This design comes from an exercise in tuning for small area, a short achievable clock period and few clock cycles on the open sky130 flow, not from production work. At most, simulation tests tie the RTL to the original design; equivalence was not proved. Some runs may be left out. An edit can pass the tests and still lose a function that they never use. The RTL of runs 7, 14 and 15 was laid out without a check of its function. The clock input has no modelled driver; a real chip could not lean on it and would need a root buffer or a full tree. Power is estimated from default activity; no workload was simulated.

==> design.v <==
`timescale 1ns/1ps
module conv2d_3x3_lb #(
    parameter MAX_W = 16
)(
    input         clk,
    input         reset,
    input         start,
    input  [7:0]  base_a,
    input  [7:0]  base_b,
    input  [7:0]  base_c,
    input  [4:0]  tile_w,    
    input  [4:0]  tile_h,    
    output reg    busy,
    output reg    done,
    output            a_en,
    output            a_we,          
    output reg  [7:0] a_addr,
    output      [31:0] a_di,         
    input       [31:0] a_dout,
    output            b_en,
    output            b_we,          
    output reg  [7:0] b_addr,
    output      [31:0] b_di,         
    input       [31:0] b_dout,
    output            c_en,
    output            c_we,
    output reg  [7:0] c_addr,
    output reg [31:0] c_di,
    input       [31:0] c_dout        
);
    assign a_we = 1'b0;
    assign b_we = 1'b0;
    assign a_di = 32'd0;
    assign b_di = 32'd0;
    reg        rd_en;       
    reg        wr_en;       
    assign a_en = rd_en;
    assign b_en = rd_en;
    assign c_en = wr_en;
    assign c_we = wr_en;
    reg  [1:0] kj, ki;      
    reg  [4:0] ox_left;     
    reg  [4:0] oy_left;     
    reg  [4:0] wr;          
    reg        f1, f2, f3;
    reg        l1, l2, l3;
    reg [31:0] A_r;                   
    reg [15:0] bneg, bone, btwo;      
    reg [31:0] p_s, p_c;              
    wire [31:0] nxt_s, nxt_c;
    wire [31:0] acc_next;             
    wire [32:0] bx = {b_dout, 1'b0};
    wire [15:0] enc_neg, enc_one, enc_two;
    genvar gi;
    generate for (gi = 0; gi < 16; gi = gi + 1) begin : benc
        assign enc_neg[gi] = bx[2*gi+2];
        assign enc_one[gi] = bx[2*gi+1] ^ bx[2*gi];
        assign enc_two[gi] = (bx[2*gi+2] & ~bx[2*gi+1] & ~bx[2*gi]) |
                             (~bx[2*gi+2] & bx[2*gi+1] & bx[2*gi]);
    end endgenerate
    wire       row_end = (ox_left == 5'd0);
    wire [7:0] a_step  = (kj != 2'd2) ? 8'd1 :
                         (ki != 2'd2) ? {3'd0, wr} - 8'd2 :
                         {2'b11, ~wr, 1'b1} + {6'd0, row_end, 1'b0};
  wire pp0_0 = (bone[0] & A_r[0]) ^ bneg[0];
  wire pp0_1 = ((bone[0] & A_r[1]) | (btwo[0] & A_r[0])) ^ bneg[0];
  wire pp0_2 = ((bone[0] & A_r[2]) | (btwo[0] & A_r[1])) ^ bneg[0];
  wire pp0_3 = ((bone[0] & A_r[3]) | (btwo[0] & A_r[2])) ^ bneg[0];
  wire pp0_4 = ((bone[0] & A_r[4]) | (btwo[0] & A_r[3])) ^ bneg[0];
  wire pp0_5 = ((bone[0] & A_r[5]) | (btwo[0] & A_r[4])) ^ bneg[0];
  wire pp0_6 = ((bone[0] & A_r[6]) | (btwo[0] & A_r[5])) ^ bneg[0];
  wire pp0_7 = ((bone[0] & A_r[7]) | (btwo[0] & A_r[6])) ^ bneg[0];
  wire pp0_8 = ((bone[0] & A_r[8]) | (btwo[0] & A_r[7])) ^ bneg[0];
  wire pp0_9 = ((bone[0] & A_r[9]) | (btwo[0] & A_r[8])) ^ bneg[0];
  wire pp0_10 = ((bone[0] & A_r[10]) | (btwo[0] & A_r[9])) ^ bneg[0];
  wire pp0_11 = ((bone[0] & A_r[11]) | (btwo[0] & A_r[10])) ^ bneg[0];
  wire pp0_12 = ((bone[0] & A_r[12]) | (btwo[0] & A_r[11])) ^ bneg[0];
  wire pp0_13 = ((bone[0] & A_r[13]) | (btwo[0] & A_r[12])) ^ bneg[0];
  wire pp0_14 = ((bone[0] & A_r[14]) | (btwo[0] & A_r[13])) ^ bneg[0];
  wire pp0_15 = ((bone[0] & A_r[15]) | (btwo[0] & A_r[14])) ^ bneg[0];
  wire pp0_16 = ((bone[0] & A_r[16]) | (btwo[0] & A_r[15])) ^ bneg[0];
  wire pp0_17 = ((bone[0] & A_r[17]) | (btwo[0] & A_r[16])) ^ bneg[0];
  wire pp0_18 = ((bone[0] & A_r[18]) | (btwo[0] & A_r[17])) ^ bneg[0];
  wire pp0_19 = ((bone[0] & A_r[19]) | (btwo[0] & A_r[18])) ^ bneg[0];
  wire pp0_20 = ((bone[0] & A_r[20]) | (btwo[0] & A_r[19])) ^ bneg[0];
  wire pp0_21 = ((bone[0] & A_r[21]) | (btwo[0] & A_r[20])) ^ bneg[0];
  wire pp0_22 = ((bone[0] & A_r[22]) | (btwo[0] & A_r[21])) ^ bneg[0];
  wire pp0_23 = ((bone[0] & A_r[23]) | (btwo[0] & A_r[22])) ^ bneg[0];
  wire pp0_24 = ((bone[0] & A_r[24]) | (btwo[0] & A_r[23])) ^ bneg[0];
  wire pp0_25 = ((bone[0] & A_r[25]) | (btwo[0] & A_r[24])) ^ bneg[0];
  wire pp0_26 = ((bone[0] & A_r[26]) | (btwo[0] & A_r[25])) ^ bneg[0];
  wire pp0_27 = ((bone[0] & A_r[27]) | (btwo[0] & A_r[26])) ^ bneg[0];
  wire pp0_28 = ((bone[0] & A_r[28]) | (btwo[0] & A_r[27])) ^ bneg[0];
  wire pp0_29 = ((bone[0] & A_r[29]) | (btwo[0] & A_r[28])) ^ bneg[0];
  wire pp0_30 = ((bone[0] & A_r[30]) | (btwo[0] & A_r[29])) ^ bneg[0];
  wire pp0_31 = ((bone[0] & A_r[31]) | (btwo[0] & A_r[30])) ^ bneg[0];
  wire pp1_0 = (bone[1] & A_r[0]) ^ bneg[1];
  wire pp1_1 = ((bone[1] & A_r[1]) | (btwo[1] & A_r[0])) ^ bneg[1];
  wire pp1_2 = ((bone[1] & A_r[2]) | (btwo[1] & A_r[1])) ^ bneg[1];
  wire pp1_3 = ((bone[1] & A_r[3]) | (btwo[1] & A_r[2])) ^ bneg[1];
  wire pp1_4 = ((bone[1] & A_r[4]) | (btwo[1] & A_r[3])) ^ bneg[1];
  wire pp1_5 = ((bone[1] & A_r[5]) | (btwo[1] & A_r[4])) ^ bneg[1];
  wire pp1_6 = ((bone[1] & A_r[6]) | (btwo[1] & A_r[5])) ^ bneg[1];
  wire pp1_7 = ((bone[1] & A_r[7]) | (btwo[1] & A_r[6])) ^ bneg[1];
  wire pp1_8 = ((bone[1] & A_r[8]) | (btwo[1] & A_r[7])) ^ bneg[1];
  wire pp1_9 = ((bone[1] & A_r[9]) | (btwo[1] & A_r[8])) ^ bneg[1];
  wire pp1_10 = ((bone[1] & A_r[10]) | (btwo[1] & A_r[9])) ^ bneg[1];
  wire pp1_11 = ((bone[1] & A_r[11]) | (btwo[1] & A_r[10])) ^ bneg[1];
  wire pp1_12 = ((bone[1] & A_r[12]) | (btwo[1] & A_r[11])) ^ bneg[1];
  wire pp1_13 = ((bone[1] & A_r[13]) | (btwo[1] & A_r[12])) ^ bneg[1];
  wire pp1_14 = ((bone[1] & A_r[14]) | (btwo[1] & A_r[13])) ^ bneg[1];
  wire pp1_15 = ((bone[1] & A_r[15]) | (btwo[1] & A_r[14])) ^ bneg[1];
  wire pp1_16 = ((bone[1] & A_r[16]) | (btwo[1] & A_r[15])) ^ bneg[1];
  wire pp1_17 = ((bone[1] & A_r[17]) | (btwo[1] & A_r[16])) ^ bneg[1];
  wire pp1_18 = ((bone[1] & A_r[18]) | (btwo[1] & A_r[17])) ^ bneg[1];
  wire pp1_19 = ((bone[1] & A_r[19]) | (btwo[1] & A_r[18])) ^ bneg[1];
  wire pp1_20 = ((bone[1] & A_r[20]) | (btwo[1] & A_r[19])) ^ bneg[1];
  wire pp1_21 = ((bone[1] & A_r[21]) | (btwo[1] & A_r[20])) ^ bneg[1];
  wire pp1_22 = ((bone[1] & A_r[22]) | (btwo[1] & A_r[21])) ^ bneg[1];
  wire pp1_23 = ((bone[1] & A_r[23]) | (btwo[1] & A_r[22])) ^ bneg[1];
  wire pp1_24 = ((bone[1] & A_r[24]) | (btwo[1] & A_r[23])) ^ bneg[1];
  wire pp1_25 = ((bone[1] & A_r[25]) | (btwo[1] & A_r[24])) ^ bneg[1];
  wire pp1_26 = ((bone[1] & A_r[26]) | (btwo[1] & A_r[25])) ^ bneg[1];
  wire pp1_27 = ((bone[1] & A_r[27]) | (btwo[1] & A_r[26])) ^ bneg[1];
  wire pp1_28 = ((bone[1] & A_r[28]) | (btwo[1] & A_r[27])) ^ bneg[1];
  wire pp1_29 = ((bone[1] & A_r[29]) | (btwo[1] & A_r[28])) ^ bneg[1];
  wire pp2_0 = (bone[2] & A_r[0]) ^ bneg[2];
  wire pp2_1 = ((bone[2] & A_r[1]) | (btwo[2] & A_r[0])) ^ bneg[2];
  wire pp2_2 = ((bone[2] & A_r[2]) | (btwo[2] & A_r[1])) ^ bneg[2];
  wire pp2_3 = ((bone[2] & A_r[3]) | (btwo[2] & A_r[2])) ^ bneg[2];
  wire pp2_4 = ((bone[2] & A_r[4]) | (btwo[2] & A_r[3])) ^ bneg[2];
  wire pp2_5 = ((bone[2] & A_r[5]) | (btwo[2] & A_r[4])) ^ bneg[2];
  wire pp2_6 = ((bone[2] & A_r[6]) | (btwo[2] & A_r[5])) ^ bneg[2];
  wire pp2_7 = ((bone[2] & A_r[7]) | (btwo[2] & A_r[6])) ^ bneg[2];
  wire pp2_8 = ((bone[2] & A_r[8]) | (btwo[2] & A_r[7])) ^ bneg[2];
  wire pp2_9 = ((bone[2] & A_r[9]) | (btwo[2] & A_r[8])) ^ bneg[2];
  wire pp2_10 = ((bone[2] & A_r[10]) | (btwo[2] & A_r[9])) ^ bneg[2];
  wire pp2_11 = ((bone[2] & A_r[11]) | (btwo[2] & A_r[10])) ^ bneg[2];
  wire pp2_12 = ((bone[2] & A_r[12]) | (btwo[2] & A_r[11])) ^ bneg[2];
  wire pp2_13 = ((bone[2] & A_r[13]) | (btwo[2] & A_r[12])) ^ bneg[2];
  wire pp2_14 = ((bone[2] & A_r[14]) | (btwo[2] & A_r[13])) ^ bneg[2];
  wire pp2_15 = ((bone[2] & A_r[15]) | (btwo[2] & A_r[14])) ^ bneg[2];
  wire pp2_16 = ((bone[2] & A_r[16]) | (btwo[2] & A_r[15])) ^ bneg[2];
  wire pp2_17 = ((bone[2] & A_r[17]) | (btwo[2] & A_r[16])) ^ bneg[2];
  wire pp2_18 = ((bone[2] & A_r[18]) | (btwo[2] & A_r[17])) ^ bneg[2];
  wire pp2_19 = ((bone[2] & A_r[19]) | (btwo[2] & A_r[18])) ^ bneg[2];
  wire pp2_20 = ((bone[2] & A_r[20]) | (btwo[2] & A_r[19])) ^ bneg[2];
  wire pp2_21 = ((bone[2] & A_r[21]) | (btwo[2] & A_r[20])) ^ bneg[2];
  wire pp2_22 = ((bone[2] & A_r[22]) | (btwo[2] & A_r[21])) ^ bneg[2];
  wire pp2_23 = ((bone[2] & A_r[23]) | (btwo[2] & A_r[22])) ^ bneg[2];
  wire pp2_24 = ((bone[2] & A_r[24]) | (btwo[2] & A_r[23])) ^ bneg[2];
  wire pp2_25 = ((bone[2] & A_r[25]) | (btwo[2] & A_r[24])) ^ bneg[2];
  wire pp2_26 = ((bone[2] & A_r[26]) | (btwo[2] & A_r[25])) ^ bneg[2];
  wire pp2_27 = ((bone[2] & A_r[27]) | (btwo[2] & A_r[26])) ^ bneg[2];
  wire pp3_0 = (bone[3] & A_r[0]) ^ bneg[3];
  wire pp3_1 = ((bone[3] & A_r[1]) | (btwo[3] & A_r[0])) ^ bneg[3];
  wire pp3_2 = ((bone[3] & A_r[2]) | (btwo[3] & A_r[1])) ^ bneg[3];
  wire pp3_3 = ((bone[3] & A_r[3]) | (btwo[3] & A_r[2])) ^ bneg[3];
  wire pp3_4 = ((bone[3] & A_r[4]) | (btwo[3] & A_r[3])) ^ bneg[3];
  wire pp3_5 = ((bone[3] & A_r[5]) | (btwo[3] & A_r[4])) ^ bneg[3];
  wire pp3_6 = ((bone[3] & A_r[6]) | (btwo[3] & A_r[5])) ^ bneg[3];
  wire pp3_7 = ((bone[3] & A_r[7]) | (btwo[3] & A_r[6])) ^ bneg[3];
  wire pp3_8 = ((bone[3] & A_r[8]) | (btwo[3] & A_r[7])) ^ bneg[3];
  wire pp3_9 = ((bone[3] & A_r[9]) | (btwo[3] & A_r[8])) ^ bneg[3];
  wire pp3_10 = ((bone[3] & A_r[10]) | (btwo[3] & A_r[9])) ^ bneg[3];
  wire pp3_11 = ((bone[3] & A_r[11]) | (btwo[3] & A_r[10])) ^ bneg[3];
  wire pp3_12 = ((bone[3] & A_r[12]) | (btwo[3] & A_r[11])) ^ bneg[3];
  wire pp3_13 = ((bone[3] & A_r[13]) | (btwo[3] & A_r[12])) ^ bneg[3];
  wire pp3_14 = ((bone[3] & A_r[14]) | (btwo[3] & A_r[13])) ^ bneg[3];
  wire pp3_15 = ((bone[3] & A_r[15]) | (btwo[3] & A_r[14])) ^ bneg[3];
  wire pp3_16 = ((bone[3] & A_r[16]) | (btwo[3] & A_r[15])) ^ bneg[3];
  wire pp3_17 = ((bone[3] & A_r[17]) | (btwo[3] & A_r[16])) ^ bneg[3];
  wire pp3_18 = ((bone[3] & A_r[18]) | (btwo[3] & A_r[17])) ^ bneg[3];
  wire pp3_19 = ((bone[3] & A_r[19]) | (btwo[3] & A_r[18])) ^ bneg[3];
  wire pp3_20 = ((bone[3] & A_r[20]) | (btwo[3] & A_r[19])) ^ bneg[3];
  wire pp3_21 = ((bone[3] & A_r[21]) | (btwo[3] & A_r[20])) ^ bneg[3];
  wire pp3_22 = ((bone[3] & A_r[22]) | (btwo[3] & A_r[21])) ^ bneg[3];
  wire pp3_23 = ((bone[3] & A_r[23]) | (btwo[3] & A_r[22])) ^ bneg[3];
  wire pp3_24 = ((bone[3] & A_r[24]) | (btwo[3] & A_r[23])) ^ bneg[3];
  wire pp3_25 = ((bone[3] & A_r[25]) | (btwo[3] & A_r[24])) ^ bneg[3];
  wire pp4_0 = (bone[4] & A_r[0]) ^ bneg[4];
  wire pp4_1 = ((bone[4] & A_r[1]) | (btwo[4] & A_r[0])) ^ bneg[4];
  wire pp4_2 = ((bone[4] & A_r[2]) | (btwo[4] & A_r[1])) ^ bneg[4];
  wire pp4_3 = ((bone[4] & A_r[3]) | (btwo[4] & A_r[2])) ^ bneg[4];
  wire pp4_4 = ((bone[4] & A_r[4]) | (btwo[4] & A_r[3])) ^ bneg[4];
  wire pp4_5 = ((bone[4] & A_r[5]) | (btwo[4] & A_r[4])) ^ bneg[4];
  wire pp4_6 = ((bone[4] & A_r[6]) | (btwo[4] & A_r[5])) ^ bneg[4];
  wire pp4_7 = ((bone[4] & A_r[7]) | (btwo[4] & A_r[6])) ^ bneg[4];
  wire pp4_8 = ((bone[4] & A_r[8]) | (btwo[4] & A_r[7])) ^ bneg[4];
  wire pp4_9 = ((bone[4] & A_r[9]) | (btwo[4] & A_r[8])) ^ bneg[4];
  wire pp4_10 = ((bone[4] & A_r[10]) | (btwo[4] & A_r[9])) ^ bneg[4];
  wire pp4_11 = ((bone[4] & A_r[11]) | (btwo[4] & A_r[10])) ^ bneg[4];
  wire pp4_12 = ((bone[4] & A_r[12]) | (btwo[4] & A_r[11])) ^ bneg[4];
  wire pp4_13 = ((bone[4] & A_r[13]) | (btwo[4] & A_r[12])) ^ bneg[4];
  wire pp4_14 = ((bone[4] & A_r[14]) | (btwo[4] & A_r[13])) ^ bneg[4];
  wire pp4_15 = ((bone[4] & A_r[15]) | (btwo[4] & A_r[14])) ^ bneg[4];
  wire pp4_16 = ((bone[4] & A_r[16]) | (btwo[4] & A_r[15])) ^ bneg[4];
  wire pp4_17 = ((bone[4] & A_r[17]) | (btwo[4] & A_r[16])) ^ bneg[4];
  wire pp4_18 = ((bone[4] & A_r[18]) | (btwo[4] & A_r[17])) ^ bneg[4];
  wire pp4_19 = ((bone[4] & A_r[19]) | (btwo[4] & A_r[18])) ^ bneg[4];
  wire pp4_20 = ((bone[4] & A_r[20]) | (btwo[4] & A_r[19])) ^ bneg[4];
  wire pp4_21 = ((bone[4] & A_r[21]) | (btwo[4] & A_r[20])) ^ bneg[4];
  wire pp4_22 = ((bone[4] & A_r[22]) | (btwo[4] & A_r[21])) ^ bneg[4];
  wire pp4_23 = ((bone[4] & A_r[23]) | (btwo[4] & A_r[22])) ^ bneg[4];
  wire pp5_0 = (bone[5] & A_r[0]) ^ bneg[5];
  wire pp5_1 = ((bone[5] & A_r[1]) | (btwo[5] & A_r[0])) ^ bneg[5];
  wire pp5_2 = ((bone[5] & A_r[2]) | (btwo[5] & A_r[1])) ^ bneg[5];
  wire pp5_3 = ((bone[5] & A_r[3]) | (btwo[5] & A_r[2])) ^ bneg[5];
  wire pp5_4 = ((bone[5] & A_r[4]) | (btwo[5] & A_r[3])) ^ bneg[5];
  wire pp5_5 = ((bone[5] & A_r[5]) | (btwo[5] & A_r[4])) ^ bneg[5];
  wire pp5_6 = ((bone[5] & A_r[6]) | (btwo[5] & A_r[5])) ^ bneg[5];
  wire pp5_7 = ((bone[5] & A_r[7]) | (btwo[5] & A_r[6])) ^ bneg[5];
  wire pp5_8 = ((bone[5] & A_r[8]) | (btwo[5] & A_r[7])) ^ bneg[5];
  wire pp5_9 = ((bone[5] & A_r[9]) | (btwo[5] & A_r[8])) ^ bneg[5];
  wire pp5_10 = ((bone[5] & A_r[10]) | (btwo[5] & A_r[9])) ^ bneg[5];
  wire pp5_11 = ((bone[5] & A_r[11]) | (btwo[5] & A_r[10])) ^ bneg[5];
  wire pp5_12 = ((bone[5] & A_r[12]) | (btwo[5] & A_r[11])) ^ bneg[5];
  wire pp5_13 = ((bone[5] & A_r[13]) | (btwo[5] & A_r[12])) ^ bneg[5];
  wire pp5_14 = ((bone[5] & A_r[14]) | (btwo[5] & A_r[13])) ^ bneg[5];
  wire pp5_15 = ((bone[5] & A_r[15]) | (btwo[5] & A_r[14])) ^ bneg[5];
  wire pp5_16 = ((bone[5] & A_r[16]) | (btwo[5] & A_r[15])) ^ bneg[5];
  wire pp5_17 = ((bone[5] & A_r[17]) | (btwo[5] & A_r[16])) ^ bneg[5];
  wire pp5_18 = ((bone[5] & A_r[18]) | (btwo[5] & A_r[17])) ^ bneg[5];
  wire pp5_19 = ((bone[5] & A_r[19]) | (btwo[5] & A_r[18])) ^ bneg[5];
  wire pp5_20 = ((bone[5] & A_r[20]) | (btwo[5] & A_r[19])) ^ bneg[5];
  wire pp5_21 = ((bone[5] & A_r[21]) | (btwo[5] & A_r[20])) ^ bneg[5];
  wire pp6_0 = (bone[6] & A_r[0]) ^ bneg[6];
  wire pp6_1 = ((bone[6] & A_r[1]) | (btwo[6] & A_r[0])) ^ bneg[6];
  wire pp6_2 = ((bone[6] & A_r[2]) | (btwo[6] & A_r[1])) ^ bneg[6];
  wire pp6_3 = ((bone[6] & A_r[3]) | (btwo[6] & A_r[2])) ^ bneg[6];
  wire pp6_4 = ((bone[6] & A_r[4]) | (btwo[6] & A_r[3])) ^ bneg[6];
  wire pp6_5 = ((bone[6] & A_r[5]) | (btwo[6] & A_r[4])) ^ bneg[6];
  wire pp6_6 = ((bone[6] & A_r[6]) | (btwo[6] & A_r[5])) ^ bneg[6];
  wire pp6_7 = ((bone[6] & A_r[7]) | (btwo[6] & A_r[6])) ^ bneg[6];
  wire pp6_8 = ((bone[6] & A_r[8]) | (btwo[6] & A_r[7])) ^ bneg[6];
  wire pp6_9 = ((bone[6] & A_r[9]) | (btwo[6] & A_r[8])) ^ bneg[6];
  wire pp6_10 = ((bone[6] & A_r[10]) | (btwo[6] & A_r[9])) ^ bneg[6];
  wire pp6_11 = ((bone[6] & A_r[11]) | (btwo[6] & A_r[10])) ^ bneg[6];
  wire pp6_12 = ((bone[6] & A_r[12]) | (btwo[6] & A_r[11])) ^ bneg[6];
  wire pp6_13 = ((bone[6] & A_r[13]) | (btwo[6] & A_r[12])) ^ bneg[6];
  wire pp6_14 = ((bone[6] & A_r[14]) | (btwo[6] & A_r[13])) ^ bneg[6];
  wire pp6_15 = ((bone[6] & A_r[15]) | (btwo[6] & A_r[14])) ^ bneg[6];
  wire pp6_16 = ((bone[6] & A_r[16]) | (btwo[6] & A_r[15])) ^ bneg[6];
  wire pp6_17 = ((bone[6] & A_r[17]) | (btwo[6] & A_r[16])) ^ bneg[6];
  wire pp6_18 = ((bone[6] & A_r[18]) | (btwo[6] & A_r[17])) ^ bneg[6];
  wire pp6_19 = ((bone[6] & A_r[19]) | (btwo[6] & A_r[18])) ^ bneg[6];
  wire pp7_0 = (bone[7] & A_r[0]) ^ bneg[7];
  wire pp7_1 = ((bone[7] & A_r[1]) | (btwo[7] & A_r[0])) ^ bneg[7];
  wire pp7_2 = ((bone[7] & A_r[2]) | (btwo[7] & A_r[1])) ^ bneg[7];
  wire pp7_3 = ((bone[7] & A_r[3]) | (btwo[7] & A_r[2])) ^ bneg[7];
  wire pp7_4 = ((bone[7] & A_r[4]) | (btwo[7] & A_r[3])) ^ bneg[7];
  wire pp7_5 = ((bone[7] & A_r[5]) | (btwo[7] & A_r[4])) ^ bneg[7];
  wire pp7_6 = ((bone[7] & A_r[6]) | (btwo[7] & A_r[5])) ^ bneg[7];
  wire pp7_7 = ((bone[7] & A_r[7]) | (btwo[7] & A_r[6])) ^ bneg[7];
  wire pp7_8 = ((bone[7] & A_r[8]) | (btwo[7] & A_r[7])) ^ bneg[7];
  wire pp7_9 = ((bone[7] & A_r[9]) | (btwo[7] & A_r[8])) ^ bneg[7];
  wire pp7_10 = ((bone[7] & A_r[10]) | (btwo[7] & A_r[9])) ^ bneg[7];
  wire pp7_11 = ((bone[7] & A_r[11]) | (btwo[7] & A_r[10])) ^ bneg[7];
  wire pp7_12 = ((bone[7] & A_r[12]) | (btwo[7] & A_r[11])) ^ bneg[7];
  wire pp7_13 = ((bone[7] & A_r[13]) | (btwo[7] & A_r[12])) ^ bneg[7];
  wire pp7_14 = ((bone[7] & A_r[14]) | (btwo[7] & A_r[13])) ^ bneg[7];
  wire pp7_15 = ((bone[7] & A_r[15]) | (btwo[7] & A_r[14])) ^ bneg[7];
  wire pp7_16 = ((bone[7] & A_r[16]) | (btwo[7] & A_r[15])) ^ bneg[7];
  wire pp7_17 = ((bone[7] & A_r[17]) | (btwo[7] & A_r[16])) ^ bneg[7];
  wire pp8_0 = (bone[8] & A_r[0]) ^ bneg[8];
  wire pp8_1 = ((bone[8] & A_r[1]) | (btwo[8] & A_r[0])) ^ bneg[8];
  wire pp8_2 = ((bone[8] & A_r[2]) | (btwo[8] & A_r[1])) ^ bneg[8];
  wire pp8_3 = ((bone[8] & A_r[3]) | (btwo[8] & A_r[2])) ^ bneg[8];
  wire pp8_4 = ((bone[8] & A_r[4]) | (btwo[8] & A_r[3])) ^ bneg[8];
  wire pp8_5 = ((bone[8] & A_r[5]) | (btwo[8] & A_r[4])) ^ bneg[8];
  wire pp8_6 = ((bone[8] & A_r[6]) | (btwo[8] & A_r[5])) ^ bneg[8];
  wire pp8_7 = ((bone[8] & A_r[7]) | (btwo[8] & A_r[6])) ^ bneg[8];
  wire pp8_8 = ((bone[8] & A_r[8]) | (btwo[8] & A_r[7])) ^ bneg[8];
  wire pp8_9 = ((bone[8] & A_r[9]) | (btwo[8] & A_r[8])) ^ bneg[8];
  wire pp8_10 = ((bone[8] & A_r[10]) | (btwo[8] & A_r[9])) ^ bneg[8];
  wire pp8_11 = ((bone[8] & A_r[11]) | (btwo[8] & A_r[10])) ^ bneg[8];
  wire pp8_12 = ((bone[8] & A_r[12]) | (btwo[8] & A_r[11])) ^ bneg[8];
  wire pp8_13 = ((bone[8] & A_r[13]) | (btwo[8] & A_r[12])) ^ bneg[8];
  wire pp8_14 = ((bone[8] & A_r[14]) | (btwo[8] & A_r[13])) ^ bneg[8];
  wire pp8_15 = ((bone[8] & A_r[15]) | (btwo[8] & A_r[14])) ^ bneg[8];
  wire pp9_0 = (bone[9] & A_r[0]) ^ bneg[9];
  wire pp9_1 = ((bone[9] & A_r[1]) | (btwo[9] & A_r[0])) ^ bneg[9];
  wire pp9_2 = ((bone[9] & A_r[2]) | (btwo[9] & A_r[1])) ^ bneg[9];
  wire pp9_3 = ((bone[9] & A_r[3]) | (btwo[9] & A_r[2])) ^ bneg[9];
  wire pp9_4 = ((bone[9] & A_r[4]) | (btwo[9] & A_r[3])) ^ bneg[9];
  wire pp9_5 = ((bone[9] & A_r[5]) | (btwo[9] & A_r[4])) ^ bneg[9];
  wire pp9_6 = ((bone[9] & A_r[6]) | (btwo[9] & A_r[5])) ^ bneg[9];
  wire pp9_7 = ((bone[9] & A_r[7]) | (btwo[9] & A_r[6])) ^ bneg[9];
  wire pp9_8 = ((bone[9] & A_r[8]) | (btwo[9] & A_r[7])) ^ bneg[9];
  wire pp9_9 = ((bone[9] & A_r[9]) | (btwo[9] & A_r[8])) ^ bneg[9];
  wire pp9_10 = ((bone[9] & A_r[10]) | (btwo[9] & A_r[9])) ^ bneg[9];
  wire pp9_11 = ((bone[9] & A_r[11]) | (btwo[9] & A_r[10])) ^ bneg[9];
  wire pp9_12 = ((bone[9] & A_r[12]) | (btwo[9] & A_r[11])) ^ bneg[9];
  wire pp9_13 = ((bone[9] & A_r[13]) | (btwo[9] & A_r[12])) ^ bneg[9];
  wire pp10_0 = (bone[10] & A_r[0]) ^ bneg[10];
  wire pp10_1 = ((bone[10] & A_r[1]) | (btwo[10] & A_r[0])) ^ bneg[10];
  wire pp10_2 = ((bone[10] & A_r[2]) | (btwo[10] & A_r[1])) ^ bneg[10];
  wire pp10_3 = ((bone[10] & A_r[3]) | (btwo[10] & A_r[2])) ^ bneg[10];
  wire pp10_4 = ((bone[10] & A_r[4]) | (btwo[10] & A_r[3])) ^ bneg[10];
  wire pp10_5 = ((bone[10] & A_r[5]) | (btwo[10] & A_r[4])) ^ bneg[10];
  wire pp10_6 = ((bone[10] & A_r[6]) | (btwo[10] & A_r[5])) ^ bneg[10];
  wire pp10_7 = ((bone[10] & A_r[7]) | (btwo[10] & A_r[6])) ^ bneg[10];
  wire pp10_8 = ((bone[10] & A_r[8]) | (btwo[10] & A_r[7])) ^ bneg[10];
  wire pp10_9 = ((bone[10] & A_r[9]) | (btwo[10] & A_r[8])) ^ bneg[10];
  wire pp10_10 = ((bone[10] & A_r[10]) | (btwo[10] & A_r[9])) ^ bneg[10];
  wire pp10_11 = ((bone[10] & A_r[11]) | (btwo[10] & A_r[10])) ^ bneg[10];
  wire pp11_0 = (bone[11] & A_r[0]) ^ bneg[11];
  wire pp11_1 = ((bone[11] & A_r[1]) | (btwo[11] & A_r[0])) ^ bneg[11];
  wire pp11_2 = ((bone[11] & A_r[2]) | (btwo[11] & A_r[1])) ^ bneg[11];
  wire pp11_3 = ((bone[11] & A_r[3]) | (btwo[11] & A_r[2])) ^ bneg[11];
  wire pp11_4 = ((bone[11] & A_r[4]) | (btwo[11] & A_r[3])) ^ bneg[11];
  wire pp11_5 = ((bone[11] & A_r[5]) | (btwo[11] & A_r[4])) ^ bneg[11];
  wire pp11_6 = ((bone[11] & A_r[6]) | (btwo[11] & A_r[5])) ^ bneg[11];
  wire pp11_7 = ((bone[11] & A_r[7]) | (btwo[11] & A_r[6])) ^ bneg[11];
  wire pp11_8 = ((bone[11] & A_r[8]) | (btwo[11] & A_r[7])) ^ bneg[11];
  wire pp11_9 = ((bone[11] & A_r[9]) | (btwo[11] & A_r[8])) ^ bneg[11];
  wire pp12_0 = (bone[12] & A_r[0]) ^ bneg[12];
  wire pp12_1 = ((bone[12] & A_r[1]) | (btwo[12] & A_r[0])) ^ bneg[12];
  wire pp12_2 = ((bone[12] & A_r[2]) | (btwo[12] & A_r[1])) ^ bneg[12];
  wire pp12_3 = ((bone[12] & A_r[3]) | (btwo[12] & A_r[2])) ^ bneg[12];
  wire pp12_4 = ((bone[12] & A_r[4]) | (btwo[12] & A_r[3])) ^ bneg[12];
  wire pp12_5 = ((bone[12] & A_r[5]) | (btwo[12] & A_r[4])) ^ bneg[12];
  wire pp12_6 = ((bone[12] & A_r[6]) | (btwo[12] & A_r[5])) ^ bneg[12];
  wire pp12_7 = ((bone[12] & A_r[7]) | (btwo[12] & A_r[6])) ^ bneg[12];
  wire pp13_0 = (bone[13] & A_r[0]) ^ bneg[13];
  wire pp13_1 = ((bone[13] & A_r[1]) | (btwo[13] & A_r[0])) ^ bneg[13];
  wire pp13_2 = ((bone[13] & A_r[2]) | (btwo[13] & A_r[1])) ^ bneg[13];
  wire pp13_3 = ((bone[13] & A_r[3]) | (btwo[13] & A_r[2])) ^ bneg[13];
  wire pp13_4 = ((bone[13] & A_r[4]) | (btwo[13] & A_r[3])) ^ bneg[13];
  wire pp13_5 = ((bone[13] & A_r[5]) | (btwo[13] & A_r[4])) ^ bneg[13];
  wire pp14_0 = (bone[14] & A_r[0]) ^ bneg[14];
  wire pp14_1 = ((bone[14] & A_r[1]) | (btwo[14] & A_r[0])) ^ bneg[14];
  wire pp14_2 = ((bone[14] & A_r[2]) | (btwo[14] & A_r[1])) ^ bneg[14];
  wire pp14_3 = ((bone[14] & A_r[3]) | (btwo[14] & A_r[2])) ^ bneg[14];
  wire pp15_0 = (bone[15] & A_r[0]) ^ bneg[15];
  wire pp15_1 = ((bone[15] & A_r[1]) | (btwo[15] & A_r[0])) ^ bneg[15];
  assign nxt_s[0] = bneg[0];
  assign nxt_c[0] = pp0_0;
  assign nxt_s[1] = pp0_1;
  assign nxt_c[1] = 1'b0;
  wire s1, c2;
  fa3 u_s1 (bneg[1], pp0_2, pp1_0, s1, c2);
  assign nxt_s[2] = s1;
  assign nxt_c[2] = 1'b0;
  wire s3, c4;
  fa3 u_s3 (pp0_3, pp1_1, c2, s3, c4);
  assign nxt_s[3] = s3;
  assign nxt_c[3] = 1'b0;
  wire s5, c6;
  fa3 u_s5 (bneg[2], pp0_4, pp1_2, s5, c6);
  wire s7, c8;
  fa3 u_s7 (pp2_0, s5, c4, s7, c8);
  assign nxt_s[4] = s7;
  assign nxt_c[4] = 1'b0;
  wire s9, c10;
  fa3 u_s9 (pp0_5, pp1_3, pp2_1, s9, c10);
  wire s11, c12;
  fa3 u_s11 (c6, s9, c8, s11, c12);
  assign nxt_s[5] = s11;
  assign nxt_c[5] = 1'b0;
  wire s13, c14;
  fa3 u_s13 (bneg[3], pp0_6, pp1_4, s13, c14);
  wire s15, c16;
  fa3 u_s15 (pp2_2, pp3_0, c10, s15, c16);
  wire s17, c18;
  fa3 u_s17 (s13, s15, c12, s17, c18);
  assign nxt_s[6] = s17;
  assign nxt_c[6] = 1'b0;
  wire s19, c20;
  fa3 u_s19 (pp0_7, pp1_5, pp2_3, s19, c20);
  wire s21, c22;
  fa3 u_s21 (pp3_1, c14, s19, s21, c22);
  wire s23, c24;
  fa3 u_s23 (c16, s21, c18, s23, c24);
  assign nxt_s[7] = s23;
  assign nxt_c[7] = 1'b0;
  wire s25, c26;
  fa3 u_s25 (bneg[4], pp0_8, pp1_6, s25, c26);
  wire s27, c28;
  fa3 u_s27 (pp2_4, pp3_2, pp4_0, s27, c28);
  wire s29, c30;
  fa3 u_s29 (c20, s25, s27, s29, c30);
  wire h31, hc32;
  ha2 u_h31 (c22, s29, h31, hc32);
  assign nxt_s[8] = h31;
  assign nxt_c[8] = c24;
  wire s33, c34;
  fa3 u_s33 (pp0_9, pp1_7, pp2_5, s33, c34);
  wire s35, c36;
  fa3 u_s35 (pp3_3, pp4_1, c26, s35, c36);
  wire s37, c38;
  fa3 u_s37 (c28, s33, c30, s37, c38);
  wire s39, c40;
  fa3 u_s39 (s35, hc32, s37, s39, c40);
  assign nxt_s[9] = s39;
  assign nxt_c[9] = 1'b0;
  wire s41, c42;
  fa3 u_s41 (bneg[5], pp0_10, pp1_8, s41, c42);
  wire s43, c44;
  fa3 u_s43 (pp2_6, pp3_4, pp4_2, s43, c44);
  wire s45, c46;
  fa3 u_s45 (pp5_0, c34, s41, s45, c46);
  wire s47, c48;
  fa3 u_s47 (s43, c36, s45, s47, c48);
  wire s49, c50;
  fa3 u_s49 (c38, s47, c40, s49, c50);
  assign nxt_s[10] = s49;
  assign nxt_c[10] = 1'b0;
  wire s51, c52;
  fa3 u_s51 (pp0_11, pp1_9, pp2_7, s51, c52);
  wire s53, c54;
  fa3 u_s53 (pp3_5, pp4_3, pp5_1, s53, c54);
  wire s55, c56;
  fa3 u_s55 (c42, c44, s51, s55, c56);
  wire s57, c58;
  fa3 u_s57 (s53, c46, s55, s57, c58);
  wire h59, hc60;
  ha2 u_h59 (c48, s57, h59, hc60);
  assign nxt_s[11] = h59;
  assign nxt_c[11] = c50;
  wire s61, c62;
  fa3 u_s61 (bneg[6], pp0_12, pp1_10, s61, c62);
  wire s63, c64;
  fa3 u_s63 (pp2_8, pp3_6, pp4_4, s63, c64);
  wire s65, c66;
  fa3 u_s65 (pp5_2, pp6_0, c52, s65, c66);
  wire s67, c68;
  fa3 u_s67 (c54, s61, s63, s67, c68);
  wire s69, c70;
  fa3 u_s69 (c56, s65, s67, s69, c70);
  wire s71, c72;
  fa3 u_s71 (c58, s69, hc60, s71, c72);
  assign nxt_s[12] = s71;
  assign nxt_c[12] = 1'b0;
  wire s73, c74;
  fa3 u_s73 (pp0_13, pp1_11, pp2_9, s73, c74);
  wire s75, c76;
  fa3 u_s75 (pp3_7, pp4_5, pp5_3, s75, c76);
  wire s77, c78;
  fa3 u_s77 (pp6_1, c62, c64, s77, c78);
  wire s79, c80;
  fa3 u_s79 (s73, s75, c66, s79, c80);
  wire s81, c82;
  fa3 u_s81 (c68, s77, s79, s81, c82);
  wire h83, hc84;
  ha2 u_h83 (c70, s81, h83, hc84);
  assign nxt_s[13] = h83;
  assign nxt_c[13] = c72;
  wire s85, c86;
  fa3 u_s85 (bneg[7], pp0_14, pp1_12, s85, c86);
  wire s87, c88;
  fa3 u_s87 (pp2_10, pp3_8, pp4_6, s87, c88);
  wire s89, c90;
  fa3 u_s89 (pp5_4, pp6_2, pp7_0, s89, c90);
  wire s91, c92;
  fa3 u_s91 (c74, c76, s85, s91, c92);
  wire s93, c94;
  fa3 u_s93 (s87, s89, c78, s93, c94);
  wire s95, c96;
  fa3 u_s95 (s91, c80, s93, s95, c96);
  wire s97, c98;
  fa3 u_s97 (c82, s95, hc84, s97, c98);
  assign nxt_s[14] = s97;
  assign nxt_c[14] = 1'b0;
  wire s99, c100;
  fa3 u_s99 (pp0_15, pp1_13, pp2_11, s99, c100);
  wire s101, c102;
  fa3 u_s101 (pp3_9, pp4_7, pp5_5, s101, c102);
  wire s103, c104;
  fa3 u_s103 (pp6_3, pp7_1, c86, s103, c104);
  wire s105, c106;
  fa3 u_s105 (c88, c90, s101, s105, c106);
  wire s107, c108;
  fa3 u_s107 (s99, c92, s103, s107, c108);
  wire s109, c110;
  fa3 u_s109 (s105, c94, s107, s109, c110);
  wire h111, hc112;
  ha2 u_h111 (c96, s109, h111, hc112);
  assign nxt_s[15] = h111;
  assign nxt_c[15] = c98;
  wire s113, c114;
  fa3 u_s113 (bneg[8], pp0_16, pp1_14, s113, c114);
  wire s115, c116;
  fa3 u_s115 (pp2_12, pp3_10, pp4_8, s115, c116);
  wire s117, c118;
  fa3 u_s117 (pp5_6, pp6_4, pp7_2, s117, c118);
  wire s119, c120;
  fa3 u_s119 (pp8_0, c100, c102, s119, c120);
  wire s121, c122;
  fa3 u_s121 (s113, s115, s117, s121, c122);
  wire s123, c124;
  fa3 u_s123 (c104, c106, s119, s123, c124);
  wire s125, c126;
  fa3 u_s125 (s121, c108, s123, s125, c126);
  wire h127, hc128;
  ha2 u_h127 (c110, s125, h127, hc128);
  assign nxt_s[16] = hc112;
  assign nxt_c[16] = h127;
  wire s129, c130;
  fa3 u_s129 (pp0_17, pp1_15, pp2_13, s129, c130);
  wire s131, c132;
  fa3 u_s131 (pp3_11, pp4_9, pp5_7, s131, c132);
  wire s133, c134;
  fa3 u_s133 (pp6_5, pp7_3, pp8_1, s133, c134);
  wire s135, c136;
  fa3 u_s135 (c114, c116, c118, s135, c136);
  wire s137, c138;
  fa3 u_s137 (s129, s131, s133, s137, c138);
  wire s139, c140;
  fa3 u_s139 (c120, c122, s135, s139, c140);
  wire s141, c142;
  fa3 u_s141 (s137, c124, s139, s141, c142);
  wire h143, hc144;
  ha2 u_h143 (c126, s141, h143, hc144);
  assign nxt_s[17] = hc128;
  assign nxt_c[17] = h143;
  wire s145, c146;
  fa3 u_s145 (bneg[9], pp0_18, pp1_16, s145, c146);
  wire s147, c148;
  fa3 u_s147 (pp2_14, pp3_12, pp4_10, s147, c148);
  wire s149, c150;
  fa3 u_s149 (pp5_8, pp6_6, pp7_4, s149, c150);
  wire s151, c152;
  fa3 u_s151 (pp8_2, pp9_0, c130, s151, c152);
  wire s153, c154;
  fa3 u_s153 (c132, c134, s145, s153, c154);
  wire s155, c156;
  fa3 u_s155 (s147, s149, c136, s155, c156);
  wire s157, c158;
  fa3 u_s157 (c138, s151, s153, s157, c158);
  wire s159, c160;
  fa3 u_s159 (c140, s155, s157, s159, c160);
  wire h161, hc162;
  ha2 u_h161 (c142, s159, h161, hc162);
  assign nxt_s[18] = hc144;
  assign nxt_c[18] = h161;
  wire s163, c164;
  fa3 u_s163 (pp0_19, pp1_17, pp2_15, s163, c164);
  wire s165, c166;
  fa3 u_s165 (pp3_13, pp4_11, pp5_9, s165, c166);
  wire s167, c168;
  fa3 u_s167 (pp6_7, pp7_5, pp8_3, s167, c168);
  wire s169, c170;
  fa3 u_s169 (pp9_1, c146, c148, s169, c170);
  wire s171, c172;
  fa3 u_s171 (c150, s163, s165, s171, c172);
  wire s173, c174;
  fa3 u_s173 (s167, c152, c154, s173, c174);
  wire s175, c176;
  fa3 u_s175 (s169, s171, c156, s175, c176);
  wire s177, c178;
  fa3 u_s177 (c158, s173, s175, s177, c178);
  wire h179, hc180;
  ha2 u_h179 (c160, s177, h179, hc180);
  assign nxt_s[19] = hc162;
  assign nxt_c[19] = h179;
  wire s181, c182;
  fa3 u_s181 (bneg[10], pp0_20, pp10_0, s181, c182);
  wire s183, c184;
  fa3 u_s183 (pp1_18, pp2_16, pp3_14, s183, c184);
  wire s185, c186;
  fa3 u_s185 (pp4_12, pp5_10, pp6_8, s185, c186);
  wire s187, c188;
  fa3 u_s187 (pp7_6, pp8_4, pp9_2, s187, c188);
  wire s189, c190;
  fa3 u_s189 (c164, c166, c168, s189, c190);
  wire s191, c192;
  fa3 u_s191 (s181, s183, s185, s191, c192);
  wire s193, c194;
  fa3 u_s193 (s187, c170, c172, s193, c194);
  wire s195, c196;
  fa3 u_s195 (s189, s191, c174, s195, c196);
  wire s197, c198;
  fa3 u_s197 (s193, c176, s195, s197, c198);
  wire h199, hc200;
  ha2 u_h199 (c178, s197, h199, hc200);
  assign nxt_s[20] = hc180;
  assign nxt_c[20] = h199;
  wire s201, c202;
  fa3 u_s201 (pp0_21, pp10_1, pp1_19, s201, c202);
  wire s203, c204;
  fa3 u_s203 (pp2_17, pp3_15, pp4_13, s203, c204);
  wire s205, c206;
  fa3 u_s205 (pp5_11, pp6_9, pp7_7, s205, c206);
  wire s207, c208;
  fa3 u_s207 (pp8_5, pp9_3, c182, s207, c208);
  wire s209, c210;
  fa3 u_s209 (c184, c186, c188, s209, c210);
  wire s211, c212;
  fa3 u_s211 (s201, s203, s205, s211, c212);
  wire s213, c214;
  fa3 u_s213 (c190, c192, s207, s213, c214);
  wire s215, c216;
  fa3 u_s215 (s209, s211, c194, s215, c216);
  wire s217, c218;
  fa3 u_s217 (s213, c196, s215, s217, c218);
  wire h219, hc220;
  ha2 u_h219 (c198, s217, h219, hc220);
  assign nxt_s[21] = hc200;
  assign nxt_c[21] = h219;
  wire s221, c222;
  fa3 u_s221 (bneg[11], pp0_22, pp10_2, s221, c222);
  wire s223, c224;
  fa3 u_s223 (pp11_0, pp1_20, pp2_18, s223, c224);
  wire s225, c226;
  fa3 u_s225 (pp3_16, pp4_14, pp5_12, s225, c226);
  wire s227, c228;
  fa3 u_s227 (pp6_10, pp7_8, pp8_6, s227, c228);
  wire s229, c230;
  fa3 u_s229 (pp9_4, c202, c204, s229, c230);
  wire s231, c232;
  fa3 u_s231 (c206, s221, s223, s231, c232);
  wire s233, c234;
  fa3 u_s233 (s225, s227, c208, s233, c234);
  wire s235, c236;
  fa3 u_s235 (c210, c212, s229, s235, c236);
  wire s237, c238;
  fa3 u_s237 (s231, c214, s233, s237, c238);
  wire s239, c240;
  fa3 u_s239 (s235, c216, s237, s239, c240);
  wire h241, hc242;
  ha2 u_h241 (c218, s239, h241, hc242);
  assign nxt_s[22] = hc220;
  assign nxt_c[22] = h241;
  wire s243, c244;
  fa3 u_s243 (pp0_23, pp10_3, pp11_1, s243, c244);
  wire s245, c246;
  fa3 u_s245 (pp1_21, pp2_19, pp3_17, s245, c246);
  wire s247, c248;
  fa3 u_s247 (pp4_15, pp5_13, pp6_11, s247, c248);
  wire s249, c250;
  fa3 u_s249 (pp7_9, pp8_7, pp9_5, s249, c250);
  wire s251, c252;
  fa3 u_s251 (c222, c224, c226, s251, c252);
  wire s253, c254;
  fa3 u_s253 (c228, s243, s245, s253, c254);
  wire s255, c256;
  fa3 u_s255 (s247, s249, c230, s255, c256);
  wire s257, c258;
  fa3 u_s257 (c232, s251, s253, s257, c258);
  wire s259, c260;
  fa3 u_s259 (c234, c236, s255, s259, c260);
  wire s261, c262;
  fa3 u_s261 (s257, c238, s259, s261, c262);
  wire h263, hc264;
  ha2 u_h263 (c240, s261, h263, hc264);
  assign nxt_s[23] = hc242;
  assign nxt_c[23] = h263;
  wire s265, c266;
  fa3 u_s265 (bneg[12], pp0_24, pp10_4, s265, c266);
  wire s267, c268;
  fa3 u_s267 (pp11_2, pp12_0, pp1_22, s267, c268);
  wire s269, c270;
  fa3 u_s269 (pp2_20, pp3_18, pp4_16, s269, c270);
  wire s271, c272;
  fa3 u_s271 (pp5_14, pp6_12, pp7_10, s271, c272);
  wire s273, c274;
  fa3 u_s273 (pp8_8, pp9_6, c244, s273, c274);
  wire s275, c276;
  fa3 u_s275 (c246, c248, c250, s275, c276);
  wire s277, c278;
  fa3 u_s277 (s265, s267, s269, s277, c278);
  wire s279, c280;
  fa3 u_s279 (s271, c252, c254, s279, c280);
  wire s281, c282;
  fa3 u_s281 (s273, s275, s277, s281, c282);
  wire s283, c284;
  fa3 u_s283 (c256, c258, s279, s283, c284);
  wire s285, c286;
  fa3 u_s285 (s281, c260, s283, s285, c286);
  wire h287, hc288;
  ha2 u_h287 (c262, s285, h287, hc288);
  assign nxt_s[24] = hc264;
  assign nxt_c[24] = h287;
  wire s289, c290;
  fa3 u_s289 (pp0_25, pp10_5, pp11_3, s289, c290);
  wire s291, c292;
  fa3 u_s291 (pp12_1, pp1_23, pp2_21, s291, c292);
  wire s293, c294;
  fa3 u_s293 (pp3_19, pp4_17, pp5_15, s293, c294);
  wire s295, c296;
  fa3 u_s295 (pp6_13, pp7_11, pp8_9, s295, c296);
  wire s297, c298;
  fa3 u_s297 (pp9_7, c266, c268, s297, c298);
  wire s299, c300;
  fa3 u_s299 (c270, c272, s289, s299, c300);
  wire s301, c302;
  fa3 u_s301 (s291, s293, s295, s301, c302);
  wire s303, c304;
  fa3 u_s303 (c274, c276, c278, s303, c304);
  wire s305, c306;
  fa3 u_s305 (s297, s299, s301, s305, c306);
  wire s307, c308;
  fa3 u_s307 (c280, c282, s303, s307, c308);
  wire s309, c310;
  fa3 u_s309 (s305, c284, s307, s309, c310);
  wire h311, hc312;
  ha2 u_h311 (c286, s309, h311, hc312);
  assign nxt_s[25] = hc288;
  assign nxt_c[25] = h311;
  wire s313, c314;
  fa3 u_s313 (bneg[13], pp0_26, pp10_6, s313, c314);
  wire s315, c316;
  fa3 u_s315 (pp11_4, pp12_2, pp13_0, s315, c316);
  wire s317, c318;
  fa3 u_s317 (pp1_24, pp2_22, pp3_20, s317, c318);
  wire s319, c320;
  fa3 u_s319 (pp4_18, pp5_16, pp6_14, s319, c320);
  wire s321, c322;
  fa3 u_s321 (pp7_12, pp8_10, pp9_8, s321, c322);
  wire s323, c324;
  fa3 u_s323 (c290, c292, c294, s323, c324);
  wire s325, c326;
  fa3 u_s325 (c296, s313, s315, s325, c326);
  wire s327, c328;
  fa3 u_s327 (s317, s319, s321, s327, c328);
  wire s329, c330;
  fa3 u_s329 (c298, c300, c302, s329, c330);
  wire s331, c332;
  fa3 u_s331 (s323, s325, s327, s331, c332);
  wire s333, c334;
  fa3 u_s333 (c304, c306, s329, s333, c334);
  wire s335, c336;
  fa3 u_s335 (s331, c308, s333, s335, c336);
  wire h337, hc338;
  ha2 u_h337 (c310, s335, h337, hc338);
  assign nxt_s[26] = hc312;
  assign nxt_c[26] = h337;
  wire s339, c340;
  fa3 u_s339 (pp0_27, pp10_7, pp11_5, s339, c340);
  wire s341, c342;
  fa3 u_s341 (pp12_3, pp13_1, pp1_25, s341, c342);
  wire s343, c344;
  fa3 u_s343 (pp2_23, pp3_21, pp4_19, s343, c344);
  wire s345, c346;
  fa3 u_s345 (pp5_17, pp6_15, pp7_13, s345, c346);
  wire s347, c348;
  fa3 u_s347 (pp8_11, pp9_9, c314, s347, c348);
  wire s349, c350;
  fa3 u_s349 (c316, c318, c320, s349, c350);
  wire s351, c352;
  fa3 u_s351 (c322, s339, s341, s351, c352);
  wire s353, c354;
  fa3 u_s353 (s343, s345, c324, s353, c354);
  wire s355, c356;
  fa3 u_s355 (c326, c328, s347, s355, c356);
  wire s357, c358;
  fa3 u_s357 (s349, s351, c330, s357, c358);
  wire s359, c360;
  fa3 u_s359 (s353, c332, s355, s359, c360);
  wire s361, c362;
  fa3 u_s361 (c334, s357, s359, s361, c362);
  wire h363, hc364;
  ha2 u_h363 (c336, s361, h363, hc364);
  assign nxt_s[27] = hc338;
  assign nxt_c[27] = h363;
  wire s365, c366;
  fa3 u_s365 (bneg[14], pp0_28, pp10_8, s365, c366);
  wire s367, c368;
  fa3 u_s367 (pp11_6, pp12_4, pp13_2, s367, c368);
  wire s369, c370;
  fa3 u_s369 (pp14_0, pp1_26, pp2_24, s369, c370);
  wire s371, c372;
  fa3 u_s371 (pp3_22, pp4_20, pp5_18, s371, c372);
  wire s373, c374;
  fa3 u_s373 (pp6_16, pp7_14, pp8_12, s373, c374);
  wire s375, c376;
  fa3 u_s375 (pp9_10, c340, c342, s375, c376);
  wire s377, c378;
  fa3 u_s377 (c344, c346, s365, s377, c378);
  wire s379, c380;
  fa3 u_s379 (s367, s369, s371, s379, c380);
  wire s381, c382;
  fa3 u_s381 (s373, c348, c350, s381, c382);
  wire s383, c384;
  fa3 u_s383 (c352, s375, s377, s383, c384);
  wire s385, c386;
  fa3 u_s385 (s379, c354, c356, s385, c386);
  wire s387, c388;
  fa3 u_s387 (s381, s383, c358, s387, c388);
  wire s389, c390;
  fa3 u_s389 (c360, s385, s387, s389, c390);
  wire h391, hc392;
  ha2 u_h391 (c362, s389, h391, hc392);
  assign nxt_s[28] = hc364;
  assign nxt_c[28] = h391;
  wire s393, c394;
  fa3 u_s393 (pp0_29, pp10_9, pp11_7, s393, c394);
  wire s395, c396;
  fa3 u_s395 (pp12_5, pp13_3, pp14_1, s395, c396);
  wire s397, c398;
  fa3 u_s397 (pp1_27, pp2_25, pp3_23, s397, c398);
  wire s399, c400;
  fa3 u_s399 (pp4_21, pp5_19, pp6_17, s399, c400);
  wire s401, c402;
  fa3 u_s401 (pp7_15, pp8_13, pp9_11, s401, c402);
  wire s403, c404;
  fa3 u_s403 (c366, c368, c370, s403, c404);
  wire s405, c406;
  fa3 u_s405 (c372, c374, s393, s405, c406);
  wire s407, c408;
  fa3 u_s407 (s395, s397, s399, s407, c408);
  wire s409, c410;
  fa3 u_s409 (s401, c376, c378, s409, c410);
  wire s411, c412;
  fa3 u_s411 (c380, s403, s405, s411, c412);
  wire s413, c414;
  fa3 u_s413 (s407, c382, c384, s413, c414);
  wire s415, c416;
  fa3 u_s415 (s409, s411, c386, s415, c416);
  wire s417, c418;
  fa3 u_s417 (s413, c388, s415, s417, c418);
  wire h419, hc420;
  ha2 u_h419 (c390, s417, h419, hc420);
  assign nxt_s[29] = hc392;
  assign nxt_c[29] = h419;
  wire s421, c422;
  fa3 u_s421 (bneg[15], pp0_30, pp10_10, s421, c422);
  wire s423, c424;
  fa3 u_s423 (pp11_8, pp12_6, pp13_4, s423, c424);
  wire s425, c426;
  fa3 u_s425 (pp14_2, pp15_0, pp1_28, s425, c426);
  wire s427, c428;
  fa3 u_s427 (pp2_26, pp3_24, pp4_22, s427, c428);
  wire s429, c430;
  fa3 u_s429 (pp5_20, pp6_18, pp7_16, s429, c430);
  wire s431, c432;
  fa3 u_s431 (pp8_14, pp9_12, c394, s431, c432);
  wire s433, c434;
  fa3 u_s433 (c396, c398, c400, s433, c434);
  wire s435, c436;
  fa3 u_s435 (c402, s421, s423, s435, c436);
  wire s437, c438;
  fa3 u_s437 (s425, s427, s429, s437, c438);
  wire s439, c440;
  fa3 u_s439 (c404, c406, c408, s439, c440);
  wire s441, c442;
  fa3 u_s441 (s431, s433, s435, s441, c442);
  wire s443, c444;
  fa3 u_s443 (s437, c410, c412, s443, c444);
  wire s445, c446;
  fa3 u_s445 (s439, s441, c414, s445, c446);
  wire s447, c448;
  fa3 u_s447 (s443, c416, s445, s447, c448);
  wire h449, hc450;
  ha2 u_h449 (c418, s447, h449, hc450);
  assign nxt_s[30] = hc420;
  assign nxt_c[30] = h449;
  wire x451;
  xo2 u_x451 (pp0_31, pp10_11, x451);
  wire x452;
  xo2 u_x452 (pp11_9, pp12_7, x452);
  wire x453;
  xo2 u_x453 (pp13_5, pp14_3, x453);
  wire x454;
  xo2 u_x454 (pp15_1, pp1_29, x454);
  wire x455;
  xo2 u_x455 (pp2_27, pp3_25, x455);
  wire x456;
  xo2 u_x456 (pp4_23, pp5_21, x456);
  wire x457;
  xo2 u_x457 (pp6_19, pp7_17, x457);
  wire x458;
  xo2 u_x458 (pp8_15, pp9_13, x458);
  wire x459;
  xo2 u_x459 (x451, x452, x459);
  wire x460;
  xo2 u_x460 (x453, x454, x460);
  wire x461;
  xo2 u_x461 (x455, x456, x461);
  wire x462;
  xo2 u_x462 (x457, x458, x462);
  wire x463;
  xo2 u_x463 (c422, c424, x463);
  wire x464;
  xo2 u_x464 (c426, c428, x464);
  wire x465;
  xo2 u_x465 (c430, x459, x465);
  wire x466;
  xo2 u_x466 (x460, x461, x466);
  wire x467;
  xo2 u_x467 (x462, x463, x467);
  wire x468;
  xo2 u_x468 (x464, x465, x468);
  wire x469;
  xo2 u_x469 (x466, c432, x469);
  wire x470;
  xo2 u_x470 (c434, x467, x470);
  wire x471;
  xo2 u_x471 (x468, c436, x471);
  wire x472;
  xo2 u_x472 (c438, x469, x472);
  wire x473;
  xo2 u_x473 (x470, x471, x473);
  wire x474;
  xo2 u_x474 (x472, c440, x474);
  wire x475;
  xo2 u_x475 (x473, c442, x475);
  wire x476;
  xo2 u_x476 (x474, x475, x476);
  wire x477;
  xo2 u_x477 (c444, x476, x477);
  wire x478;
  xo2 u_x478 (x477, c446, x478);
  wire x479;
  xo2 u_x479 (x478, c448, x479);
  assign nxt_s[31] = x479;
  assign nxt_c[31] = hc450;
  wire [31:0] accm = c_di & {32{~f3}};
  wire [31:0] csa_s, csa_c;
  assign csa_c[0] = 1'b0;
  fa3 u_csa0 (accm[0], p_s[0], p_c[0], csa_s[0], csa_c[1]);
  ha2 u_csa1 (accm[1], p_s[1], csa_s[1], csa_c[2]);
  ha2 u_csa2 (accm[2], p_s[2], csa_s[2], csa_c[3]);
  ha2 u_csa3 (accm[3], p_s[3], csa_s[3], csa_c[4]);
  ha2 u_csa4 (accm[4], p_s[4], csa_s[4], csa_c[5]);
  ha2 u_csa5 (accm[5], p_s[5], csa_s[5], csa_c[6]);
  ha2 u_csa6 (accm[6], p_s[6], csa_s[6], csa_c[7]);
  ha2 u_csa7 (accm[7], p_s[7], csa_s[7], csa_c[8]);
  fa3 u_csa8 (accm[8], p_s[8], p_c[8], csa_s[8], csa_c[9]);
  ha2 u_csa9 (accm[9], p_s[9], csa_s[9], csa_c[10]);
  ha2 u_csa10 (accm[10], p_s[10], csa_s[10], csa_c[11]);
  fa3 u_csa11 (accm[11], p_s[11], p_c[11], csa_s[11], csa_c[12]);
  ha2 u_csa12 (accm[12], p_s[12], csa_s[12], csa_c[13]);
  fa3 u_csa13 (accm[13], p_s[13], p_c[13], csa_s[13], csa_c[14]);
  ha2 u_csa14 (accm[14], p_s[14], csa_s[14], csa_c[15]);
  fa3 u_csa15 (accm[15], p_s[15], p_c[15], csa_s[15], csa_c[16]);
  fa3 u_csa16 (accm[16], p_s[16], p_c[16], csa_s[16], csa_c[17]);
  fa3 u_csa17 (accm[17], p_s[17], p_c[17], csa_s[17], csa_c[18]);
  fa3 u_csa18 (accm[18], p_s[18], p_c[18], csa_s[18], csa_c[19]);
  fa3 u_csa19 (accm[19], p_s[19], p_c[19], csa_s[19], csa_c[20]);
  fa3 u_csa20 (accm[20], p_s[20], p_c[20], csa_s[20], csa_c[21]);
  fa3 u_csa21 (accm[21], p_s[21], p_c[21], csa_s[21], csa_c[22]);
  fa3 u_csa22 (accm[22], p_s[22], p_c[22], csa_s[22], csa_c[23]);
  fa3 u_csa23 (accm[23], p_s[23], p_c[23], csa_s[23], csa_c[24]);
  fa3 u_csa24 (accm[24], p_s[24], p_c[24], csa_s[24], csa_c[25]);
  fa3 u_csa25 (accm[25], p_s[25], p_c[25], csa_s[25], csa_c[26]);
  fa3 u_csa26 (accm[26], p_s[26], p_c[26], csa_s[26], csa_c[27]);
  fa3 u_csa27 (accm[27], p_s[27], p_c[27], csa_s[27], csa_c[28]);
  fa3 u_csa28 (accm[28], p_s[28], p_c[28], csa_s[28], csa_c[29]);
  fa3 u_csa29 (accm[29], p_s[29], p_c[29], csa_s[29], csa_c[30]);
  fa3 u_csa30 (accm[30], p_s[30], p_c[30], csa_s[30], csa_c[31]);
  assign csa_s[31] = accm[31] ^ p_s[31] ^ p_c[31];
  wire [31:0] ad_p = csa_s ^ csa_c;
  wire [31:0] ad_g = csa_s & csa_c;
  wire adG1 = ad_g[1] | (ad_p[1] & ad_g[0]);
  wire adG2 = ad_g[3] | (ad_p[3] & ad_g[2]);
  wire adP2 = ad_p[3] & ad_p[2];
  wire adG3 = ad_g[5] | (ad_p[5] & ad_g[4]);
  wire adP3 = ad_p[5] & ad_p[4];
  wire adG4 = ad_g[7] | (ad_p[7] & ad_g[6]);
  wire adP4 = ad_p[7] & ad_p[6];
  wire adG5 = ad_g[9] | (ad_p[9] & ad_g[8]);
  wire adP5 = ad_p[9] & ad_p[8];
  wire adG6 = ad_g[11] | (ad_p[11] & ad_g[10]);
  wire adP6 = ad_p[11] & ad_p[10];
  wire adG7 = ad_g[13] | (ad_p[13] & ad_g[12]);
  wire adP7 = ad_p[13] & ad_p[12];
  wire adG8 = ad_g[15] | (ad_p[15] & ad_g[14]);
  wire adP8 = ad_p[15] & ad_p[14];
  wire adG9 = ad_g[17] | (ad_p[17] & ad_g[16]);
  wire adP9 = ad_p[17] & ad_p[16];
  wire adG10 = ad_g[19] | (ad_p[19] & ad_g[18]);
  wire adP10 = ad_p[19] & ad_p[18];
  wire adG11 = ad_g[21] | (ad_p[21] & ad_g[20]);
  wire adP11 = ad_p[21] & ad_p[20];
  wire adG12 = ad_g[23] | (ad_p[23] & ad_g[22]);
  wire adP12 = ad_p[23] & ad_p[22];
  wire adG13 = ad_g[25] | (ad_p[25] & ad_g[24]);
  wire adP13 = ad_p[25] & ad_p[24];
  wire adG14 = ad_g[27] | (ad_p[27] & ad_g[26]);
  wire adP14 = ad_p[27] & ad_p[26];
  wire adG15 = ad_g[29] | (ad_p[29] & ad_g[28]);
  wire adP15 = ad_p[29] & ad_p[28];
  wire adG16 = ad_g[31] | (ad_p[31] & ad_g[30]);
  wire adP16 = ad_p[31] & ad_p[30];
  wire adG17 = adG2 | (adP2 & adG1);
  wire adG18 = adG4 | (adP4 & adG3);
  wire adP18 = adP4 & adP3;
  wire adG19 = adG6 | (adP6 & adG5);
  wire adP19 = adP6 & adP5;
  wire adG20 = adG8 | (adP8 & adG7);
  wire adP20 = adP8 & adP7;
  wire adG21 = adG10 | (adP10 & adG9);
  wire adP21 = adP10 & adP9;
  wire adG22 = adG12 | (adP12 & adG11);
  wire adP22 = adP12 & adP11;
  wire adG23 = adG14 | (adP14 & adG13);
  wire adP23 = adP14 & adP13;
  wire adG24 = adG16 | (adP16 & adG15);
  wire adP24 = adP16 & adP15;
  wire adG25 = adG18 | (adP18 & adG17);
  wire adG26 = adG20 | (adP20 & adG19);
  wire adP26 = adP20 & adP19;
  wire adG27 = adG22 | (adP22 & adG21);
  wire adP27 = adP22 & adP21;
  wire adG28 = adG24 | (adP24 & adG23);
  wire adP28 = adP24 & adP23;
  wire adG29 = adG26 | (adP26 & adG25);
  wire adG30 = adG28 | (adP28 & adG27);
  wire adP30 = adP28 & adP27;
  wire adG31 = adG30 | (adP30 & adG29);
  wire adG32 = adG27 | (adP27 & adG29);
  wire adG33 = adG19 | (adP19 & adG25);
  wire adG34 = adG21 | (adP21 & adG29);
  wire adG35 = adG23 | (adP23 & adG32);
  wire adG36 = adG3 | (adP3 & adG17);
  wire adG37 = adG5 | (adP5 & adG25);
  wire adG38 = adG7 | (adP7 & adG33);
  wire adG39 = adG9 | (adP9 & adG29);
  wire adG40 = adG11 | (adP11 & adG34);
  wire adG41 = adG13 | (adP13 & adG32);
  wire adG42 = adG15 | (adP15 & adG35);
  wire adG43 = ad_g[2] | (ad_p[2] & adG1);
  wire adG44 = ad_g[4] | (ad_p[4] & adG17);
  wire adG45 = ad_g[6] | (ad_p[6] & adG36);
  wire adG46 = ad_g[8] | (ad_p[8] & adG25);
  wire adG47 = ad_g[10] | (ad_p[10] & adG37);
  wire adG48 = ad_g[12] | (ad_p[12] & adG33);
  wire adG49 = ad_g[14] | (ad_p[14] & adG38);
  wire adG50 = ad_g[16] | (ad_p[16] & adG29);
  wire adG51 = ad_g[18] | (ad_p[18] & adG39);
  wire adG52 = ad_g[20] | (ad_p[20] & adG34);
  wire adG53 = ad_g[22] | (ad_p[22] & adG40);
  wire adG54 = ad_g[24] | (ad_p[24] & adG32);
  wire adG55 = ad_g[26] | (ad_p[26] & adG41);
  wire adG56 = ad_g[28] | (ad_p[28] & adG35);
  wire adG57 = ad_g[30] | (ad_p[30] & adG42);
  assign acc_next = ad_p ^ {adG57, adG42, adG56, adG35, adG55, adG41, adG54, adG32, adG53, adG40, adG52, adG34, adG51, adG39, adG50, adG29, adG49, adG38, adG48, adG33, adG47, adG37, adG46, adG25, adG45, adG36, adG44, adG17, adG43, adG1, ad_g[0], 1'b0};
    wire go      = !busy && start;
    wire win_end = (kj == 2'd2) && (ki == 2'd2);
    always @(posedge clk) begin
        a_addr <= go ? base_a : a_addr + a_step;
        b_addr <= (go || win_end) ? base_b : b_addr + 8'd1;
        c_addr <= go ? base_c : c_addr + {7'd0, wr_en};
    end
    always @(posedge clk) begin
        A_r   <= a_dout;
        bneg  <= enc_neg;
        bone  <= enc_one;
        btwo  <= enc_two;
        p_s   <= nxt_s;
        p_c   <= nxt_c;
        c_di  <= acc_next;
        f1    <= (kj == 2'd0) && (ki == 2'd0);
        f2    <= f1;
        f3    <= f2;
    end
    always @(posedge clk) begin
        if (reset) begin
            busy  <= 1'b0;
            done  <= 1'b0;
            rd_en <= 1'b0;
            wr_en <= 1'b0;
            l1 <= 1'b0; l2 <= 1'b0; l3 <= 1'b0;
        end else begin
            done  <= 1'b0;
            l1    <= rd_en && win_end;
            l2    <= l1;
            l3    <= l2;
            wr_en <= l3;
            if (!busy) begin
                if (start) begin
                    busy    <= 1'b1;
                    rd_en   <= 1'b1;
                    kj      <= 2'd0;
                    ki      <= 2'd0;
                    ox_left <= tile_w - 5'd3;
                    oy_left <= tile_h - 5'd3;
                    wr      <= tile_w;
                end
            end else begin
                if (wr_en && !rd_en && !l3) begin
                    busy <= 1'b0;
                    done <= 1'b1;
                end
                if (rd_en) begin
                    if (kj != 2'd2) begin
                        kj     <= kj + 2'd1;
                    end else if (ki != 2'd2) begin
                        kj     <= 2'd0;
                        ki     <= ki + 2'd1;
                    end else begin
                        kj     <= 2'd0;
                        ki     <= 2'd0;
                        if (!row_end) begin
                            ox_left <= ox_left - 5'd1;
                        end else begin
                            ox_left <= wr - 5'd3;
                            if (oy_left == 5'd0)
                                rd_en <= 1'b0;
                            else
                                oy_left <= oy_left - 5'd1;
                        end
                    end
                end
            end
        end
    end
endmodule
module fa3 (
    input  a,
    input  b,
    input  c,
    output s,
    output co
);
    assign s  = a ^ b ^ c;
    assign co = (a & b) | (a & c) | (b & c);
endmodule
module ha2 (
    input  a,
    input  b,
    output s,
    output co
);
    assign s  = a ^ b;
    assign co = a & b;
endmodule
module xo2 (
    input  a,
    input  b,
    output y
);
    assign y = a ^ b;
endmodule
==> flow/run.sh <==
#!/bin/bash
# Standard ORFS layout (standard.sh, unchanged synthesis), with
#  - timing repair aimed well below the clock period (SETUP_SLACK_MARGIN),
#  - plain buffers on the ports instead of delay buffers,
#  - one tie cell for the constant outputs,
#  - a two-level clock tree (see post_cts.tcl).
# Every tool's output is in standard.log and in orfs/logs/.
set -euo pipefail
here=$(pwd)
bash standard.sh \
  SETUP_SLACK_MARGIN=11 \
  BUFFER_PORTS_ARGS="-buffer_cell sky130_fd_sc_hd__buf_2" \
  SKIP_REPAIR_TIE_FANOUT=1 \
  CTS_ARGS="-sink_clustering_enable -repair_clock_nets -sink_clustering_size 30 -sink_clustering_max_diameter 150 -dont_use_dummy_load" \
  POST_CTS_TCL="$here/flow/post_cts.tcl" \
  finish > standard.log 2>&1
==> flow/post_cts.tcl <==
# Runs at the end of ORFS's CTS step (POST_CTS_TCL hook).
# TritonCTS builds a root buffer, H-tree buffers and leaf (sink cluster)
# buffers. This design has few registers, so the H-tree level is removed: the
# root buffer drives every leaf buffer directly. Every register's clock still
# comes through two clkbuf_16, with nearly the same latency for all of them.
set block [ord::get_db_block]
set clk_net [[$block findBTerm clk] getNet]
proc is_clkbuf {inst} {
  return [string match "sky130_fd_sc_hd__clkbuf_*" [[$inst getMaster] getName]]
}
set root ""
set leaves {}
set middles {}
foreach inst [$block getInsts] {
  if {![is_clkbuf $inst]} { continue }
  set out [[$inst findITerm X] getNet]
  set in [[$inst findITerm A] getNet]
  if {$out == "NULL" || $in == "NULL"} { continue }
  if {[$out getSigType] != "CLOCK"} { continue }
  if {[$in getName] == [$clk_net getName]} { set root $inst; continue }
  set drives_buf 0
  foreach it [$out getITerms] {
    if {[$it isInputSignal] && [is_clkbuf [$it getInst]]} { set drives_buf 1 }
  }
  if {$drives_buf} { lappend middles $inst } else { lappend leaves $inst }
}
puts "post_cts: root [expr {$root == "" ? "none" : [$root getName]}], [llength $middles] middle buffers, [llength $leaves] leaf buffers"
if {$root != "" && [llength $middles] >= 1 && [llength $leaves] <= 12} {
  set root_net [[$root findITerm X] getNet]
  foreach inst $leaves {
    set a [$inst findITerm A]
    $a disconnect
    $a connect $root_net
  }
  foreach inst $middles {
    set out [[$inst findITerm X] getNet]
    odb::dbInst_destroy $inst
    if {[llength [$out getITerms]] == 0} { odb::dbNet_destroy $out }
  }
  puts "post_cts: the root buffer now drives the leaf buffers directly"
  estimate_parasitics -placement
  repair_timing_helper
  detailed_placement
  check_placement -verbose
  report_clock_latency
}
==> standard.sh <==
#!/bin/bash
# synth_recipe.tcl (not shown) runs the flow's synth.tcl, then flattens the netlist and writes it again
# the make line also repeats each setting of config.mk as NAME=value (left out here)
make -C /OpenROAD-flow-scripts/flow DESIGN_CONFIG=/design/flow/config.mk WORK_HOME=/design/flow/orfs CLKGATE_MAP_FILE= SYNTH_SCRIPT=/design/flow/synth_recipe.tcl "${@:-finish}"
==> config.mk <==
export PLATFORM = sky130hd
export DESIGN_NAME = conv2d_3x3_lb
export DESIGN_NICKNAME = conv2d_3x3_lb
export VERILOG_FILES = /design/flow/design.v
export SDC_FILE = /design/flow/constraint.sdc
export NUM_CORES = 4
export LEC_CHECK = 0
export CAP_MARGIN = 20
export CORE_MARGIN = 2
export CORE_UTILIZATION = 40
export SLEW_MARGIN = 20
export SYNTH_HIERARCHICAL = 1
export SYNTH_MINIMUM_KEEP_SIZE = 0
==> constraint.sdc <==
create_clock -name core_clock -period 15.0 [get_ports {clk}]
set_input_delay 3.0000 -clock core_clock [delete_from_list [all_inputs] [get_ports {clk}]]
set_output_delay 3.0000 -clock core_clock [all_outputs]
set_load 0.01 [all_outputs]
==> impl_metrics.env, run 1 <==
export IMPL_p_clk_share_pct=6.1
export IMPL_swShare_pct=44.09
export IMPL_synthesis_area_um2=18700
export IMPL_hold_class="reg -> reg"
export IMPL_antenna_found_initial=5
export IMPL_path_buf_inv=1
export IMPL_fp_row_count=79
export IMPL_dp_hpwl_mm=34.59
export IMPL_finalHoldViolCount=0
export IMPL_worstReg2RegStart="A_r[6]$_DFF_P_"
export IMPL_ir_drop_mv=0.1664
export IMPL_fin_util_pct=47.09
export IMPL_wire_per_inst_um=22.49
export IMPL_ys_seq_elements=218
export IMPL_grt_pass1_vias=14440
export IMPL_overflow=0
export IMPL_path_clk_slew_ns=0.11
export IMPL_power_switching_mw=2.077
export IMPL_largest_cell_class="multi-input gates"
export IMPL_grt_max_degree=67
export IMPL_async_reset_ff_share_pct=0
export IMPL_internal_power_mw=2.634
export IMPL_r2r_cells=10
export IMPL_clock_skew_ns=0.04420
export IMPL_ys_seq_area_share_pct=24.36
export IMPL_ioPinCount=261
export IMPL_hold_ws_ns=0.3393
export IMPL_combPwrFrac_pct=73.6
export IMPL_dp_slack_ns=10.33
export IMPL_nNonClkInverters=44
export IMPL_area_growth_synth_to_final_pct=16.75
export IMPL_insertion_delay_ns=0.43
export IMPL_drv_cap=0
export IMPL_die_area_um2=48490
export IMPL_drive_above_1_share_pct=25.11
export IMPL_grt_pass1_wl_mm=82.96
export IMPL_viasPerCell=5.669
export IMPL_startpoint_type="flip-flop"
export IMPL_worst_pin_slew_ns=0.6353
export IMPL_num_antenna_cells=1
export IMPL_drc_errors=0
export IMPL_crit_type="reg -> reg"
export IMPL_power_per_cell_area_nw_per_um2=215.8
export IMPL_fin_tns_setup_ns=0
export IMPL_die_h_um=220.2
export IMPL_slew_violations=0
export IMPL_powerSeq_mw=0.958
export IMPL_postRouteAntennaNets=0
export IMPL_timing_slew_headroom_pct=57.50
export IMPL_finalPower_mw=4.711
export IMPL_io_buffer_count=162
export IMPL_ys_top_cells_by_area="fa_1, dfxtp_1, xnor2_1"
export IMPL_most_common_layout_cells="xnor2_1, a22oi_1, fa_1"
export IMPL_drt_total_wl_mm=54.70
export IMPL_required_ns=15.32
export IMPL_fp_coreArea_um2=46360
export IMPL_nonClkBufAreaFrac_pct=12.00
export IMPL_hp_start="f1$_DFF_P_"
export IMPL_multi_input_area_um2=13270
export IMPL_nClkBuffers=9
export IMPL_rsz0062_at_grt="true"
export IMPL_vias=13790
export IMPL_cp_max_fo=13
export IMPL_n_all_buffers=270
export IMPL_fillers=4164
export IMPL_synth_fp_nets=2224
export IMPL_p_seq_share_pct=20.3
export IMPL_final_cell_area_um2=21830
export IMPL_r2r_end="p_c[29]$_DFF_P_"
export IMPL_yosys_area_top_type="fa_1"
export IMPL_status="timing/DRC/antenna clean"
export IMPL_critPathCaptureType="flip-flop"
export IMPL_p_leak_nw=8.501
export IMPL_synth_area_per_cell_um2=10.60
export IMPL_dp_cells=2351
export IMPL_first_pass_iters=7
export IMPL_cts_sinks=218
export IMPL_p_comb_mw=3.46
export IMPL_rrSetupSlack_ns=11.06
export IMPL_worst_slack_ns=11.06
export IMPL_min_path_cells=0
export IMPL_ys_warn_count=7
export IMPL_synth_edf_count=19
export IMPL_critical_path_top_delay_family="adder cells"
export IMPL_initial_core_util_pct=40.33
export IMPL_fp_dieW_um=220.2
Testbench counts for the RTL of run 1, summed over its fixed seeds: cycles 205,773.
==> run 1: metal layers <==
| layer | share of wire, % | vias up | global-route usage, % |
|---|---|---|---|
| li1 | - | 5996 | - |
| met3 | 9.8 | 125 | 5.636 |
| met5 | 0.071 | - | 0 |
| met2 | 46 | 794 | 36.29 |
| met4 | 3.3 | 6 | 8.098 |
| met1 | 41 | 6867 | 29.60 |
==> run 1: cell families after synthesis <==
| kind of cell | Yosys count | share of synthesized area [%] |
|---|---|---|
| other cells | 1 | 0.02006 |
| flops | 218 | 24.36 |
| xor+xnor | 369 | 17.28 |
| mux | 2 | 0.1138 |
| fa+ha+maj | 327 | 31.60 |
| simple gates | 213 | 5.902 |
| buf+inv | 263 | 6.651 |
| compound gates | 371 | 14.07 |
==> run 1: cell usage after synthesis, types with 2 or more instances <==
cell type	number
xor2_1	70
a21boi_1	3
and3_1	6
nor2b_1	40
edfxtp_1	19
a22oi_1	256
o21ai_1	24
nand3b_1	15
nor3_1	7
a31oi_1	2
nand4_1	2
fa_1	242
a211oi_1	2
buf_1	22
nand3_1	10
a21o_1	9
inv_1	43
dfxtp_1	199
a21oi_1	33
xnor2_1	299
a211oi_2	2
o211ai_1	4
and4_1	2
nor4b_1	2
ha_1	85
clkbuf_1	128
buf_4	68
and2_1	6
nor3b_1	3
nor2_1	31
o21ai_0	17
nand2_1	67
nand2b_1	20
o21a_1	7
==> run 1: state kept, by name, summed over array words and instances, names as in the netlist, 2 cells and up <==
register,count
A_r,32
a_addr,8
b_addr,8
bneg,16
bone,16
btwo,16
c_addr,8
c_di,32
ki,2
kj,2
ox_left,5
oy_left,5
p_c,21
p_s,32
wr,5
==> run 1: modules after synthesis, one instance, submodules excluded <==
module | flops+latches | times used
conv2d_3x3_lb | 218 | 1
fa3 | 0 | 226
ha2 | 0 | 30
xo2 | 0 | 29
==> run 1: how the worst max path moves through the flow <==
stage                     slack [ns]           start  cells after the start                   end
after floorplan                10.70           start                      6  oy_left[0]$_DFFE_PP_
after global placement         10.35      f3$_DFF_P_                     15      c_di[31]$_DFF_P_
after detailed placement       10.33      f3$_DFF_P_                     15      c_di[31]$_DFF_P_
after global routing           10.98  A_r[6]$_DFF_P_                     10       p_c[29]$_DFF_P_
final                          11.06  A_r[6]$_DFF_P_                     10       p_c[29]$_DFF_P_
==> run_1/density.png <==
The die is cut into 22 by 22 equal tiles; dark blue is low, red is high, 0 to 100% covered.
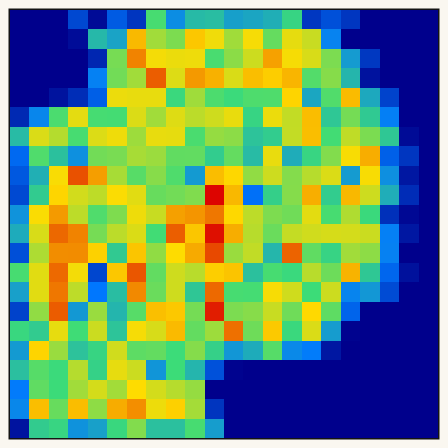
- fullest tile: 100%
- mean over tiles: 43%
- nearly empty tiles: 22%
- tiles over 75% full: 13%
- emptiest ninth of the die: lower right

==> run_1/final_placement.png <==
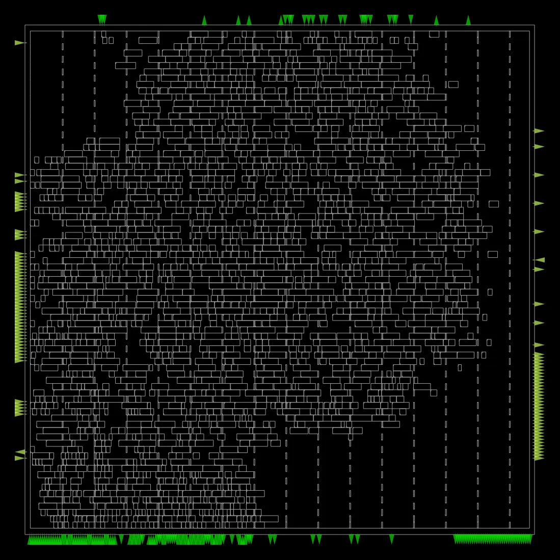
Finished Layout Cells: 2432
well-tap cell count: 607

==> run_1/gate_families.png <==
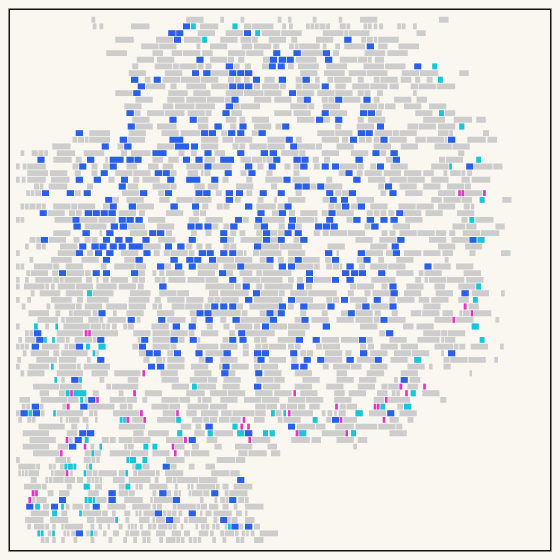
- inverters: magenta (cells 44; most used inv_1)
- NOR gates: cyan (cells 83; most used nor2b_1; where all over the die)
- XOR/XNOR gates: blue (cells 369; most used xnor2_1)
commonest non-fill, non-tap cell in the layout: xnor2_1
multi-input logic portion of the cell area: 60.80%

==> inputs of run 2 (changes only) <==
--- a/design.v
+++ b/design.v
@@ -47,6 +47,6 @@
     reg [31:0] A_r;                   
     reg [15:0] bneg, bone, btwo;      
-    reg [31:0] p_s, p_c;              
-    wire [31:0] nxt_s, nxt_c;
+    reg [31:0] p_s, p_c, p_x;         
+    wire [31:0] nxt_s, nxt_c, nxt_x;
     wire [31:0] acc_next;             
     wire [32:0] bx = {b_dout, 1'b0};
@@ -335,28 +335,16 @@
   wire pp15_0 = (bone[15] & A_r[0]) ^ bneg[15];
   wire pp15_1 = ((bone[15] & A_r[1]) | (btwo[15] & A_r[0])) ^ bneg[15];
-  assign nxt_s[0] = bneg[0];
-  assign nxt_c[0] = pp0_0;
-  assign nxt_s[1] = pp0_1;
-  assign nxt_c[1] = 1'b0;
   wire s1, c2;
   fa3 u_s1 (bneg[1], pp0_2, pp1_0, s1, c2);
-  assign nxt_s[2] = s1;
-  assign nxt_c[2] = 1'b0;
   wire s3, c4;
   fa3 u_s3 (pp0_3, pp1_1, c2, s3, c4);
-  assign nxt_s[3] = s3;
-  assign nxt_c[3] = 1'b0;
   wire s5, c6;
   fa3 u_s5 (bneg[2], pp0_4, pp1_2, s5, c6);
   wire s7, c8;
   fa3 u_s7 (pp2_0, s5, c4, s7, c8);
-  assign nxt_s[4] = s7;
-  assign nxt_c[4] = 1'b0;
   wire s9, c10;
   fa3 u_s9 (pp0_5, pp1_3, pp2_1, s9, c10);
   wire s11, c12;
   fa3 u_s11 (c6, s9, c8, s11, c12);
-  assign nxt_s[5] = s11;
-  assign nxt_c[5] = 1'b0;
   wire s13, c14;
   fa3 u_s13 (bneg[3], pp0_6, pp1_4, s13, c14);
@@ -365,6 +353,4 @@
   wire s17, c18;
   fa3 u_s17 (s13, s15, c12, s17, c18);
-  assign nxt_s[6] = s17;
-  assign nxt_c[6] = 1'b0;
   wire s19, c20;
   fa3 u_s19 (pp0_7, pp1_5, pp2_3, s19, c20);
@@ -373,6 +359,4 @@
   wire s23, c24;
   fa3 u_s23 (c16, s21, c18, s23, c24);
-  assign nxt_s[7] = s23;
-  assign nxt_c[7] = 1'b0;
   wire s25, c26;
   fa3 u_s25 (bneg[4], pp0_8, pp1_6, s25, c26);
@@ -383,6 +367,4 @@
   wire h31, hc32;
   ha2 u_h31 (c22, s29, h31, hc32);
-  assign nxt_s[8] = h31;
-  assign nxt_c[8] = c24;
   wire s33, c34;
   fa3 u_s33 (pp0_9, pp1_7, pp2_5, s33, c34);
@@ -393,6 +375,4 @@
   wire s39, c40;
   fa3 u_s39 (s35, hc32, s37, s39, c40);
-  assign nxt_s[9] = s39;
-  assign nxt_c[9] = 1'b0;
   wire s41, c42;
   fa3 u_s41 (bneg[5], pp0_10, pp1_8, s41, c42);
@@ -405,6 +385,4 @@
   wire s49, c50;
   fa3 u_s49 (c38, s47, c40, s49, c50);
-  assign nxt_s[10] = s49;
-  assign nxt_c[10] = 1'b0;
   wire s51, c52;
   fa3 u_s51 (pp0_11, pp1_9, pp2_7, s51, c52);
@@ -417,6 +395,4 @@
   wire h59, hc60;
   ha2 u_h59 (c48, s57, h59, hc60);
-  assign nxt_s[11] = h59;
-  assign nxt_c[11] = c50;
   wire s61, c62;
   fa3 u_s61 (bneg[6], pp0_12, pp1_10, s61, c62);
@@ -431,6 +407,4 @@
   wire s71, c72;
   fa3 u_s71 (c58, s69, hc60, s71, c72);
-  assign nxt_s[12] = s71;
-  assign nxt_c[12] = 1'b0;
   wire s73, c74;
   fa3 u_s73 (pp0_13, pp1_11, pp2_9, s73, c74);
@@ -445,6 +419,4 @@
   wire h83, hc84;
   ha2 u_h83 (c70, s81, h83, hc84);
-  assign nxt_s[13] = h83;
-  assign nxt_c[13] = c72;
   wire s85, c86;
   fa3 u_s85 (bneg[7], pp0_14, pp1_12, s85, c86);
@@ -461,6 +433,4 @@
   wire s97, c98;
   fa3 u_s97 (c82, s95, hc84, s97, c98);
-  assign nxt_s[14] = s97;
-  assign nxt_c[14] = 1'b0;
   wire s99, c100;
   fa3 u_s99 (pp0_15, pp1_13, pp2_11, s99, c100);
@@ -477,6 +447,4 @@
   wire h111, hc112;
   ha2 u_h111 (c96, s109, h111, hc112);
-  assign nxt_s[15] = h111;
-  assign nxt_c[15] = c98;
   wire s113, c114;
   fa3 u_s113 (bneg[8], pp0_16, pp1_14, s113, c114);
@@ -495,6 +463,4 @@
   wire h127, hc128;
   ha2 u_h127 (c110, s125, h127, hc128);
-  assign nxt_s[16] = hc112;
-  assign nxt_c[16] = h127;
   wire s129, c130;
   fa3 u_s129 (pp0_17, pp1_15, pp2_13, s129, c130);
@@ -513,6 +479,4 @@
   wire h143, hc144;
   ha2 u_h143 (c126, s141, h143, hc144);
-  assign nxt_s[17] = hc128;
-  assign nxt_c[17] = h143;
   wire s145, c146;
   fa3 u_s145 (bneg[9], pp0_18, pp1_16, s145, c146);
@@ -533,6 +497,4 @@
   wire h161, hc162;
   ha2 u_h161 (c142, s159, h161, hc162);
-  assign nxt_s[18] = hc144;
-  assign nxt_c[18] = h161;
   wire s163, c164;
   fa3 u_s163 (pp0_19, pp1_17, pp2_15, s163, c164);
@@ -553,6 +515,4 @@
   wire h179, hc180;
   ha2 u_h179 (c160, s177, h179, hc180);
-  assign nxt_s[19] = hc162;
-  assign nxt_c[19] = h179;
   wire s181, c182;
   fa3 u_s181 (bneg[10], pp0_20, pp10_0, s181, c182);
@@ -575,6 +535,4 @@
   wire h199, hc200;
   ha2 u_h199 (c178, s197, h199, hc200);
-  assign nxt_s[20] = hc180;
-  assign nxt_c[20] = h199;
   wire s201, c202;
   fa3 u_s201 (pp0_21, pp10_1, pp1_19, s201, c202);
@@ -597,6 +555,4 @@
   wire h219, hc220;
   ha2 u_h219 (c198, s217, h219, hc220);
-  assign nxt_s[21] = hc200;
-  assign nxt_c[21] = h219;
   wire s221, c222;
   fa3 u_s221 (bneg[11], pp0_22, pp10_2, s221, c222);
@@ -621,6 +577,4 @@
   wire h241, hc242;
   ha2 u_h241 (c218, s239, h241, hc242);
-  assign nxt_s[22] = hc220;
-  assign nxt_c[22] = h241;
   wire s243, c244;
   fa3 u_s243 (pp0_23, pp10_3, pp11_1, s243, c244);
@@ -645,6 +599,4 @@
   wire h263, hc264;
   ha2 u_h263 (c240, s261, h263, hc264);
-  assign nxt_s[23] = hc242;
-  assign nxt_c[23] = h263;
   wire s265, c266;
   fa3 u_s265 (bneg[12], pp0_24, pp10_4, s265, c266);
@@ -671,6 +623,4 @@
   wire h287, hc288;
   ha2 u_h287 (c262, s285, h287, hc288);
-  assign nxt_s[24] = hc264;
-  assign nxt_c[24] = h287;
   wire s289, c290;
   fa3 u_s289 (pp0_25, pp10_5, pp11_3, s289, c290);
@@ -697,6 +647,4 @@
   wire h311, hc312;
   ha2 u_h311 (c286, s309, h311, hc312);
-  assign nxt_s[25] = hc288;
-  assign nxt_c[25] = h311;
   wire s313, c314;
   fa3 u_s313 (bneg[13], pp0_26, pp10_6, s313, c314);
@@ -725,6 +673,4 @@
   wire h337, hc338;
   ha2 u_h337 (c310, s335, h337, hc338);
-  assign nxt_s[26] = hc312;
-  assign nxt_c[26] = h337;
   wire s339, c340;
   fa3 u_s339 (pp0_27, pp10_7, pp11_5, s339, c340);
@@ -753,6 +699,4 @@
   wire h363, hc364;
   ha2 u_h363 (c336, s361, h363, hc364);
-  assign nxt_s[27] = hc338;
-  assign nxt_c[27] = h363;
   wire s365, c366;
   fa3 u_s365 (bneg[14], pp0_28, pp10_8, s365, c366);
@@ -781,167 +725,352 @@
   wire s389, c390;
   fa3 u_s389 (c360, s385, s387, s389, c390);
-  wire h391, hc392;
-  ha2 u_h391 (c362, s389, h391, hc392);
-  assign nxt_s[28] = hc364;
-  assign nxt_c[28] = h391;
+  wire s391, c392;
+  fa3 u_s391 (pp0_29, pp10_9, pp11_7, s391, c392);
   wire s393, c394;
-  fa3 u_s393 (pp0_29, pp10_9, pp11_7, s393, c394);
+  fa3 u_s393 (pp12_5, pp13_3, pp14_1, s393, c394);
   wire s395, c396;
-  fa3 u_s395 (pp12_5, pp13_3, pp14_1, s395, c396);
+  fa3 u_s395 (pp1_27, pp2_25, pp3_23, s395, c396);
   wire s397, c398;
-  fa3 u_s397 (pp1_27, pp2_25, pp3_23, s397, c398);
+  fa3 u_s397 (pp4_21, pp5_19, pp6_17, s397, c398);
   wire s399, c400;
-  fa3 u_s399 (pp4_21, pp5_19, pp6_17, s399, c400);
+  fa3 u_s399 (pp7_15, pp8_13, pp9_11, s399, c400);
   wire s401, c402;
-  fa3 u_s401 (pp7_15, pp8_13, pp9_11, s401, c402);
+  fa3 u_s401 (c366, c368, c370, s401, c402);
   wire s403, c404;
-  fa3 u_s403 (c366, c368, c370, s403, c404);
+  fa3 u_s403 (c372, c374, s391, s403, c404);
   wire s405, c406;
-  fa3 u_s405 (c372, c374, s393, s405, c406);
+  fa3 u_s405 (s393, s395, s397, s405, c406);
   wire s407, c408;
-  fa3 u_s407 (s395, s397, s399, s407, c408);
+  fa3 u_s407 (s399, c376, c378, s407, c408);
   wire s409, c410;
-  fa3 u_s409 (s401, c376, c378, s409, c410);
+  fa3 u_s409 (c380, s401, s403, s409, c410);
   wire s411, c412;
-  fa3 u_s411 (c380, s403, s405, s411, c412);
+  fa3 u_s411 (s405, c382, c384, s411, c412);
   wire s413, c414;
-  fa3 u_s413 (s407, c382, c384, s413, c414);
+  fa3 u_s413 (s407, s409, c386, s413, c414);
   wire s415, c416;
-  fa3 u_s415 (s409, s411, c386, s415, c416);
+  fa3 u_s415 (s411, c388, s413, s415, c416);
   wire s417, c418;
-  fa3 u_s417 (s413, c388, s415, s417, c418);
-  wire h419, hc420;
-  ha2 u_h419 (c390, s417, h419, hc420);
-  assign nxt_s[29] = hc392;
-  assign nxt_c[29] = h419;
+  fa3 u_s417 (bneg[15], pp0_30, pp10_10, s417, c418);
+  wire s419, c420;
+  fa3 u_s419 (pp11_8, pp12_6, pp13_4, s419, c420);
   wire s421, c422;
-  fa3 u_s421 (bneg[15], pp0_30, pp10_10, s421, c422);
+  fa3 u_s421 (pp14_2, pp15_0, pp1_28, s421, c422);
   wire s423, c424;
-  fa3 u_s423 (pp11_8, pp12_6, pp13_4, s423, c424);
+  fa3 u_s423 (pp2_26, pp3_24, pp4_22, s423, c424);
   wire s425, c426;
-  fa3 u_s425 (pp14_2, pp15_0, pp1_28, s425, c426);
+  fa3 u_s425 (pp5_20, pp6_18, pp7_16, s425, c426);
   wire s427, c428;
-  fa3 u_s427 (pp2_26, pp3_24, pp4_22, s427, c428);
+  fa3 u_s427 (pp8_14, pp9_12, c392, s427, c428);
   wire s429, c430;
-  fa3 u_s429 (pp5_20, pp6_18, pp7_16, s429, c430);
+  fa3 u_s429 (c394, c396, c398, s429, c430);
   wire s431, c432;
-  fa3 u_s431 (pp8_14, pp9_12, c394, s431, c432);
+  fa3 u_s431 (c400, s417, s419, s431, c432);
   wire s433, c434;
-  fa3 u_s433 (c396, c398, c400, s433, c434);
+  fa3 u_s433 (s421, s423, s425, s433, c434);
   wire s435, c436;
-  fa3 u_s435 (c402, s421, s423, s435, c436);
+  fa3 u_s435 (c402, c404, c406, s435, c436);
   wire s437, c438;
-  fa3 u_s437 (s425, s427, s429, s437, c438);
+  fa3 u_s437 (s427, s429, s431, s437, c438);
   wire s439, c440;
-  fa3 u_s439 (c404, c406, c408, s439, c440);
+  fa3 u_s439 (s433, c408, c410, s439, c440);
   wire s441, c442;
-  fa3 u_s441 (s431, s433, s435, s441, c442);
-  wire s443, c444;
-  fa3 u_s443 (s437, c410, c412, s443, c444);
-  wire s445, c446;
-  fa3 u_s445 (s439, s441, c414, s445, c446);
-  wire s447, c448;
-  fa3 u_s447 (s443, c416, s445, s447, c448);
-  wire h449, hc450;
-  ha2 u_h449 (c418, s447, h449, hc450);
-  assign nxt_s[30] = hc420;
-  assign nxt_c[30] = h449;
+  fa3 u_s441 (s435, s437, c412, s441, c442);
+  wire h443, hc444;
+  ha2 u_h443 (s439, c414, h443, hc444);
+  wire x445;
+  xo2 u_x445 (pp0_31, pp10_11, x445);
+  wire x446;
+  xo2 u_x446 (pp11_9, pp12_7, x446);
+  wire x447;
+  xo2 u_x447 (pp13_5, pp14_3, x447);
+  wire x448;
+  xo2 u_x448 (pp15_1, pp1_29, x448);
+  wire x449;
+  xo2 u_x449 (pp2_27, pp3_25, x449);
+  wire x450;
+  xo2 u_x450 (pp4_23, pp5_21, x450);
   wire x451;
-  xo2 u_x451 (pp0_31, pp10_11, x451);
+  xo2 u_x451 (pp6_19, pp7_17, x451);
   wire x452;
-  xo2 u_x452 (pp11_9, pp12_7, x452);
+  xo2 u_x452 (pp8_15, pp9_13, x452);
   wire x453;
-  xo2 u_x453 (pp13_5, pp14_3, x453);
+  xo2 u_x453 (x445, x446, x453);
   wire x454;
-  xo2 u_x454 (pp15_1, pp1_29, x454);
+  xo2 u_x454 (x447, x448, x454);
   wire x455;
-  xo2 u_x455 (pp2_27, pp3_25, x455);
+  xo2 u_x455 (x449, x450, x455);
   wire x456;
-  xo2 u_x456 (pp4_23, pp5_21, x456);
+  xo2 u_x456 (x451, x452, x456);
   wire x457;
-  xo2 u_x457 (pp6_19, pp7_17, x457);
+  xo2 u_x457 (c418, c420, x457);
   wire x458;
-  xo2 u_x458 (pp8_15, pp9_13, x458);
+  xo2 u_x458 (c422, c424, x458);
   wire x459;
-  xo2 u_x459 (x451, x452, x459);
+  xo2 u_x459 (c426, x453, x459);
   wire x460;
-  xo2 u_x460 (x453, x454, x460);
+  xo2 u_x460 (x454, x455, x460);
   wire x461;
-  xo2 u_x461 (x455, x456, x461);
+  xo2 u_x461 (x456, x457, x461);
   wire x462;
-  xo2 u_x462 (x457, x458, x462);
+  xo2 u_x462 (x458, x459, x462);
   wire x463;
-  xo2 u_x463 (c422, c424, x463);
+  xo2 u_x463 (x460, c428, x463);
   wire x464;
-  xo2 u_x464 (c426, c428, x464);
+  xo2 u_x464 (c430, x461, x464);
   wire x465;
-  xo2 u_x465 (c430, x459, x465);
+  xo2 u_x465 (x462, c432, x465);
   wire x466;
-  xo2 u_x466 (x460, x461, x466);
+  xo2 u_x466 (c434, x463, x466);
   wire x467;
-  xo2 u_x467 (x462, x463, x467);
+  xo2 u_x467 (x464, x465, x467);
   wire x468;
-  xo2 u_x468 (x464, x465, x468);
+  xo2 u_x468 (x466, c436, x468);
   wire x469;
-  xo2 u_x469 (x466, c432, x469);
+  xo2 u_x469 (x467, c438, x469);
   wire x470;
-  xo2 u_x470 (c434, x467, x470);
+  xo2 u_x470 (x468, x469, x470);
   wire x471;
-  xo2 u_x471 (x468, c436, x471);
+  xo2 u_x471 (c440, x470, x471);
   wire x472;
-  xo2 u_x472 (c438, x469, x472);
-  wire x473;
-  xo2 u_x473 (x470, x471, x473);
-  wire x474;
-  xo2 u_x474 (x472, c440, x474);
-  wire x475;
-  xo2 u_x475 (x473, c442, x475);
-  wire x476;
-  xo2 u_x476 (x474, x475, x476);
-  wire x477;
-  xo2 u_x477 (c444, x476, x477);
-  wire x478;
-  xo2 u_x478 (x477, c446, x478);
-  wire x479;
-  xo2 u_x479 (x478, c448, x479);
-  assign nxt_s[31] = x479;
-  assign nxt_c[31] = hc450;
+  xo2 u_x472 (x471, c442, x472);
+  assign nxt_s[0] = bneg[0];
+  assign nxt_c[0] = pp0_0;
+  assign nxt_x[0] = 1'b0;
+  assign nxt_s[1] = pp0_1;
+  assign nxt_c[1] = 1'b0;
+  assign nxt_x[1] = 1'b0;
+  assign nxt_s[2] = s1;
+  assign nxt_c[2] = 1'b0;
+  assign nxt_x[2] = 1'b0;
+  assign nxt_s[3] = s3;
+  assign nxt_c[3] = 1'b0;
+  assign nxt_x[3] = 1'b0;
+  assign nxt_s[4] = s7;
+  assign nxt_c[4] = 1'b0;
+  assign nxt_x[4] = 1'b0;
+  assign nxt_s[5] = s11;
+  assign nxt_c[5] = 1'b0;
+  assign nxt_x[5] = 1'b0;
+  assign nxt_s[6] = s17;
+  assign nxt_c[6] = 1'b0;
+  assign nxt_x[6] = 1'b0;
+  assign nxt_s[7] = s23;
+  assign nxt_c[7] = 1'b0;
+  assign nxt_x[7] = 1'b0;
+  assign nxt_s[8] = h31;
+  assign nxt_c[8] = c24;
+  assign nxt_x[8] = 1'b0;
+  assign nxt_s[9] = s39;
+  assign nxt_c[9] = 1'b0;
+  assign nxt_x[9] = 1'b0;
+  assign nxt_s[10] = s49;
+  assign nxt_c[10] = 1'b0;
+  assign nxt_x[10] = 1'b0;
+  assign nxt_s[11] = h59;
+  assign nxt_c[11] = c50;
+  assign nxt_x[11] = 1'b0;
+  assign nxt_s[12] = s71;
+  assign nxt_c[12] = 1'b0;
+  assign nxt_x[12] = 1'b0;
+  assign nxt_s[13] = h83;
+  assign nxt_c[13] = c72;
+  assign nxt_x[13] = 1'b0;
+  assign nxt_s[14] = s97;
+  assign nxt_c[14] = 1'b0;
+  assign nxt_x[14] = 1'b0;
+  assign nxt_s[15] = h111;
+  assign nxt_c[15] = c98;
+  assign nxt_x[15] = 1'b0;
+  assign nxt_s[16] = hc112;
+  assign nxt_c[16] = h127;
+  assign nxt_x[16] = 1'b0;
+  assign nxt_s[17] = hc128;
+  assign nxt_c[17] = h143;
+  assign nxt_x[17] = 1'b0;
+  assign nxt_s[18] = hc144;
+  assign nxt_c[18] = h161;
+  assign nxt_x[18] = 1'b0;
+  assign nxt_s[19] = hc162;
+  assign nxt_c[19] = h179;
+  assign nxt_x[19] = 1'b0;
+  assign nxt_s[20] = hc180;
+  assign nxt_c[20] = h199;
+  assign nxt_x[20] = 1'b0;
+  assign nxt_s[21] = hc200;
+  assign nxt_c[21] = h219;
+  assign nxt_x[21] = 1'b0;
+  assign nxt_s[22] = hc220;
+  assign nxt_c[22] = h241;
+  assign nxt_x[22] = 1'b0;
+  assign nxt_s[23] = hc242;
+  assign nxt_c[23] = h263;
+  assign nxt_x[23] = 1'b0;
+  assign nxt_s[24] = hc264;
+  assign nxt_c[24] = h287;
+  assign nxt_x[24] = 1'b0;
+  assign nxt_s[25] = hc288;
+  assign nxt_c[25] = h311;
+  assign nxt_x[25] = 1'b0;
+  assign nxt_s[26] = hc312;
+  assign nxt_c[26] = h337;
+  assign nxt_x[26] = 1'b0;
+  assign nxt_s[27] = hc338;
+  assign nxt_c[27] = h363;
+  assign nxt_x[27] = 1'b0;
+  assign nxt_s[28] = c362;
+  assign nxt_c[28] = s389;
+  assign nxt_x[28] = hc364;
+  assign nxt_s[29] = c390;
+  assign nxt_c[29] = s415;
+  assign nxt_x[29] = 1'b0;
+  assign nxt_s[30] = s441;
+  assign nxt_c[30] = h443;
+  assign nxt_x[30] = c416;
+  assign nxt_s[31] = hc444;
+  assign nxt_c[31] = x472;
+  assign nxt_x[31] = 1'b0;
   wire [31:0] accm = c_di & {32{~f3}};
-  wire [31:0] csa_s, csa_c;
-  assign csa_c[0] = 1'b0;
-  fa3 u_csa0 (accm[0], p_s[0], p_c[0], csa_s[0], csa_c[1]);
-  ha2 u_csa1 (accm[1], p_s[1], csa_s[1], csa_c[2]);
-  ha2 u_csa2 (accm[2], p_s[2], csa_s[2], csa_c[3]);
-  ha2 u_csa3 (accm[3], p_s[3], csa_s[3], csa_c[4]);
-  ha2 u_csa4 (accm[4], p_s[4], csa_s[4], csa_c[5]);
-  ha2 u_csa5 (accm[5], p_s[5], csa_s[5], csa_c[6]);
-  ha2 u_csa6 (accm[6], p_s[6], csa_s[6], csa_c[7]);
-  ha2 u_csa7 (accm[7], p_s[7], csa_s[7], csa_c[8]);
-  fa3 u_csa8 (accm[8], p_s[8], p_c[8], csa_s[8], csa_c[9]);
-  ha2 u_csa9 (accm[9], p_s[9], csa_s[9], csa_c[10]);
-  ha2 u_csa10 (accm[10], p_s[10], csa_s[10], csa_c[11]);
-  fa3 u_csa11 (accm[11], p_s[11], p_c[11], csa_s[11], csa_c[12]);
-  ha2 u_csa12 (accm[12], p_s[12], csa_s[12], csa_c[13]);
-  fa3 u_csa13 (accm[13], p_s[13], p_c[13], csa_s[13], csa_c[14]);
-  ha2 u_csa14 (accm[14], p_s[14], csa_s[14], csa_c[15]);
-  fa3 u_csa15 (accm[15], p_s[15], p_c[15], csa_s[15], csa_c[16]);
-  fa3 u_csa16 (accm[16], p_s[16], p_c[16], csa_s[16], csa_c[17]);
-  fa3 u_csa17 (accm[17], p_s[17], p_c[17], csa_s[17], csa_c[18]);
-  fa3 u_csa18 (accm[18], p_s[18], p_c[18], csa_s[18], csa_c[19]);
-  fa3 u_csa19 (accm[19], p_s[19], p_c[19], csa_s[19], csa_c[20]);
-  fa3 u_csa20 (accm[20], p_s[20], p_c[20], csa_s[20], csa_c[21]);
-  fa3 u_csa21 (accm[21], p_s[21], p_c[21], csa_s[21], csa_c[22]);
-  fa3 u_csa22 (accm[22], p_s[22], p_c[22], csa_s[22], csa_c[23]);
-  fa3 u_csa23 (accm[23], p_s[23], p_c[23], csa_s[23], csa_c[24]);
-  fa3 u_csa24 (accm[24], p_s[24], p_c[24], csa_s[24], csa_c[25]);
-  fa3 u_csa25 (accm[25], p_s[25], p_c[25], csa_s[25], csa_c[26]);
-  fa3 u_csa26 (accm[26], p_s[26], p_c[26], csa_s[26], csa_c[27]);
-  fa3 u_csa27 (accm[27], p_s[27], p_c[27], csa_s[27], csa_c[28]);
-  fa3 u_csa28 (accm[28], p_s[28], p_c[28], csa_s[28], csa_c[29]);
-  fa3 u_csa29 (accm[29], p_s[29], p_c[29], csa_s[29], csa_c[30]);
-  fa3 u_csa30 (accm[30], p_s[30], p_c[30], csa_s[30], csa_c[31]);
-  assign csa_s[31] = accm[31] ^ p_s[31] ^ p_c[31];
-  wire [31:0] ad_p = csa_s ^ csa_c;
-  wire [31:0] ad_g = csa_s & csa_c;
+  wire h473, hc474;
+  ha2 u_h473 (p_c[0], p_s[0], h473, hc474);
+  wire h475, hc476;
+  ha2 u_h475 (p_s[1], accm[1], h475, hc476);
+  wire h477, hc478;
+  ha2 u_h477 (p_s[2], accm[2], h477, hc478);
+  wire h479, hc480;
+  ha2 u_h479 (p_s[3], accm[3], h479, hc480);
+  wire h481, hc482;
+  ha2 u_h481 (p_s[4], accm[4], h481, hc482);
+  wire h483, hc484;
+  ha2 u_h483 (p_s[5], accm[5], h483, hc484);
+  wire h485, hc486;
+  ha2 u_h485 (p_s[6], accm[6], h485, hc486);
+  wire h487, hc488;
+  ha2 u_h487 (p_s[7], accm[7], h487, hc488);
+  wire s489, c490;
+  fa3 u_s489 (p_c[8], p_s[8], accm[8], s489, c490);
+  wire h491, hc492;
+  ha2 u_h491 (p_s[9], accm[9], h491, hc492);
+  wire h493, hc494;
+  ha2 u_h493 (p_s[10], accm[10], h493, hc494);
+  wire s495, c496;
+  fa3 u_s495 (p_c[11], p_s[11], accm[11], s495, c496);
+  wire h497, hc498;
+  ha2 u_h497 (p_s[12], accm[12], h497, hc498);
+  wire s499, c500;
+  fa3 u_s499 (p_c[13], p_s[13], accm[13], s499, c500);
+  wire h501, hc502;
+  ha2 u_h501 (p_s[14], accm[14], h501, hc502);
+  wire s503, c504;
+  fa3 u_s503 (p_c[15], p_s[15], accm[15], s503, c504);
+  wire s505, c506;
+  fa3 u_s505 (p_c[16], p_s[16], accm[16], s505, c506);
+  wire s507, c508;
+  fa3 u_s507 (p_c[17], p_s[17], accm[17], s507, c508);
+  wire s509, c510;
+  fa3 u_s509 (p_c[18], p_s[18], accm[18], s509, c510);
+  wire s511, c512;
+  fa3 u_s511 (p_c[19], p_s[19], accm[19], s511, c512);
+  wire s513, c514;
+  fa3 u_s513 (p_c[20], p_s[20], accm[20], s513, c514);
+  wire s515, c516;
+  fa3 u_s515 (p_c[21], p_s[21], accm[21], s515, c516);
+  wire s517, c518;
+  fa3 u_s517 (p_c[22], p_s[22], accm[22], s517, c518);
+  wire s519, c520;
+  fa3 u_s519 (p_c[23], p_s[23], accm[23], s519, c520);
+  wire s521, c522;
+  fa3 u_s521 (p_c[24], p_s[24], accm[24], s521, c522);
+  wire s523, c524;
+  fa3 u_s523 (p_c[25], p_s[25], accm[25], s523, c524);
+  wire s525, c526;
+  fa3 u_s525 (p_c[26], p_s[26], accm[26], s525, c526);
+  wire s527, c528;
+  fa3 u_s527 (p_c[27], p_s[27], accm[27], s527, c528);
+  wire s529, c530;
+  fa3 u_s529 (p_c[28], p_s[28], p_x[28], s529, c530);
+  wire h531, hc532;
+  ha2 u_h531 (accm[28], s529, h531, hc532);
+  wire s533, c534;
+  fa3 u_s533 (p_c[29], p_s[29], accm[29], s533, c534);
+  wire h535, hc536;
+  ha2 u_h535 (c530, s533, h535, hc536);
+  wire s537, c538;
+  fa3 u_s537 (p_c[30], p_s[30], p_x[30], s537, c538);
+  wire s539, c540;
+  fa3 u_s539 (accm[30], s537, c534, s539, c540);
+  wire x541;
+  xo2 u_x541 (p_c[31], p_s[31], x541);
+  wire x542;
+  xo2 u_x542 (accm[31], x541, x542);
+  wire x543;
+  xo2 u_x543 (c538, x542, x543);
+  wire [31:0] st2_a, st2_b;
+  assign st2_a[0] = accm[0];
+  assign st2_b[0] = h473;
+  assign st2_a[1] = hc474;
+  assign st2_b[1] = h475;
+  assign st2_a[2] = hc476;
+  assign st2_b[2] = h477;
+  assign st2_a[3] = hc478;
+  assign st2_b[3] = h479;
+  assign st2_a[4] = hc480;
+  assign st2_b[4] = h481;
+  assign st2_a[5] = hc482;
+  assign st2_b[5] = h483;
+  assign st2_a[6] = hc484;
+  assign st2_b[6] = h485;
+  assign st2_a[7] = hc486;
+  assign st2_b[7] = h487;
+  assign st2_a[8] = hc488;
+  assign st2_b[8] = s489;
+  assign st2_a[9] = h491;
+  assign st2_b[9] = c490;
+  assign st2_a[10] = hc492;
+  assign st2_b[10] = h493;
+  assign st2_a[11] = hc494;
+  assign st2_b[11] = s495;
+  assign st2_a[12] = h497;
+  assign st2_b[12] = c496;
+  assign st2_a[13] = hc498;
+  assign st2_b[13] = s499;
+  assign st2_a[14] = h501;
+  assign st2_b[14] = c500;
+  assign st2_a[15] = hc502;
+  assign st2_b[15] = s503;
+  assign st2_a[16] = c504;
+  assign st2_b[16] = s505;
+  assign st2_a[17] = c506;
+  assign st2_b[17] = s507;
+  assign st2_a[18] = c508;
+  assign st2_b[18] = s509;
+  assign st2_a[19] = c510;
+  assign st2_b[19] = s511;
+  assign st2_a[20] = c512;
+  assign st2_b[20] = s513;
+  assign st2_a[21] = c514;
+  assign st2_b[21] = s515;
+  assign st2_a[22] = c516;
+  assign st2_b[22] = s517;
+  assign st2_a[23] = c518;
+  assign st2_b[23] = s519;
+  assign st2_a[24] = c520;
+  assign st2_b[24] = s521;
+  assign st2_a[25] = c522;
+  assign st2_b[25] = s523;
+  assign st2_a[26] = c524;
+  assign st2_b[26] = s525;
+  assign st2_a[27] = c526;
+  assign st2_b[27] = s527;
+  assign st2_a[28] = c528;
+  assign st2_b[28] = h531;
+  assign st2_a[29] = hc532;
+  assign st2_b[29] = h535;
+  assign st2_a[30] = hc536;
+  assign st2_b[30] = s539;
+  assign st2_a[31] = x543;
+  assign st2_b[31] = c540;
+  wire [31:0] ad_p = st2_a ^ st2_b;
+  wire [31:0] ad_g = st2_a & st2_b;
   wire adG1 = ad_g[1] | (ad_p[1] & ad_g[0]);
   wire adG2 = ad_g[3] | (ad_p[3] & ad_g[2]);
@@ -1042,4 +1171,5 @@
         p_s   <= nxt_s;
         p_c   <= nxt_c;
+        p_x   <= nxt_x;
         c_di  <= acc_next;
         f1    <= (kj == 2'd0) && (ki == 2'd0);
==> run_2/gate_families.png <==
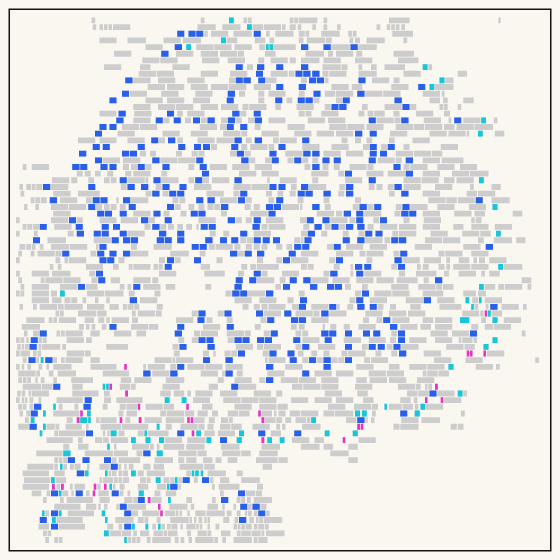
- inverters: magenta (cells 33; most used inv_1)
- XOR/XNOR gates: blue (cells 371; most used xnor2_1)
- NOR gates: cyan (cells 88; most used nor2b_1; where all over the die)
multi-input logic portion of the cell area: 63.68%
Finished Layout Cells: 2383

==> run_2/cell_classes.png <==
Fill, decap, tap and diode cells in gray.
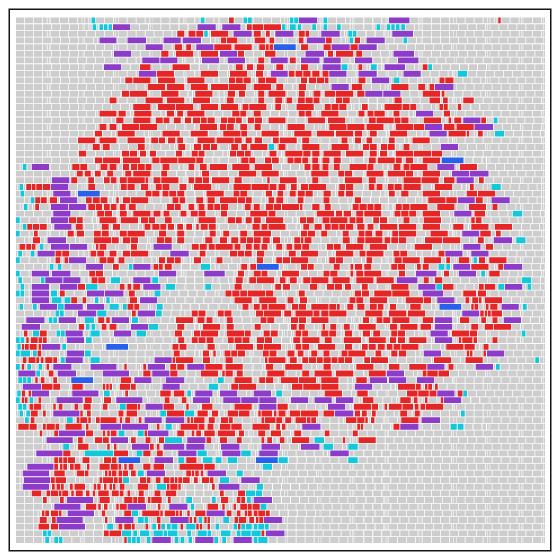
- cells driving clock nets: blue (cells 9)
- other buffers and delay cells: cyan (cells 223)
- all other logic: red (cells 1321)
- flip-flops: purple (cells 220)

==> run_2/final_congestion.png <==
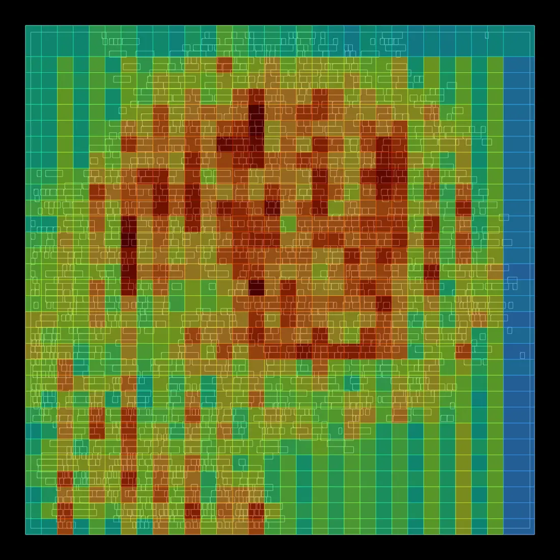
Global Route Usage Sum: 21.60%
met3 usage: 4.206%
final design utilization: 43.86%
routing usage on met2: 34.95%

==> run_2/final_placement.png <==
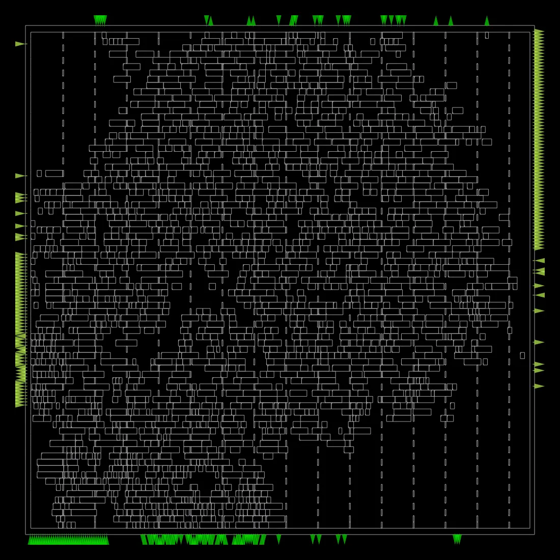
Seq area share: 23.19%
Placeable Area: 46460 µm²

==> impl_metrics.env, run 2 <==
export IMPL_fin_nets=2236
export IMPL_ioPinCount=261
export IMPL_max_freq_mhz=248.0
export IMPL_drive_above_1_share_pct=18.39
export IMPL_rsz0062_at_grt="true"
export IMPL_grt_max_degree=67
export IMPL_fillers=4423
export IMPL_ys_types=49
export IMPL_required_ns=12.00
export IMPL_hold_class="reg -> reg"
export IMPL_p_leak_nw=7.920
export IMPL_grt_pass1_wl_mm=79.81
export IMPL_overflow=0
export IMPL_synth_top_flop_cell="dfxtp_1"
export IMPL_hold_ws_ns=0.3332
export IMPL_initial_core_util_pct=40.36
export IMPL_ys_top_cells_by_area="fa_1, dfxtp_1, xnor2_1"
export IMPL_worst_pin_slew_ns=0.5979
export IMPL_synth_edf_count=19
export IMPL_place_area_um2=19540
export IMPL_dr_first_iter_drc_count=1238
export IMPL_timing_slew_headroom_pct=60.08
export IMPL_synth_common_cells="xnor2_1, a22oi_1, fa_1, dfxtp_1, clkbuf_1"
export IMPL_path_clk_slew_ns=0.12
export IMPL_synthesis_area_um2=18750
export IMPL_regArea_um2=4726
export IMPL_synth_area_per_cell_um2=10.66
export IMPL_antenna_found_initial=4
export IMPL_vias=13260
export IMPL_finalHoldViolCount=0
export IMPL_final_cell_area_um2=20370
export IMPL_cp_max_fo=2
export IMPL_fin_crit_ns=4.032
export IMPL_insertion_delay_ns=0.44
export IMPL_synth_cells=1759
export IMPL_crit_type="reg -> out"
export IMPL_gp_congestion=0.8376
export IMPL_setup_viol=0
export IMPL_dp_hpwl_mm=34.74
export IMPL_power_per_cell_area_nw_per_um2=213.3
export IMPL_largestRegisters="A_r: 32 flops, c_di: 32 flops, p_s: 32 flops"
export IMPL_postRouteAntennaNets=0
export IMPL_slew_violations=0
export IMPL_drv_cap=0
export IMPL_dp_cells=2346
export IMPL_fin_crit_sh_pct=26.88
export IMPL_crit_arrival_ns=1.03
export IMPL_grt_busiest_layer="met2"
export IMPL_ir_drop_mv=0.1040
export IMPL_critPathCaptureType="primary output"
export IMPL_ys_seq_area_share_pct=24.50
export IMPL_die_area_um2=48620
export IMPL_clock_skew_ns=0.04321
export IMPL_synth_most_common_cell="xnor2_1"
export IMPL_synth_fp_nets=2220
export IMPL_cts_sinks=220
export IMPL_met1_usage_pct=28.93
export IMPL_wire_per_inst_um=21.47
export IMPL_async_reset_ff_share_pct=0
export IMPL_yosys_area_top_type="fa_1"
export IMPL_fp_dieW_um=220.5
export IMPL_grt_pass1_vias=13970
export IMPL_drc_errors=0
export IMPL_drt_total_wl_mm=51.17
export IMPL_area_growth_synth_to_final_pct=8.668
export IMPL_multi_input_area_um2=12970
export IMPL_die_h_um=220.5
export IMPL_layout_commonest_cell="xnor2_1"
export IMPL_startpoint_type="flip-flop"
export IMPL_ys_warn_count=7
export IMPL_io_buffer_count=162
export IMPL_fp_row_count=79
export IMPL_first_pass_iters=6
export IMPL_synth_top_area_share_pct=25.84
export IMPL_viasPerCell=5.565
export IMPL_ys_seq_elements=220
export IMPL_fin_tns_setup_ns=0
export IMPL_status="timing/DRC/antenna clean"
export IMPL_most_common_layout_cells="xnor2_1, a22oi_1, fa_1"
Testbench counts for the RTL of run 2, summed over its fixed seeds: cycles 205,773.
==> run 2: Yosys stat by module (local to each module, per instance) <==
module | area, µm² | cells inside
conv2d_3x3_lb | 13590 | 1472
xo2 | 8.758 | 1
ha2 | 12.51 | 1
fa3 | 20.02 | 1
==> run 2: metal layers <==
layer,share of wire (%),up-vias,wire (µm)
li1,-,5879,-
met1,42,6583,21330
met2,47,698,23910
met3,8.8,100,4479
met4,2.8,2,1438
met5,0.025,-,13
==> run 2: per-stage QoR <==
step / utilization (%) / power (mW) / setup slack (ns)
global route: 43.85 / 4.899 / 10.93
detailed placement: 42.05 / 4.022 / 10.41
floorplan: - / 3.165 / 10.70
global placement: 42.05 / 3.939 / 10.45
finish: 43.86 / 4.347 / 10.97
==> run 2: area by class of cell <==
cell class | count | area share (%)
diodes | 3 | 0.03685
clock buffers | 9 | 1.105
inverters | 33 | 0.6080
multi-input cells | 1288 | 63.68
flip-flops and latches | 220 | 23.19
well taps | 607 | 3.728
repair buffers | 223 | 7.652
==> run 2: where the power goes <==
part           internal (mW)  switching, mW  total [mW]
Combinational           1.47           1.61        3.08
Sequential             0.854          0.121       0.975
Clock                  0.109          0.183       0.292
Total                   2.43           1.92        4.35
==> run 2: worst paths after layout <==
path / cells after the start / endpoint / slack (ns) / startpoint
hold / removal: 0 / f3$_DFF_P_ / 0.33 / f2$_DFF_P_
setup reg to reg: 9 / p_c[27]$_DFF_P_ / 11.08 / bone[3]$_DFF_P_
setup / recovery: 2 / busy / 10.97 / busy$_SDFF_PP0_
hold reg to reg: 0 / f3$_DFF_P_ / 0.33 / f2$_DFF_P_
==> run 2: logic make-up after synthesis <==
| family | count (synthesis) | synth area share [%] |
|---|---|---|
| xor+xnor | 371 | 17.33 |
| compound gates | 368 | 13.96 |
| fa+ha+maj | 328 | 31.58 |
| buf+inv | 251 | 6.533 |
| flops | 220 | 24.50 |
| simple gates | 218 | 5.959 |
| mux | 2 | 0.1134 |
| other cells | 1 | 0.02000 |
==> run 2: critical path, cell delays in order, from the launching register on <==
cell     delay (ns)
dfxtp_4        0.37
buf_12         0.12
buf_6          0.11
==> inputs of run 3 (changes only) <==
--- a/flow/run.sh
+++ b/flow/run.sh
@@ -9,5 +9,5 @@
 here=$(pwd)
 bash standard.sh \
-  SETUP_SLACK_MARGIN=11 \
+  SETUP_SLACK_MARGIN=11.3 \
   BUFFER_PORTS_ARGS="-buffer_cell sky130_fd_sc_hd__buf_2" \
   SKIP_REPAIR_TIE_FANOUT=1 \
==> flow/post_cts.tcl (replaced) <==
set block [ord::get_db_block]
set clk_net [[$block findBTerm clk] getNet]
proc is_clkbuf {inst} {
  return [string match "sky130_fd_sc_hd__clkbuf_*" [[$inst getMaster] getName]]
}
set leaves {}
set uppers {}
foreach inst [$block getInsts] {
  if {![is_clkbuf $inst]} { continue }
  set out [[$inst findITerm X] getNet]
  set in [[$inst findITerm A] getNet]
  if {$out == "NULL" || $in == "NULL"} { continue }
  if {[$out getSigType] != "CLOCK"} { continue }
  set drives_buf 0
  foreach it [$out getITerms] {
    if {[$it isInputSignal] && [is_clkbuf [$it getInst]]} { set drives_buf 1 }
  }
  if {$drives_buf} { lappend uppers $inst } else { lappend leaves $inst }
}
set nl [llength $leaves]
puts "post_cts: [llength $uppers] upper buffers, $nl leaf buffers"
if {$nl >= 2 && [llength $uppers] >= 1 && $nl <= 16} {
  # leaf centres
  set pts {}
  foreach inst $leaves {
    set bb [$inst getBBox]
    lappend pts [list [expr {([$bb xMin] + [$bb xMax]) / 2}] [expr {([$bb yMin] + [$bb yMax]) / 2}]]
  }
  set k [expr {$nl < 4 ? $nl : 4}]
  # k-means, started from leaves spread through the list sorted by angle
  set cen {}
  set sx 0; set sy 0
  foreach p $pts { set sx [expr {$sx + [lindex $p 0]}]; set sy [expr {$sy + [lindex $p 1]}] }
  set mx [expr {$sx / $nl}]; set my [expr {$sy / $nl}]
  set order [lsort -real -indices [lmap p $pts {expr {atan2([lindex $p 1] - $my, [lindex $p 0] - $mx)}}]]
  for {set i 0} {$i < $k} {incr i} {
    lappend cen [lindex $pts [lindex $order [expr {$i * $nl / $k}]]]
  }
  for {set it 0} {$it < 50} {incr it} {
    set asg {}
    foreach p $pts {
      set best 0; set bd 1e30
      for {set i 0} {$i < $k} {incr i} {
        set c [lindex $cen $i]
        set d [expr {abs([lindex $p 0] - [lindex $c 0]) + abs([lindex $p 1] - [lindex $c 1])}]
        if {$d < $bd} { set bd $d; set best $i }
      }
      lappend asg $best
    }
    set new {}
    for {set i 0} {$i < $k} {incr i} {
      set n 0; set ax 0; set ay 0
      foreach p $pts a $asg { if {$a == $i} { incr n; set ax [expr {$ax + [lindex $p 0]}]; set ay [expr {$ay + [lindex $p 1]}] } }
      if {$n > 0} { lappend new [list [expr {$ax / $n}] [expr {$ay / $n}]] } else { lappend new [lindex $cen $i] }
    }
    set cen $new
  }
  set master [[ord::get_db] findMaster sky130_fd_sc_hd__clkbuf_16]
  foreach inst $uppers {
    set out [[$inst findITerm X] getNet]
    odb::dbInst_destroy $inst
    if {[llength [$out getITerms]] == 0} { odb::dbNet_destroy $out }
  }
  for {set i 0} {$i < $k} {incr i} {
    set members {}
    foreach inst $leaves a $asg { if {$a == $i} { lappend members $inst } }
    if {[llength $members] == 0} { continue }
    set b [odb::dbInst_create $block $master "clkbuf_grp_${i}_clk"]
    set c [lindex $cen $i]
    $b setLocation [expr {int([lindex $c 0])}] [expr {int([lindex $c 1])}]
    $b setPlacementStatus PLACED
    set n [odb::dbNet_create $block "clknet_grp_${i}_clk"]
    $n setSigType CLOCK
    [$b findITerm A] connect $clk_net
    [$b findITerm X] connect $n
    foreach inst $members {
      set a [$inst findITerm A]
      $a disconnect
      $a connect $n
    }
    puts "post_cts: group $i: [llength $members] leaf buffers"
  }
  detailed_placement
  estimate_parasitics -placement
  repair_timing_helper
  detailed_placement
  check_placement -verbose
  report_clock_latency
}
==> run_3/density.png <==
The die is cut into 22 by 22 equal tiles; dark blue is low, red is high, 0 to 100% covered.
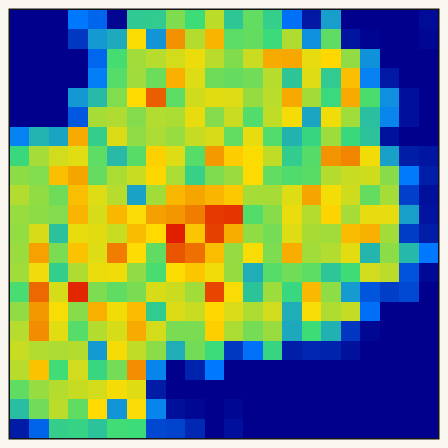
- mean over tiles: 45%
- tiles over 75% full: 13%
- fullest tile: 97%
- nearly empty tiles: 21%
- emptiest ninth of the die: lower right

==> run_3/cell_classes.png <==
Fill, decap, tap and diode cells in gray.
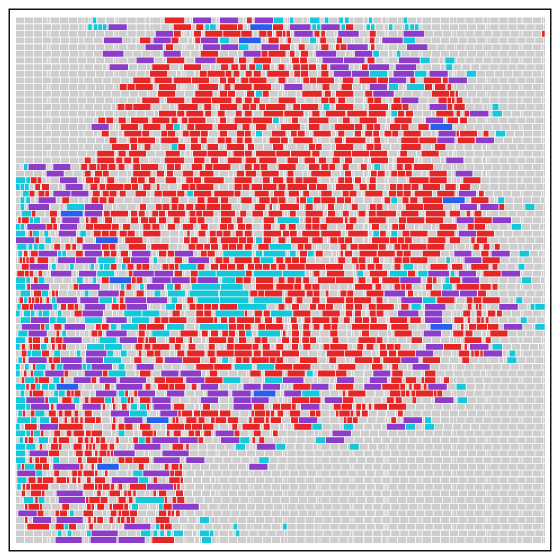
- cells driving clock nets: blue (cells 12)
- flip-flops: purple (cells 220)
- all other logic: red (cells 1321)
- other buffers and delay cells: cyan (cells 298)

==> run_3/gate_families.png <==
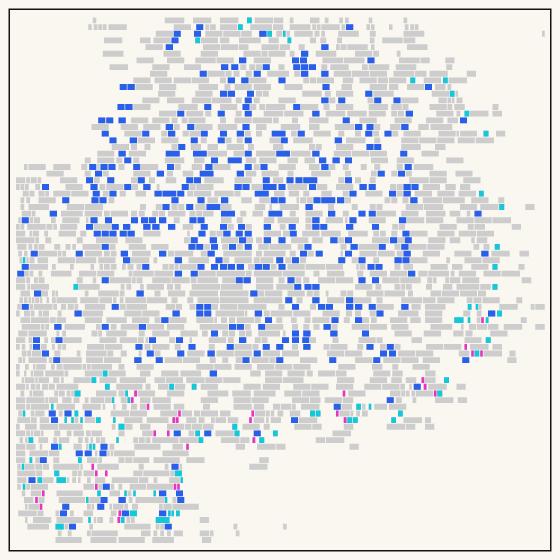
- NOR gates: cyan (cells 88; most used nor2b_1; where all over the die)
- inverters: magenta (cells 33; most used inv_1)
- XOR/XNOR gates: blue (cells 371; most used xnor2_1)
multi-input logic portion of the cell area: 59.55%
Finished Layout Cells: 2461

==> run_3/port_nets.png <==
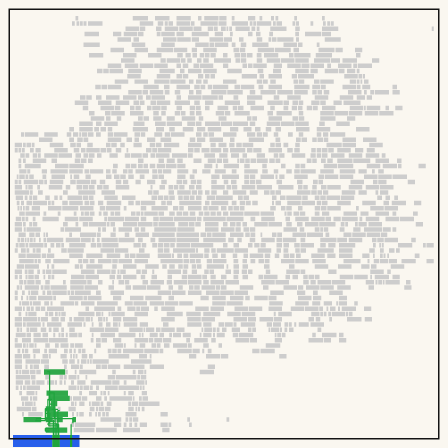
- `c_dout`: blue (direction input; end cells 0)
- `tile_w`: green (direction input; end cells 12; wire 185 µm)
Port Buffers: 162
Top Ports: 261

==> impl_metrics.env, run 3 <==
export IMPL_status="timing/DRC/antenna clean"
export IMPL_vias=14040
export IMPL_drc_errors=0
export IMPL_drv_cap=0
export IMPL_finalPower_mw=4.665
export IMPL_layout_commonest_cell="xnor2_1"
export IMPL_synth_fp_nets=2220
export IMPL_yosys_area_top_type="fa_1"
export IMPL_path_clk_slew_ns=0.11
export IMPL_first_pass_iters=7
export IMPL_antenna_found_initial=6
export IMPL_place_area_um2=19550
export IMPL_ys_types=49
export IMPL_crit_arrival_ns=0.91
export IMPL_drive_above_1_share_pct=29.50
export IMPL_dr_first_iter_drc_count=1582
export IMPL_max_freq_mhz=255.7
export IMPL_timing_slew_headroom_pct=66.48
export IMPL_dp_hpwl_mm=35.40
export IMPL_largestRegisters="A_r: 32 flops, c_di: 32 flops, p_s: 32 flops"
export IMPL_required_ns=12.00
export IMPL_initial_core_util_pct=40.36
export IMPL_grt_max_degree=67
export IMPL_finalHoldViolCount=0
export IMPL_dp_cells=2342
export IMPL_die_h_um=220.5
export IMPL_hold_class="reg -> reg"
export IMPL_synth_cells=1759
export IMPL_multi_input_area_um2=13460
export IMPL_overflow=0
export IMPL_fin_nets=2316
export IMPL_synth_top_flop_cell="dfxtp_1"
export IMPL_async_reset_ff_share_pct=0
export IMPL_fin_util_pct=48.65
export IMPL_grt_pass1_vias=14330
export IMPL_rsz0062_at_grt="true"
export IMPL_fp_row_count=79
export IMPL_clock_skew_ns=0.05245
export IMPL_cp_max_fo=2
export IMPL_setup_viol=0
export IMPL_fin_tns_setup_ns=0
export IMPL_critPathCaptureType="primary output"
export IMPL_fp_coreArea_um2=46460
export IMPL_fin_crit_ns=3.910
export IMPL_cts_sinks=220
export IMPL_wire_per_inst_um=23.64
export IMPL_fillers=4183
export IMPL_startpoint_type="flip-flop"
export IMPL_viasPerCell=5.706
export IMPL_power_per_cell_area_nw_per_um2=206.4
export IMPL_grtUsageTotal_pct=22.86
export IMPL_final_cell_area_um2=22600
export IMPL_fp_dieW_um=220.5
export IMPL_area_growth_synth_to_final_pct=20.55
export IMPL_drt_total_wl_mm=58.18
export IMPL_gp_congestion=0.8558
export IMPL_slew_violations=0
export IMPL_ir_drop_mv=0.1320
export IMPL_synth_edf_count=19
export IMPL_ys_seq_area_share_pct=24.50
export IMPL_insertion_delay_ns=0.33
export IMPL_crit_type="reg -> out"
export IMPL_grt_pass1_wl_mm=84.55
export IMPL_ys_seq_elements=220
export IMPL_most_common_layout_cells="xnor2_1, a22oi_1, fa_1"
export IMPL_die_area_um2=48620
export IMPL_synth_most_common_cell="xnor2_1"
export IMPL_regArea_um2=4862
export IMPL_synth_top_area_share_pct=25.84
export IMPL_ys_warn_count=7
export IMPL_postRouteAntennaNets=0
export IMPL_synth_area_per_cell_um2=10.66
export IMPL_worst_pin_slew_ns=0.5010
export IMPL_fin_crit_sh_pct=26.07
export IMPL_p_leak_nw=8.811
export IMPL_synthesis_area_um2=18750
export IMPL_ys_top_cells_by_area="fa_1, dfxtp_1, xnor2_1"
export IMPL_synth_common_cells="xnor2_1, a22oi_1, fa_1, dfxtp_1, clkbuf_1"
==> run 3: cell counts after synthesis <==
No cell type changed its count.
==> run 3: layer usage <==
metal | up-vias | share of wire, % | track usage, %
li1 | 6058 | - | -
met1 | 6961 | 39 | 29.70
met2 | 837 | 46 | 37.72
met3 | 181 | 11 | 5.581
met4 | 6 | 3.9 | 6.867
met5 | - | 0.057 | 0
==> run 3: path summary, 6_finish.rpt <==
path / slack [ns] / end / cells past startpoint / startpoint
max: 11.09 / busy / 2 / busy$_SDFF_PP0_
min: 0.34 / f2$_DFF_P_ / 0 / f1$_DFF_P_
max reg2reg: 11.27 / p_c[24]$_DFF_P_ / 9 / A_r[1]$_DFF_P_
min reg2reg: 0.34 / f2$_DFF_P_ / 0 / f1$_DFF_P_
==> run 3: cells by family (layout without fill, tap and decap cells) <==
group           Yosys count  in the layout  synth area share (%)
xor+xnor                371            371                 17.33
compound gates          368            368                 13.96
fa+ha+maj               328            328                 31.58
buf+inv                 251            343                 6.533
flops                   220            220                 24.50
simple gates            218            218                 5.959
mux                       2              2                0.1134
other cells               1              4               0.02000
==> run 3: area by class of cell, clock buffers not listed <==
| cell class | count | area share (%) |
|---|---|---|
| Antenna cell | 3 | 0.03321 |
| Buffer | 4 | 0.4428 |
| Tap cell | 607 | 3.360 |
| Sequential cell | 220 | 21.51 |
| Inverter | 33 | 0.5480 |
| Multi-Input combinational cell | 1288 | 59.55 |
| Timing Repair Buffer | 298 | 13.67 |
==> run 3: per-module statistics from Yosys, one instance, submodules excluded <==
module	flip-flops and latches	copies in the design	cells inside
fa3	0	225	1
ha2	0	31	1
conv2d_3x3_lb	220	1	1472
xo2	0	31	1
==> run 3: through the flow <==
stage          hold WS, ns  setup slack [ns]
6_report            0.3420             11.09
5_1_grt             0.3456             11.05
3_5_place_dp        0.3179             10.41
3_3_place_gp        0.3153             10.45
2_1_floorplan       0.3096             10.70
==> run 3: critical path: stages, from the launching register on <==
cell and delay, ns:
dfxtp_2 0.35, buf_12 0.12, buf_6 0.11
==> run 3: report_power, final <==
part | switching (mW) | internal [mW] | total [mW]
clock | 0.176 | 0.145 | 0.321
sequential | 0.135 | 0.857 | 0.991
combinational | 1.69 | 1.66 | 3.35
==> inputs of run 4 (changes only) <==
--- a/flow/run.sh
+++ b/flow/run.sh
@@ -9,5 +9,5 @@
 here=$(pwd)
 bash standard.sh \
-  SETUP_SLACK_MARGIN=11.3 \
+  SETUP_SLACK_MARGIN=11.6 \
   BUFFER_PORTS_ARGS="-buffer_cell sky130_fd_sc_hd__buf_2" \
   SKIP_REPAIR_TIE_FANOUT=1 \
==> run_4/port_nets.png <==
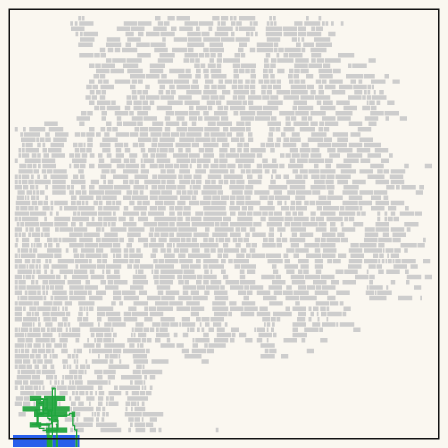
- `tile_w`: green (direction input; end cells 12; wire 202 µm)
- `c_dout`: blue (direction input; end cells 0)

==> run_4/density.png <==
The die is cut into 22 by 22 equal tiles; dark blue is low, red is high, 0 to 100% covered.
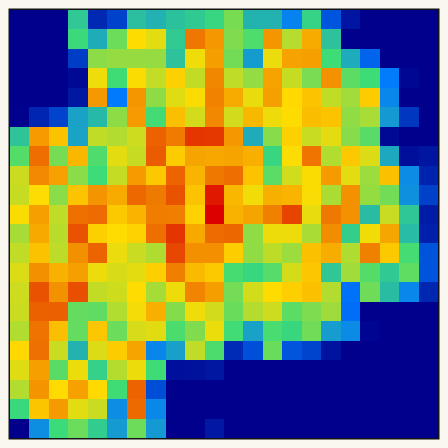
- fullest tile: 100%
- mean over tiles: 50%
- nearly empty tiles: 21%
- tiles over 75% full: 28%
Initial Util: 40.36%
final design utilization: 53.44%

==> run_4/final_placement.png <==
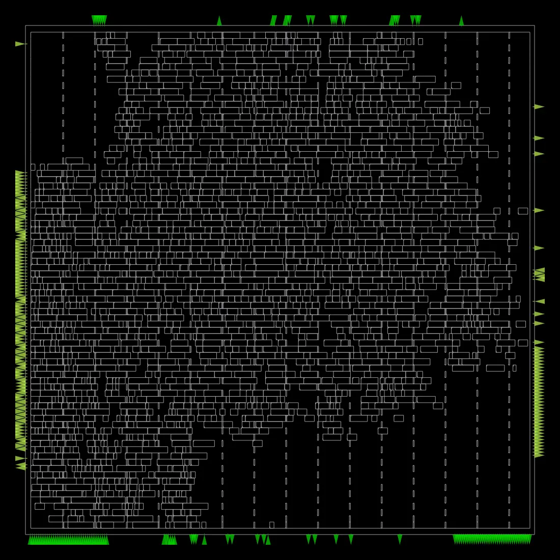
Finished Layout Cells: 2533
Seq area share: 19.65%
fill count: 3862

==> run_4/final_congestion.png <==
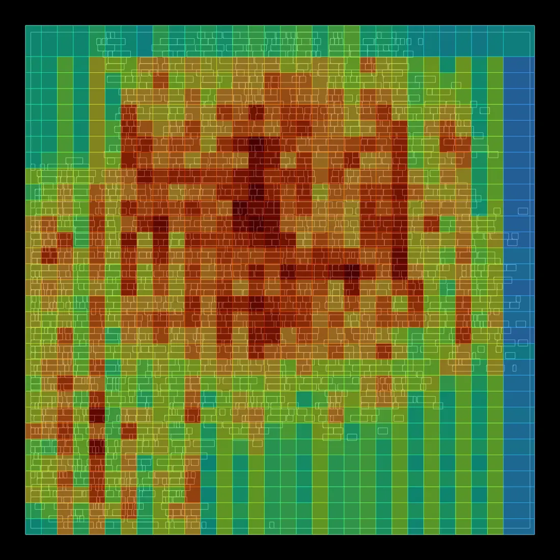
busiest grt layer: met2
Global Route Usage Sum: 25.03%
met3 usage: 6.062%

==> impl_metrics.env, run 4 <==
export IMPL_status="timing/DRC/antenna clean"
export IMPL_critPathCaptureType="primary output"
export IMPL_fin_crit_ns=3.923
export IMPL_worstReg2RegStart="bone[2]$_DFF_P_"
export IMPL_ys_warn_count=7
export IMPL_die_h_um=220.5
export IMPL_area_growth_synth_to_final_pct=32.42
export IMPL_final_cell_area_um2=24830
export IMPL_ys_top_cells_by_area="fa_1, dfxtp_1, xnor2_1"
export IMPL_drt_total_wl_mm=61.14
export IMPL_clock_skew_ns=0.04772
export IMPL_synth_most_common_cell="xnor2_1"
export IMPL_yosys_area_top_type="fa_1"
export IMPL_cp_max_fo=2
export IMPL_hold_end="f3$_DFF_P_"
export IMPL_rrSetupSlack_ns=11.25
export IMPL_async_reset_ff_share_pct=0
export IMPL_synth_top_area_share_pct=25.84
export IMPL_fin_nets=2391
export IMPL_drc_errors=0
export IMPL_synth_edf_count=19
export IMPL_wire_per_inst_um=24.14
export IMPL_num_antenna_cells=0
export IMPL_worst_pin_slew_ns=0.5362
export IMPL_fin_tns_setup_ns=0
export IMPL_multi_input_area_um2=14740
export IMPL_startpoint_type="flip-flop"
export IMPL_power_per_cell_area_nw_per_um2=204.3
export IMPL_hold_ws_ns=0.3350
export IMPL_synth_area_per_cell_um2=10.66
export IMPL_path_clk_slew_ns=0.12
export IMPL_antenna_found_initial=2
export IMPL_drive_above_1_share_pct=45.43
export IMPL_place_area_um2=19860
export IMPL_fin_crit_sh_pct=26.15
export IMPL_die_area_um2=48620
export IMPL_max_freq_mhz=254.9
export IMPL_ys_seq_elements=220
export IMPL_synth_common_cells="xnor2_1, a22oi_1, fa_1, dfxtp_1, clkbuf_1"
export IMPL_crit_type="reg -> out"
export IMPL_overflow=0
export IMPL_insertion_delay_ns=0.32
export IMPL_grt_max_degree=67
export IMPL_dr_first_iter_drc_count=1308
export IMPL_use_met2_pct=39.72
export IMPL_largestRegisters="A_r: 32 flops, c_di: 32 flops, p_s: 32 flops"
export IMPL_required_ns=12.00
export IMPL_slew_violations=0
export IMPL_postRouteAntennaNets=0
export IMPL_gp_congestion=0.8553
export IMPL_met1_usage_pct=32.71
export IMPL_grt_pass1_wl_mm=91.58
export IMPL_first_pass_iters=8
export IMPL_hold_class="reg -> reg"
export IMPL_layout_commonest_cell="xnor2_1"
export IMPL_finalHoldViolCount=0
export IMPL_drv_cap=0
export IMPL_synth_fp_nets=2220
export IMPL_fp_dieW_um=220.5
export IMPL_ys_types=49
export IMPL_io_buffer_count=162
export IMPL_synth_cells=1759
export IMPL_ir_drop_mv=0.1370
export IMPL_most_common_layout_cells="xnor2_1, a22oi_1, fa_1"
export IMPL_rsz0062_at_grt="true"
export IMPL_r2r_cells=10
export IMPL_p_leak_nw=9.547
export IMPL_grt_pass1_vias=15380
export IMPL_ioPinCount=261
export IMPL_crit_arrival_ns=0.92
export IMPL_setup_viol=0
export IMPL_synth_top_flop_cell="dfxtp_1"
export IMPL_r2r_end="p_c[24]$_DFF_P_"
export IMPL_ys_seq_area_share_pct=24.50
export IMPL_synthesis_area_um2=18750
export IMPL_cts_sinks=220
export IMPL_fp_row_count=79
export IMPL_viasPerCell=5.702
export IMPL_fp_coreArea_um2=46460
export IMPL_vias=14440
export IMPL_hp_start="f2$_DFF_P_"
export IMPL_timing_slew_headroom_pct=64.26
export IMPL_dp_hpwl_mm=35.38
[run 4: cell counts after synthesis]
Identical to the previous run, type by type.
[run 4: per-stage QoR]
step | setup slack, ns | instances
final | 11.08 | 2533
after detailed placement | 10.41 | 2342
after global placement | 10.45 | 2342
after floorplan | 10.70 | 1759
after global routing | 11.05 | 2533
[run 4: final cells by class, clock buffers not listed]
type	count	share of cell area, %
inverters	33	0.4989
well taps	607	3.059
plain buffers	4	0.4032
repair buffers	370	16.21
flip-flops and latches	220	19.65
multi-input cells	1291	59.37
[run 4: critical path, stage by stage (launching register included)]
cell	delay, ns
dfxtp_4	0.37
buf_12	0.12
buf_6	0.11
[run 4: cells by family after synthesis]
family / synth area share (%)
xor gates and xnor gates: 17.33
muxes: 0.1134
AOI/OAI and AO/OA: 13.96
DFF: 24.50
buffers and inverters: 6.533
other: 0.02000
and+or+nand+nor: 5.959
adders and majority gates: 31.58
[run 4: worst max-delay path by stage]
stage	slack, ns	cells past startpoint	end	start
after floorplan	10.70	6	oy_left[0]$_DFFE_PP_	start
after global placement	10.45	6	oy_left[0]$_DFFE_PP_	start
after detailed placement	10.41	6	oy_left[0]$_DFFE_PP_	start
after global routing	11.05	2	busy	busy$_SDFF_PP0_
final	11.08	2	busy	busy$_SDFF_PP0_
[run 4: per-layer routing]
layer	routed length, µm	vias to the layer above
met5	19	-
met4	2684	4
met3	6057	199
met2	28030	824
met1	24340	7204
li1	-	6212
[run 4: Yosys stat by module (local to each module, per instance)]
module	times used	area (µm²)	flops+latches	cells
conv2d_3x3_lb	1	13590	220	1472
fa3	225	20.02	0	1
ha2	31	12.51	0	1
xo2	31	8.758	0	1
[run 4: report_power, final]
part | switching [mW] | internal [mW] | total [mW]
registers | 0.127 | 0.857 | 0.984
clock network | 0.176 | 0.145 | 0.321
logic | 1.86 | 1.91 | 3.77
==> inputs of run 5 (changes only) <==
--- a/flow/run.sh
+++ b/flow/run.sh
@@ -9,5 +9,5 @@
 here=$(pwd)
 bash standard.sh \
-  SETUP_SLACK_MARGIN=11.6 \
+  SETUP_SLACK_MARGIN=11 \
   BUFFER_PORTS_ARGS="-buffer_cell sky130_fd_sc_hd__buf_2" \
   SKIP_REPAIR_TIE_FANOUT=1 \
==> run_5/gate_families.png <==
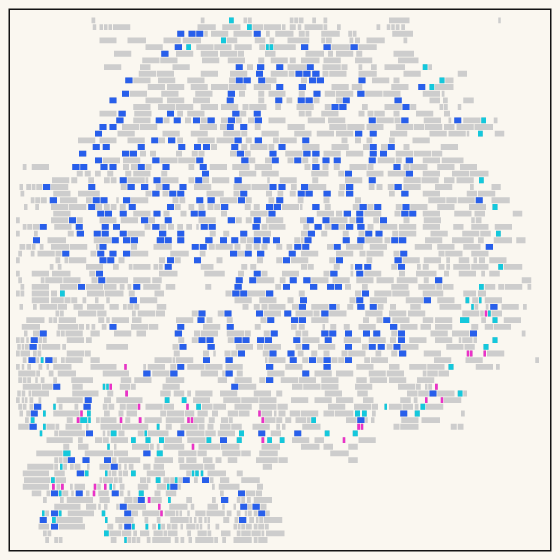
- inverters: magenta (cells 33; most used inv_1)
- NOR gates: cyan (cells 88; most used nor2b_1; where all over the die)
- XOR/XNOR gates: blue (cells 371; most used xnor2_1)
Finished Layout Cells: 2385
multi-input logic portion of the cell area: 63.31%

==> run_5/final_congestion.png <==
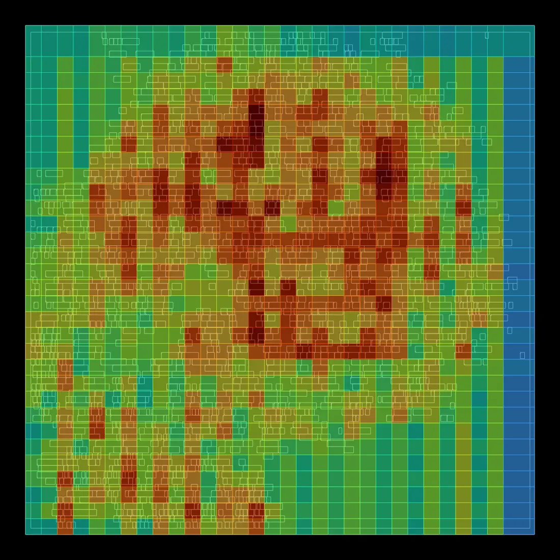
met3 usage: 4.247%
drt wl/cell: 21.48 µm
Global Route Usage Sum: 21.44%

==> run_5/final_placement.png <==
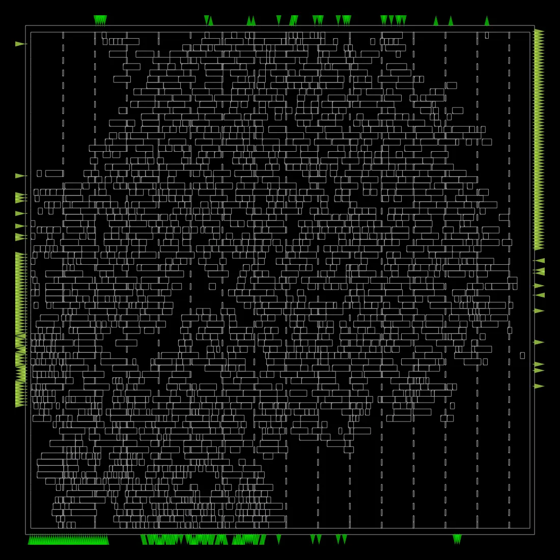
seq_cells: 220
fill count: 4408
final design utilization: 44.11%
Seq area share: 23.08%
Cell Rows: 79

==> run_5/port_nets.png <==
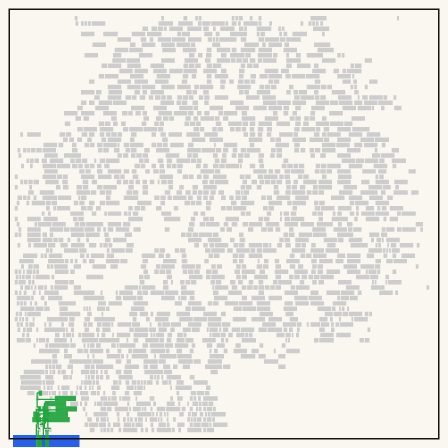
- `c_dout`: blue (direction input; end cells 0)
- `tile_w`: green (direction input; end cells 12; wire 144 µm)

==> impl_metrics.env, run 5 <==
export IMPL_crit_type="in -> reg"
export IMPL_rsz0062_at_grt="false"
export IMPL_fp_coreArea_um2=46460
export IMPL_cp_max_fo=9
export IMPL_most_common_layout_cells="xnor2_1, a22oi_1, fa_1"
export IMPL_layout_commonest_cell="xnor2_1"
export IMPL_worstReg2RegStart="A_r[4]$_DFF_P_"
export IMPL_yosys_area_top_type="fa_1"
export IMPL_path_clk_slew_ns=0.11
export IMPL_crit_cells=5
export IMPL_status="timing/DRC/antenna clean"
export IMPL_top_layer_used="met5"
export IMPL_synth_edf_count=19
export IMPL_finalPower_mw=4.372
export IMPL_ys_top_cells_by_area="fa_1, dfxtp_1, xnor2_1"
export IMPL_synth_most_common_cell="xnor2_1"
export IMPL_io_buffer_count=162
export IMPL_critPathCaptureType="flip-flop"
export IMPL_critical_path_top_delay_family="compound AO/OA/AOI/OAI gates"
export IMPL_initial_core_util_pct=40.36
export IMPL_fin_crit_ns=3.938
export IMPL_crit_top_cell="a21boi_4"
export IMPL_async_reset_ff_share_pct=0
export IMPL_synth_fp_nets=2220
export IMPL_r2r_end="p_c[27]$_DFF_P_"
export IMPL_area_growth_synth_to_final_pct=9.303
export IMPL_ys_types=49
export IMPL_grt_pass1_wl_mm=80.01
export IMPL_critical_path_max_stage_delay_ns=0.26
export IMPL_wl_met2_mm=24.06
export IMPL_ys_seq_area_share_pct=24.50
export IMPL_gp_congestion=0.8376
export IMPL_grt_pass1_vias=14040
export IMPL_fp_dieW_um=220.5
export IMPL_p_leak_nw=7.970
export IMPL_synth_top_flop_cell="dfxtp_1"
export IMPL_internal_power_mw=2.466
export IMPL_required_ns=14.99
export IMPL_fin_crit_sh_pct=26.25
export IMPL_drc_errors=0
export IMPL_combPwrFrac_pct=70.4
export IMPL_overflow=0
export IMPL_synth_cells=1759
export IMPL_setup_viol=0
export IMPL_largestRegisters="A_r: 32 flops, c_di: 32 flops, p_s: 32 flops"
export IMPL_max_freq_mhz=253.9
export IMPL_path_buf_inv=1
export IMPL_synthesis_area_um2=18750
export IMPL_finalHoldViolCount=0
export IMPL_ys_warn_count=7
export IMPL_min_path_cells=0
export IMPL_die_h_um=220.5
export IMPL_worst_pin_slew_ns=0.6089
export IMPL_synth_area_per_cell_um2=10.66
export IMPL_swShare_pct=43.59
export IMPL_power_switching_mw=1.906
export IMPL_crit_slowest_cell="a21boi_4"
export IMPL_r2r_cells=9
export IMPL_die_area_um2=48620
export IMPL_drive_above_1_share_pct=18.54
export IMPL_dr_wl_met3_mm=4.323
export IMPL_viasPerCell=5.547
export IMPL_ys_seq_elements=220
export IMPL_timing_slew_headroom_pct=59.35
export IMPL_hold_class="reg -> reg"
export IMPL_p_seq_share_pct=22.3
export IMPL_startpoint_type="primary input"
export IMPL_grt_max_degree=67
export IMPL_dr_first_iter_drc_count=1262
==> run 5: changes by cell type in the layout (fill, tap and decap cells not counted), sizes merged <==
cell	change
buf	-139
bufbuf	-9
nand2	-1
nor2b	-2
diode	+3
==> run 5: cell type report, clock buffers not listed <==
cell class / instances / area [µm²] / area share (%)
repair buffers: 222 / 1599 / 7.803
diodes: 3 / 7.507 / 0.03663
inverters: 33 / 123.9 / 0.6044
well taps: 607 / 759.5 / 3.706
flip-flops and latches: 220 / 4730 / 23.08
multi-input cells: 1288 / 12970 / 63.31
plain buffers: 4 / 100.1 / 0.4884
==> run 5: cells by family after synthesis <==
kind of cell	Yosys count	synth area share, %
XOR/XNOR	371	17.33
AO/OA/AOI/OAI	368	13.96
adder cells (fa/ha/maj)	328	31.58
buffers and inverters	251	6.533
flip-flops	220	24.50
AND/OR/NAND/NOR	218	5.959
multiplexers	2	0.1134
other	1	0.02000
==> run 5: metal layers <==
metal / track usage (%) / vias up
met3: 4.247 / 107
met2: 35.04 / 639
met4: 6.489 / 2
met5: 0 / -
met1: 28.78 / 6593
li1: - / 5889
==> run 5: stage by stage <==
stage	instances	hold slack (ns)	instance area, µm²	setup WS (ns)
finish	2385	0.3328	20490	11.06
global route	2384	0.3454	20490	11.00
detailed placement	2346	0.3147	19540	10.41
global placement	2346	0.3100	19540	10.45
floorplan	1759	0.3096	18800	10.70
==> run 5: Yosys stat by module (local to each module, per instance) <==
module,cells inside,cell area [µm²],flip-flops and latches,copies in the design
xo2,1,8.758,0,31
fa3,1,20.02,0,225
conv2d_3x3_lb,1472,13590,220,1
ha2,1,12.51,0,31
==> run 5: how the worst min path moves through the flow <==
stage                    start         end  slack (ns)
floorplan           f1$_DFF_P_  f2$_DFF_P_        0.31
global placement    f2$_DFF_P_  f3$_DFF_P_        0.31
detailed placement  f2$_DFF_P_  f3$_DFF_P_        0.31
global route        f2$_DFF_P_  f3$_DFF_P_        0.35
finish              f2$_DFF_P_  f3$_DFF_P_        0.33
==> run 5: power groups by stage <==
stage          Sequential [mW]  Clock, mW  Combinational [mW]
2_1_floorplan            0.959          0                2.21
3_3_place_gp             0.971          0                2.97
3_5_place_dp             0.973          0                3.05
5_1_grt                  0.995      0.355                3.58
6_report                 0.976      0.319                3.08
==> inputs of run 6 (changes only) <==
--- a/config.mk
+++ b/config.mk
@@ -8,5 +8,6 @@
 export CAP_MARGIN = 20
 export CORE_MARGIN = 2
-export CORE_UTILIZATION = 40
+export CORE_UTILIZATION = 60
+export PLACE_DENSITY = 0.75
 export SLEW_MARGIN = 20
 export SYNTH_HIERARCHICAL = 1
==> run_6/final_placement.png <==
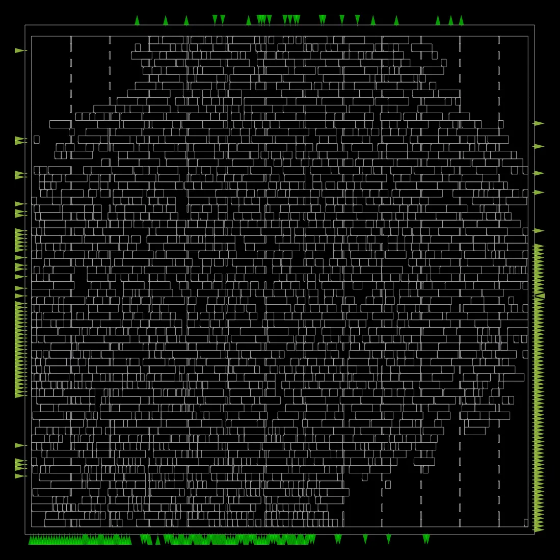
Finished Layout Cells: 2159
final design utilization: 64.78%
well-tap cell count: 396
Seq area share: 23.62%

==> run_6/cell_classes.png <==
Fill, decap, tap and diode cells in gray.
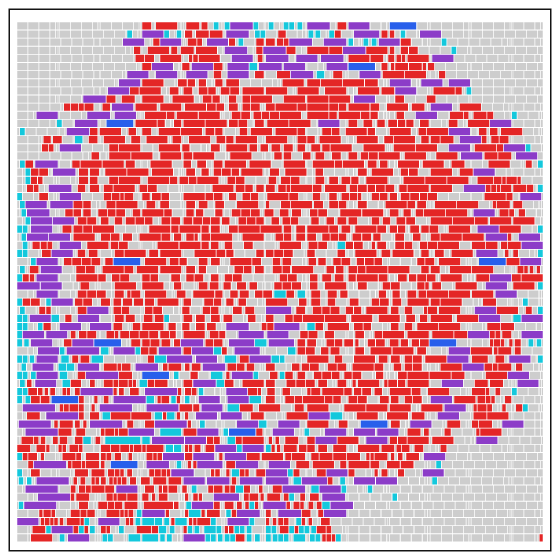
- cells driving clock nets: blue (cells 12)
- flip-flops: purple (cells 220)
- all other logic: red (cells 1321)
- other buffers and delay cells: cyan (cells 208)

==> run_6/port_nets.png <==
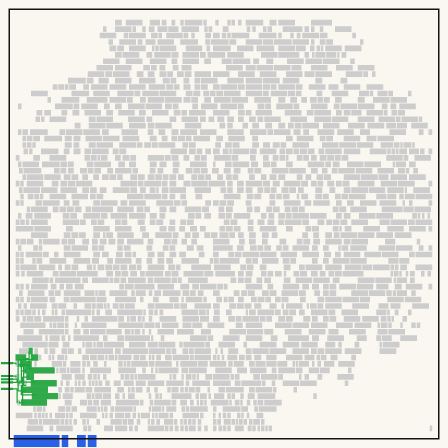
- `c_dout`: blue (direction input; end cells 0)
- `tile_w`: green (direction input; end cells 12; wire 123 µm)

==> run_6/final_congestion.png <==
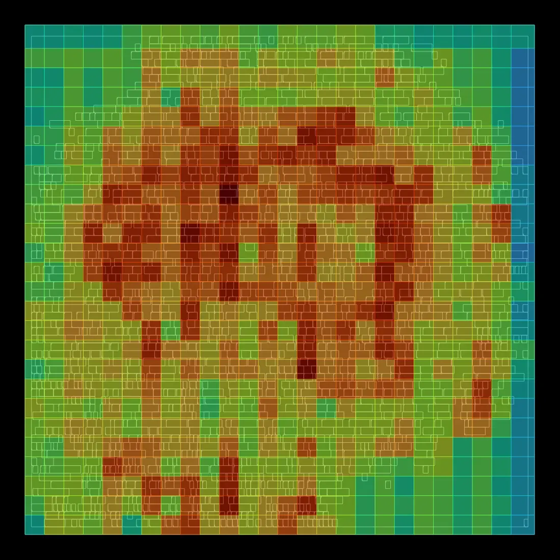
Global Route Usage Sum: 27.97%
routing usage on met2: 45.67%
met1 Use GR: 37.42%
drt wl/cell: 21.07 µm

==> impl_metrics.env, run 6 <==
export IMPL_fillers=2402
export IMPL_drive_above_1_share_pct=16.41
export IMPL_required_ns=14.96
export IMPL_ir_drop_mv=0.1492
export IMPL_viasPerCell=6.067
export IMPL_antenna_found_initial=2
export IMPL_fin_crit_sh_pct=26.39
export IMPL_synth_top_area_share_pct=25.84
export IMPL_drt_total_wl_mm=45.50
export IMPL_synth_mux_area_share_pct=0.1134
export IMPL_cts_sinks=220
export IMPL_synth_cells=1759
export IMPL_ys_warn_count=7
export IMPL_clock_skew_ns=0.05462
export IMPL_insertion_delay_ns=0.33
export IMPL_cp_max_fo=5
export IMPL_rsz0062_at_grt="true"
export IMPL_grt_max_degree=67
export IMPL_startpoint_type="primary input"
export IMPL_postRouteAntennaNets=0
export IMPL_status="timing/DRC/antenna clean"
export IMPL_yosys_area_top_type="fa_1"
export IMPL_critPathCaptureType="flip-flop"
export IMPL_grt_pass1_wl_mm=72.69
export IMPL_synth_xor_area_share_pct=17.33
export IMPL_drv_cap=0
export IMPL_largestRegisters="A_r: 32 flops, c_di: 32 flops, p_s: 32 flops"
export IMPL_area_growth_synth_to_final_pct=5.966
export IMPL_layout_commonest_cell="xnor2_1"
export IMPL_finalHoldViolCount=0
export IMPL_hold_class="reg -> reg"
export IMPL_io_buffer_count=162
export IMPL_synth_edf_count=19
export IMPL_synth_most_common_cell="xnor2_1"
export IMPL_ys_top_cells_by_area="fa_1, dfxtp_1, xnor2_1"
export IMPL_vias=13100
export IMPL_dp_hpwl_mm=31.55
export IMPL_grt_pass1_vias=13720
export IMPL_power_per_cell_area_nw_per_um2=214.2
export IMPL_fin_nets=2226
export IMPL_hold_ws_ns=0.3489
export IMPL_die_area_um2=32680
export IMPL_worst_pin_slew_ns=0.6383
export IMPL_synth_area_per_cell_um2=10.66
export IMPL_synth_compound_area_share_pct=13.96
export IMPL_fin_tns_setup_ns=0
export IMPL_die_h_um=180.8
export IMPL_yosys_area_share_simple_pct=5.959
export IMPL_most_common_layout_cells="xnor2_1, a22oi_1, fa_1"
export IMPL_synth_fp_nets=2220
export IMPL_fp_coreArea_um2=30670
export IMPL_slew_violations=0
export IMPL_finalPower_mw=4.256
export IMPL_synthesis_area_um2=18750
export IMPL_initial_core_util_pct=61.13
export IMPL_fin_crit_ns=3.958
export IMPL_timing_slew_headroom_pct=57.45
export IMPL_setup_viol=0
export IMPL_max_freq_mhz=252.6
export IMPL_fp_dieW_um=180.8
export IMPL_ys_types=49
export IMPL_async_reset_ff_share_pct=0
export IMPL_path_clk_slew_ns=0.10
export IMPL_first_pass_iters=6
export IMPL_synth_top_family_by_area="adder cells"
export IMPL_p_leak_nw=7.827
export IMPL_ys_seq_elements=220
export IMPL_synth_common_cells="xnor2_1, a22oi_1, fa_1, dfxtp_1, clkbuf_1"
export IMPL_dr_first_iter_drc_count=1090
export IMPL_synth_top_flop_cell="dfxtp_1"
export IMPL_drc_errors=0
export IMPL_fp_row_count=64
export IMPL_ys_seq_area_share_pct=24.50
export IMPL_synth_adder_area_share_pct=31.58
export IMPL_gp_congestion=0.8930
export IMPL_crit_arrival_ns=3.92
export IMPL_overflow=0
export IMPL_crit_type="in -> reg"
export IMPL_ioPinCount=261
## run 6: cell counts after synthesis
No cell type changed its count.
## run 6: final timing paths
check | from | endpoint | slack [ns] | depth (start not counted)
setup / recovery | start | oy_left[3]$_DFFE_PP_ | 11.04 | 6
hold reg to reg | f2$_DFF_P_ | f3$_DFF_P_ | 0.35 | 0
setup reg to reg | A_r[4]$_DFF_P_ | p_c[26]$_DFF_P_ | 11.11 | 9
hold / removal | f2$_DFF_P_ | f3$_DFF_P_ | 0.35 | 0
## run 6: per-layer routing
layer / share of wire, % / track usage (%) / routed length (µm)
met5: 0.026 / 0 / 12
met4: 3.5 / 9.581 / 1608
met3: 9.4 / 5.523 / 4270
met2: 47 / 45.67 / 21500
met1: 40 / 37.42 / 18100
## run 6: area by class of cell, clock buffers not listed
type	count	area, µm²	area share (%)
timing repair buffer	208	1277	6.430
inverter	33	123.9	0.6235
antenna	2	5.005	0.02519
multi-input combinational	1288	12970	65.30
buffer	4	100.1	0.5038
tap	396	495.5	2.494
sequential	220	4692	23.62
## run 6: worst max-delay path, cell delays in order
cell and delay [ns]:
buf_8 0.07, nand2b_4 0.06, a21oi_4 0.17, and2_4 0.18, a21boi_4 0.17, a21boi_4 0.27
## run 6: cell families after synthesis
family | count (synthesis)
adders and majority gates | 328
and+or+nand+nor | 218
muxes | 2
buffers and inverters | 251
AOI/OAI and AO/OA | 368
DFF | 220
xor gates and xnor gates | 371
other | 1
## run 6: power by group
part           internal, mW  total [mW]  leakage [nW]  switching [mW]
clock                 0.145       0.317         0.148           0.172
sequential            0.846       0.969          1.87           0.123
combinational          1.41        2.97          5.81            1.56
total                  2.40        4.26          7.83            1.86
## run 6: per-module statistics from Yosys (local to each module, per instance)
module | cell area (µm²) | flops+latches | cells
conv2d_3x3_lb | 13590 | 220 | 1472
fa3 | 20.02 | 0 | 1
ha2 | 12.51 | 0 | 1
xo2 | 8.758 | 0 | 1
## run 6: through the flow
step	cells	worst slack [ns]	instance area, µm²	utilization (%)
after floorplan	1759	10.70	18800	-
after global placement	2130	10.47	19240	62.72
after detailed placement	2130	10.47	19240	62.72
after global routing	2158	10.98	19870	64.77
final	2159	11.04	19870	64.78
==> inputs of run 7 (changes only) <==
--- a/design.v
+++ b/design.v
@@ -357,6 +357,6 @@
   wire s21, c22;
   fa3 u_s21 (pp3_1, c14, s19, s21, c22);
-  wire s23, c24;
-  fa3 u_s23 (c16, s21, c18, s23, c24);
+  wire h23, hc24;
+  ha2 u_h23 (c16, s21, h23, hc24);
   wire s25, c26;
   fa3 u_s25 (bneg[4], pp0_8, pp1_6, s25, c26);
@@ -365,6 +365,6 @@
   wire s29, c30;
   fa3 u_s29 (c20, s25, s27, s29, c30);
-  wire h31, hc32;
-  ha2 u_h31 (c22, s29, h31, hc32);
+  wire s31, c32;
+  fa3 u_s31 (c22, s29, hc24, s31, c32);
   wire s33, c34;
   fa3 u_s33 (pp0_9, pp1_7, pp2_5, s33, c34);
@@ -374,5 +374,5 @@
   fa3 u_s37 (c28, s33, c30, s37, c38);
   wire s39, c40;
-  fa3 u_s39 (s35, hc32, s37, s39, c40);
+  fa3 u_s39 (s35, s37, c32, s39, c40);
   wire s41, c42;
   fa3 u_s41 (bneg[5], pp0_10, pp1_8, s41, c42);
@@ -514,5 +514,5 @@
   fa3 u_s177 (c158, s173, s175, s177, c178);
   wire h179, hc180;
-  ha2 u_h179 (c160, s177, h179, hc180);
+  ha2 u_h179 (c160, hc162, h179, hc180);
   wire s181, c182;
   fa3 u_s181 (bneg[10], pp0_20, pp10_0, s181, c182);
@@ -621,218 +621,210 @@
   wire s285, c286;
   fa3 u_s285 (s281, c260, s283, s285, c286);
-  wire h287, hc288;
-  ha2 u_h287 (c262, s285, h287, hc288);
+  wire s287, c288;
+  fa3 u_s287 (pp0_25, pp10_5, pp11_3, s287, c288);
   wire s289, c290;
-  fa3 u_s289 (pp0_25, pp10_5, pp11_3, s289, c290);
+  fa3 u_s289 (pp12_1, pp1_23, pp2_21, s289, c290);
   wire s291, c292;
-  fa3 u_s291 (pp12_1, pp1_23, pp2_21, s291, c292);
+  fa3 u_s291 (pp3_19, pp4_17, pp5_15, s291, c292);
   wire s293, c294;
-  fa3 u_s293 (pp3_19, pp4_17, pp5_15, s293, c294);
+  fa3 u_s293 (pp6_13, pp7_11, pp8_9, s293, c294);
   wire s295, c296;
-  fa3 u_s295 (pp6_13, pp7_11, pp8_9, s295, c296);
+  fa3 u_s295 (pp9_7, c266, c268, s295, c296);
   wire s297, c298;
-  fa3 u_s297 (pp9_7, c266, c268, s297, c298);
+  fa3 u_s297 (c270, c272, s287, s297, c298);
   wire s299, c300;
-  fa3 u_s299 (c270, c272, s289, s299, c300);
+  fa3 u_s299 (s289, s291, s293, s299, c300);
   wire s301, c302;
-  fa3 u_s301 (s291, s293, s295, s301, c302);
+  fa3 u_s301 (c274, c276, c278, s301, c302);
   wire s303, c304;
-  fa3 u_s303 (c274, c276, c278, s303, c304);
+  fa3 u_s303 (s295, s297, s299, s303, c304);
   wire s305, c306;
-  fa3 u_s305 (s297, s299, s301, s305, c306);
+  fa3 u_s305 (c280, c282, s301, s305, c306);
   wire s307, c308;
-  fa3 u_s307 (c280, c282, s303, s307, c308);
+  fa3 u_s307 (s303, c284, s305, s307, c308);
   wire s309, c310;
-  fa3 u_s309 (s305, c284, s307, s309, c310);
-  wire h311, hc312;
-  ha2 u_h311 (c286, s309, h311, hc312);
+  fa3 u_s309 (bneg[13], pp0_26, pp10_6, s309, c310);
+  wire s311, c312;
+  fa3 u_s311 (pp11_4, pp12_2, pp13_0, s311, c312);
   wire s313, c314;
-  fa3 u_s313 (bneg[13], pp0_26, pp10_6, s313, c314);
+  fa3 u_s313 (pp1_24, pp2_22, pp3_20, s313, c314);
   wire s315, c316;
-  fa3 u_s315 (pp11_4, pp12_2, pp13_0, s315, c316);
+  fa3 u_s315 (pp4_18, pp5_16, pp6_14, s315, c316);
   wire s317, c318;
-  fa3 u_s317 (pp1_24, pp2_22, pp3_20, s317, c318);
+  fa3 u_s317 (pp7_12, pp8_10, pp9_8, s317, c318);
   wire s319, c320;
-  fa3 u_s319 (pp4_18, pp5_16, pp6_14, s319, c320);
+  fa3 u_s319 (c288, c290, c292, s319, c320);
   wire s321, c322;
-  fa3 u_s321 (pp7_12, pp8_10, pp9_8, s321, c322);
+  fa3 u_s321 (c294, s309, s311, s321, c322);
   wire s323, c324;
-  fa3 u_s323 (c290, c292, c294, s323, c324);
+  fa3 u_s323 (s313, s315, s317, s323, c324);
   wire s325, c326;
-  fa3 u_s325 (c296, s313, s315, s325, c326);
+  fa3 u_s325 (c296, c298, c300, s325, c326);
   wire s327, c328;
-  fa3 u_s327 (s317, s319, s321, s327, c328);
+  fa3 u_s327 (s319, s321, s323, s327, c328);
   wire s329, c330;
-  fa3 u_s329 (c298, c300, c302, s329, c330);
+  fa3 u_s329 (c302, c304, s325, s329, c330);
   wire s331, c332;
-  fa3 u_s331 (s323, s325, s327, s331, c332);
+  fa3 u_s331 (s327, c306, s329, s331, c332);
   wire s333, c334;
-  fa3 u_s333 (c304, c306, s329, s333, c334);
+  fa3 u_s333 (pp0_27, pp10_7, pp11_5, s333, c334);
   wire s335, c336;
-  fa3 u_s335 (s331, c308, s333, s335, c336);
-  wire h337, hc338;
-  ha2 u_h337 (c310, s335, h337, hc338);
+  fa3 u_s335 (pp12_3, pp13_1, pp1_25, s335, c336);
+  wire s337, c338;
+  fa3 u_s337 (pp2_23, pp3_21, pp4_19, s337, c338);
   wire s339, c340;
-  fa3 u_s339 (pp0_27, pp10_7, pp11_5, s339, c340);
+  fa3 u_s339 (pp5_17, pp6_15, pp7_13, s339, c340);
   wire s341, c342;
-  fa3 u_s341 (pp12_3, pp13_1, pp1_25, s341, c342);
+  fa3 u_s341 (pp8_11, pp9_9, c310, s341, c342);
   wire s343, c344;
-  fa3 u_s343 (pp2_23, pp3_21, pp4_19, s343, c344);
+  fa3 u_s343 (c312, c314, c316, s343, c344);
   wire s345, c346;
-  fa3 u_s345 (pp5_17, pp6_15, pp7_13, s345, c346);
+  fa3 u_s345 (c318, s333, s335, s345, c346);
   wire s347, c348;
-  fa3 u_s347 (pp8_11, pp9_9, c314, s347, c348);
+  fa3 u_s347 (s337, s339, c320, s347, c348);
   wire s349, c350;
-  fa3 u_s349 (c316, c318, c320, s349, c350);
+  fa3 u_s349 (c322, c324, s341, s349, c350);
   wire s351, c352;
-  fa3 u_s351 (c322, s339, s341, s351, c352);
+  fa3 u_s351 (s343, s345, c326, s351, c352);
   wire s353, c354;
-  fa3 u_s353 (s343, s345, c324, s353, c354);
+  fa3 u_s353 (s347, c328, s349, s353, c354);
   wire s355, c356;
-  fa3 u_s355 (c326, c328, s347, s355, c356);
+  fa3 u_s355 (c330, s351, s353, s355, c356);
   wire s357, c358;
-  fa3 u_s357 (s349, s351, c330, s357, c358);
+  fa3 u_s357 (bneg[14], pp0_28, pp10_8, s357, c358);
   wire s359, c360;
-  fa3 u_s359 (s353, c332, s355, s359, c360);
+  fa3 u_s359 (pp11_6, pp12_4, pp13_2, s359, c360);
   wire s361, c362;
-  fa3 u_s361 (c334, s357, s359, s361, c362);
-  wire h363, hc364;
-  ha2 u_h363 (c336, s361, h363, hc364);
+  fa3 u_s361 (pp14_0, pp1_26, pp2_24, s361, c362);
+  wire s363, c364;
+  fa3 u_s363 (pp3_22, pp4_20, pp5_18, s363, c364);
   wire s365, c366;
-  fa3 u_s365 (bneg[14], pp0_28, pp10_8, s365, c366);
+  fa3 u_s365 (pp6_16, pp7_14, pp8_12, s365, c366);
   wire s367, c368;
-  fa3 u_s367 (pp11_6, pp12_4, pp13_2, s367, c368);
+  fa3 u_s367 (pp9_10, c334, c336, s367, c368);
   wire s369, c370;
-  fa3 u_s369 (pp14_0, pp1_26, pp2_24, s369, c370);
+  fa3 u_s369 (c338, c340, s357, s369, c370);
   wire s371, c372;
-  fa3 u_s371 (pp3_22, pp4_20, pp5_18, s371, c372);
+  fa3 u_s371 (s359, s361, s363, s371, c372);
   wire s373, c374;
-  fa3 u_s373 (pp6_16, pp7_14, pp8_12, s373, c374);
+  fa3 u_s373 (s365, c342, c344, s373, c374);
   wire s375, c376;
-  fa3 u_s375 (pp9_10, c340, c342, s375, c376);
+  fa3 u_s375 (c346, s367, s369, s375, c376);
   wire s377, c378;
-  fa3 u_s377 (c344, c346, s365, s377, c378);
+  fa3 u_s377 (s371, c348, c350, s377, c378);
   wire s379, c380;
-  fa3 u_s379 (s367, s369, s371, s379, c380);
-  wire s381, c382;
-  fa3 u_s381 (s373, c348, c350, s381, c382);
+  fa3 u_s379 (s373, s375, c352, s379, c380);
+  wire h381, hc382;
+  ha2 u_h381 (c354, s377, h381, hc382);
   wire s383, c384;
-  fa3 u_s383 (c352, s375, s377, s383, c384);
+  fa3 u_s383 (pp0_29, pp10_9, pp11_7, s383, c384);
   wire s385, c386;
-  fa3 u_s385 (s379, c354, c356, s385, c386);
+  fa3 u_s385 (pp12_5, pp13_3, pp14_1, s385, c386);
   wire s387, c388;
-  fa3 u_s387 (s381, s383, c358, s387, c388);
+  fa3 u_s387 (pp1_27, pp2_25, pp3_23, s387, c388);
   wire s389, c390;
-  fa3 u_s389 (c360, s385, s387, s389, c390);
+  fa3 u_s389 (pp4_21, pp5_19, pp6_17, s389, c390);
   wire s391, c392;
-  fa3 u_s391 (pp0_29, pp10_9, pp11_7, s391, c392);
+  fa3 u_s391 (pp7_15, pp8_13, pp9_11, s391, c392);
   wire s393, c394;
-  fa3 u_s393 (pp12_5, pp13_3, pp14_1, s393, c394);
+  fa3 u_s393 (c358, c360, c362, s393, c394);
   wire s395, c396;
-  fa3 u_s395 (pp1_27, pp2_25, pp3_23, s395, c396);
+  fa3 u_s395 (c364, c366, s383, s395, c396);
   wire s397, c398;
-  fa3 u_s397 (pp4_21, pp5_19, pp6_17, s397, c398);
+  fa3 u_s397 (s385, s387, s389, s397, c398);
   wire s399, c400;
-  fa3 u_s399 (pp7_15, pp8_13, pp9_11, s399, c400);
+  fa3 u_s399 (s391, c368, c370, s399, c400);
   wire s401, c402;
-  fa3 u_s401 (c366, c368, c370, s401, c402);
+  fa3 u_s401 (c372, s393, s395, s401, c402);
   wire s403, c404;
-  fa3 u_s403 (c372, c374, s391, s403, c404);
+  fa3 u_s403 (s397, c374, c376, s403, c404);
   wire s405, c406;
-  fa3 u_s405 (s393, s395, s397, s405, c406);
-  wire s407, c408;
-  fa3 u_s407 (s399, c376, c378, s407, c408);
+  fa3 u_s405 (s399, s401, c378, s405, c406);
+  wire h407, hc408;
+  ha2 u_h407 (s403, hc382, h407, hc408);
   wire s409, c410;
-  fa3 u_s409 (c380, s401, s403, s409, c410);
+  fa3 u_s409 (bneg[15], pp0_30, pp10_10, s409, c410);
   wire s411, c412;
-  fa3 u_s411 (s405, c382, c384, s411, c412);
+  fa3 u_s411 (pp11_8, pp12_6, pp13_4, s411, c412);
   wire s413, c414;
-  fa3 u_s413 (s407, s409, c386, s413, c414);
+  fa3 u_s413 (pp14_2, pp15_0, pp1_28, s413, c414);
   wire s415, c416;
-  fa3 u_s415 (s411, c388, s413, s415, c416);
+  fa3 u_s415 (pp2_26, pp3_24, pp4_22, s415, c416);
   wire s417, c418;
-  fa3 u_s417 (bneg[15], pp0_30, pp10_10, s417, c418);
+  fa3 u_s417 (pp5_20, pp6_18, pp7_16, s417, c418);
   wire s419, c420;
-  fa3 u_s419 (pp11_8, pp12_6, pp13_4, s419, c420);
+  fa3 u_s419 (pp8_14, pp9_12, c384, s419, c420);
   wire s421, c422;
-  fa3 u_s421 (pp14_2, pp15_0, pp1_28, s421, c422);
+  fa3 u_s421 (c386, c388, c390, s421, c422);
   wire s423, c424;
-  fa3 u_s423 (pp2_26, pp3_24, pp4_22, s423, c424);
+  fa3 u_s423 (c392, s409, s411, s423, c424);
   wire s425, c426;
-  fa3 u_s425 (pp5_20, pp6_18, pp7_16, s425, c426);
+  fa3 u_s425 (s413, s415, s417, s425, c426);
   wire s427, c428;
-  fa3 u_s427 (pp8_14, pp9_12, c392, s427, c428);
+  fa3 u_s427 (c394, c396, c398, s427, c428);
   wire s429, c430;
-  fa3 u_s429 (c394, c396, c398, s429, c430);
+  fa3 u_s429 (s419, s421, s423, s429, c430);
   wire s431, c432;
-  fa3 u_s431 (c400, s417, s419, s431, c432);
+  fa3 u_s431 (s425, c400, c402, s431, c432);
   wire s433, c434;
-  fa3 u_s433 (s421, s423, s425, s433, c434);
-  wire s435, c436;
-  fa3 u_s435 (c402, c404, c406, s435, c436);
-  wire s437, c438;
-  fa3 u_s437 (s427, s429, s431, s437, c438);
-  wire s439, c440;
-  fa3 u_s439 (s433, c408, c410, s439, c440);
-  wire s441, c442;
-  fa3 u_s441 (s435, s437, c412, s441, c442);
-  wire h443, hc444;
-  ha2 u_h443 (s439, c414, h443, hc444);
+  fa3 u_s433 (s427, s429, c404, s433, c434);
+  wire h435, hc436;
+  ha2 u_h435 (s431, c406, h435, hc436);
+  wire x437;
+  xo2 u_x437 (pp0_31, pp10_11, x437);
+  wire x438;
+  xo2 u_x438 (pp11_9, pp12_7, x438);
+  wire x439;
+  xo2 u_x439 (pp13_5, pp14_3, x439);
+  wire x440;
+  xo2 u_x440 (pp15_1, pp1_29, x440);
+  wire x441;
+  xo2 u_x441 (pp2_27, pp3_25, x441);
+  wire x442;
+  xo2 u_x442 (pp4_23, pp5_21, x442);
+  wire x443;
+  xo2 u_x443 (pp6_19, pp7_17, x443);
+  wire x444;
+  xo2 u_x444 (pp8_15, pp9_13, x444);
   wire x445;
-  xo2 u_x445 (pp0_31, pp10_11, x445);
+  xo2 u_x445 (x437, x438, x445);
   wire x446;
-  xo2 u_x446 (pp11_9, pp12_7, x446);
+  xo2 u_x446 (x439, x440, x446);
   wire x447;
-  xo2 u_x447 (pp13_5, pp14_3, x447);
+  xo2 u_x447 (x441, x442, x447);
   wire x448;
-  xo2 u_x448 (pp15_1, pp1_29, x448);
+  xo2 u_x448 (x443, x444, x448);
   wire x449;
-  xo2 u_x449 (pp2_27, pp3_25, x449);
+  xo2 u_x449 (x445, x446, x449);
   wire x450;
-  xo2 u_x450 (pp4_23, pp5_21, x450);
+  xo2 u_x450 (x447, x448, x450);
   wire x451;
-  xo2 u_x451 (pp6_19, pp7_17, x451);
+  xo2 u_x451 (c410, c412, x451);
   wire x452;
-  xo2 u_x452 (pp8_15, pp9_13, x452);
+  xo2 u_x452 (c414, c416, x452);
   wire x453;
-  xo2 u_x453 (x445, x446, x453);
+  xo2 u_x453 (c418, x449, x453);
   wire x454;
-  xo2 u_x454 (x447, x448, x454);
+  xo2 u_x454 (x450, x451, x454);
   wire x455;
-  xo2 u_x455 (x449, x450, x455);
+  xo2 u_x455 (x452, x453, x455);
   wire x456;
-  xo2 u_x456 (x451, x452, x456);
+  xo2 u_x456 (x454, c420, x456);
   wire x457;
-  xo2 u_x457 (c418, c420, x457);
+  xo2 u_x457 (c422, c424, x457);
   wire x458;
-  xo2 u_x458 (c422, c424, x458);
+  xo2 u_x458 (c426, x455, x458);
   wire x459;
-  xo2 u_x459 (c426, x453, x459);
+  xo2 u_x459 (x456, x457, x459);
   wire x460;
-  xo2 u_x460 (x454, x455, x460);
+  xo2 u_x460 (x458, x459, x460);
   wire x461;
-  xo2 u_x461 (x456, x457, x461);
+  xo2 u_x461 (c428, c430, x461);
   wire x462;
-  xo2 u_x462 (x458, x459, x462);
+  xo2 u_x462 (x460, x461, x462);
   wire x463;
-  xo2 u_x463 (x460, c428, x463);
+  xo2 u_x463 (x462, c432, x463);
   wire x464;
-  xo2 u_x464 (c430, x461, x464);
-  wire x465;
-  xo2 u_x465 (x462, c432, x465);
-  wire x466;
-  xo2 u_x466 (c434, x463, x466);
-  wire x467;
-  xo2 u_x467 (x464, x465, x467);
-  wire x468;
-  xo2 u_x468 (x466, c436, x468);
-  wire x469;
-  xo2 u_x469 (x467, c438, x469);
-  wire x470;
-  xo2 u_x470 (x468, x469, x470);
-  wire x471;
-  xo2 u_x471 (c440, x470, x471);
-  wire x472;
-  xo2 u_x472 (x471, c442, x472);
+  xo2 u_x464 (x463, c434, x464);
   assign nxt_s[0] = bneg[0];
   assign nxt_c[0] = pp0_0;
@@ -856,9 +848,9 @@
   assign nxt_c[6] = 1'b0;
   assign nxt_x[6] = 1'b0;
-  assign nxt_s[7] = s23;
-  assign nxt_c[7] = 1'b0;
+  assign nxt_s[7] = h23;
+  assign nxt_c[7] = c18;
   assign nxt_x[7] = 1'b0;
-  assign nxt_s[8] = h31;
-  assign nxt_c[8] = c24;
+  assign nxt_s[8] = s31;
+  assign nxt_c[8] = 1'b0;
   assign nxt_x[8] = 1'b0;
   assign nxt_s[9] = s39;
@@ -874,6 +866,6 @@
   assign nxt_c[12] = 1'b0;
   assign nxt_x[12] = 1'b0;
-  assign nxt_s[13] = h83;
-  assign nxt_c[13] = c72;
+  assign nxt_s[13] = c72;
+  assign nxt_c[13] = h83;
   assign nxt_x[13] = 1'b0;
   assign nxt_s[14] = s97;
@@ -892,5 +884,5 @@
   assign nxt_c[18] = h161;
   assign nxt_x[18] = 1'b0;
-  assign nxt_s[19] = hc162;
+  assign nxt_s[19] = s177;
   assign nxt_c[19] = h179;
   assign nxt_x[19] = 1'b0;
@@ -907,97 +899,105 @@
   assign nxt_c[23] = h263;
   assign nxt_x[23] = 1'b0;
-  assign nxt_s[24] = hc264;
-  assign nxt_c[24] = h287;
-  assign nxt_x[24] = 1'b0;
-  assign nxt_s[25] = hc288;
-  assign nxt_c[25] = h311;
+  assign nxt_s[24] = c262;
+  assign nxt_c[24] = s285;
+  assign nxt_x[24] = hc264;
+  assign nxt_s[25] = c286;
+  assign nxt_c[25] = s307;
   assign nxt_x[25] = 1'b0;
-  assign nxt_s[26] = hc312;
-  assign nxt_c[26] = h337;
+  assign nxt_s[26] = c308;
+  assign nxt_c[26] = s331;
   assign nxt_x[26] = 1'b0;
-  assign nxt_s[27] = hc338;
-  assign nxt_c[27] = h363;
+  assign nxt_s[27] = c332;
+  assign nxt_c[27] = s355;
   assign nxt_x[27] = 1'b0;
-  assign nxt_s[28] = c362;
-  assign nxt_c[28] = s389;
-  assign nxt_x[28] = hc364;
-  assign nxt_s[29] = c390;
-  assign nxt_c[29] = s415;
-  assign nxt_x[29] = 1'b0;
-  assign nxt_s[30] = s441;
-  assign nxt_c[30] = h443;
-  assign nxt_x[30] = c416;
-  assign nxt_s[31] = hc444;
-  assign nxt_c[31] = x472;
+  assign nxt_s[28] = h381;
+  assign nxt_c[28] = s379;
+  assign nxt_x[28] = c356;
+  assign nxt_s[29] = c380;
+  assign nxt_c[29] = s405;
+  assign nxt_x[29] = h407;
+  assign nxt_s[30] = hc408;
+  assign nxt_c[30] = s433;
+  assign nxt_x[30] = h435;
+  assign nxt_s[31] = hc436;
+  assign nxt_c[31] = x464;
   assign nxt_x[31] = 1'b0;
   wire [31:0] accm = c_di & {32{~f3}};
+  wire h465, hc466;
+  ha2 u_h465 (p_c[0], p_s[0], h465, hc466);
+  wire h467, hc468;
+  ha2 u_h467 (p_s[1], accm[1], h467, hc468);
+  wire h469, hc470;
+  ha2 u_h469 (p_s[2], accm[2], h469, hc470);
+  wire h471, hc472;
+  ha2 u_h471 (p_s[3], accm[3], h471, hc472);
   wire h473, hc474;
-  ha2 u_h473 (p_c[0], p_s[0], h473, hc474);
+  ha2 u_h473 (p_s[4], accm[4], h473, hc474);
   wire h475, hc476;
-  ha2 u_h475 (p_s[1], accm[1], h475, hc476);
+  ha2 u_h475 (p_s[5], accm[5], h475, hc476);
   wire h477, hc478;
-  ha2 u_h477 (p_s[2], accm[2], h477, hc478);
-  wire h479, hc480;
-  ha2 u_h479 (p_s[3], accm[3], h479, hc480);
+  ha2 u_h477 (p_s[6], accm[6], h477, hc478);
+  wire s479, c480;
+  fa3 u_s479 (p_c[7], p_s[7], accm[7], s479, c480);
   wire h481, hc482;
-  ha2 u_h481 (p_s[4], accm[4], h481, hc482);
+  ha2 u_h481 (p_s[8], accm[8], h481, hc482);
   wire h483, hc484;
-  ha2 u_h483 (p_s[5], accm[5], h483, hc484);
+  ha2 u_h483 (p_s[9], accm[9], h483, hc484);
   wire h485, hc486;
-  ha2 u_h485 (p_s[6], accm[6], h485, hc486);
-  wire h487, hc488;
-  ha2 u_h487 (p_s[7], accm[7], h487, hc488);
-  wire s489, c490;
-  fa3 u_s489 (p_c[8], p_s[8], accm[8], s489, c490);
-  wire h491, hc492;
-  ha2 u_h491 (p_s[9], accm[9], h491, hc492);
+  ha2 u_h485 (p_s[10], accm[10], h485, hc486);
+  wire s487, c488;
+  fa3 u_s487 (p_c[11], p_s[11], accm[11], s487, c488);
+  wire h489, hc490;
+  ha2 u_h489 (p_s[12], accm[12], h489, hc490);
+  wire s491, c492;
+  fa3 u_s491 (p_c[13], p_s[13], accm[13], s491, c492);
   wire h493, hc494;
-  ha2 u_h493 (p_s[10], accm[10], h493, hc494);
+  ha2 u_h493 (p_s[14], accm[14], h493, hc494);
   wire s495, c496;
-  fa3 u_s495 (p_c[11], p_s[11], accm[11], s495, c496);
-  wire h497, hc498;
-  ha2 u_h497 (p_s[12], accm[12], h497, hc498);
+  fa3 u_s495 (p_c[15], p_s[15], accm[15], s495, c496);
+  wire s497, c498;
+  fa3 u_s497 (p_c[16], p_s[16], accm[16], s497, c498);
   wire s499, c500;
-  fa3 u_s499 (p_c[13], p_s[13], accm[13], s499, c500);
-  wire h501, hc502;
-  ha2 u_h501 (p_s[14], accm[14], h501, hc502);
+  fa3 u_s499 (p_c[17], p_s[17], accm[17], s499, c500);
+  wire s501, c502;
+  fa3 u_s501 (p_c[18], p_s[18], accm[18], s501, c502);
   wire s503, c504;
-  fa3 u_s503 (p_c[15], p_s[15], accm[15], s503, c504);
+  fa3 u_s503 (p_c[19], p_s[19], accm[19], s503, c504);
   wire s505, c506;
-  fa3 u_s505 (p_c[16], p_s[16], accm[16], s505, c506);
+  fa3 u_s505 (p_c[20], p_s[20], accm[20], s505, c506);
   wire s507, c508;
-  fa3 u_s507 (p_c[17], p_s[17], accm[17], s507, c508);
+  fa3 u_s507 (p_c[21], p_s[21], accm[21], s507, c508);
   wire s509, c510;
-  fa3 u_s509 (p_c[18], p_s[18], accm[18], s509, c510);
+  fa3 u_s509 (p_c[22], p_s[22], accm[22], s509, c510);
   wire s511, c512;
-  fa3 u_s511 (p_c[19], p_s[19], accm[19], s511, c512);
+  fa3 u_s511 (p_c[23], p_s[23], accm[23], s511, c512);
   wire s513, c514;
-  fa3 u_s513 (p_c[20], p_s[20], accm[20], s513, c514);
-  wire s515, c516;
-  fa3 u_s515 (p_c[21], p_s[21], accm[21], s515, c516);
+  fa3 u_s513 (p_c[24], p_s[24], p_x[24], s513, c514);
+  wire h515, hc516;
+  ha2 u_h515 (accm[24], s513, h515, hc516);
   wire s517, c518;
-  fa3 u_s517 (p_c[22], p_s[22], accm[22], s517, c518);
-  wire s519, c520;
-  fa3 u_s519 (p_c[23], p_s[23], accm[23], s519, c520);
+  fa3 u_s517 (p_c[25], p_s[25], accm[25], s517, c518);
+  wire h519, hc520;
+  ha2 u_h519 (c514, s517, h519, hc520);
   wire s521, c522;
-  fa3 u_s521 (p_c[24], p_s[24], accm[24], s521, c522);
-  wire s523, c524;
-  fa3 u_s523 (p_c[25], p_s[25], accm[25], s523, c524);
+  fa3 u_s521 (p_c[26], p_s[26], accm[26], s521, c522);
+  wire h523, hc524;
+  ha2 u_h523 (c518, s521, h523, hc524);
   wire s525, c526;
-  fa3 u_s525 (p_c[26], p_s[26], accm[26], s525, c526);
-  wire s527, c528;
-  fa3 u_s527 (p_c[27], p_s[27], accm[27], s527, c528);
+  fa3 u_s525 (p_c[27], p_s[27], accm[27], s525, c526);
+  wire h527, hc528;
+  ha2 u_h527 (c522, s525, h527, hc528);
   wire s529, c530;
   fa3 u_s529 (p_c[28], p_s[28], p_x[28], s529, c530);
-  wire h531, hc532;
-  ha2 u_h531 (accm[28], s529, h531, hc532);
+  wire s531, c532;
+  fa3 u_s531 (accm[28], s529, c526, s531, c532);
   wire s533, c534;
-  fa3 u_s533 (p_c[29], p_s[29], accm[29], s533, c534);
-  wire h535, hc536;
-  ha2 u_h535 (c530, s533, h535, hc536);
+  fa3 u_s533 (p_c[29], p_s[29], p_x[29], s533, c534);
+  wire s535, c536;
+  fa3 u_s535 (accm[29], c530, s533, s535, c536);
   wire s537, c538;
   fa3 u_s537 (p_c[30], p_s[30], p_x[30], s537, c538);
   wire s539, c540;
-  fa3 u_s539 (accm[30], s537, c534, s539, c540);
+  fa3 u_s539 (accm[30], c534, s537, s539, c540);
   wire x541;
   xo2 u_x541 (p_c[31], p_s[31], x541);
@@ -1005,67 +1005,67 @@
   xo2 u_x542 (accm[31], x541, x542);
   wire x543;
-  xo2 u_x543 (c538, x542, x543);
+  xo2 u_x543 (x542, c538, x543);
   wire [31:0] st2_a, st2_b;
   assign st2_a[0] = accm[0];
-  assign st2_b[0] = h473;
-  assign st2_a[1] = hc474;
-  assign st2_b[1] = h475;
-  assign st2_a[2] = hc476;
-  assign st2_b[2] = h477;
-  assign st2_a[3] = hc478;
-  assign st2_b[3] = h479;
-  assign st2_a[4] = hc480;
-  assign st2_b[4] = h481;
-  assign st2_a[5] = hc482;
-  assign st2_b[5] = h483;
-  assign st2_a[6] = hc484;
-  assign st2_b[6] = h485;
-  assign st2_a[7] = hc486;
-  assign st2_b[7] = h487;
-  assign st2_a[8] = hc488;
-  assign st2_b[8] = s489;
-  assign st2_a[9] = h491;
-  assign st2_b[9] = c490;
-  assign st2_a[10] = hc492;
-  assign st2_b[10] = h493;
-  assign st2_a[11] = hc494;
-  assign st2_b[11] = s495;
-  assign st2_a[12] = h497;
-  assign st2_b[12] = c496;
-  assign st2_a[13] = hc498;
-  assign st2_b[13] = s499;
-  assign st2_a[14] = h501;
-  assign st2_b[14] = c500;
-  assign st2_a[15] = hc502;
-  assign st2_b[15] = s503;
-  assign st2_a[16] = c504;
-  assign st2_b[16] = s505;
-  assign st2_a[17] = c506;
-  assign st2_b[17] = s507;
-  assign st2_a[18] = c508;
-  assign st2_b[18] = s509;
-  assign st2_a[19] = c510;
-  assign st2_b[19] = s511;
-  assign st2_a[20] = c512;
-  assign st2_b[20] = s513;
-  assign st2_a[21] = c514;
-  assign st2_b[21] = s515;
-  assign st2_a[22] = c516;
-  assign st2_b[22] = s517;
-  assign st2_a[23] = c518;
-  assign st2_b[23] = s519;
-  assign st2_a[24] = c520;
-  assign st2_b[24] = s521;
-  assign st2_a[25] = c522;
-  assign st2_b[25] = s523;
-  assign st2_a[26] = c524;
-  assign st2_b[26] = s525;
-  assign st2_a[27] = c526;
-  assign st2_b[27] = s527;
-  assign st2_a[28] = c528;
-  assign st2_b[28] = h531;
-  assign st2_a[29] = hc532;
-  assign st2_b[29] = h535;
-  assign st2_a[30] = hc536;
+  assign st2_b[0] = h465;
+  assign st2_a[1] = hc466;
+  assign st2_b[1] = h467;
+  assign st2_a[2] = hc468;
+  assign st2_b[2] = h469;
+  assign st2_a[3] = hc470;
+  assign st2_b[3] = h471;
+  assign st2_a[4] = hc472;
+  assign st2_b[4] = h473;
+  assign st2_a[5] = hc474;
+  assign st2_b[5] = h475;
+  assign st2_a[6] = hc476;
+  assign st2_b[6] = h477;
+  assign st2_a[7] = hc478;
+  assign st2_b[7] = s479;
+  assign st2_a[8] = h481;
+  assign st2_b[8] = c480;
+  assign st2_a[9] = hc482;
+  assign st2_b[9] = h483;
+  assign st2_a[10] = hc484;
+  assign st2_b[10] = h485;
+  assign st2_a[11] = hc486;
+  assign st2_b[11] = s487;
+  assign st2_a[12] = h489;
+  assign st2_b[12] = c488;
+  assign st2_a[13] = hc490;
+  assign st2_b[13] = s491;
+  assign st2_a[14] = h493;
+  assign st2_b[14] = c492;
+  assign st2_a[15] = hc494;
+  assign st2_b[15] = s495;
+  assign st2_a[16] = c496;
+  assign st2_b[16] = s497;
+  assign st2_a[17] = c498;
+  assign st2_b[17] = s499;
+  assign st2_a[18] = c500;
+  assign st2_b[18] = s501;
+  assign st2_a[19] = c502;
+  assign st2_b[19] = s503;
+  assign st2_a[20] = c504;
+  assign st2_b[20] = s505;
+  assign st2_a[21] = c506;
+  assign st2_b[21] = s507;
+  assign st2_a[22] = c508;
+  assign st2_b[22] = s509;
+  assign st2_a[23] = c510;
+  assign st2_b[23] = s511;
+  assign st2_a[24] = c512;
+  assign st2_b[24] = h515;
+  assign st2_a[25] = hc516;
+  assign st2_b[25] = h519;
+  assign st2_a[26] = hc520;
+  assign st2_b[26] = h523;
+  assign st2_a[27] = hc524;
+  assign st2_b[27] = h527;
+  assign st2_a[28] = hc528;
+  assign st2_b[28] = s531;
+  assign st2_a[29] = s535;
+  assign st2_b[29] = c532;
+  assign st2_a[30] = c536;
   assign st2_b[30] = s539;
   assign st2_a[31] = x543;
--- a/config.mk
+++ b/config.mk
@@ -8,6 +8,6 @@
 export CAP_MARGIN = 20
 export CORE_MARGIN = 2
-export CORE_UTILIZATION = 60
-export PLACE_DENSITY = 0.75
+export CORE_UTILIZATION = 70
+export PLACE_DENSITY = 0.85
 export SLEW_MARGIN = 20
 export SYNTH_HIERARCHICAL = 1
==> run_7/cell_classes.png <==
Fill, decap, tap and diode cells in gray.
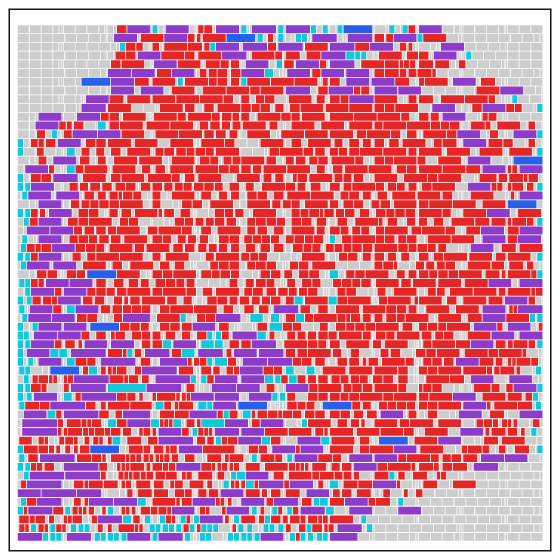
- other buffers and delay cells: cyan (cells 209)
- flip-flops: purple (cells 222)
- all other logic: red (cells 1321)
- cells driving clock nets: blue (cells 12)
Cell Rows: 59
final design utilization: 75.40%
Placeable Area: 26210 µm²

==> run_7/final_congestion.png <==
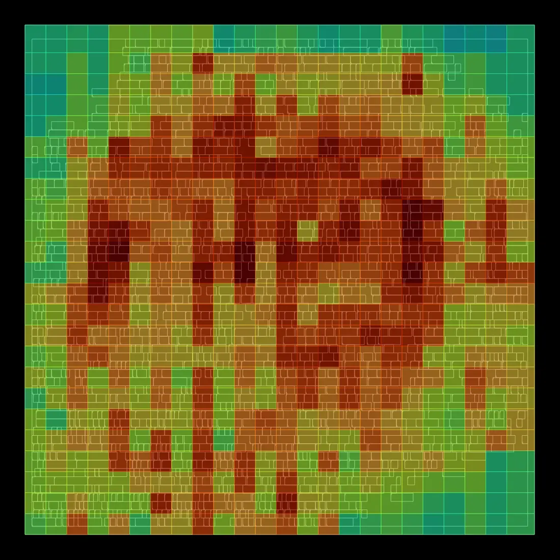
met1 Use GR: 43.37%
drt wl/cell: 22.61 µm
Global Route Usage Sum: 34.47%
routing usage on met2: 55.28%
met3 usage: 9.285%

==> run_7/final_placement.png <==
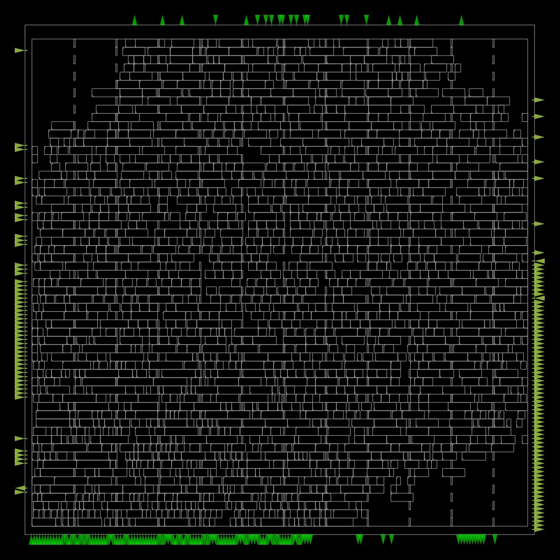
Finished Layout Cells: 2105
seq_cells: 222
fill count: 1731
well-tap cell count: 335
Seq area share: 23.82%

==> run_7/density.png <==
The die is cut into 17 by 17 equal tiles; dark blue is low, red is high, 0 to 100% covered.
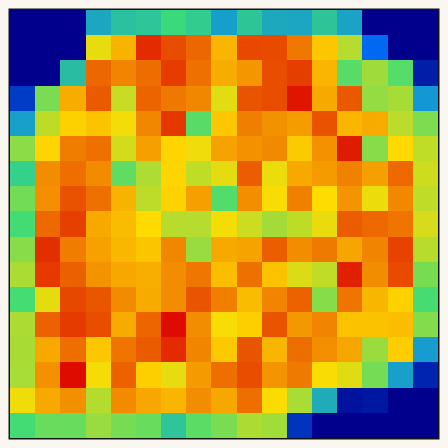
- nearly empty tiles: 6.9%
- mean over tiles: 69%
- tiles over 75% full: 57%
- fullest tile: 99%

==> impl_metrics.env, run 7 <==
export IMPL_ir_drop_mv=0.1408
export IMPL_synth_compound_area_share_pct=13.93
export IMPL_crit_top_cell="fa_1"
export IMPL_power_per_cell_area_nw_per_um2=217.7
export IMPL_cp_max_fo=11
export IMPL_dr_first_iter_drc_count=1429
export IMPL_synth_common_cells="xnor2_1, a22oi_1, fa_1, dfxtp_1, clkbuf_1"
export IMPL_rsz0062_at_grt="true"
export IMPL_yosys_area_top_type="fa_1"
export IMPL_synth_area_per_cell_um2=10.67
export IMPL_synth_cells=1761
export IMPL_dp_hpwl_mm=33.09
export IMPL_synth_top_flop_cell="dfxtp_1"
export IMPL_timing_slew_headroom_pct=50.13
export IMPL_drc_errors=0
export IMPL_status="timing/DRC/antenna clean"
export IMPL_layout_commonest_cell="xnor2_1"
export IMPL_critical_path_max_stage_delay_ns=0.70
export IMPL_ys_top_cells_by_area="fa_1, dfxtp_1, xnor2_1"
export IMPL_worst_pin_slew_ns=0.7471
export IMPL_synth_fp_nets=2222
export IMPL_first_pass_iters=7
export IMPL_synth_xor_area_share_pct=17.29
export IMPL_yosys_area_share_simple_pct=5.947
export IMPL_synth_adder_area_share_pct=31.51
export IMPL_grt_pass1_vias=14580
export IMPL_overflow=0
export IMPL_vias=13660
export IMPL_setup_viol=0
export IMPL_grt_max_degree=67
export IMPL_ys_types=49
export IMPL_r2r_cells=8
export IMPL_drive_above_1_share_pct=16.10
export IMPL_crit_cells=8
export IMPL_insertion_delay_ns=0.32
export IMPL_drt_total_wl_mm=47.60
export IMPL_largestRegisters="A_r: 32 flops, c_di: 32 flops, p_s: 32 flops"
export IMPL_critPathCaptureType="flip-flop"
export IMPL_crit_slowest_cell="dfxtp_1"
export IMPL_synth_mux_area_share_pct=0.1132
export IMPL_path_cells="a22oi_1 > xnor2_1 > fa_1 > fa_1 > fa_1 > fa_1 > fa_1 > ha_1"
export IMPL_hold_class="reg -> reg"
export IMPL_startpoint_type="flip-flop"
export IMPL_grt_pass1_wl_mm=76.04
export IMPL_initial_core_util_pct=71.70
==> run 7: changes by cell type after synthesis <==
cell	before	now
dfxtp_1	201	203
==> run 7: power breakdown <==
group / switching (mW) / internal, mW / leakage (nW)
sequential: 0.126 / 0.850 / 1.89
clock: 0.172 / 0.145 / 0.148
combinational: 1.61 / 1.40 / 5.79
==> run 7: layout make-up, clock buffers not listed <==
class	count	area, µm²
inverters	33	123.9
repair buffers	209	1220
well taps	335	419.2
diodes	6	15.01
plain buffers	4	100.1
fillers	1731	6447
flip-flops and latches	222	4707
multi-input cells	1288	12970
==> run 7: Yosys stat by module (local to each module, per instance) <==
module         times used  area, µm²  flops+latches
ha2                    31      12.51              0
conv2d_3x3_lb           1      13630            222
xo2                    31      8.758              0
fa3                   225      20.02              0
==> run 7: metal layers <==
layer	part of all wire (%)	vias up	global-route usage, %
met2	48	972	55.28
met1	36	6622	43.37
li1	-	5867	-
met3	12	197	9.285
met5	0.048	-	1.043
met4	4.4	4	17.24
==> run 7: worst paths after layout <==
path	startpoint	end	slack [ns]
setup / recovery	A_r[21]$_DFF_P_	p_c[23]$_DFF_P_	10.97
setup reg to reg	A_r[21]$_DFF_P_	p_c[23]$_DFF_P_	10.97
hold / removal	f2$_DFF_P_	f3$_DFF_P_	0.34
hold reg to reg	f2$_DFF_P_	f3$_DFF_P_	0.34
==> run 7: stage by stage <==
step	instances	power, mW	cell area (µm²)	setup WS [ns]
global placement	2075	3.744	19230	10.49
global route	2104	4.790	19760	10.93
finish	2105	4.302	19760	10.97
floorplan	1761	3.145	18840	10.70
detailed placement	2075	3.967	19230	10.44
==> run 7: cell families (layout without fill, tap and decap cells) <==
kind of cell	Yosys count	count (layout)
multiplexers	2	2
AND/OR/NAND/NOR	218	218
flip-flops	222	222
AO/OA/AOI/OAI	368	368
adder cells (fa/ha/maj)	328	328
buffers and inverters	251	254
XOR/XNOR	371	371
other	1	7
==> inputs of run 8 (changes only) <==
--- a/design.v
+++ b/design.v
@@ -1157,5 +1157,6 @@
   wire adG57 = ad_g[30] | (ad_p[30] & adG42);
   assign acc_next = ad_p ^ {adG57, adG42, adG56, adG35, adG55, adG41, adG54, adG32, adG53, adG40, adG52, adG34, adG51, adG39, adG50, adG29, adG49, adG38, adG48, adG33, adG47, adG37, adG46, adG25, adG45, adG36, adG44, adG17, adG43, adG1, ad_g[0], 1'b0};
-    wire go      = !busy && start;
+    wire running = rd_en | l1 | l2 | l3 | wr_en;
+    wire go      = !running && start;
     wire win_end = (kj == 2'd2) && (ki == 2'd2);
     always @(posedge clk) begin
@@ -1190,5 +1191,5 @@
             l3    <= l2;
             wr_en <= l3;
-            if (!busy) begin
+            if (!running) begin
                 if (start) begin
                     busy    <= 1'b1;
--- a/config.mk
+++ b/config.mk
@@ -6,8 +6,9 @@
 export NUM_CORES = 4
 export LEC_CHECK = 0
+export ABC_CLOCK_PERIOD_IN_PS = 3500
 export CAP_MARGIN = 20
 export CORE_MARGIN = 2
-export CORE_UTILIZATION = 70
-export PLACE_DENSITY = 0.85
+export CORE_UTILIZATION = 60
+export PLACE_DENSITY = 0.75
 export SLEW_MARGIN = 20
 export SYNTH_HIERARCHICAL = 1
==> run_8/port_nets.png <==
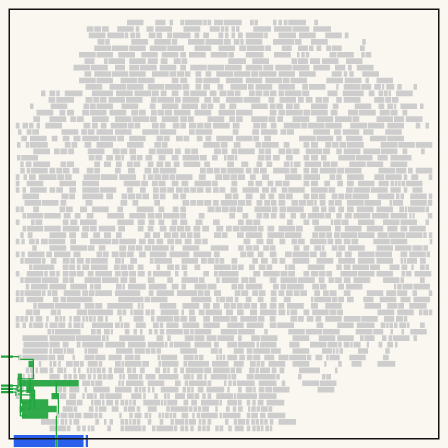
- `tile_w`: green (direction input; end cells 12; wire 131 µm)
- `c_dout`: blue (direction input; end cells 0)

==> run_8/final_placement.png <==
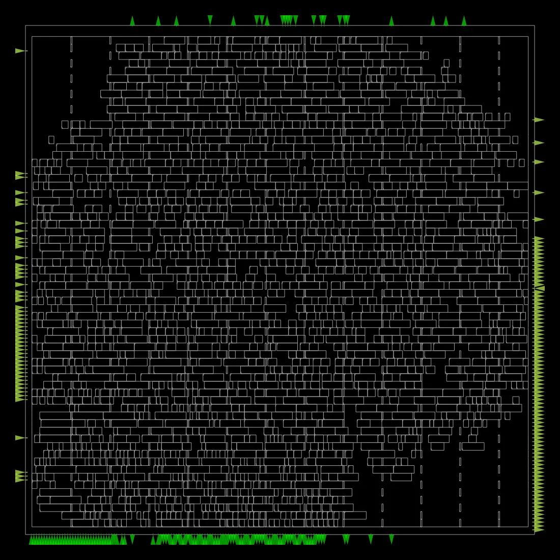
well-tap cell count: 396
fill count: 2454
Cell Rows: 64

==> run_8/cell_classes.png <==
Fill, decap, tap and diode cells in gray.
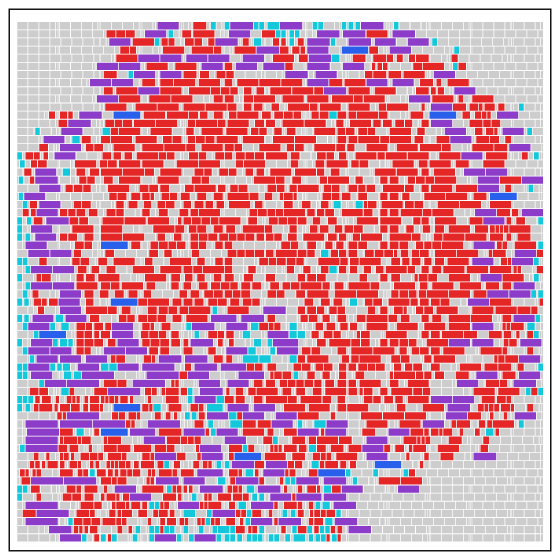
- flip-flops: purple (cells 222)
- other buffers and delay cells: cyan (cells 210)
- cells driving clock nets: blue (cells 12)
- all other logic: red (cells 1320)
final design utilization: 64.46%
Seq area share: 23.85%
post-route cell area: 19770 µm²
Placeable Area: 30670 µm²

==> run_8/density.png <==
The die is cut into 18 by 18 equal tiles; dark blue is low, red is high, 0 to 100% covered.
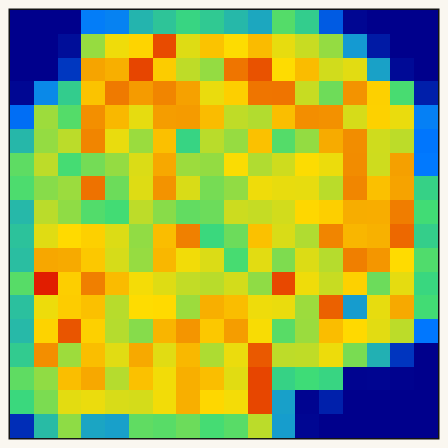
- tiles over 75% full: 31%
- nearly empty tiles: 9.6%
- emptiest ninth of the die: lower right
Initial Util: 61.10%

==> impl_metrics.env, run 8 <==
export IMPL_synth_top_area_share_pct=25.85
export IMPL_startpoint_type="flip-flop"
export IMPL_path_cells="buf_4 > a22oi_1 > xnor2_1 > fa_1 > fa_1 > fa_1 > fa_1 > fa_1 > ha_1"
export IMPL_instances_no_fill=2165
export IMPL_required_ns=15.20
export IMPL_fp_dieW_um=180.7
export IMPL_cp_max_fo=21
export IMPL_overflow=0
export IMPL_ys_seq_area_share_pct=24.73
export IMPL_dp_cells=2137
export IMPL_worst_pin_slew_ns=0.8544
export IMPL_power_per_cell_area_nw_per_um2=212.7
export IMPL_setup_viol=0
export IMPL_synth_area_per_cell_um2=10.66
export IMPL_crit_type="reg -> reg"
export IMPL_largestRegisters="A_r: 32 flops, c_di: 32 flops, p_s: 32 flops"
export IMPL_die_area_um2=32660
export IMPL_ioPinCount=261
export IMPL_r2r_cells=9
export IMPL_clock_skew_ns=0.04221
export IMPL_cts_sinks=222
export IMPL_path_clk_slew_ns=0.11
export IMPL_ys_seq_elements=222
export IMPL_first_pass_iters=6
export IMPL_synth_cells=1757
export IMPL_worstReg2RegStart="btwo[1]$_DFF_P_"
export IMPL_synth_fp_nets=2218
export IMPL_viasPerCell=6.076
export IMPL_synthesis_area_um2=18740
export IMPL_synth_common_cells="xnor2_1, a22oi_1, fa_1, dfxtp_1, clkbuf_1"
export IMPL_status="timing/DRC/antenna clean"
export IMPL_grt_pass1_vias=13820
export IMPL_r2r_end="p_c[22]$_DFF_P_"
export IMPL_synth_edf_count=19
export IMPL_drc_errors=0
export IMPL_postRouteAntennaNets=0
export IMPL_grtUsageTotal_pct=28.45
export IMPL_hold_class="reg -> reg"
export IMPL_async_reset_ff_share_pct=0
export IMPL_timing_slew_headroom_pct=42.61
export IMPL_drt_total_wl_mm=46.10
Testbench counts for the RTL of run 8, summed over its fixed seeds: cycles 205,773.
[run 8: changes by cell type after synthesis, sizes merged, moves of 3 or more]
cell | before | now
inv | 33 | 40
nor2 | 33 | 27
nor2b | 42 | 37
o21bai | 0 | 4
nand2b | 20 | 16
clkbuf | 108 | 105
o21a | 6 | 2
nand3 | 11 | 14
[run 8: worst max-delay path: cells and delay by family (launching register included)]
family	cells	cell delay, ns
xor gates and xnor gates	1	0.20
adders and majority gates	6	2.66
DFF	1	0.47
AOI/OAI and AO/OA	1	0.14
buffers and inverters	1	0.30
[run 8: cells by family (layout without fill, tap and decap cells)]
family	count (synthesis)	after routing	share of synthesized area, %
xor+xnor	372	372	17.39
compound gates	369	369	13.72
fa+ha+maj	328	328	31.60
buf+inv	255	262	6.677
flops	222	222	24.73
simple gates	208	208	5.756
mux	2	2	0.1068
other cells	1	6	0.02001
[run 8: routing by layer]
layer,routed length (µm),vias up,global-route usage (%)
met2,21950,692,46.36
met5,30,-,0
met1,18470,6487,37.68
li1,-,5853,-
met4,1469,4,9.742
met3,4179,118,6.309
[run 8: worst min-delay path by stage]
stage                     from          to  depth (start not counted)
detailed placement  f1$_DFF_P_  f2$_DFF_P_                          0
global placement    f2$_DFF_P_  f3$_DFF_P_                          0
floorplan           f1$_DFF_P_  f2$_DFF_P_                          0
global route        f2$_DFF_P_  f3$_DFF_P_                          0
finish              f2$_DFF_P_  f3$_DFF_P_                          0
[run 8: per-module statistics from Yosys (local to each module, per instance)]
module	cell area, µm²	flops+latches	cells	times used
conv2d_3x3_lb	13570	222	1470	1
fa3	20.02	0	1	225
ha2	12.51	0	1	31
xo2	8.758	0	1	31
[run 8: metrics by stage]
step	worst slack [ns]	area, µm²
detailed placement	10.36	19220
global route	11.01	19770
finish	11.10	19770
floorplan	11.00	18740
global placement	10.39	19220
[run 8: cell type report, clock buffers not listed]
type,instances,area (µm²)
multi-input cells,1280,12870
fillers,2454,10900
flip-flops and latches,222,4716
repair buffers,210,1222
well taps,396,495.5
inverters,40,150.1
plain buffers,4,100.1
diodes,5,12.51
[run 8: where the power goes]
part,switching [mW],internal (mW)
Combinational,1.56,1.36
Sequential,0.118,0.853
Clock,0.169,0.145
Total,1.85,2.36
==> inputs of run 9 (changes only) <==
--- a/flow/run.sh
+++ b/flow/run.sh
@@ -9,5 +9,5 @@
 here=$(pwd)
 bash standard.sh \
-  SETUP_SLACK_MARGIN=11 \
+  SETUP_SLACK_MARGIN=11.15 \
   BUFFER_PORTS_ARGS="-buffer_cell sky130_fd_sc_hd__buf_2" \
   SKIP_REPAIR_TIE_FANOUT=1 \
--- a/config.mk
+++ b/config.mk
@@ -6,5 +6,4 @@
 export NUM_CORES = 4
 export LEC_CHECK = 0
-export ABC_CLOCK_PERIOD_IN_PS = 3500
 export CAP_MARGIN = 20
 export CORE_MARGIN = 2
==> run_9/cell_classes.png <==
Fill, decap, tap and diode cells in gray.
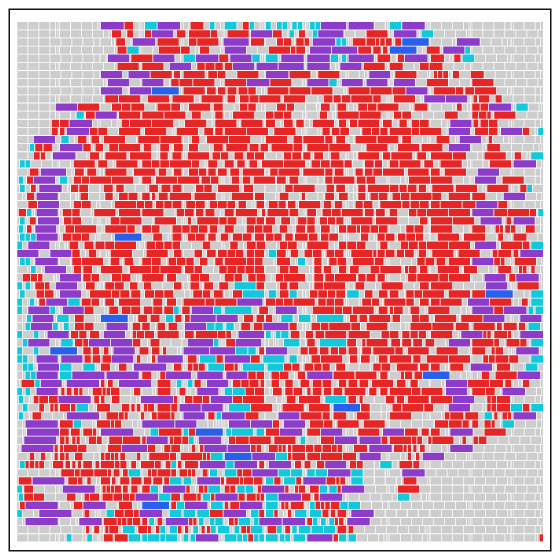
- other buffers and delay cells: cyan (cells 231)
- flip-flops: purple (cells 222)
- cells driving clock nets: blue (cells 12)
- all other logic: red (cells 1320)
Seq area share: 23.36%
post-route cell area: 20590 µm²
final design utilization: 67.13%

==> run_9/final_congestion.png <==
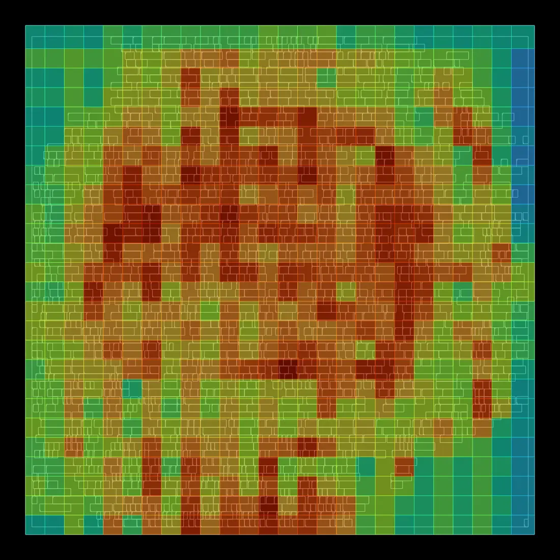
drt wl/cell: 21.59 µm
routing usage on met2: 46.95%
met3 usage: 6.208%

==> run_9/density.png <==
The die is cut into 18 by 18 equal tiles; dark blue is low, red is high, 0 to 100% covered.
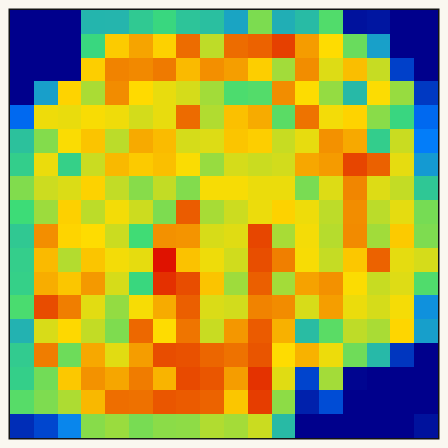
- mean over tiles: 62%
- fullest tile: 98%
- emptiest ninth of the die: lower right

==> run_9/final_placement.png <==
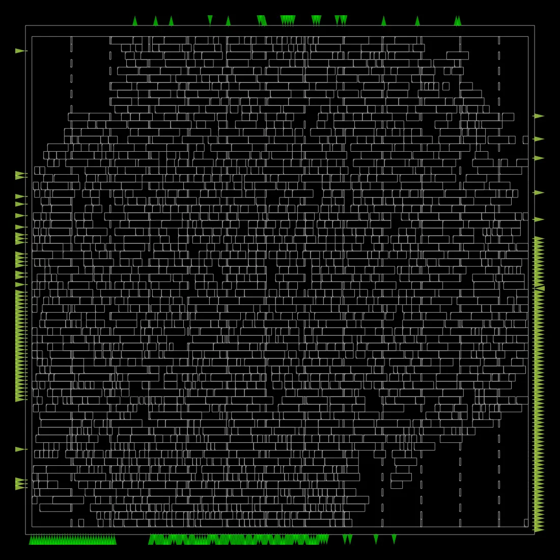
fill count: 2287
Finished Layout Cells: 2186

==> impl_metrics.env, run 9 <==
export IMPL_crit_arrival_ns=0.82
export IMPL_drc_errors=0
export IMPL_required_ns=12.00
export IMPL_critical_path_max_stage_delay_ns=0.38
export IMPL_clock_skew_ns=0.05569
export IMPL_drt_total_wl_mm=47.20
export IMPL_place_area_um2=19240
export IMPL_area_growth_synth_to_final_pct=9.882
export IMPL_initial_core_util_pct=61.10
export IMPL_largestRegisters="A_r: 32 flops, c_di: 32 flops, p_s: 32 flops"
export IMPL_finalHoldViolCount=0
export IMPL_drv_cap=0
export IMPL_ys_seq_area_share_pct=24.73
export IMPL_antenna_found_initial=6
export IMPL_setup_viol=0
export IMPL_fp_row_count=64
export IMPL_synth_top_area_share_pct=25.85
export IMPL_drive_above_1_share_pct=19.66
export IMPL_ys_warn_count=7
export IMPL_synth_common_cells="xnor2_1, a22oi_1, fa_1, dfxtp_1, clkbuf_1"
export IMPL_critical_path_top_delay_family="flip-flops"
export IMPL_fp_coreArea_um2=30670
export IMPL_path_cells="buf_6"
export IMPL_die_area_um2=32660
export IMPL_fin_tns_setup_ns=0
export IMPL_io_buffer_count=162
export IMPL_crit_cells=1
export IMPL_timing_slew_headroom_pct=43.99
export IMPL_r2r_end="p_c[22]$_DFF_P_"
export IMPL_gp_congestion=0.8996
export IMPL_fin_crit_ns=3.816
export IMPL_viasPerCell=6.141
export IMPL_ioPinCount=261
export IMPL_layout_commonest_cell="xnor2_1"
export IMPL_yosys_area_top_type="fa_1"
export IMPL_ys_top_cells_by_area="fa_1, dfxtp_1, xnor2_1"
export IMPL_synth_fp_nets=2218
export IMPL_overflow=0
export IMPL_fin_nets=2250
export IMPL_p_leak_nw=8.149
export IMPL_vias=13430
export IMPL_postRouteAntennaNets=0
export IMPL_synth_most_common_cell="xnor2_1"
export IMPL_hold_class="reg -> reg"
export IMPL_most_common_layout_cells="xnor2_1, a22oi_1, fa_1"
export IMPL_ys_types=45
export IMPL_synth_top_flop_cell="dfxtp_1"
export IMPL_async_reset_ff_share_pct=0
export IMPL_path_buf_inv=1
export IMPL_synth_area_per_cell_um2=10.66
export IMPL_dp_hpwl_mm=32.51
export IMPL_rrSetupSlack_ns=11.25
export IMPL_critPathCaptureType="primary output"
export IMPL_grtUsageTotal_pct=28.93
export IMPL_startpoint="b_addr[5]$_DFF_P_"
export IMPL_die_h_um=180.7
export IMPL_r2r_cells=8
export IMPL_synth_cells=1757
export IMPL_crit_type="reg -> out"
export IMPL_cts_sinks=222
export IMPL_synthesis_area_um2=18740
export IMPL_fp_dieW_um=180.7
export IMPL_worstSetupEndpoint="b_addr[5]"
export IMPL_insertion_delay_ns=0.32
export IMPL_ys_seq_elements=222
export IMPL_status="timing/DRC/antenna clean"
export IMPL_slew_violations=0
export IMPL_grt_pass1_vias=14120
export IMPL_startpoint_type="flip-flop"
export IMPL_hp_start="f2$_DFF_P_"
export IMPL_grt_pass1_wl_mm=74.99
export IMPL_dr_first_iter_drc_count=1277
export IMPL_path_clk_slew_ns=0.12
export IMPL_fin_crit_sh_pct=25.44
export IMPL_first_pass_iters=7
export IMPL_synth_edf_count=19
export IMPL_finalPower_mw=4.343
export IMPL_power_per_cell_area_nw_per_um2=210.9
export IMPL_max_freq_mhz=262.0
export IMPL_grt_max_degree=67
export IMPL_cp_max_fo=3
export IMPL_rsz0062_at_grt="false"
export IMPL_worstReg2RegStart="bone[6]$_DFF_P_"
export IMPL_crit_slowest_cell="dfxtp_2"
export IMPL_worst_pin_slew_ns=0.8339
-- run 9: layout make-up, clock buffers not listed --
cell class	instances	area, µm²	area share (%)
buffer	4	100.1	0.4861
multi-input combinational	1280	12920	62.74
timing repair buffer	231	1903	9.243
inverter	40	150.1	0.7292
sequential	222	4810	23.36
antenna	5	12.51	0.06077
tap	396	495.5	2.406
-- run 9: cell families (layout without fill, tap and decap cells) --
kind of cell	after synthesis	count (layout)	share of synthesized area, %
muxes	2	2	0.1068
xor gates and xnor gates	372	372	17.39
AOI/OAI and AO/OA	369	369	13.72
DFF	222	222	24.73
and+or+nand+nor	208	208	5.756
other	1	6	0.02001
buffers and inverters	255	283	6.677
adders and majority gates	328	328	31.60
-- run 9: power by group --
group / internal, mW / total (mW) / switching [mW]
registers: 0.862 / 0.991 / 0.129
logic: 1.46 / 3.03 / 1.58
clock network: 0.145 / 0.317 / 0.173
total: 2.46 / 4.34 / 1.88
-- run 9: metrics by stage --
step                      cells  worst slack [ns]  utilization (%)  hold slack (ns)
after floorplan            1757             11.16                -           0.3096
after global placement     2136             10.62            62.75           0.3113
after detailed placement   2136             10.59            62.75           0.3243
after global routing       2185             11.14            67.13           0.3579
final                      2186             11.18            67.13           0.3461
-- run 9: how the worst min path moves through the flow --
stage            endpoint  slack, ns  cells past startpoint
6_report       f3$_DFF_P_       0.35                      0
2_1_floorplan  f2$_DFF_P_       0.31                      0
3_5_place_dp   f3$_DFF_P_       0.32                      0
5_1_grt        f3$_DFF_P_       0.36                      0
3_3_place_gp   f2$_DFF_P_       0.31                      0
-- run 9: routing by layer --
layer / vias up / wire length [µm] / global-route usage (%)
li1: 5905 / - / -
met1: 6606 / 18800 / 38.24
met2: 787 / 21940 / 46.95
met3: 125 / 4655 / 6.208
met4: 2 / 1786 / 10.81
met5: - / 13 / 0
-- run 9: per-module statistics from Yosys, one instance, submodules excluded --
module,cells inside,flip-flops and latches,times used
conv2d_3x3_lb,1470,222,1
fa3,1,0,225
ha2,1,0,31
xo2,1,0,31
==> inputs of run 10 (changes only) <==
--- a/flow/run.sh
+++ b/flow/run.sh
@@ -9,5 +9,5 @@
 here=$(pwd)
 bash standard.sh \
-  SETUP_SLACK_MARGIN=11.15 \
+  SETUP_SLACK_MARGIN=11 \
   BUFFER_PORTS_ARGS="-buffer_cell sky130_fd_sc_hd__buf_2" \
   SKIP_REPAIR_TIE_FANOUT=1 \
==> run_10/gate_families.png <==
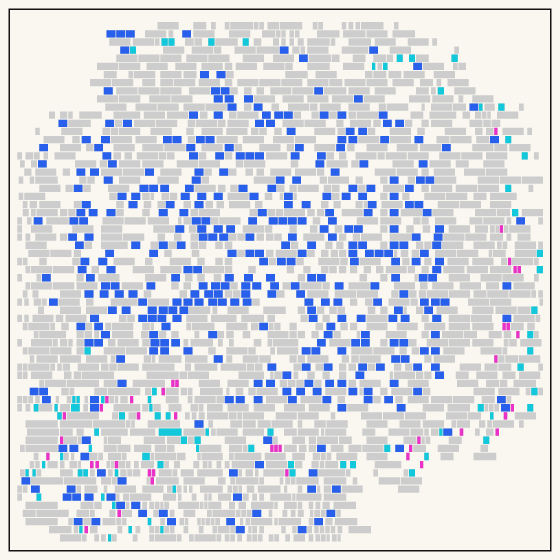
- NOR gates: cyan (cells 77; most used nor2b_1; where all over the die)
- inverters: magenta (cells 40; most used inv_1)
- XOR/XNOR gates: blue (cells 372; most used xnor2_1)
multi-input logic portion of the cell area: 65.12%
Finished Layout Cells: 2165

==> run_10/final_congestion.png <==
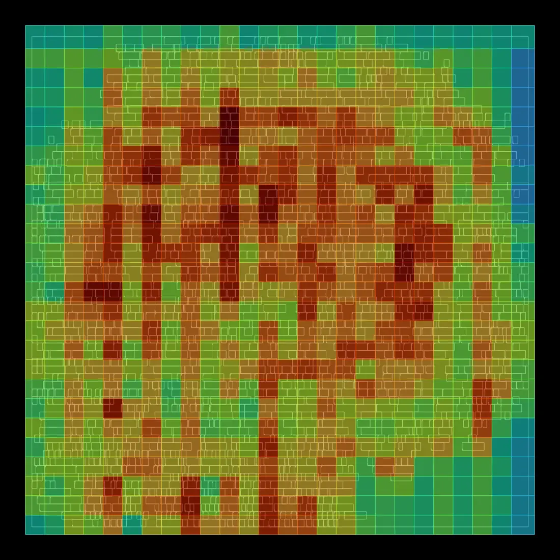
met3 usage: 6.309%
final design utilization: 64.46%
met1 Use GR: 37.68%

==> impl_metrics.env, run 10 <==
export IMPL_yosys_area_share_simple_pct=5.756
export IMPL_yosys_area_top_type="fa_1"
export IMPL_crit_top_cell="fa_1"
export IMPL_die_area_um2=32660
export IMPL_grt_pass1_wl_mm=73.53
export IMPL_dr_first_iter_drc_count=1186
export IMPL_critPathCaptureType="flip-flop"
export IMPL_synth_area_per_cell_um2=10.66
export IMPL_fp_row_count=64
export IMPL_fin_nets=2229
export IMPL_max_freq_mhz=256.5
export IMPL_synth_mux_area_share_pct=0.1068
export IMPL_overflow=0
export IMPL_synth_xor_area_share_pct=17.39
export IMPL_area_growth_synth_to_final_pct=5.509
export IMPL_grtUsageTotal_pct=28.45
export IMPL_path_cells="buf_4 > a22oi_1 > xnor2_1 > fa_1 > fa_1 > fa_1 > fa_1 > fa_1 > ha_1"
export IMPL_min_path_cells=0
export IMPL_crit_slowest_cell="fa_1"
export IMPL_synth_fp_nets=2218
export IMPL_die_h_um=180.7
export IMPL_ys_top_cells_by_area="fa_1, dfxtp_1, xnor2_1"
export IMPL_final_cell_area_um2=19770
export IMPL_synth_top_family_by_area="adder cells"
export IMPL_wire_per_inst_um=21.29
export IMPL_p_leak_nw=7.860
export IMPL_most_common_layout_cells="xnor2_1, a22oi_1, fa_1"
export IMPL_ys_warn_count=7
export IMPL_fin_crit_sh_pct=25.99
export IMPL_grt_pass1_vias=13820
export IMPL_ys_seq_area_share_pct=24.73
export IMPL_drt_total_wl_mm=46.10
export IMPL_layout_commonest_cell="xnor2_1"
export IMPL_clock_skew_ns=0.04221
export IMPL_setup_viol=0
export IMPL_synth_compound_area_share_pct=13.72
export IMPL_fin_tns_setup_ns=0
export IMPL_vias=13150
export IMPL_status="timing/DRC/antenna clean"
export IMPL_worst_pin_slew_ns=0.8544
export IMPL_synth_top_area_share_pct=25.85
export IMPL_worst_slack_ns=11.10
export IMPL_viasPerCell=6.076
export IMPL_synth_adder_area_share_pct=31.60
export IMPL_ir_drop_mv=0.1010
export IMPL_place_area_um2=19220
export IMPL_antenna_found_initial=6
export IMPL_dp_hpwl_mm=32.84
export IMPL_r2r_cells=9
export IMPL_synth_most_common_cell="xnor2_1"
export IMPL_rsz0062_at_grt="false"
export IMPL_critical_path_max_stage_delay_ns=0.54
export IMPL_synth_edf_count=19
export IMPL_synthesis_area_um2=18740
export IMPL_drv_cap=0
export IMPL_async_reset_ff_share_pct=0
export IMPL_timing_slew_headroom_pct=42.61
[run 10: cell count changes in the layout (fill, tap and decap cells not counted), sizes merged]
cell,previous run,this run
clkbuf,15,12
buf,228,210
[run 10: cell families after synthesis]
group                      Yosys count
buffers and inverters              255
adders and majority gates          328
DFF                                222
other                                1
muxes                                2
xor gates and xnor gates           372
AOI/OAI and AO/OA                  369
and+or+nand+nor                    208
[run 10: final timing paths]
kind                   start               to  slack [ns]
max reg2reg  btwo[1]$_DFF_P_  p_c[22]$_DFF_P_       11.10
max          btwo[1]$_DFF_P_  p_c[22]$_DFF_P_       11.10
min               f2$_DFF_P_       f3$_DFF_P_        0.34
min reg2reg       f2$_DFF_P_       f3$_DFF_P_        0.34
[run 10: where the power goes]
group	internal, mW	switching (mW)
Sequential	0.853	0.118
Combinational	1.36	1.56
Clock	0.145	0.169
Total	2.36	1.85
[run 10: cell type report, clock buffers not listed]
cell class	instances	area, µm²
repair buffers	210	1222
plain buffers	4	100.1
multi-input cells	1280	12870
flip-flops and latches	222	4716
diodes	5	12.51
inverters	40	150.1
well taps	396	495.5
fillers	2454	10900
[run 10: Yosys stat by module, one instance, submodules excluded]
module	flip-flops and latches	cells inside	area [µm²]	copies in the design
conv2d_3x3_lb	222	1470	13570	1
fa3	0	1	20.02	225
ha2	0	1	12.51	31
xo2	0	1	8.758	31
[run 10: layer usage]
metal	up-vias	global-route usage, %	share of wire, %
met1	6487	37.68	40
met2	692	46.36	48
met3	118	6.309	9.1
met4	4	9.742	3.2
met5	-	0	0.065
li1	5853	-	-
==> inputs of run 11 (changes only) <==
--- a/config.mk
+++ b/config.mk
@@ -8,6 +8,6 @@
 export CAP_MARGIN = 20
 export CORE_MARGIN = 2
-export CORE_UTILIZATION = 60
-export PLACE_DENSITY = 0.75
+export CORE_UTILIZATION = 55
+export PLACE_DENSITY = 0.7
 export SLEW_MARGIN = 20
 export SYNTH_HIERARCHICAL = 1
==> run_11/final_placement.png <==
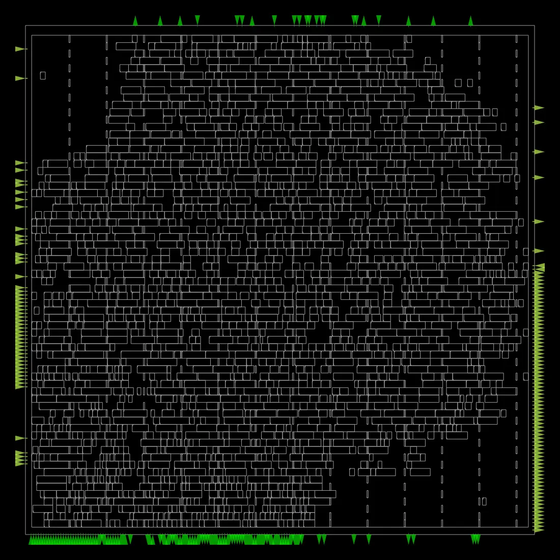
well-tap cell count: 448
final design utilization: 59.07%
Finished Layout Cells: 2210

==> run_11/gate_families.png <==
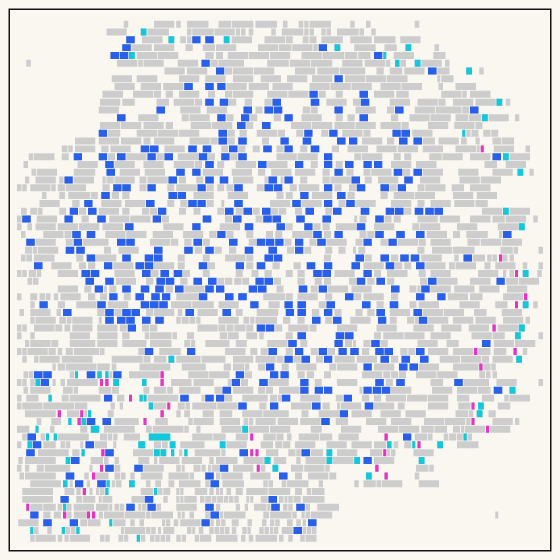
- inverters: magenta (cells 40; most used inv_1)
- XOR/XNOR gates: blue (cells 372; most used xnor2_1)
- NOR gates: cyan (cells 77; most used nor2b_1; where all over the die)

==> run_11/cell_classes.png <==
Fill, decap, tap and diode cells in gray.
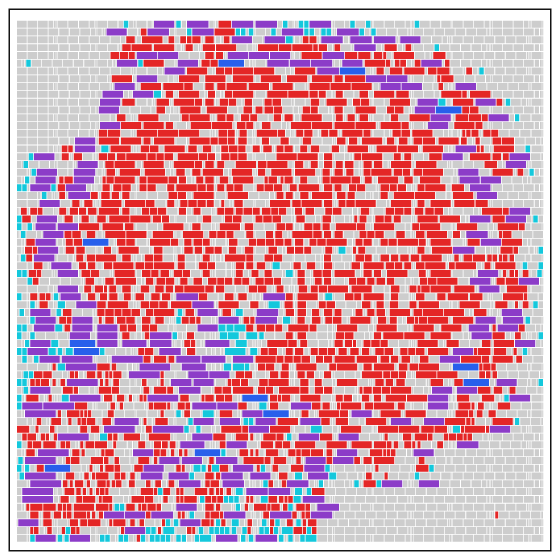
- cells driving clock nets: blue (cells 12)
- other buffers and delay cells: cyan (cells 205)
- flip-flops: purple (cells 222)
- all other logic: red (cells 1320)

==> run_11/density.png <==
The die is cut into 19 by 19 equal tiles; dark blue is low, red is high, 0 to 100% covered.
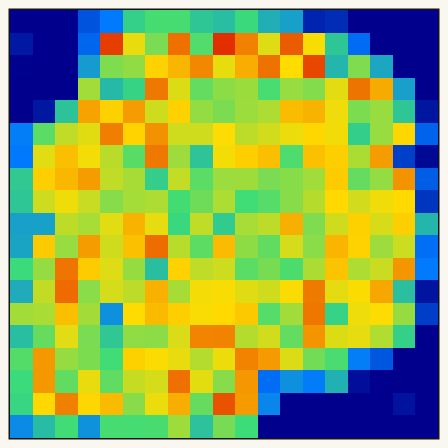
- mean over tiles: 54%
- fullest tile: 95%
- tiles over 75% full: 23%
- emptiest ninth of the die: lower right
- nearly empty tiles: 12%
Initial Util: 55.88%
Placeable Area: 33530 µm²

==> impl_metrics.env, run 11 <==
export IMPL_fp_dieW_um=188.6
export IMPL_startpoint_type="flip-flop"
export IMPL_drc_errors=0
export IMPL_insertion_delay_ns=0.31
export IMPL_place_area_um2=19270
export IMPL_die_h_um=188.6
export IMPL_vias=13000
export IMPL_crit_arrival_ns=4.10
export IMPL_synth_area_per_cell_um2=10.66
export IMPL_most_common_layout_cells="xnor2_1, a22oi_1, fa_1"
export IMPL_finalPower_mw=4.185
export IMPL_largestRegisters="A_r: 32 flops, c_di: 32 flops, p_s: 32 flops"
export IMPL_hold_ws_ns=0.3388
export IMPL_grt_max_degree=67
export IMPL_postRouteAntennaNets=0
export IMPL_slew_violations=0
export IMPL_fin_crit_sh_pct=26.02
export IMPL_final_cell_area_um2=19810
export IMPL_fin_tns_setup_ns=0
export IMPL_path_cells="buf_4 > xnor2_1 > fa_1 > fa_1 > fa_1 > fa_1 > fa_1 > ha_1"
export IMPL_critical_path_top_delay_family="adder cells"
export IMPL_rsz0062_at_grt="true"
export IMPL_synth_edf_count=19
export IMPL_grtUsageTotal_pct=26.81
export IMPL_critical_path_max_stage_delay_ns=0.65
export IMPL_path_buf_inv=1
export IMPL_timing_slew_headroom_pct=45.74
export IMPL_crit_top_cell="fa_1"
export IMPL_ys_types=45
export IMPL_wire_per_inst_um=21.00
export IMPL_async_reset_ff_share_pct=0
export IMPL_power_per_cell_area_nw_per_um2=211.2
export IMPL_layout_commonest_cell="xnor2_1"
export IMPL_crit_slowest_cell="dfxtp_2"
export IMPL_overflow=0
export IMPL_fp_row_count=67
export IMPL_worst_slack_ns=11.10
export IMPL_dp_hpwl_mm=33.37
export IMPL_synth_cells=1757
export IMPL_p_leak_nw=7.838
export IMPL_multi_input_area_um2=12870
export IMPL_ir_drop_mv=0.1275
export IMPL_path_clk_slew_ns=0.11
export IMPL_ys_top_cells_by_area="fa_1, dfxtp_1, xnor2_1"
export IMPL_ys_seq_elements=222
export IMPL_yosys_area_top_type="fa_1"
export IMPL_synth_common_cells="xnor2_1, a22oi_1, fa_1, dfxtp_1, clkbuf_1"
export IMPL_status="timing/DRC/antenna clean"
export IMPL_hold_class="reg -> reg"
export IMPL_fillers=2881
export IMPL_crit_type="reg -> reg"
export IMPL_antenna_found_initial=4
export IMPL_ioPinCount=261
export IMPL_required_ns=15.20
export IMPL_fin_crit_ns=3.903
export IMPL_cp_max_fo=17
export IMPL_drv_cap=0
export IMPL_synth_top_area_share_pct=25.85
export IMPL_synth_most_common_cell="xnor2_1"
export IMPL_drt_total_wl_mm=46.41
export IMPL_viasPerCell=5.883
-- run 11: cell counts after synthesis --
No cell type changed its count.
-- run 11: path summary, 6_finish.rpt --
check / cells after the start / slack, ns / end / from
worst max-delay path: 8 / 11.10 / p_c[21]$_DFF_P_ / bneg[2]$_DFF_P_
worst min register to register: 0 / 0.34 / f2$_DFF_P_ / f1$_DFF_P_
worst min-delay path: 0 / 0.34 / f2$_DFF_P_ / f1$_DFF_P_
worst max register to register: 8 / 11.10 / p_c[21]$_DFF_P_ / bneg[2]$_DFF_P_
-- run 11: report_power, final --
part | internal (mW) | switching (mW)
Combinational | 1.36 | 1.54
Sequential | 0.852 | 0.123
Clock | 0.145 | 0.171
-- run 11: modules after synthesis (local to each module, per instance) --
module / cells / cell area (µm²) / times used
conv2d_3x3_lb: 1470 / 13570 / 1
xo2: 1 / 8.758 / 31
ha2: 1 / 12.51 / 31
fa3: 1 / 20.02 / 225
-- run 11: worst reg2reg max path, stage by stage (launching register included) --
cell,delay [ns]
dfxtp_2,0.65
buf_4,0.41
xnor2_1,0.17
fa_1,0.47
fa_1,0.44
fa_1,0.44
fa_1,0.51
fa_1,0.41
ha_1,0.29
-- run 11: routing by layer --
metal,part of all wire (%),GRT usage [%],vias to the layer above
met5,0.028,0,-
met4,3.4,10.10,2
met3,10,6.575,115
met2,46,42.70,690
met1,41,35.56,6348
li1,-,-,5846
-- run 11: cells by family (layout without fill, tap and decap cells) --
kind of cell,count (synthesis),after routing,share of synthesized area [%]
AO/OA/AOI/OAI,369,369,13.72
XOR/XNOR,372,372,17.39
adder cells (fa/ha/maj),328,328,31.60
buffers and inverters,255,257,6.677
flip-flops,222,222,24.73
multiplexers,2,2,0.1068
other,1,4,0.02001
AND/OR/NAND/NOR,208,208,5.756
-- run 11: cell type report, clock buffers not listed --
type                    count  area share, %
plain buffers               4         0.5053
repair buffers            205          6.064
well taps                 448          2.830
multi-input cells        1280          64.96
diodes                      3        0.03790
inverters                  40         0.7580
flip-flops and latches    222          23.84
==> inputs of run 12 (changes only) <==
--- a/config.mk
+++ b/config.mk
@@ -8,6 +8,6 @@
 export CAP_MARGIN = 20
 export CORE_MARGIN = 2
-export CORE_UTILIZATION = 55
-export PLACE_DENSITY = 0.7
+export CORE_UTILIZATION = 65
+export PLACE_DENSITY = 0.8
 export SLEW_MARGIN = 20
 export SYNTH_HIERARCHICAL = 1
==> run_12/gate_families.png <==
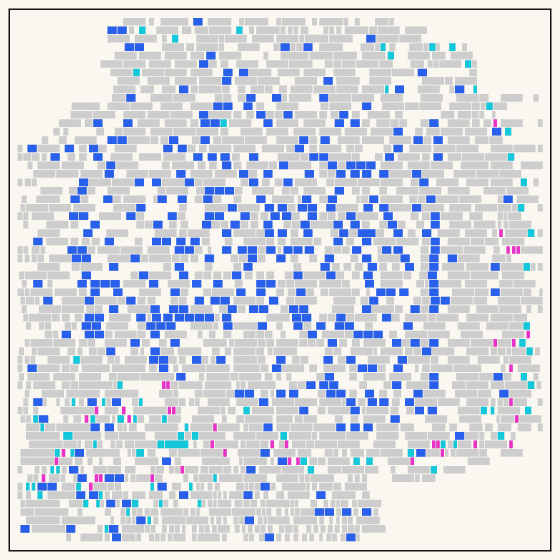
- NOR gates: cyan (cells 77; most used nor2b_1; where all over the die)
- inverters: magenta (cells 40; most used inv_1)
- XOR/XNOR gates: blue (cells 372; most used xnor2_1)

==> run_12/final_congestion.png <==
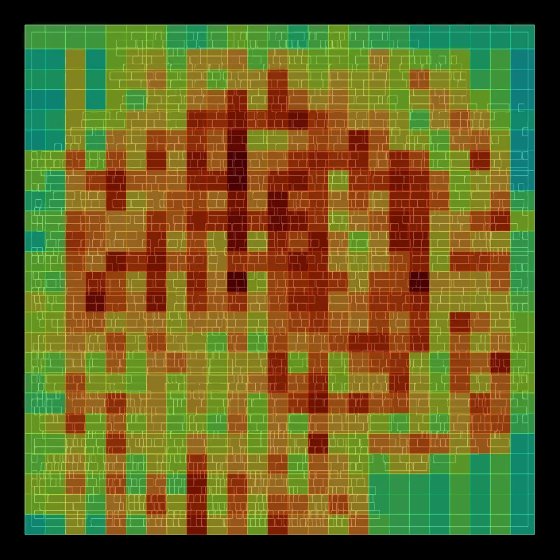
met1 Use GR: 40.74%
routing usage on met2: 51.43%
final design utilization: 69.00%

==> run_12/cell_classes.png <==
Fill, decap, tap and diode cells in gray.
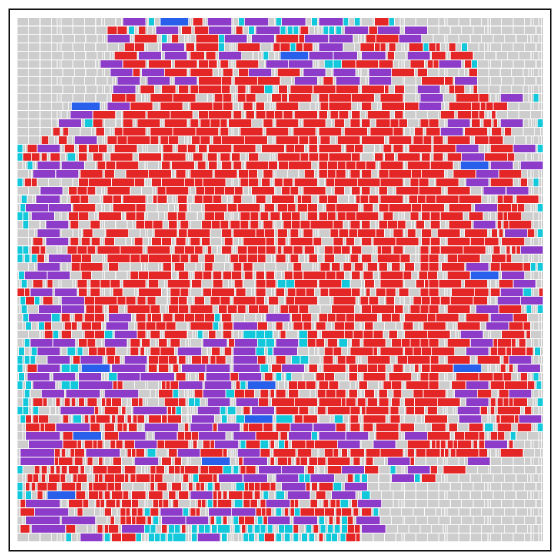
- other buffers and delay cells: cyan (cells 208)
- all other logic: red (cells 1320)
- cells driving clock nets: blue (cells 12)
- flip-flops: purple (cells 222)

==> run_12/port_nets.png <==
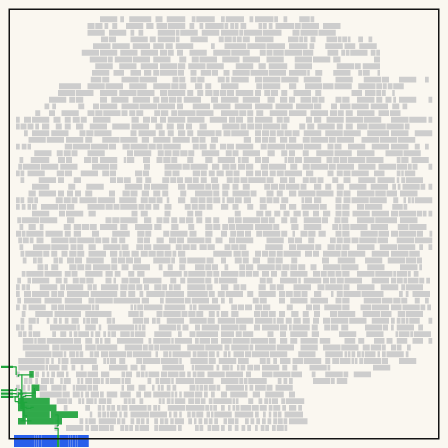
- `tile_w`: green (direction input; end cells 12; wire 107 µm)
- `c_dout`: blue (direction input; end cells 0)

==> impl_metrics.env, run 12 <==
export IMPL_status="timing/DRC/antenna clean"
export IMPL_dp_hpwl_mm=32.89
export IMPL_crit_top_cell="fa_1"
export IMPL_synth_most_common_cell="xnor2_1"
export IMPL_synth_top_family_by_area="adder cells"
export IMPL_fp_dieW_um=173.8
export IMPL_synthesis_area_um2=18740
export IMPL_initial_core_util_pct=65.64
export IMPL_fp_row_count=62
export IMPL_setup_viol=0
export IMPL_min_path_cells=0
export IMPL_required_ns=15.20
export IMPL_postRouteAntennaNets=0
export IMPL_vias=13420
export IMPL_fin_crit_ns=3.987
export IMPL_rrSetupSlack_ns=11.01
export IMPL_critPathCaptureType="flip-flop"
export IMPL_cp_max_fo=23
export IMPL_synth_adder_area_share_pct=31.60
export IMPL_async_reset_ff_share_pct=0
export IMPL_critical_path_top_delay_family="adder cells"
export IMPL_synth_compound_area_share_pct=13.72
export IMPL_synth_mux_area_share_pct=0.1068
export IMPL_synth_common_cells="xnor2_1, a22oi_1, fa_1, dfxtp_1, clkbuf_1"
export IMPL_timing_slew_headroom_pct=42.69
export IMPL_path_clk_slew_ns=0.11
export IMPL_area_growth_synth_to_final_pct=5.121
export IMPL_ys_seq_area_share_pct=24.73
export IMPL_ys_types=45
export IMPL_hold_end="f3$_DFF_P_"
export IMPL_path_buf_inv=1
export IMPL_ys_warn_count=7
export IMPL_clock_skew_ns=0.04245
export IMPL_slew_violations=0
export IMPL_layout_commonest_cell="xnor2_1"
export IMPL_synth_area_per_cell_um2=10.66
export IMPL_fin_crit_sh_pct=26.58
export IMPL_synth_edf_count=19
export IMPL_worst_pin_slew_ns=0.8533
export IMPL_viasPerCell=6.243
export IMPL_p_leak_nw=7.846
export IMPL_critical_path_max_stage_delay_ns=0.54
export IMPL_cts_sinks=222
export IMPL_crit_arrival_ns=4.19
export IMPL_gp_congestion=0.9229
export IMPL_drc_errors=0
export IMPL_grtUsageTotal_pct=31.25
export IMPL_hold_class="reg -> reg"
export IMPL_finalHoldViolCount=0
export IMPL_first_pass_iters=7
export IMPL_dr_first_iter_drc_count=1330
export IMPL_grt_max_degree=67
export IMPL_ys_seq_elements=222
export IMPL_fin_nets=2227
export IMPL_overflow=0
export IMPL_startpoint_type="flip-flop"
export IMPL_worstReg2RegStart="bneg[1]$_DFF_P_"
export IMPL_path_cells="buf_4 > xnor2_1 > fa_1 > fa_1 > fa_1 > fa_1 > fa_1 > ha_1"
export IMPL_drive_above_1_share_pct=15.72
export IMPL_synth_top_flop_cell="dfxtp_1"
export IMPL_synth_cells=1757
export IMPL_grt_pass1_vias=14160
export IMPL_crit_type="reg -> reg"
export IMPL_max_freq_mhz=250.8
export IMPL_ir_drop_mv=0.09842
export IMPL_power_per_cell_area_nw_per_um2=218.4
export IMPL_r2r_cells=8
export IMPL_fp_coreArea_um2=28550
export IMPL_hp_start="f2$_DFF_P_"
export IMPL_hold_ws_ns=0.3393
export IMPL_fin_tns_setup_ns=0
export IMPL_yosys_area_top_type="fa_1"
export IMPL_antenna_found_initial=5
export IMPL_largestRegisters="A_r: 32 flops, c_di: 32 flops, p_s: 32 flops"
export IMPL_ioPinCount=261
export IMPL_io_buffer_count=162
export IMPL_drt_total_wl_mm=46.88
export IMPL_finalPower_mw=4.302
export IMPL_most_common_layout_cells="xnor2_1, a22oi_1, fa_1"
export IMPL_synth_fp_nets=2218
export IMPL_grt_busiest_layer="met2"
export IMPL_wire_per_inst_um=21.80
export IMPL_r2r_end="p_c[23]$_DFF_P_"
export IMPL_drv_cap=0
export IMPL_use_met3_pct=5.921
export IMPL_synth_top_area_share_pct=25.85
export IMPL_insertion_delay_ns=0.31
export IMPL_yosys_area_share_simple_pct=5.756
export IMPL_crit_slowest_cell="fa_1"
export IMPL_ys_top_cells_by_area="fa_1, dfxtp_1, xnor2_1"
export IMPL_die_h_um=173.8
export IMPL_crit_cells=8
export IMPL_grt_pass1_wl_mm=74.31
export IMPL_synth_xor_area_share_pct=17.39
==> run 12: changes by cell type in the layout (fill, tap and decap cells not counted), sizes merged <==
| cell | delta |
|---|---|
| buf | +3 |
| diode | +1 |
==> run 12: area by class of cell, clock buffers not listed <==
class                   count  area, µm²  share of cell area (%)
repair buffers            208       1180                   5.990
well taps                 384      480.5                   2.439
multi-input cells        1280      12870                   65.36
diodes                      4      10.01                 0.05082
plain buffers               4      100.1                  0.5082
inverters                  40      150.1                  0.7622
flip-flops and latches    222       4703                   23.88
==> run 12: power by group <==
group	total, mW	internal (mW)	switching (mW)
clock	0.313	0.145	0.168
sequential	0.974	0.853	0.121
combinational	3.02	1.40	1.62
==> run 12: per-stage QoR <==
step	std cells	util, %	cell area, µm²
final	2150	69.00	19700
after global routing	2150	69.00	19700
after detailed placement	2123	67.23	19190
after global placement	2123	67.23	19190
after floorplan	1757	-	18740
==> run 12: worst max-delay path by stage <==
stage	end	start
global placement	ox_left[0]$_DFFE_PP_	start
global route	p_c[23]$_DFF_P_	bneg[1]$_DFF_P_
floorplan	ox_left[0]$_DFFE_PP_	start
detailed placement	ox_left[0]$_DFFE_PP_	start
finish	p_c[23]$_DFF_P_	bneg[1]$_DFF_P_
==> run 12: cell families (layout without fill, tap and decap cells) <==
group | after synthesis | in the layout
xor gates and xnor gates | 372 | 372
AOI/OAI and AO/OA | 369 | 369
adders and majority gates | 328 | 328
buffers and inverters | 255 | 260
DFF | 222 | 222
and+or+nand+nor | 208 | 208
muxes | 2 | 2
other | 1 | 5
==> run 12: Yosys stat by module (local to each module, per instance) <==
module         copies in the design  flip-flops and latches  cells  cell area [µm²]
conv2d_3x3_lb                     1                     222   1470            13570
fa3                             225                       0      1            20.02
ha2                              31                       0      1            12.51
xo2                              31                       0      1            8.758
==> run 12: routing by layer <==
metal | wire length, µm | up-vias | part of all wire (%)
li1 | - | 5854 | -
met1 | 17730 | 6524 | 38
met2 | 22550 | 883 | 48
met3 | 4676 | 160 | 10
met4 | 1904 | 2 | 4.1
met5 | 13 | - | 0.028
==> inputs of run 13 (changes only) <==
--- a/flow/run.sh
+++ b/flow/run.sh
@@ -10,5 +10,5 @@
 bash standard.sh \
   SETUP_SLACK_MARGIN=11 \
-  BUFFER_PORTS_ARGS="-buffer_cell sky130_fd_sc_hd__buf_2" \
+  BUFFER_PORTS_ARGS="-buffer_cell sky130_fd_sc_hd__buf_1" \
   SKIP_REPAIR_TIE_FANOUT=1 \
   CTS_ARGS="-sink_clustering_enable -repair_clock_nets -sink_clustering_size 30 -sink_clustering_max_diameter 150 -dont_use_dummy_load" \
--- a/config.mk
+++ b/config.mk
@@ -8,6 +8,6 @@
 export CAP_MARGIN = 20
 export CORE_MARGIN = 2
-export CORE_UTILIZATION = 65
-export PLACE_DENSITY = 0.8
+export CORE_UTILIZATION = 60
+export PLACE_DENSITY = 0.75
 export SLEW_MARGIN = 20
 export SYNTH_HIERARCHICAL = 1
==> run_13/final_placement.png <==
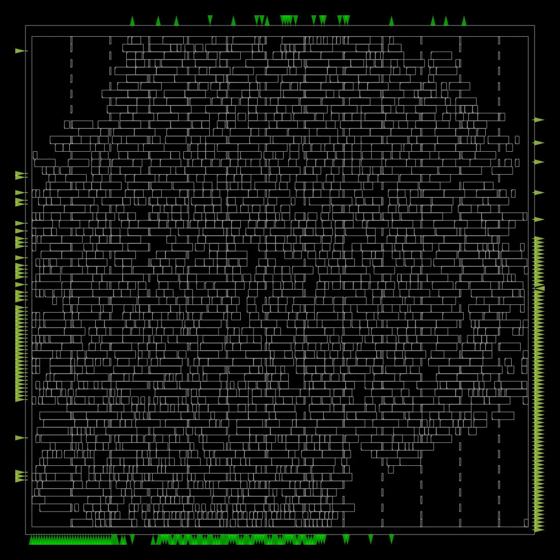
fill count: 2472
well-tap cell count: 396
Seq area share: 24.07%

==> run_13/port_nets.png <==
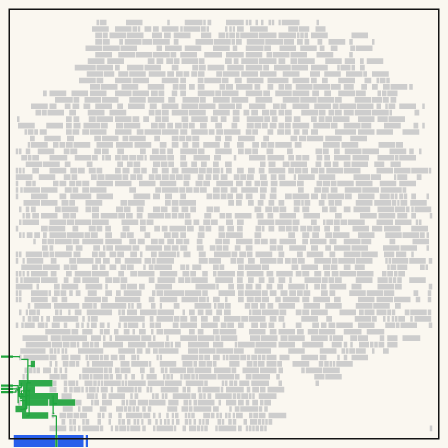
- `c_dout`: blue (direction input; end cells 0)
- `tile_w`: green (direction input; end cells 12; wire 113 µm)

==> run_13/cell_classes.png <==
Fill, decap, tap and diode cells in gray.
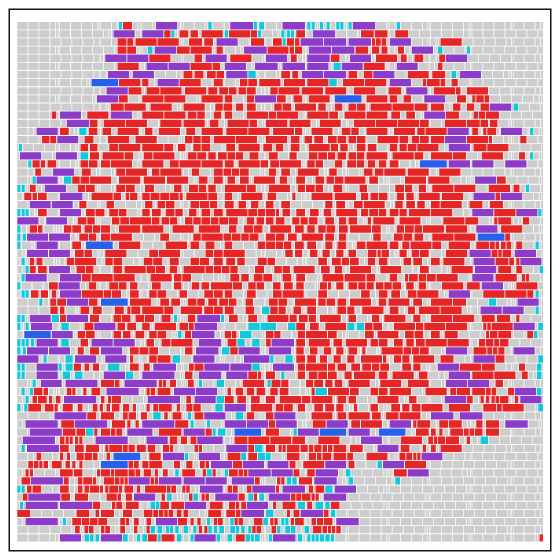
- other buffers and delay cells: cyan (cells 206)
- cells driving clock nets: blue (cells 12)
- flip-flops: purple (cells 222)
- all other logic: red (cells 1320)
post-route cell area: 19540 µm²
Placeable Area: 30670 µm²
final design utilization: 63.70%

==> run_13/final_congestion.png <==
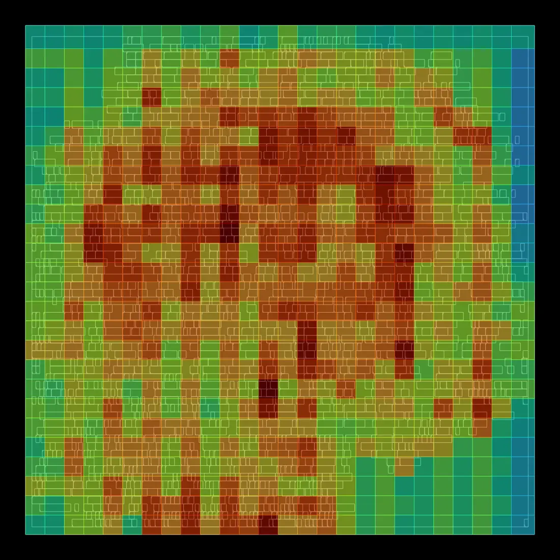
drt wl/cell: 21.46 µm
Global Route Usage Sum: 28.51%
met3 usage: 6.027%
met1 Use GR: 36.94%

==> impl_metrics.env, run 13 <==
export IMPL_layout_commonest_cell="xnor2_1"
export IMPL_insertion_delay_ns=0.32
export IMPL_status="timing/DRC/antenna clean"
export IMPL_grt_pass1_vias=13960
export IMPL_rsz0062_at_grt="true"
export IMPL_drive_above_1_share_pct=8.977
export IMPL_wl_met2_mm=22.26
export IMPL_synthesis_area_um2=18740
export IMPL_startpoint_type="flip-flop"
export IMPL_worstReg2RegStart="A_r[21]$_DFF_P_"
export IMPL_fin_crit_sh_pct=26.07
export IMPL_setup_viol=0
export IMPL_dp_cells=2135
export IMPL_grt_max_degree=67
export IMPL_required_ns=15.21
export IMPL_crit_arrival_ns=4.12
export IMPL_synth_top_flop_cell="dfxtp_1"
export IMPL_crit_type="reg -> reg"
export IMPL_ioPinCount=261
export IMPL_instances_no_fill=2160
export IMPL_cts_sinks=222
export IMPL_clock_skew_ns=0.04279
export IMPL_critPathCaptureType="flip-flop"
export IMPL_wl_met1_mm=18.21
export IMPL_synth_top_area_share_pct=25.85
export IMPL_gp_congestion=0.9229
export IMPL_initial_core_util_pct=61.10
export IMPL_ys_seq_elements=222
export IMPL_power_per_cell_area_nw_per_um2=215.7
export IMPL_synth_edf_count=19
export IMPL_dr_wl_met3_mm=4.302
export IMPL_hp_start="f1$_DFF_P_"
export IMPL_max_freq_mhz=255.7
export IMPL_grt_pass1_wl_mm=73.77
export IMPL_hold_class="reg -> reg"
export IMPL_ys_seq_area_share_pct=24.73
export IMPL_yosys_area_top_type="fa_1"
export IMPL_ir_drop_mv=0.1128
export IMPL_ys_top_cells_by_area="fa_1, dfxtp_1, xnor2_1"
export IMPL_async_reset_ff_share_pct=0
export IMPL_startpoint="A_r[21]$_DFF_P_"
export IMPL_fin_tns_setup_ns=0
export IMPL_finalPower_mw=4.214
export IMPL_antenna_found_initial=5
export IMPL_fin_crit_ns=3.911
export IMPL_top_layer_used="met5"
export IMPL_ys_warn_count=7
export IMPL_area_growth_synth_to_final_pct=4.267
export IMPL_viasPerCell=6.151
export IMPL_ys_types=45
export IMPL_synth_cells=1757
export IMPL_hold_ws_ns=0.3298
export IMPL_synth_fp_nets=2218
export IMPL_path_clk_slew_ns=0.11
export IMPL_timing_slew_headroom_pct=42.44
export IMPL_drc_errors=0
export IMPL_largestRegisters="A_r: 32 flops, c_di: 32 flops, p_s: 32 flops"
export IMPL_drv_cap=0
export IMPL_worst_pin_slew_ns=0.8570
export IMPL_finalHoldViolCount=0
export IMPL_worst_slack_ns=11.09
export IMPL_postRouteAntennaNets=0
export IMPL_synth_most_common_cell="xnor2_1"
export IMPL_dr_first_iter_drc_count=1185
export IMPL_first_pass_iters=7
export IMPL_fp_dieW_um=180.7
export IMPL_synth_common_cells="xnor2_1, a22oi_1, fa_1, dfxtp_1, clkbuf_1"
export IMPL_dp_slack_ns=10.33
export IMPL_drt_total_wl_mm=46.36
export IMPL_die_area_um2=32660
export IMPL_die_h_um=180.7
export IMPL_vias=13290
export IMPL_io_buffer_count=162
export IMPL_most_common_layout_cells="xnor2_1, a22oi_1, fa_1"
export IMPL_synth_area_per_cell_um2=10.66
export IMPL_fp_row_count=64
export IMPL_p_leak_nw=7.510
export IMPL_slew_violations=0
export IMPL_overflow=0
export IMPL_fin_nets=2225
export IMPL_dp_hpwl_mm=32.67
export IMPL_cp_max_fo=11
export IMPL_place_area_um2=19010
run 13: per-layer routing:
metal | up-vias | global-route usage (%)
met1 | 6563 | 36.94
li1 | 5845 | -
met3 | 140 | 6.027
met2 | 735 | 47.36
met5 | - | 0
met4 | 4 | 10.29
run 13: area by class of cell, clock buffers not listed:
class | count | area [µm²] | area share, %
Timing Repair Buffer | 206 | 1018 | 5.213
Multi-Input combinational cell | 1280 | 12860 | 65.83
Sequential cell | 222 | 4702 | 24.07
Buffer | 4 | 100.1 | 0.5123
Antenna cell | 4 | 10.01 | 0.05123
Tap cell | 396 | 495.5 | 2.536
Inverter | 40 | 150.1 | 0.7685
run 13: logic make-up after synthesis:
logic type	share of synthesized area (%)
xor gates and xnor gates	17.39
AOI/OAI and AO/OA	13.72
adders and majority gates	31.60
buffers and inverters	6.677
DFF	24.73
and+or+nand+nor	5.756
muxes	0.1068
other	0.02001
run 13: final timing paths:
kind | to | slack, ns | depth (start not counted)
max | p_c[23]$_DFF_P_ | 11.09 | 8
min | f2$_DFF_P_ | 0.33 | 0
max reg2reg | p_c[23]$_DFF_P_ | 11.09 | 8
min reg2reg | f2$_DFF_P_ | 0.33 | 0
run 13: critical path: stages (launching register included):
cell,delay (ns)
dfxtp_1,0.69
a22oi_1,0.21
xnor2_1,0.19
fa_1,0.58
fa_1,0.47
fa_1,0.43
fa_1,0.53
fa_1,0.41
ha_1,0.28
run 13: modules after synthesis, one instance, submodules excluded:
| module | cell area [µm²] | cells | flops+latches |
|---|---|---|---|
| conv2d_3x3_lb | 13570 | 1470 | 222 |
| xo2 | 8.758 | 1 | 0 |
| fa3 | 20.02 | 1 | 0 |
| ha2 | 12.51 | 1 | 0 |
run 13: where the power goes:
part / internal, mW / total [mW] / switching (mW)
logic: 1.36 / 2.93 / 1.57
clock network: 0.145 / 0.314 / 0.170
registers: 0.852 / 0.970 / 0.118
==> inputs of run 14 (changes only) <==
--- a/design.v
+++ b/design.v
@@ -1158,10 +1158,9 @@
   assign acc_next = ad_p ^ {adG57, adG42, adG56, adG35, adG55, adG41, adG54, adG32, adG53, adG40, adG52, adG34, adG51, adG39, adG50, adG29, adG49, adG38, adG48, adG33, adG47, adG37, adG46, adG25, adG45, adG36, adG44, adG17, adG43, adG1, ad_g[0], 1'b0};
     wire running = rd_en | l1 | l2 | l3 | wr_en;
-    wire go      = !running && start;
     wire win_end = (kj == 2'd2) && (ki == 2'd2);
     always @(posedge clk) begin
-        a_addr <= go ? base_a : a_addr + a_step;
-        b_addr <= (go || win_end) ? base_b : b_addr + 8'd1;
-        c_addr <= go ? base_c : c_addr + {7'd0, wr_en};
+        a_addr <= !running ? base_a : a_addr + a_step;
+        b_addr <= (!running || win_end) ? base_b : b_addr + 8'd1;
+        c_addr <= !running ? base_c : c_addr + {7'd0, wr_en};
     end
     always @(posedge clk) begin
@@ -1192,12 +1191,12 @@
             wr_en <= l3;
             if (!running) begin
+                kj      <= 2'd0;
+                ki      <= 2'd0;
+                ox_left <= tile_w - 5'd3;
+                oy_left <= tile_h - 5'd3;
+                wr      <= tile_w;
                 if (start) begin
                     busy    <= 1'b1;
                     rd_en   <= 1'b1;
-                    kj      <= 2'd0;
-                    ki      <= 2'd0;
-                    ox_left <= tile_w - 5'd3;
-                    oy_left <= tile_h - 5'd3;
-                    wr      <= tile_w;
                 end
             end else begin
--- a/flow/run.sh
+++ b/flow/run.sh
@@ -10,5 +10,5 @@
 bash standard.sh \
   SETUP_SLACK_MARGIN=11 \
-  BUFFER_PORTS_ARGS="-buffer_cell sky130_fd_sc_hd__buf_1" \
+  BUFFER_PORTS_ARGS="-buffer_cell sky130_fd_sc_hd__buf_2" \
   SKIP_REPAIR_TIE_FANOUT=1 \
   CTS_ARGS="-sink_clustering_enable -repair_clock_nets -sink_clustering_size 30 -sink_clustering_max_diameter 150 -dont_use_dummy_load" \
==> run_14/gate_families.png <==
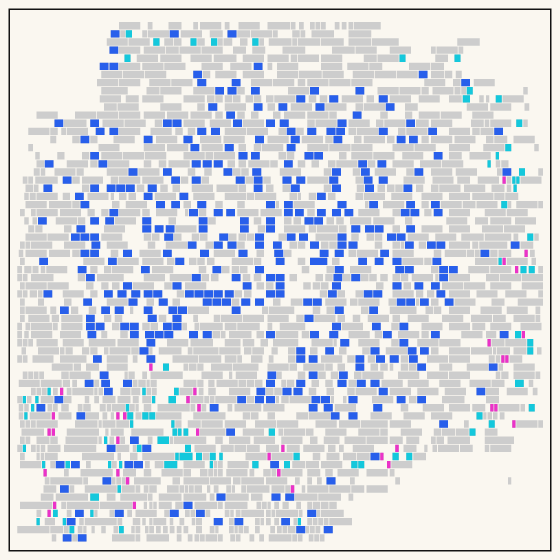
- NOR gates: cyan (cells 84; most used nor2b_1; where all over the die)
- XOR/XNOR gates: blue (cells 368; most used xnor2_1)
- inverters: magenta (cells 36; most used inv_1)

==> run_14/final_congestion.png <==
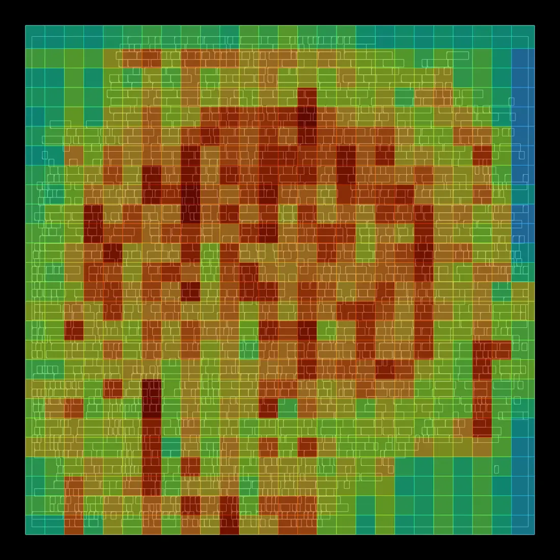
drt wl/cell: 21.39 µm
met3 usage: 6.007%
met1 Use GR: 37.07%
final design utilization: 64.69%

==> run_14/density.png <==
The die is cut into 18 by 18 equal tiles; dark blue is low, red is high, 0 to 100% covered.
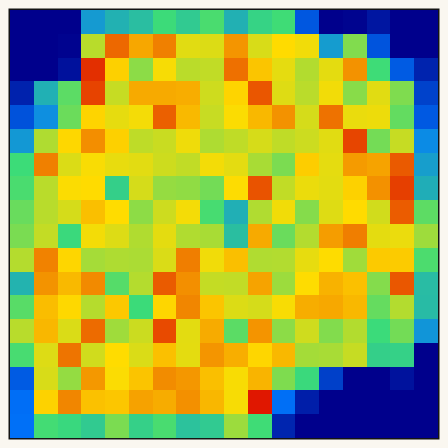
- mean over tiles: 59%
- emptiest ninth of the die: lower right
- tiles over 75% full: 28%
Initial Util: 61.08%

==> run_14/final_placement.png <==
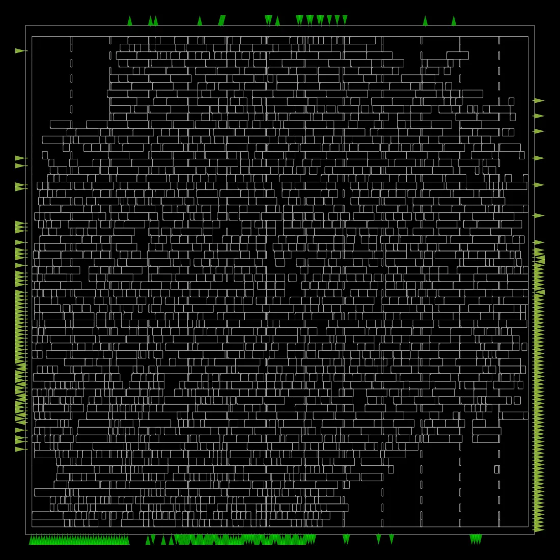
Seq area share: 23.82%
fill count: 2434

==> impl_metrics.env, run 14 <==
export IMPL_p_clk_share_pct=7.6
export IMPL_synth_top_flop_cell="dfxtp_1"
export IMPL_synth_area_per_cell_um2=10.66
export IMPL_grt_pass1_wl_mm=73.77
export IMPL_fp_coreArea_um2=30670
export IMPL_crit_cells=9
export IMPL_fin_nets=2227
export IMPL_yosys_area_top_type="fa_1"
export IMPL_synth_fp_nets=2219
export IMPL_synth_top_area_share_pct=25.86
export IMPL_drv_cap=0
export IMPL_startpoint="btwo[3]$_DFF_P_"
export IMPL_fin_crit_ns=3.978
export IMPL_synth_most_common_cell="xnor2_1"
export IMPL_path_cells="buf_4 > a22oi_1 > xnor2_1 > fa_1 > fa_1 > fa_1 > fa_1 > fa_1 > ha_1"
export IMPL_dp_hpwl_mm=33.05
export IMPL_ys_seq_area_share_pct=24.74
export IMPL_most_common_layout_cells="xnor2_1, a22oi_1, fa_1"
export IMPL_min_path_cells=0
export IMPL_drt_total_wl_mm=46.27
export IMPL_fp_dieW_um=180.7
export IMPL_power_per_cell_area_nw_per_um2=210.2
export IMPL_largestRegisters="A_r: 32 flops, c_di: 32 flops, p_s: 32 flops"
export IMPL_r2r_cells=9
export IMPL_grt_pass1_vias=13720
export IMPL_worstReg2RegStart="btwo[3]$_DFF_P_"
export IMPL_overflow=0
export IMPL_combPwrFrac_pct=69.4
export IMPL_die_area_um2=32650
export IMPL_crit_top_cell="fa_1"
export IMPL_drc_errors=0
export IMPL_max_freq_mhz=251.4
export IMPL_hold_class="reg -> reg"
export IMPL_synth_common_cells="xnor2_1, a22oi_1, fa_1, dfxtp_1, clkbuf_1"
export IMPL_critPathCaptureType="flip-flop"
export IMPL_gp_congestion=0.9277
export IMPL_ys_top_cells_by_area="fa_1, dfxtp_1, xnor2_1"
export IMPL_layout_commonest_cell="xnor2_1"
export IMPL_worst_pin_slew_ns=1.031
export IMPL_clock_skew_ns=0.05234
export IMPL_critical_path_max_stage_delay_ns=0.55
export IMPL_antenna_found_initial=5
export IMPL_startpoint_type="flip-flop"
export IMPL_hp_start="f2$_DFF_P_"
export IMPL_async_reset_ff_share_pct=0
export IMPL_setup_viol=0
export IMPL_insertion_delay_ns=0.33
export IMPL_synthesis_area_um2=18730
export IMPL_drive_above_1_share_pct=16.35
export IMPL_ys_warn_count=7
export IMPL_vias=13290
export IMPL_rsz0062_at_grt="true"
export IMPL_required_ns=15.18
export IMPL_grt_max_degree=67
export IMPL_viasPerCell=6.144
export IMPL_dr_first_iter_drc_count=1226
export IMPL_cp_max_fo=13
export IMPL_postRouteAntennaNets=0
export IMPL_ir_drop_mv=0.09894
export IMPL_ys_seq_elements=222
export IMPL_synth_edf_count=19
export IMPL_grtUsageTotal_pct=28.38
export IMPL_fin_tns_setup_ns=0
export IMPL_critical_path_top_delay_family="adder cells"
export IMPL_crit_type="reg -> reg"
export IMPL_cts_sinks=222
export IMPL_slew_violations=0
export IMPL_status="timing/DRC/antenna clean"
export IMPL_fp_row_count=64
export IMPL_first_pass_iters=6
export IMPL_swShare_pct=43.91
export IMPL_finalHoldViolCount=0
export IMPL_p_leak_nw=7.858
export IMPL_internal_power_mw=2.339
export IMPL_path_clk_slew_ns=0.11
export IMPL_die_h_um=180.7
export IMPL_crit_arrival_ns=4.16
export IMPL_fin_crit_sh_pct=26.52
export IMPL_crit_slowest_cell="fa_1"
export IMPL_path_buf_inv=1
## run 14: cell types whose count changed after synthesis, moves of 4 or more
cell	change
buf_2	-19
clkbuf_1	+12
buf_1	+11
xor2_1	-7
and3_1	-4
nor2_1	+4
## run 14: cells by family (layout without fill, tap and decap cells)
kind of cell	Yosys count	count (layout)	share of synthesized area, %
muxes	2	2	0.1135
adders and majority gates	328	328	31.60
and+or+nand+nor	209	209	5.710
xor gates and xnor gates	368	368	17.20
DFF	222	222	24.74
other	1	6	0.02002
AOI/OAI and AO/OA	376	376	14.20
buffers and inverters	252	256	6.412
## run 14: power by group through the flow
stage | clock, mW | sequential (mW) | combinational, mW
floorplan | 0 | 0.950 | 2.13
global placement | 0 | 0.965 | 2.74
detailed placement | 0 | 0.971 | 2.87
global route | 0.347 | 0.976 | 3.35
finish | 0.317 | 0.958 | 2.90
## run 14: metrics by stage
stage               area [µm²]  setup slack, ns  power (mW)  std cells  hold WS (ns)
detailed placement       19260            10.64       3.844       2135        0.3121
global placement         19260            10.71       3.700       2135        0.3138
global route             19840            10.93       4.669       2161        0.3509
floorplan                18750            11.00       3.085       1758        0.3096
finish                   19840            11.02       4.170       2163        0.3328
## run 14: cell type report, clock buffers not listed
cell class | count | area (µm²) | share of cell area (%)
Antenna cell | 5 | 12.51 | 0.06306
Buffer | 4 | 100.1 | 0.5045
Inverter | 36 | 135.1 | 0.6810
Multi-Input combinational cell | 1284 | 12950 | 65.28
Sequential cell | 222 | 4727 | 23.82
Tap cell | 396 | 495.5 | 2.497
Timing Repair Buffer | 208 | 1219 | 6.142
## run 14: routing by layer
metal / track usage [%] / vias to the layer above / wire length (µm)
li1: - / 5875 / -
met1: 37.07 / 6547 / 18540
met2: 46.74 / 740 / 21870
met3: 6.007 / 123 / 4319
met4: 10.35 / 4 / 1504
met5: 0 / - / 26
## run 14: final timing paths
check / to / slack (ns)
worst max-delay path: p_c[22]$_DFF_P_ / 11.02
worst min-delay path: f3$_DFF_P_ / 0.33
worst max register to register: p_c[22]$_DFF_P_ / 11.02
worst min register to register: f3$_DFF_P_ / 0.33
## run 14: modules after synthesis, one instance, submodules excluded
module,times used,flops+latches
conv2d_3x3_lb,1,222
fa3,225,0
ha2,31,0
xo2,31,0
==> run 15: too many edits to list; what changed since run 14 <==
design.v: 1256 -> 1261 lines; modules unchanged: 3
  conv2d_3x3_lb: edited, 1229 -> 1234 lines
==> run_15/final_congestion.png <==
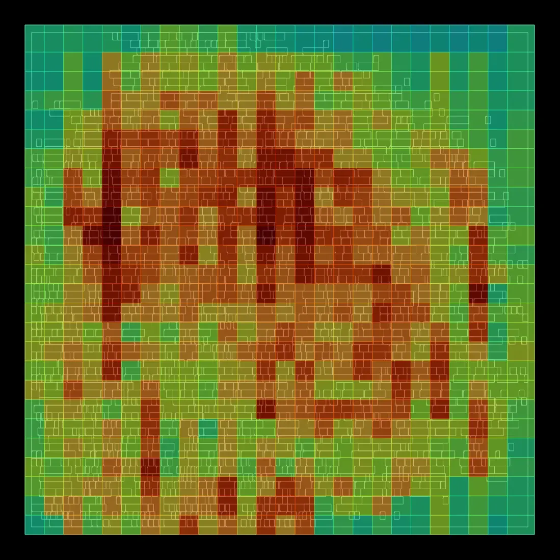
final design utilization: 63.92%
routing usage on met2: 46.53%
met1 Use GR: 38.35%
met3 usage: 5.189%
Global Route Usage Sum: 28.71%

==> run_15/final_placement.png <==
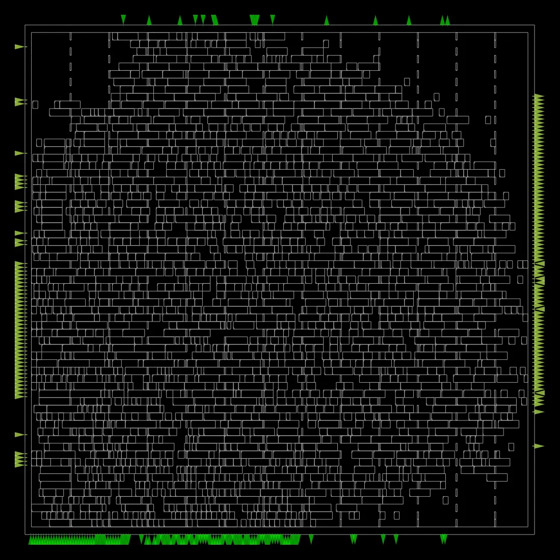
Finished Layout Cells: 2209
seq_cells: 240
Cell Rows: 65

==> run_15/gate_families.png <==
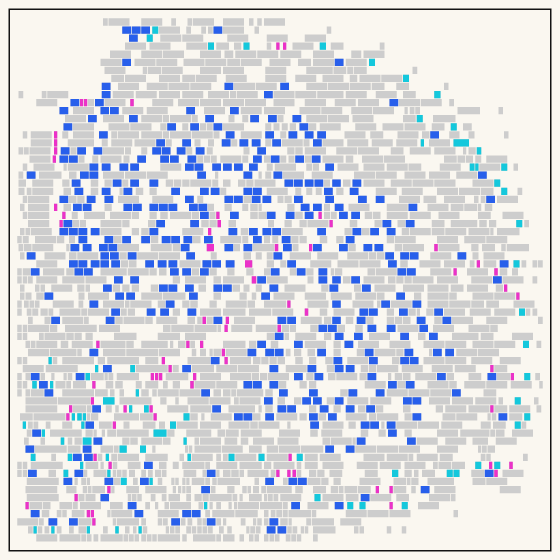
- NOR gates: cyan (cells 77; most used nor2b_1; where all over the die)
- XOR/XNOR gates: blue (cells 372; most used xnor2_1)
- inverters: magenta (cells 75; most used inv_1; where all over the die)
multi-input logic portion of the cell area: 63.78%

==> run_15/cell_classes.png <==
Fill, decap, tap and diode cells in gray.
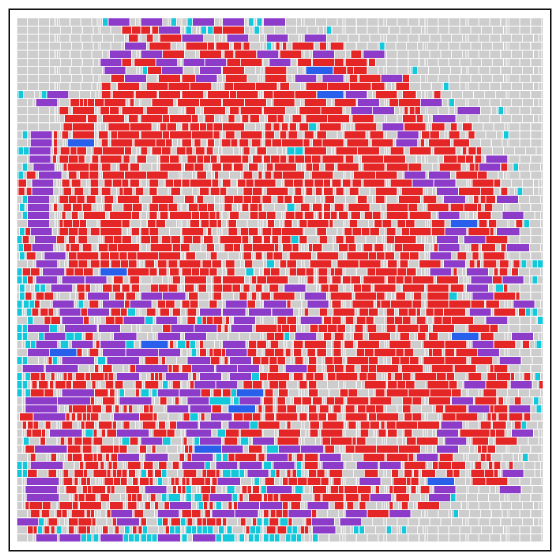
- flip-flops: purple (cells 240)
- cells driving clock nets: blue (cells 12)
- all other logic: red (cells 1353)
- other buffers and delay cells: cyan (cells 198)

==> impl_metrics.env, run 15 <==
export IMPL_status="timing/DRC/antenna clean"
export IMPL_io_buffer_count=162
export IMPL_ys_seq_elements=240
export IMPL_p_seq_share_pct=24.5
export IMPL_ys_types=49
export IMPL_p_leak_nw=8.052
export IMPL_cts_sinks=240
export IMPL_postRouteAntennaNets=0
export IMPL_fp_dieW_um=182.2
export IMPL_dr_first_iter_drc_count=1398
export IMPL_fin_crit_sh_pct=26.71
export IMPL_die_area_um2=33200
export IMPL_ioPinCount=261
export IMPL_swShare_pct=43.08
export IMPL_cp_max_fo=13
export IMPL_rsz0062_at_grt="true"
export IMPL_wire_per_inst_um=21.13
export IMPL_power_switching_mw=1.829
export IMPL_crit_type="reg -> reg"
export IMPL_synth_edf_count=19
export IMPL_timing_slew_headroom_pct=37.84
export IMPL_vias=13460
export IMPL_clk_power_mw=0.330
export IMPL_fin_crit_ns=4.007
export IMPL_antenna_found_initial=8
export IMPL_fillers=2566
export IMPL_fin_tns_setup_ns=0
export IMPL_synth_fp_nets=2258
export IMPL_combPwrFrac_pct=67.7
export IMPL_regArea_um2=5055
export IMPL_initial_core_util_pct=60.70
export IMPL_drv_cap=0
export IMPL_synth_top_area_share_pct=25.42
export IMPL_startpoint_type="flip-flop"
export IMPL_required_ns=15.19
export IMPL_synth_common_cells="xnor2_1, fa_1, dfxtp_1, a22oi_1, clkbuf_1"
export IMPL_async_reset_ff_share_pct=0
export IMPL_grt_max_degree=67
export IMPL_drt_total_wl_mm=46.68
export IMPL_insertion_delay_ns=0.32
export IMPL_layout_commonest_cell="xnor2_1"
export IMPL_p_clk_share_pct=7.8
export IMPL_p_comb_mw=2.88
export IMPL_grt_pass1_vias=14100
export IMPL_synth_top_flop_cell="dfxtp_1"
export IMPL_setup_viol=0
export IMPL_clock_skew_ns=0.04075
export IMPL_dp_hpwl_mm=34.12
export IMPL_hold_ws_ns=0.3430
export IMPL_top_power_group="combinational logic"
export IMPL_yosys_area_top_type="fa_1"
-- run 15: changes by cell type after synthesis, sizes merged, moves of 5 or more --
| cell | delta |
|---|---|
| clkbuf | -5 |
| o21ai | -9 |
| dfxtp | +18 |
| nand3b | -5 |
| nand2 | +9 |
| buf | -7 |
| a22oi | -81 |
| xor2 | +6 |
| o22ai | +81 |
| nor2 | -5 |
| inv | +36 |
-- run 15: per-layer routing --
| layer | track usage, % | share of wire (%) | routed length (µm) |
|---|---|---|---|
| met4 | 11.68 | 4.0 | 1884 |
| met1 | 38.35 | 40 | 18550 |
| met2 | 46.53 | 47 | 21900 |
| met3 | 5.189 | 9.2 | 4287 |
| met5 | 0 | 0.12 | 55 |
-- run 15: per-stage QoR --
step | setup WS, ns | cells | instance area [µm²] | total power, mW
after global placement | 10.43 | 2175 | 19480 | 3.767
after global routing | 10.97 | 2208 | 20060 | 4.783
after floorplan | 11.01 | 1797 | 19060 | 3.178
final | 10.99 | 2209 | 20070 | 4.245
after detailed placement | 10.37 | 2175 | 19480 | 3.909
-- run 15: worst max-delay path, cell delays in order, from the launching register on --
cell and delay (ns):
dfxtp_1 0.92, xnor2_1 0.27, fa_1 0.52, fa_1 0.45, fa_1 0.47, fa_1 0.54
fa_1 0.41, ha_1 0.28
-- run 15: cells by family (layout without fill, tap and decap cells) --
group | count (synthesis) | in the layout | synth area share, %
AOI/OAI and AO/OA | 368 | 368 | 13.15
xor gates and xnor gates | 372 | 372 | 17.10
adders and majority gates | 328 | 328 | 31.07
buffers and inverters | 279 | 285 | 6.848
DFF | 240 | 240 | 26.21
muxes | 2 | 2 | 0.1051
other | 1 | 5 | 0.01968
and+or+nand+nor | 207 | 207 | 5.496
-- run 15: area by class of cell, clock buffers not listed --
type,instances,share of cell area [%]
Inverter,75,1.447
Timing Repair Buffer,198,5.531
Buffer,4,0.4988
Sequential cell,240,25.19
Antenna cell,4,0.04988
Tap cell,402,2.507
Multi-Input combinational cell,1278,63.78
-- run 15: worst paths after layout --
path | from | to | slack (ns) | cells after the start
worst max register to register | bneg_n[3]$_DFF_P_ | p_c[22]$_DFF_P_ | 10.99 | 7
worst max-delay path | bneg_n[3]$_DFF_P_ | p_c[22]$_DFF_P_ | 10.99 | 7
worst min register to register | f2$_DFF_P_ | f3$_DFF_P_ | 0.34 | 0
worst min-delay path | f2$_DFF_P_ | f3$_DFF_P_ | 0.34 | 0

Check on run 15: ideal ports give 10.993 ns setup slack; a clkbuf_16 on the clock port and buf_2 on the inputs give 10.994 ns; moving port delays by the midpoint clock arrival (0.421 ns) as well gives 10.721 ns.
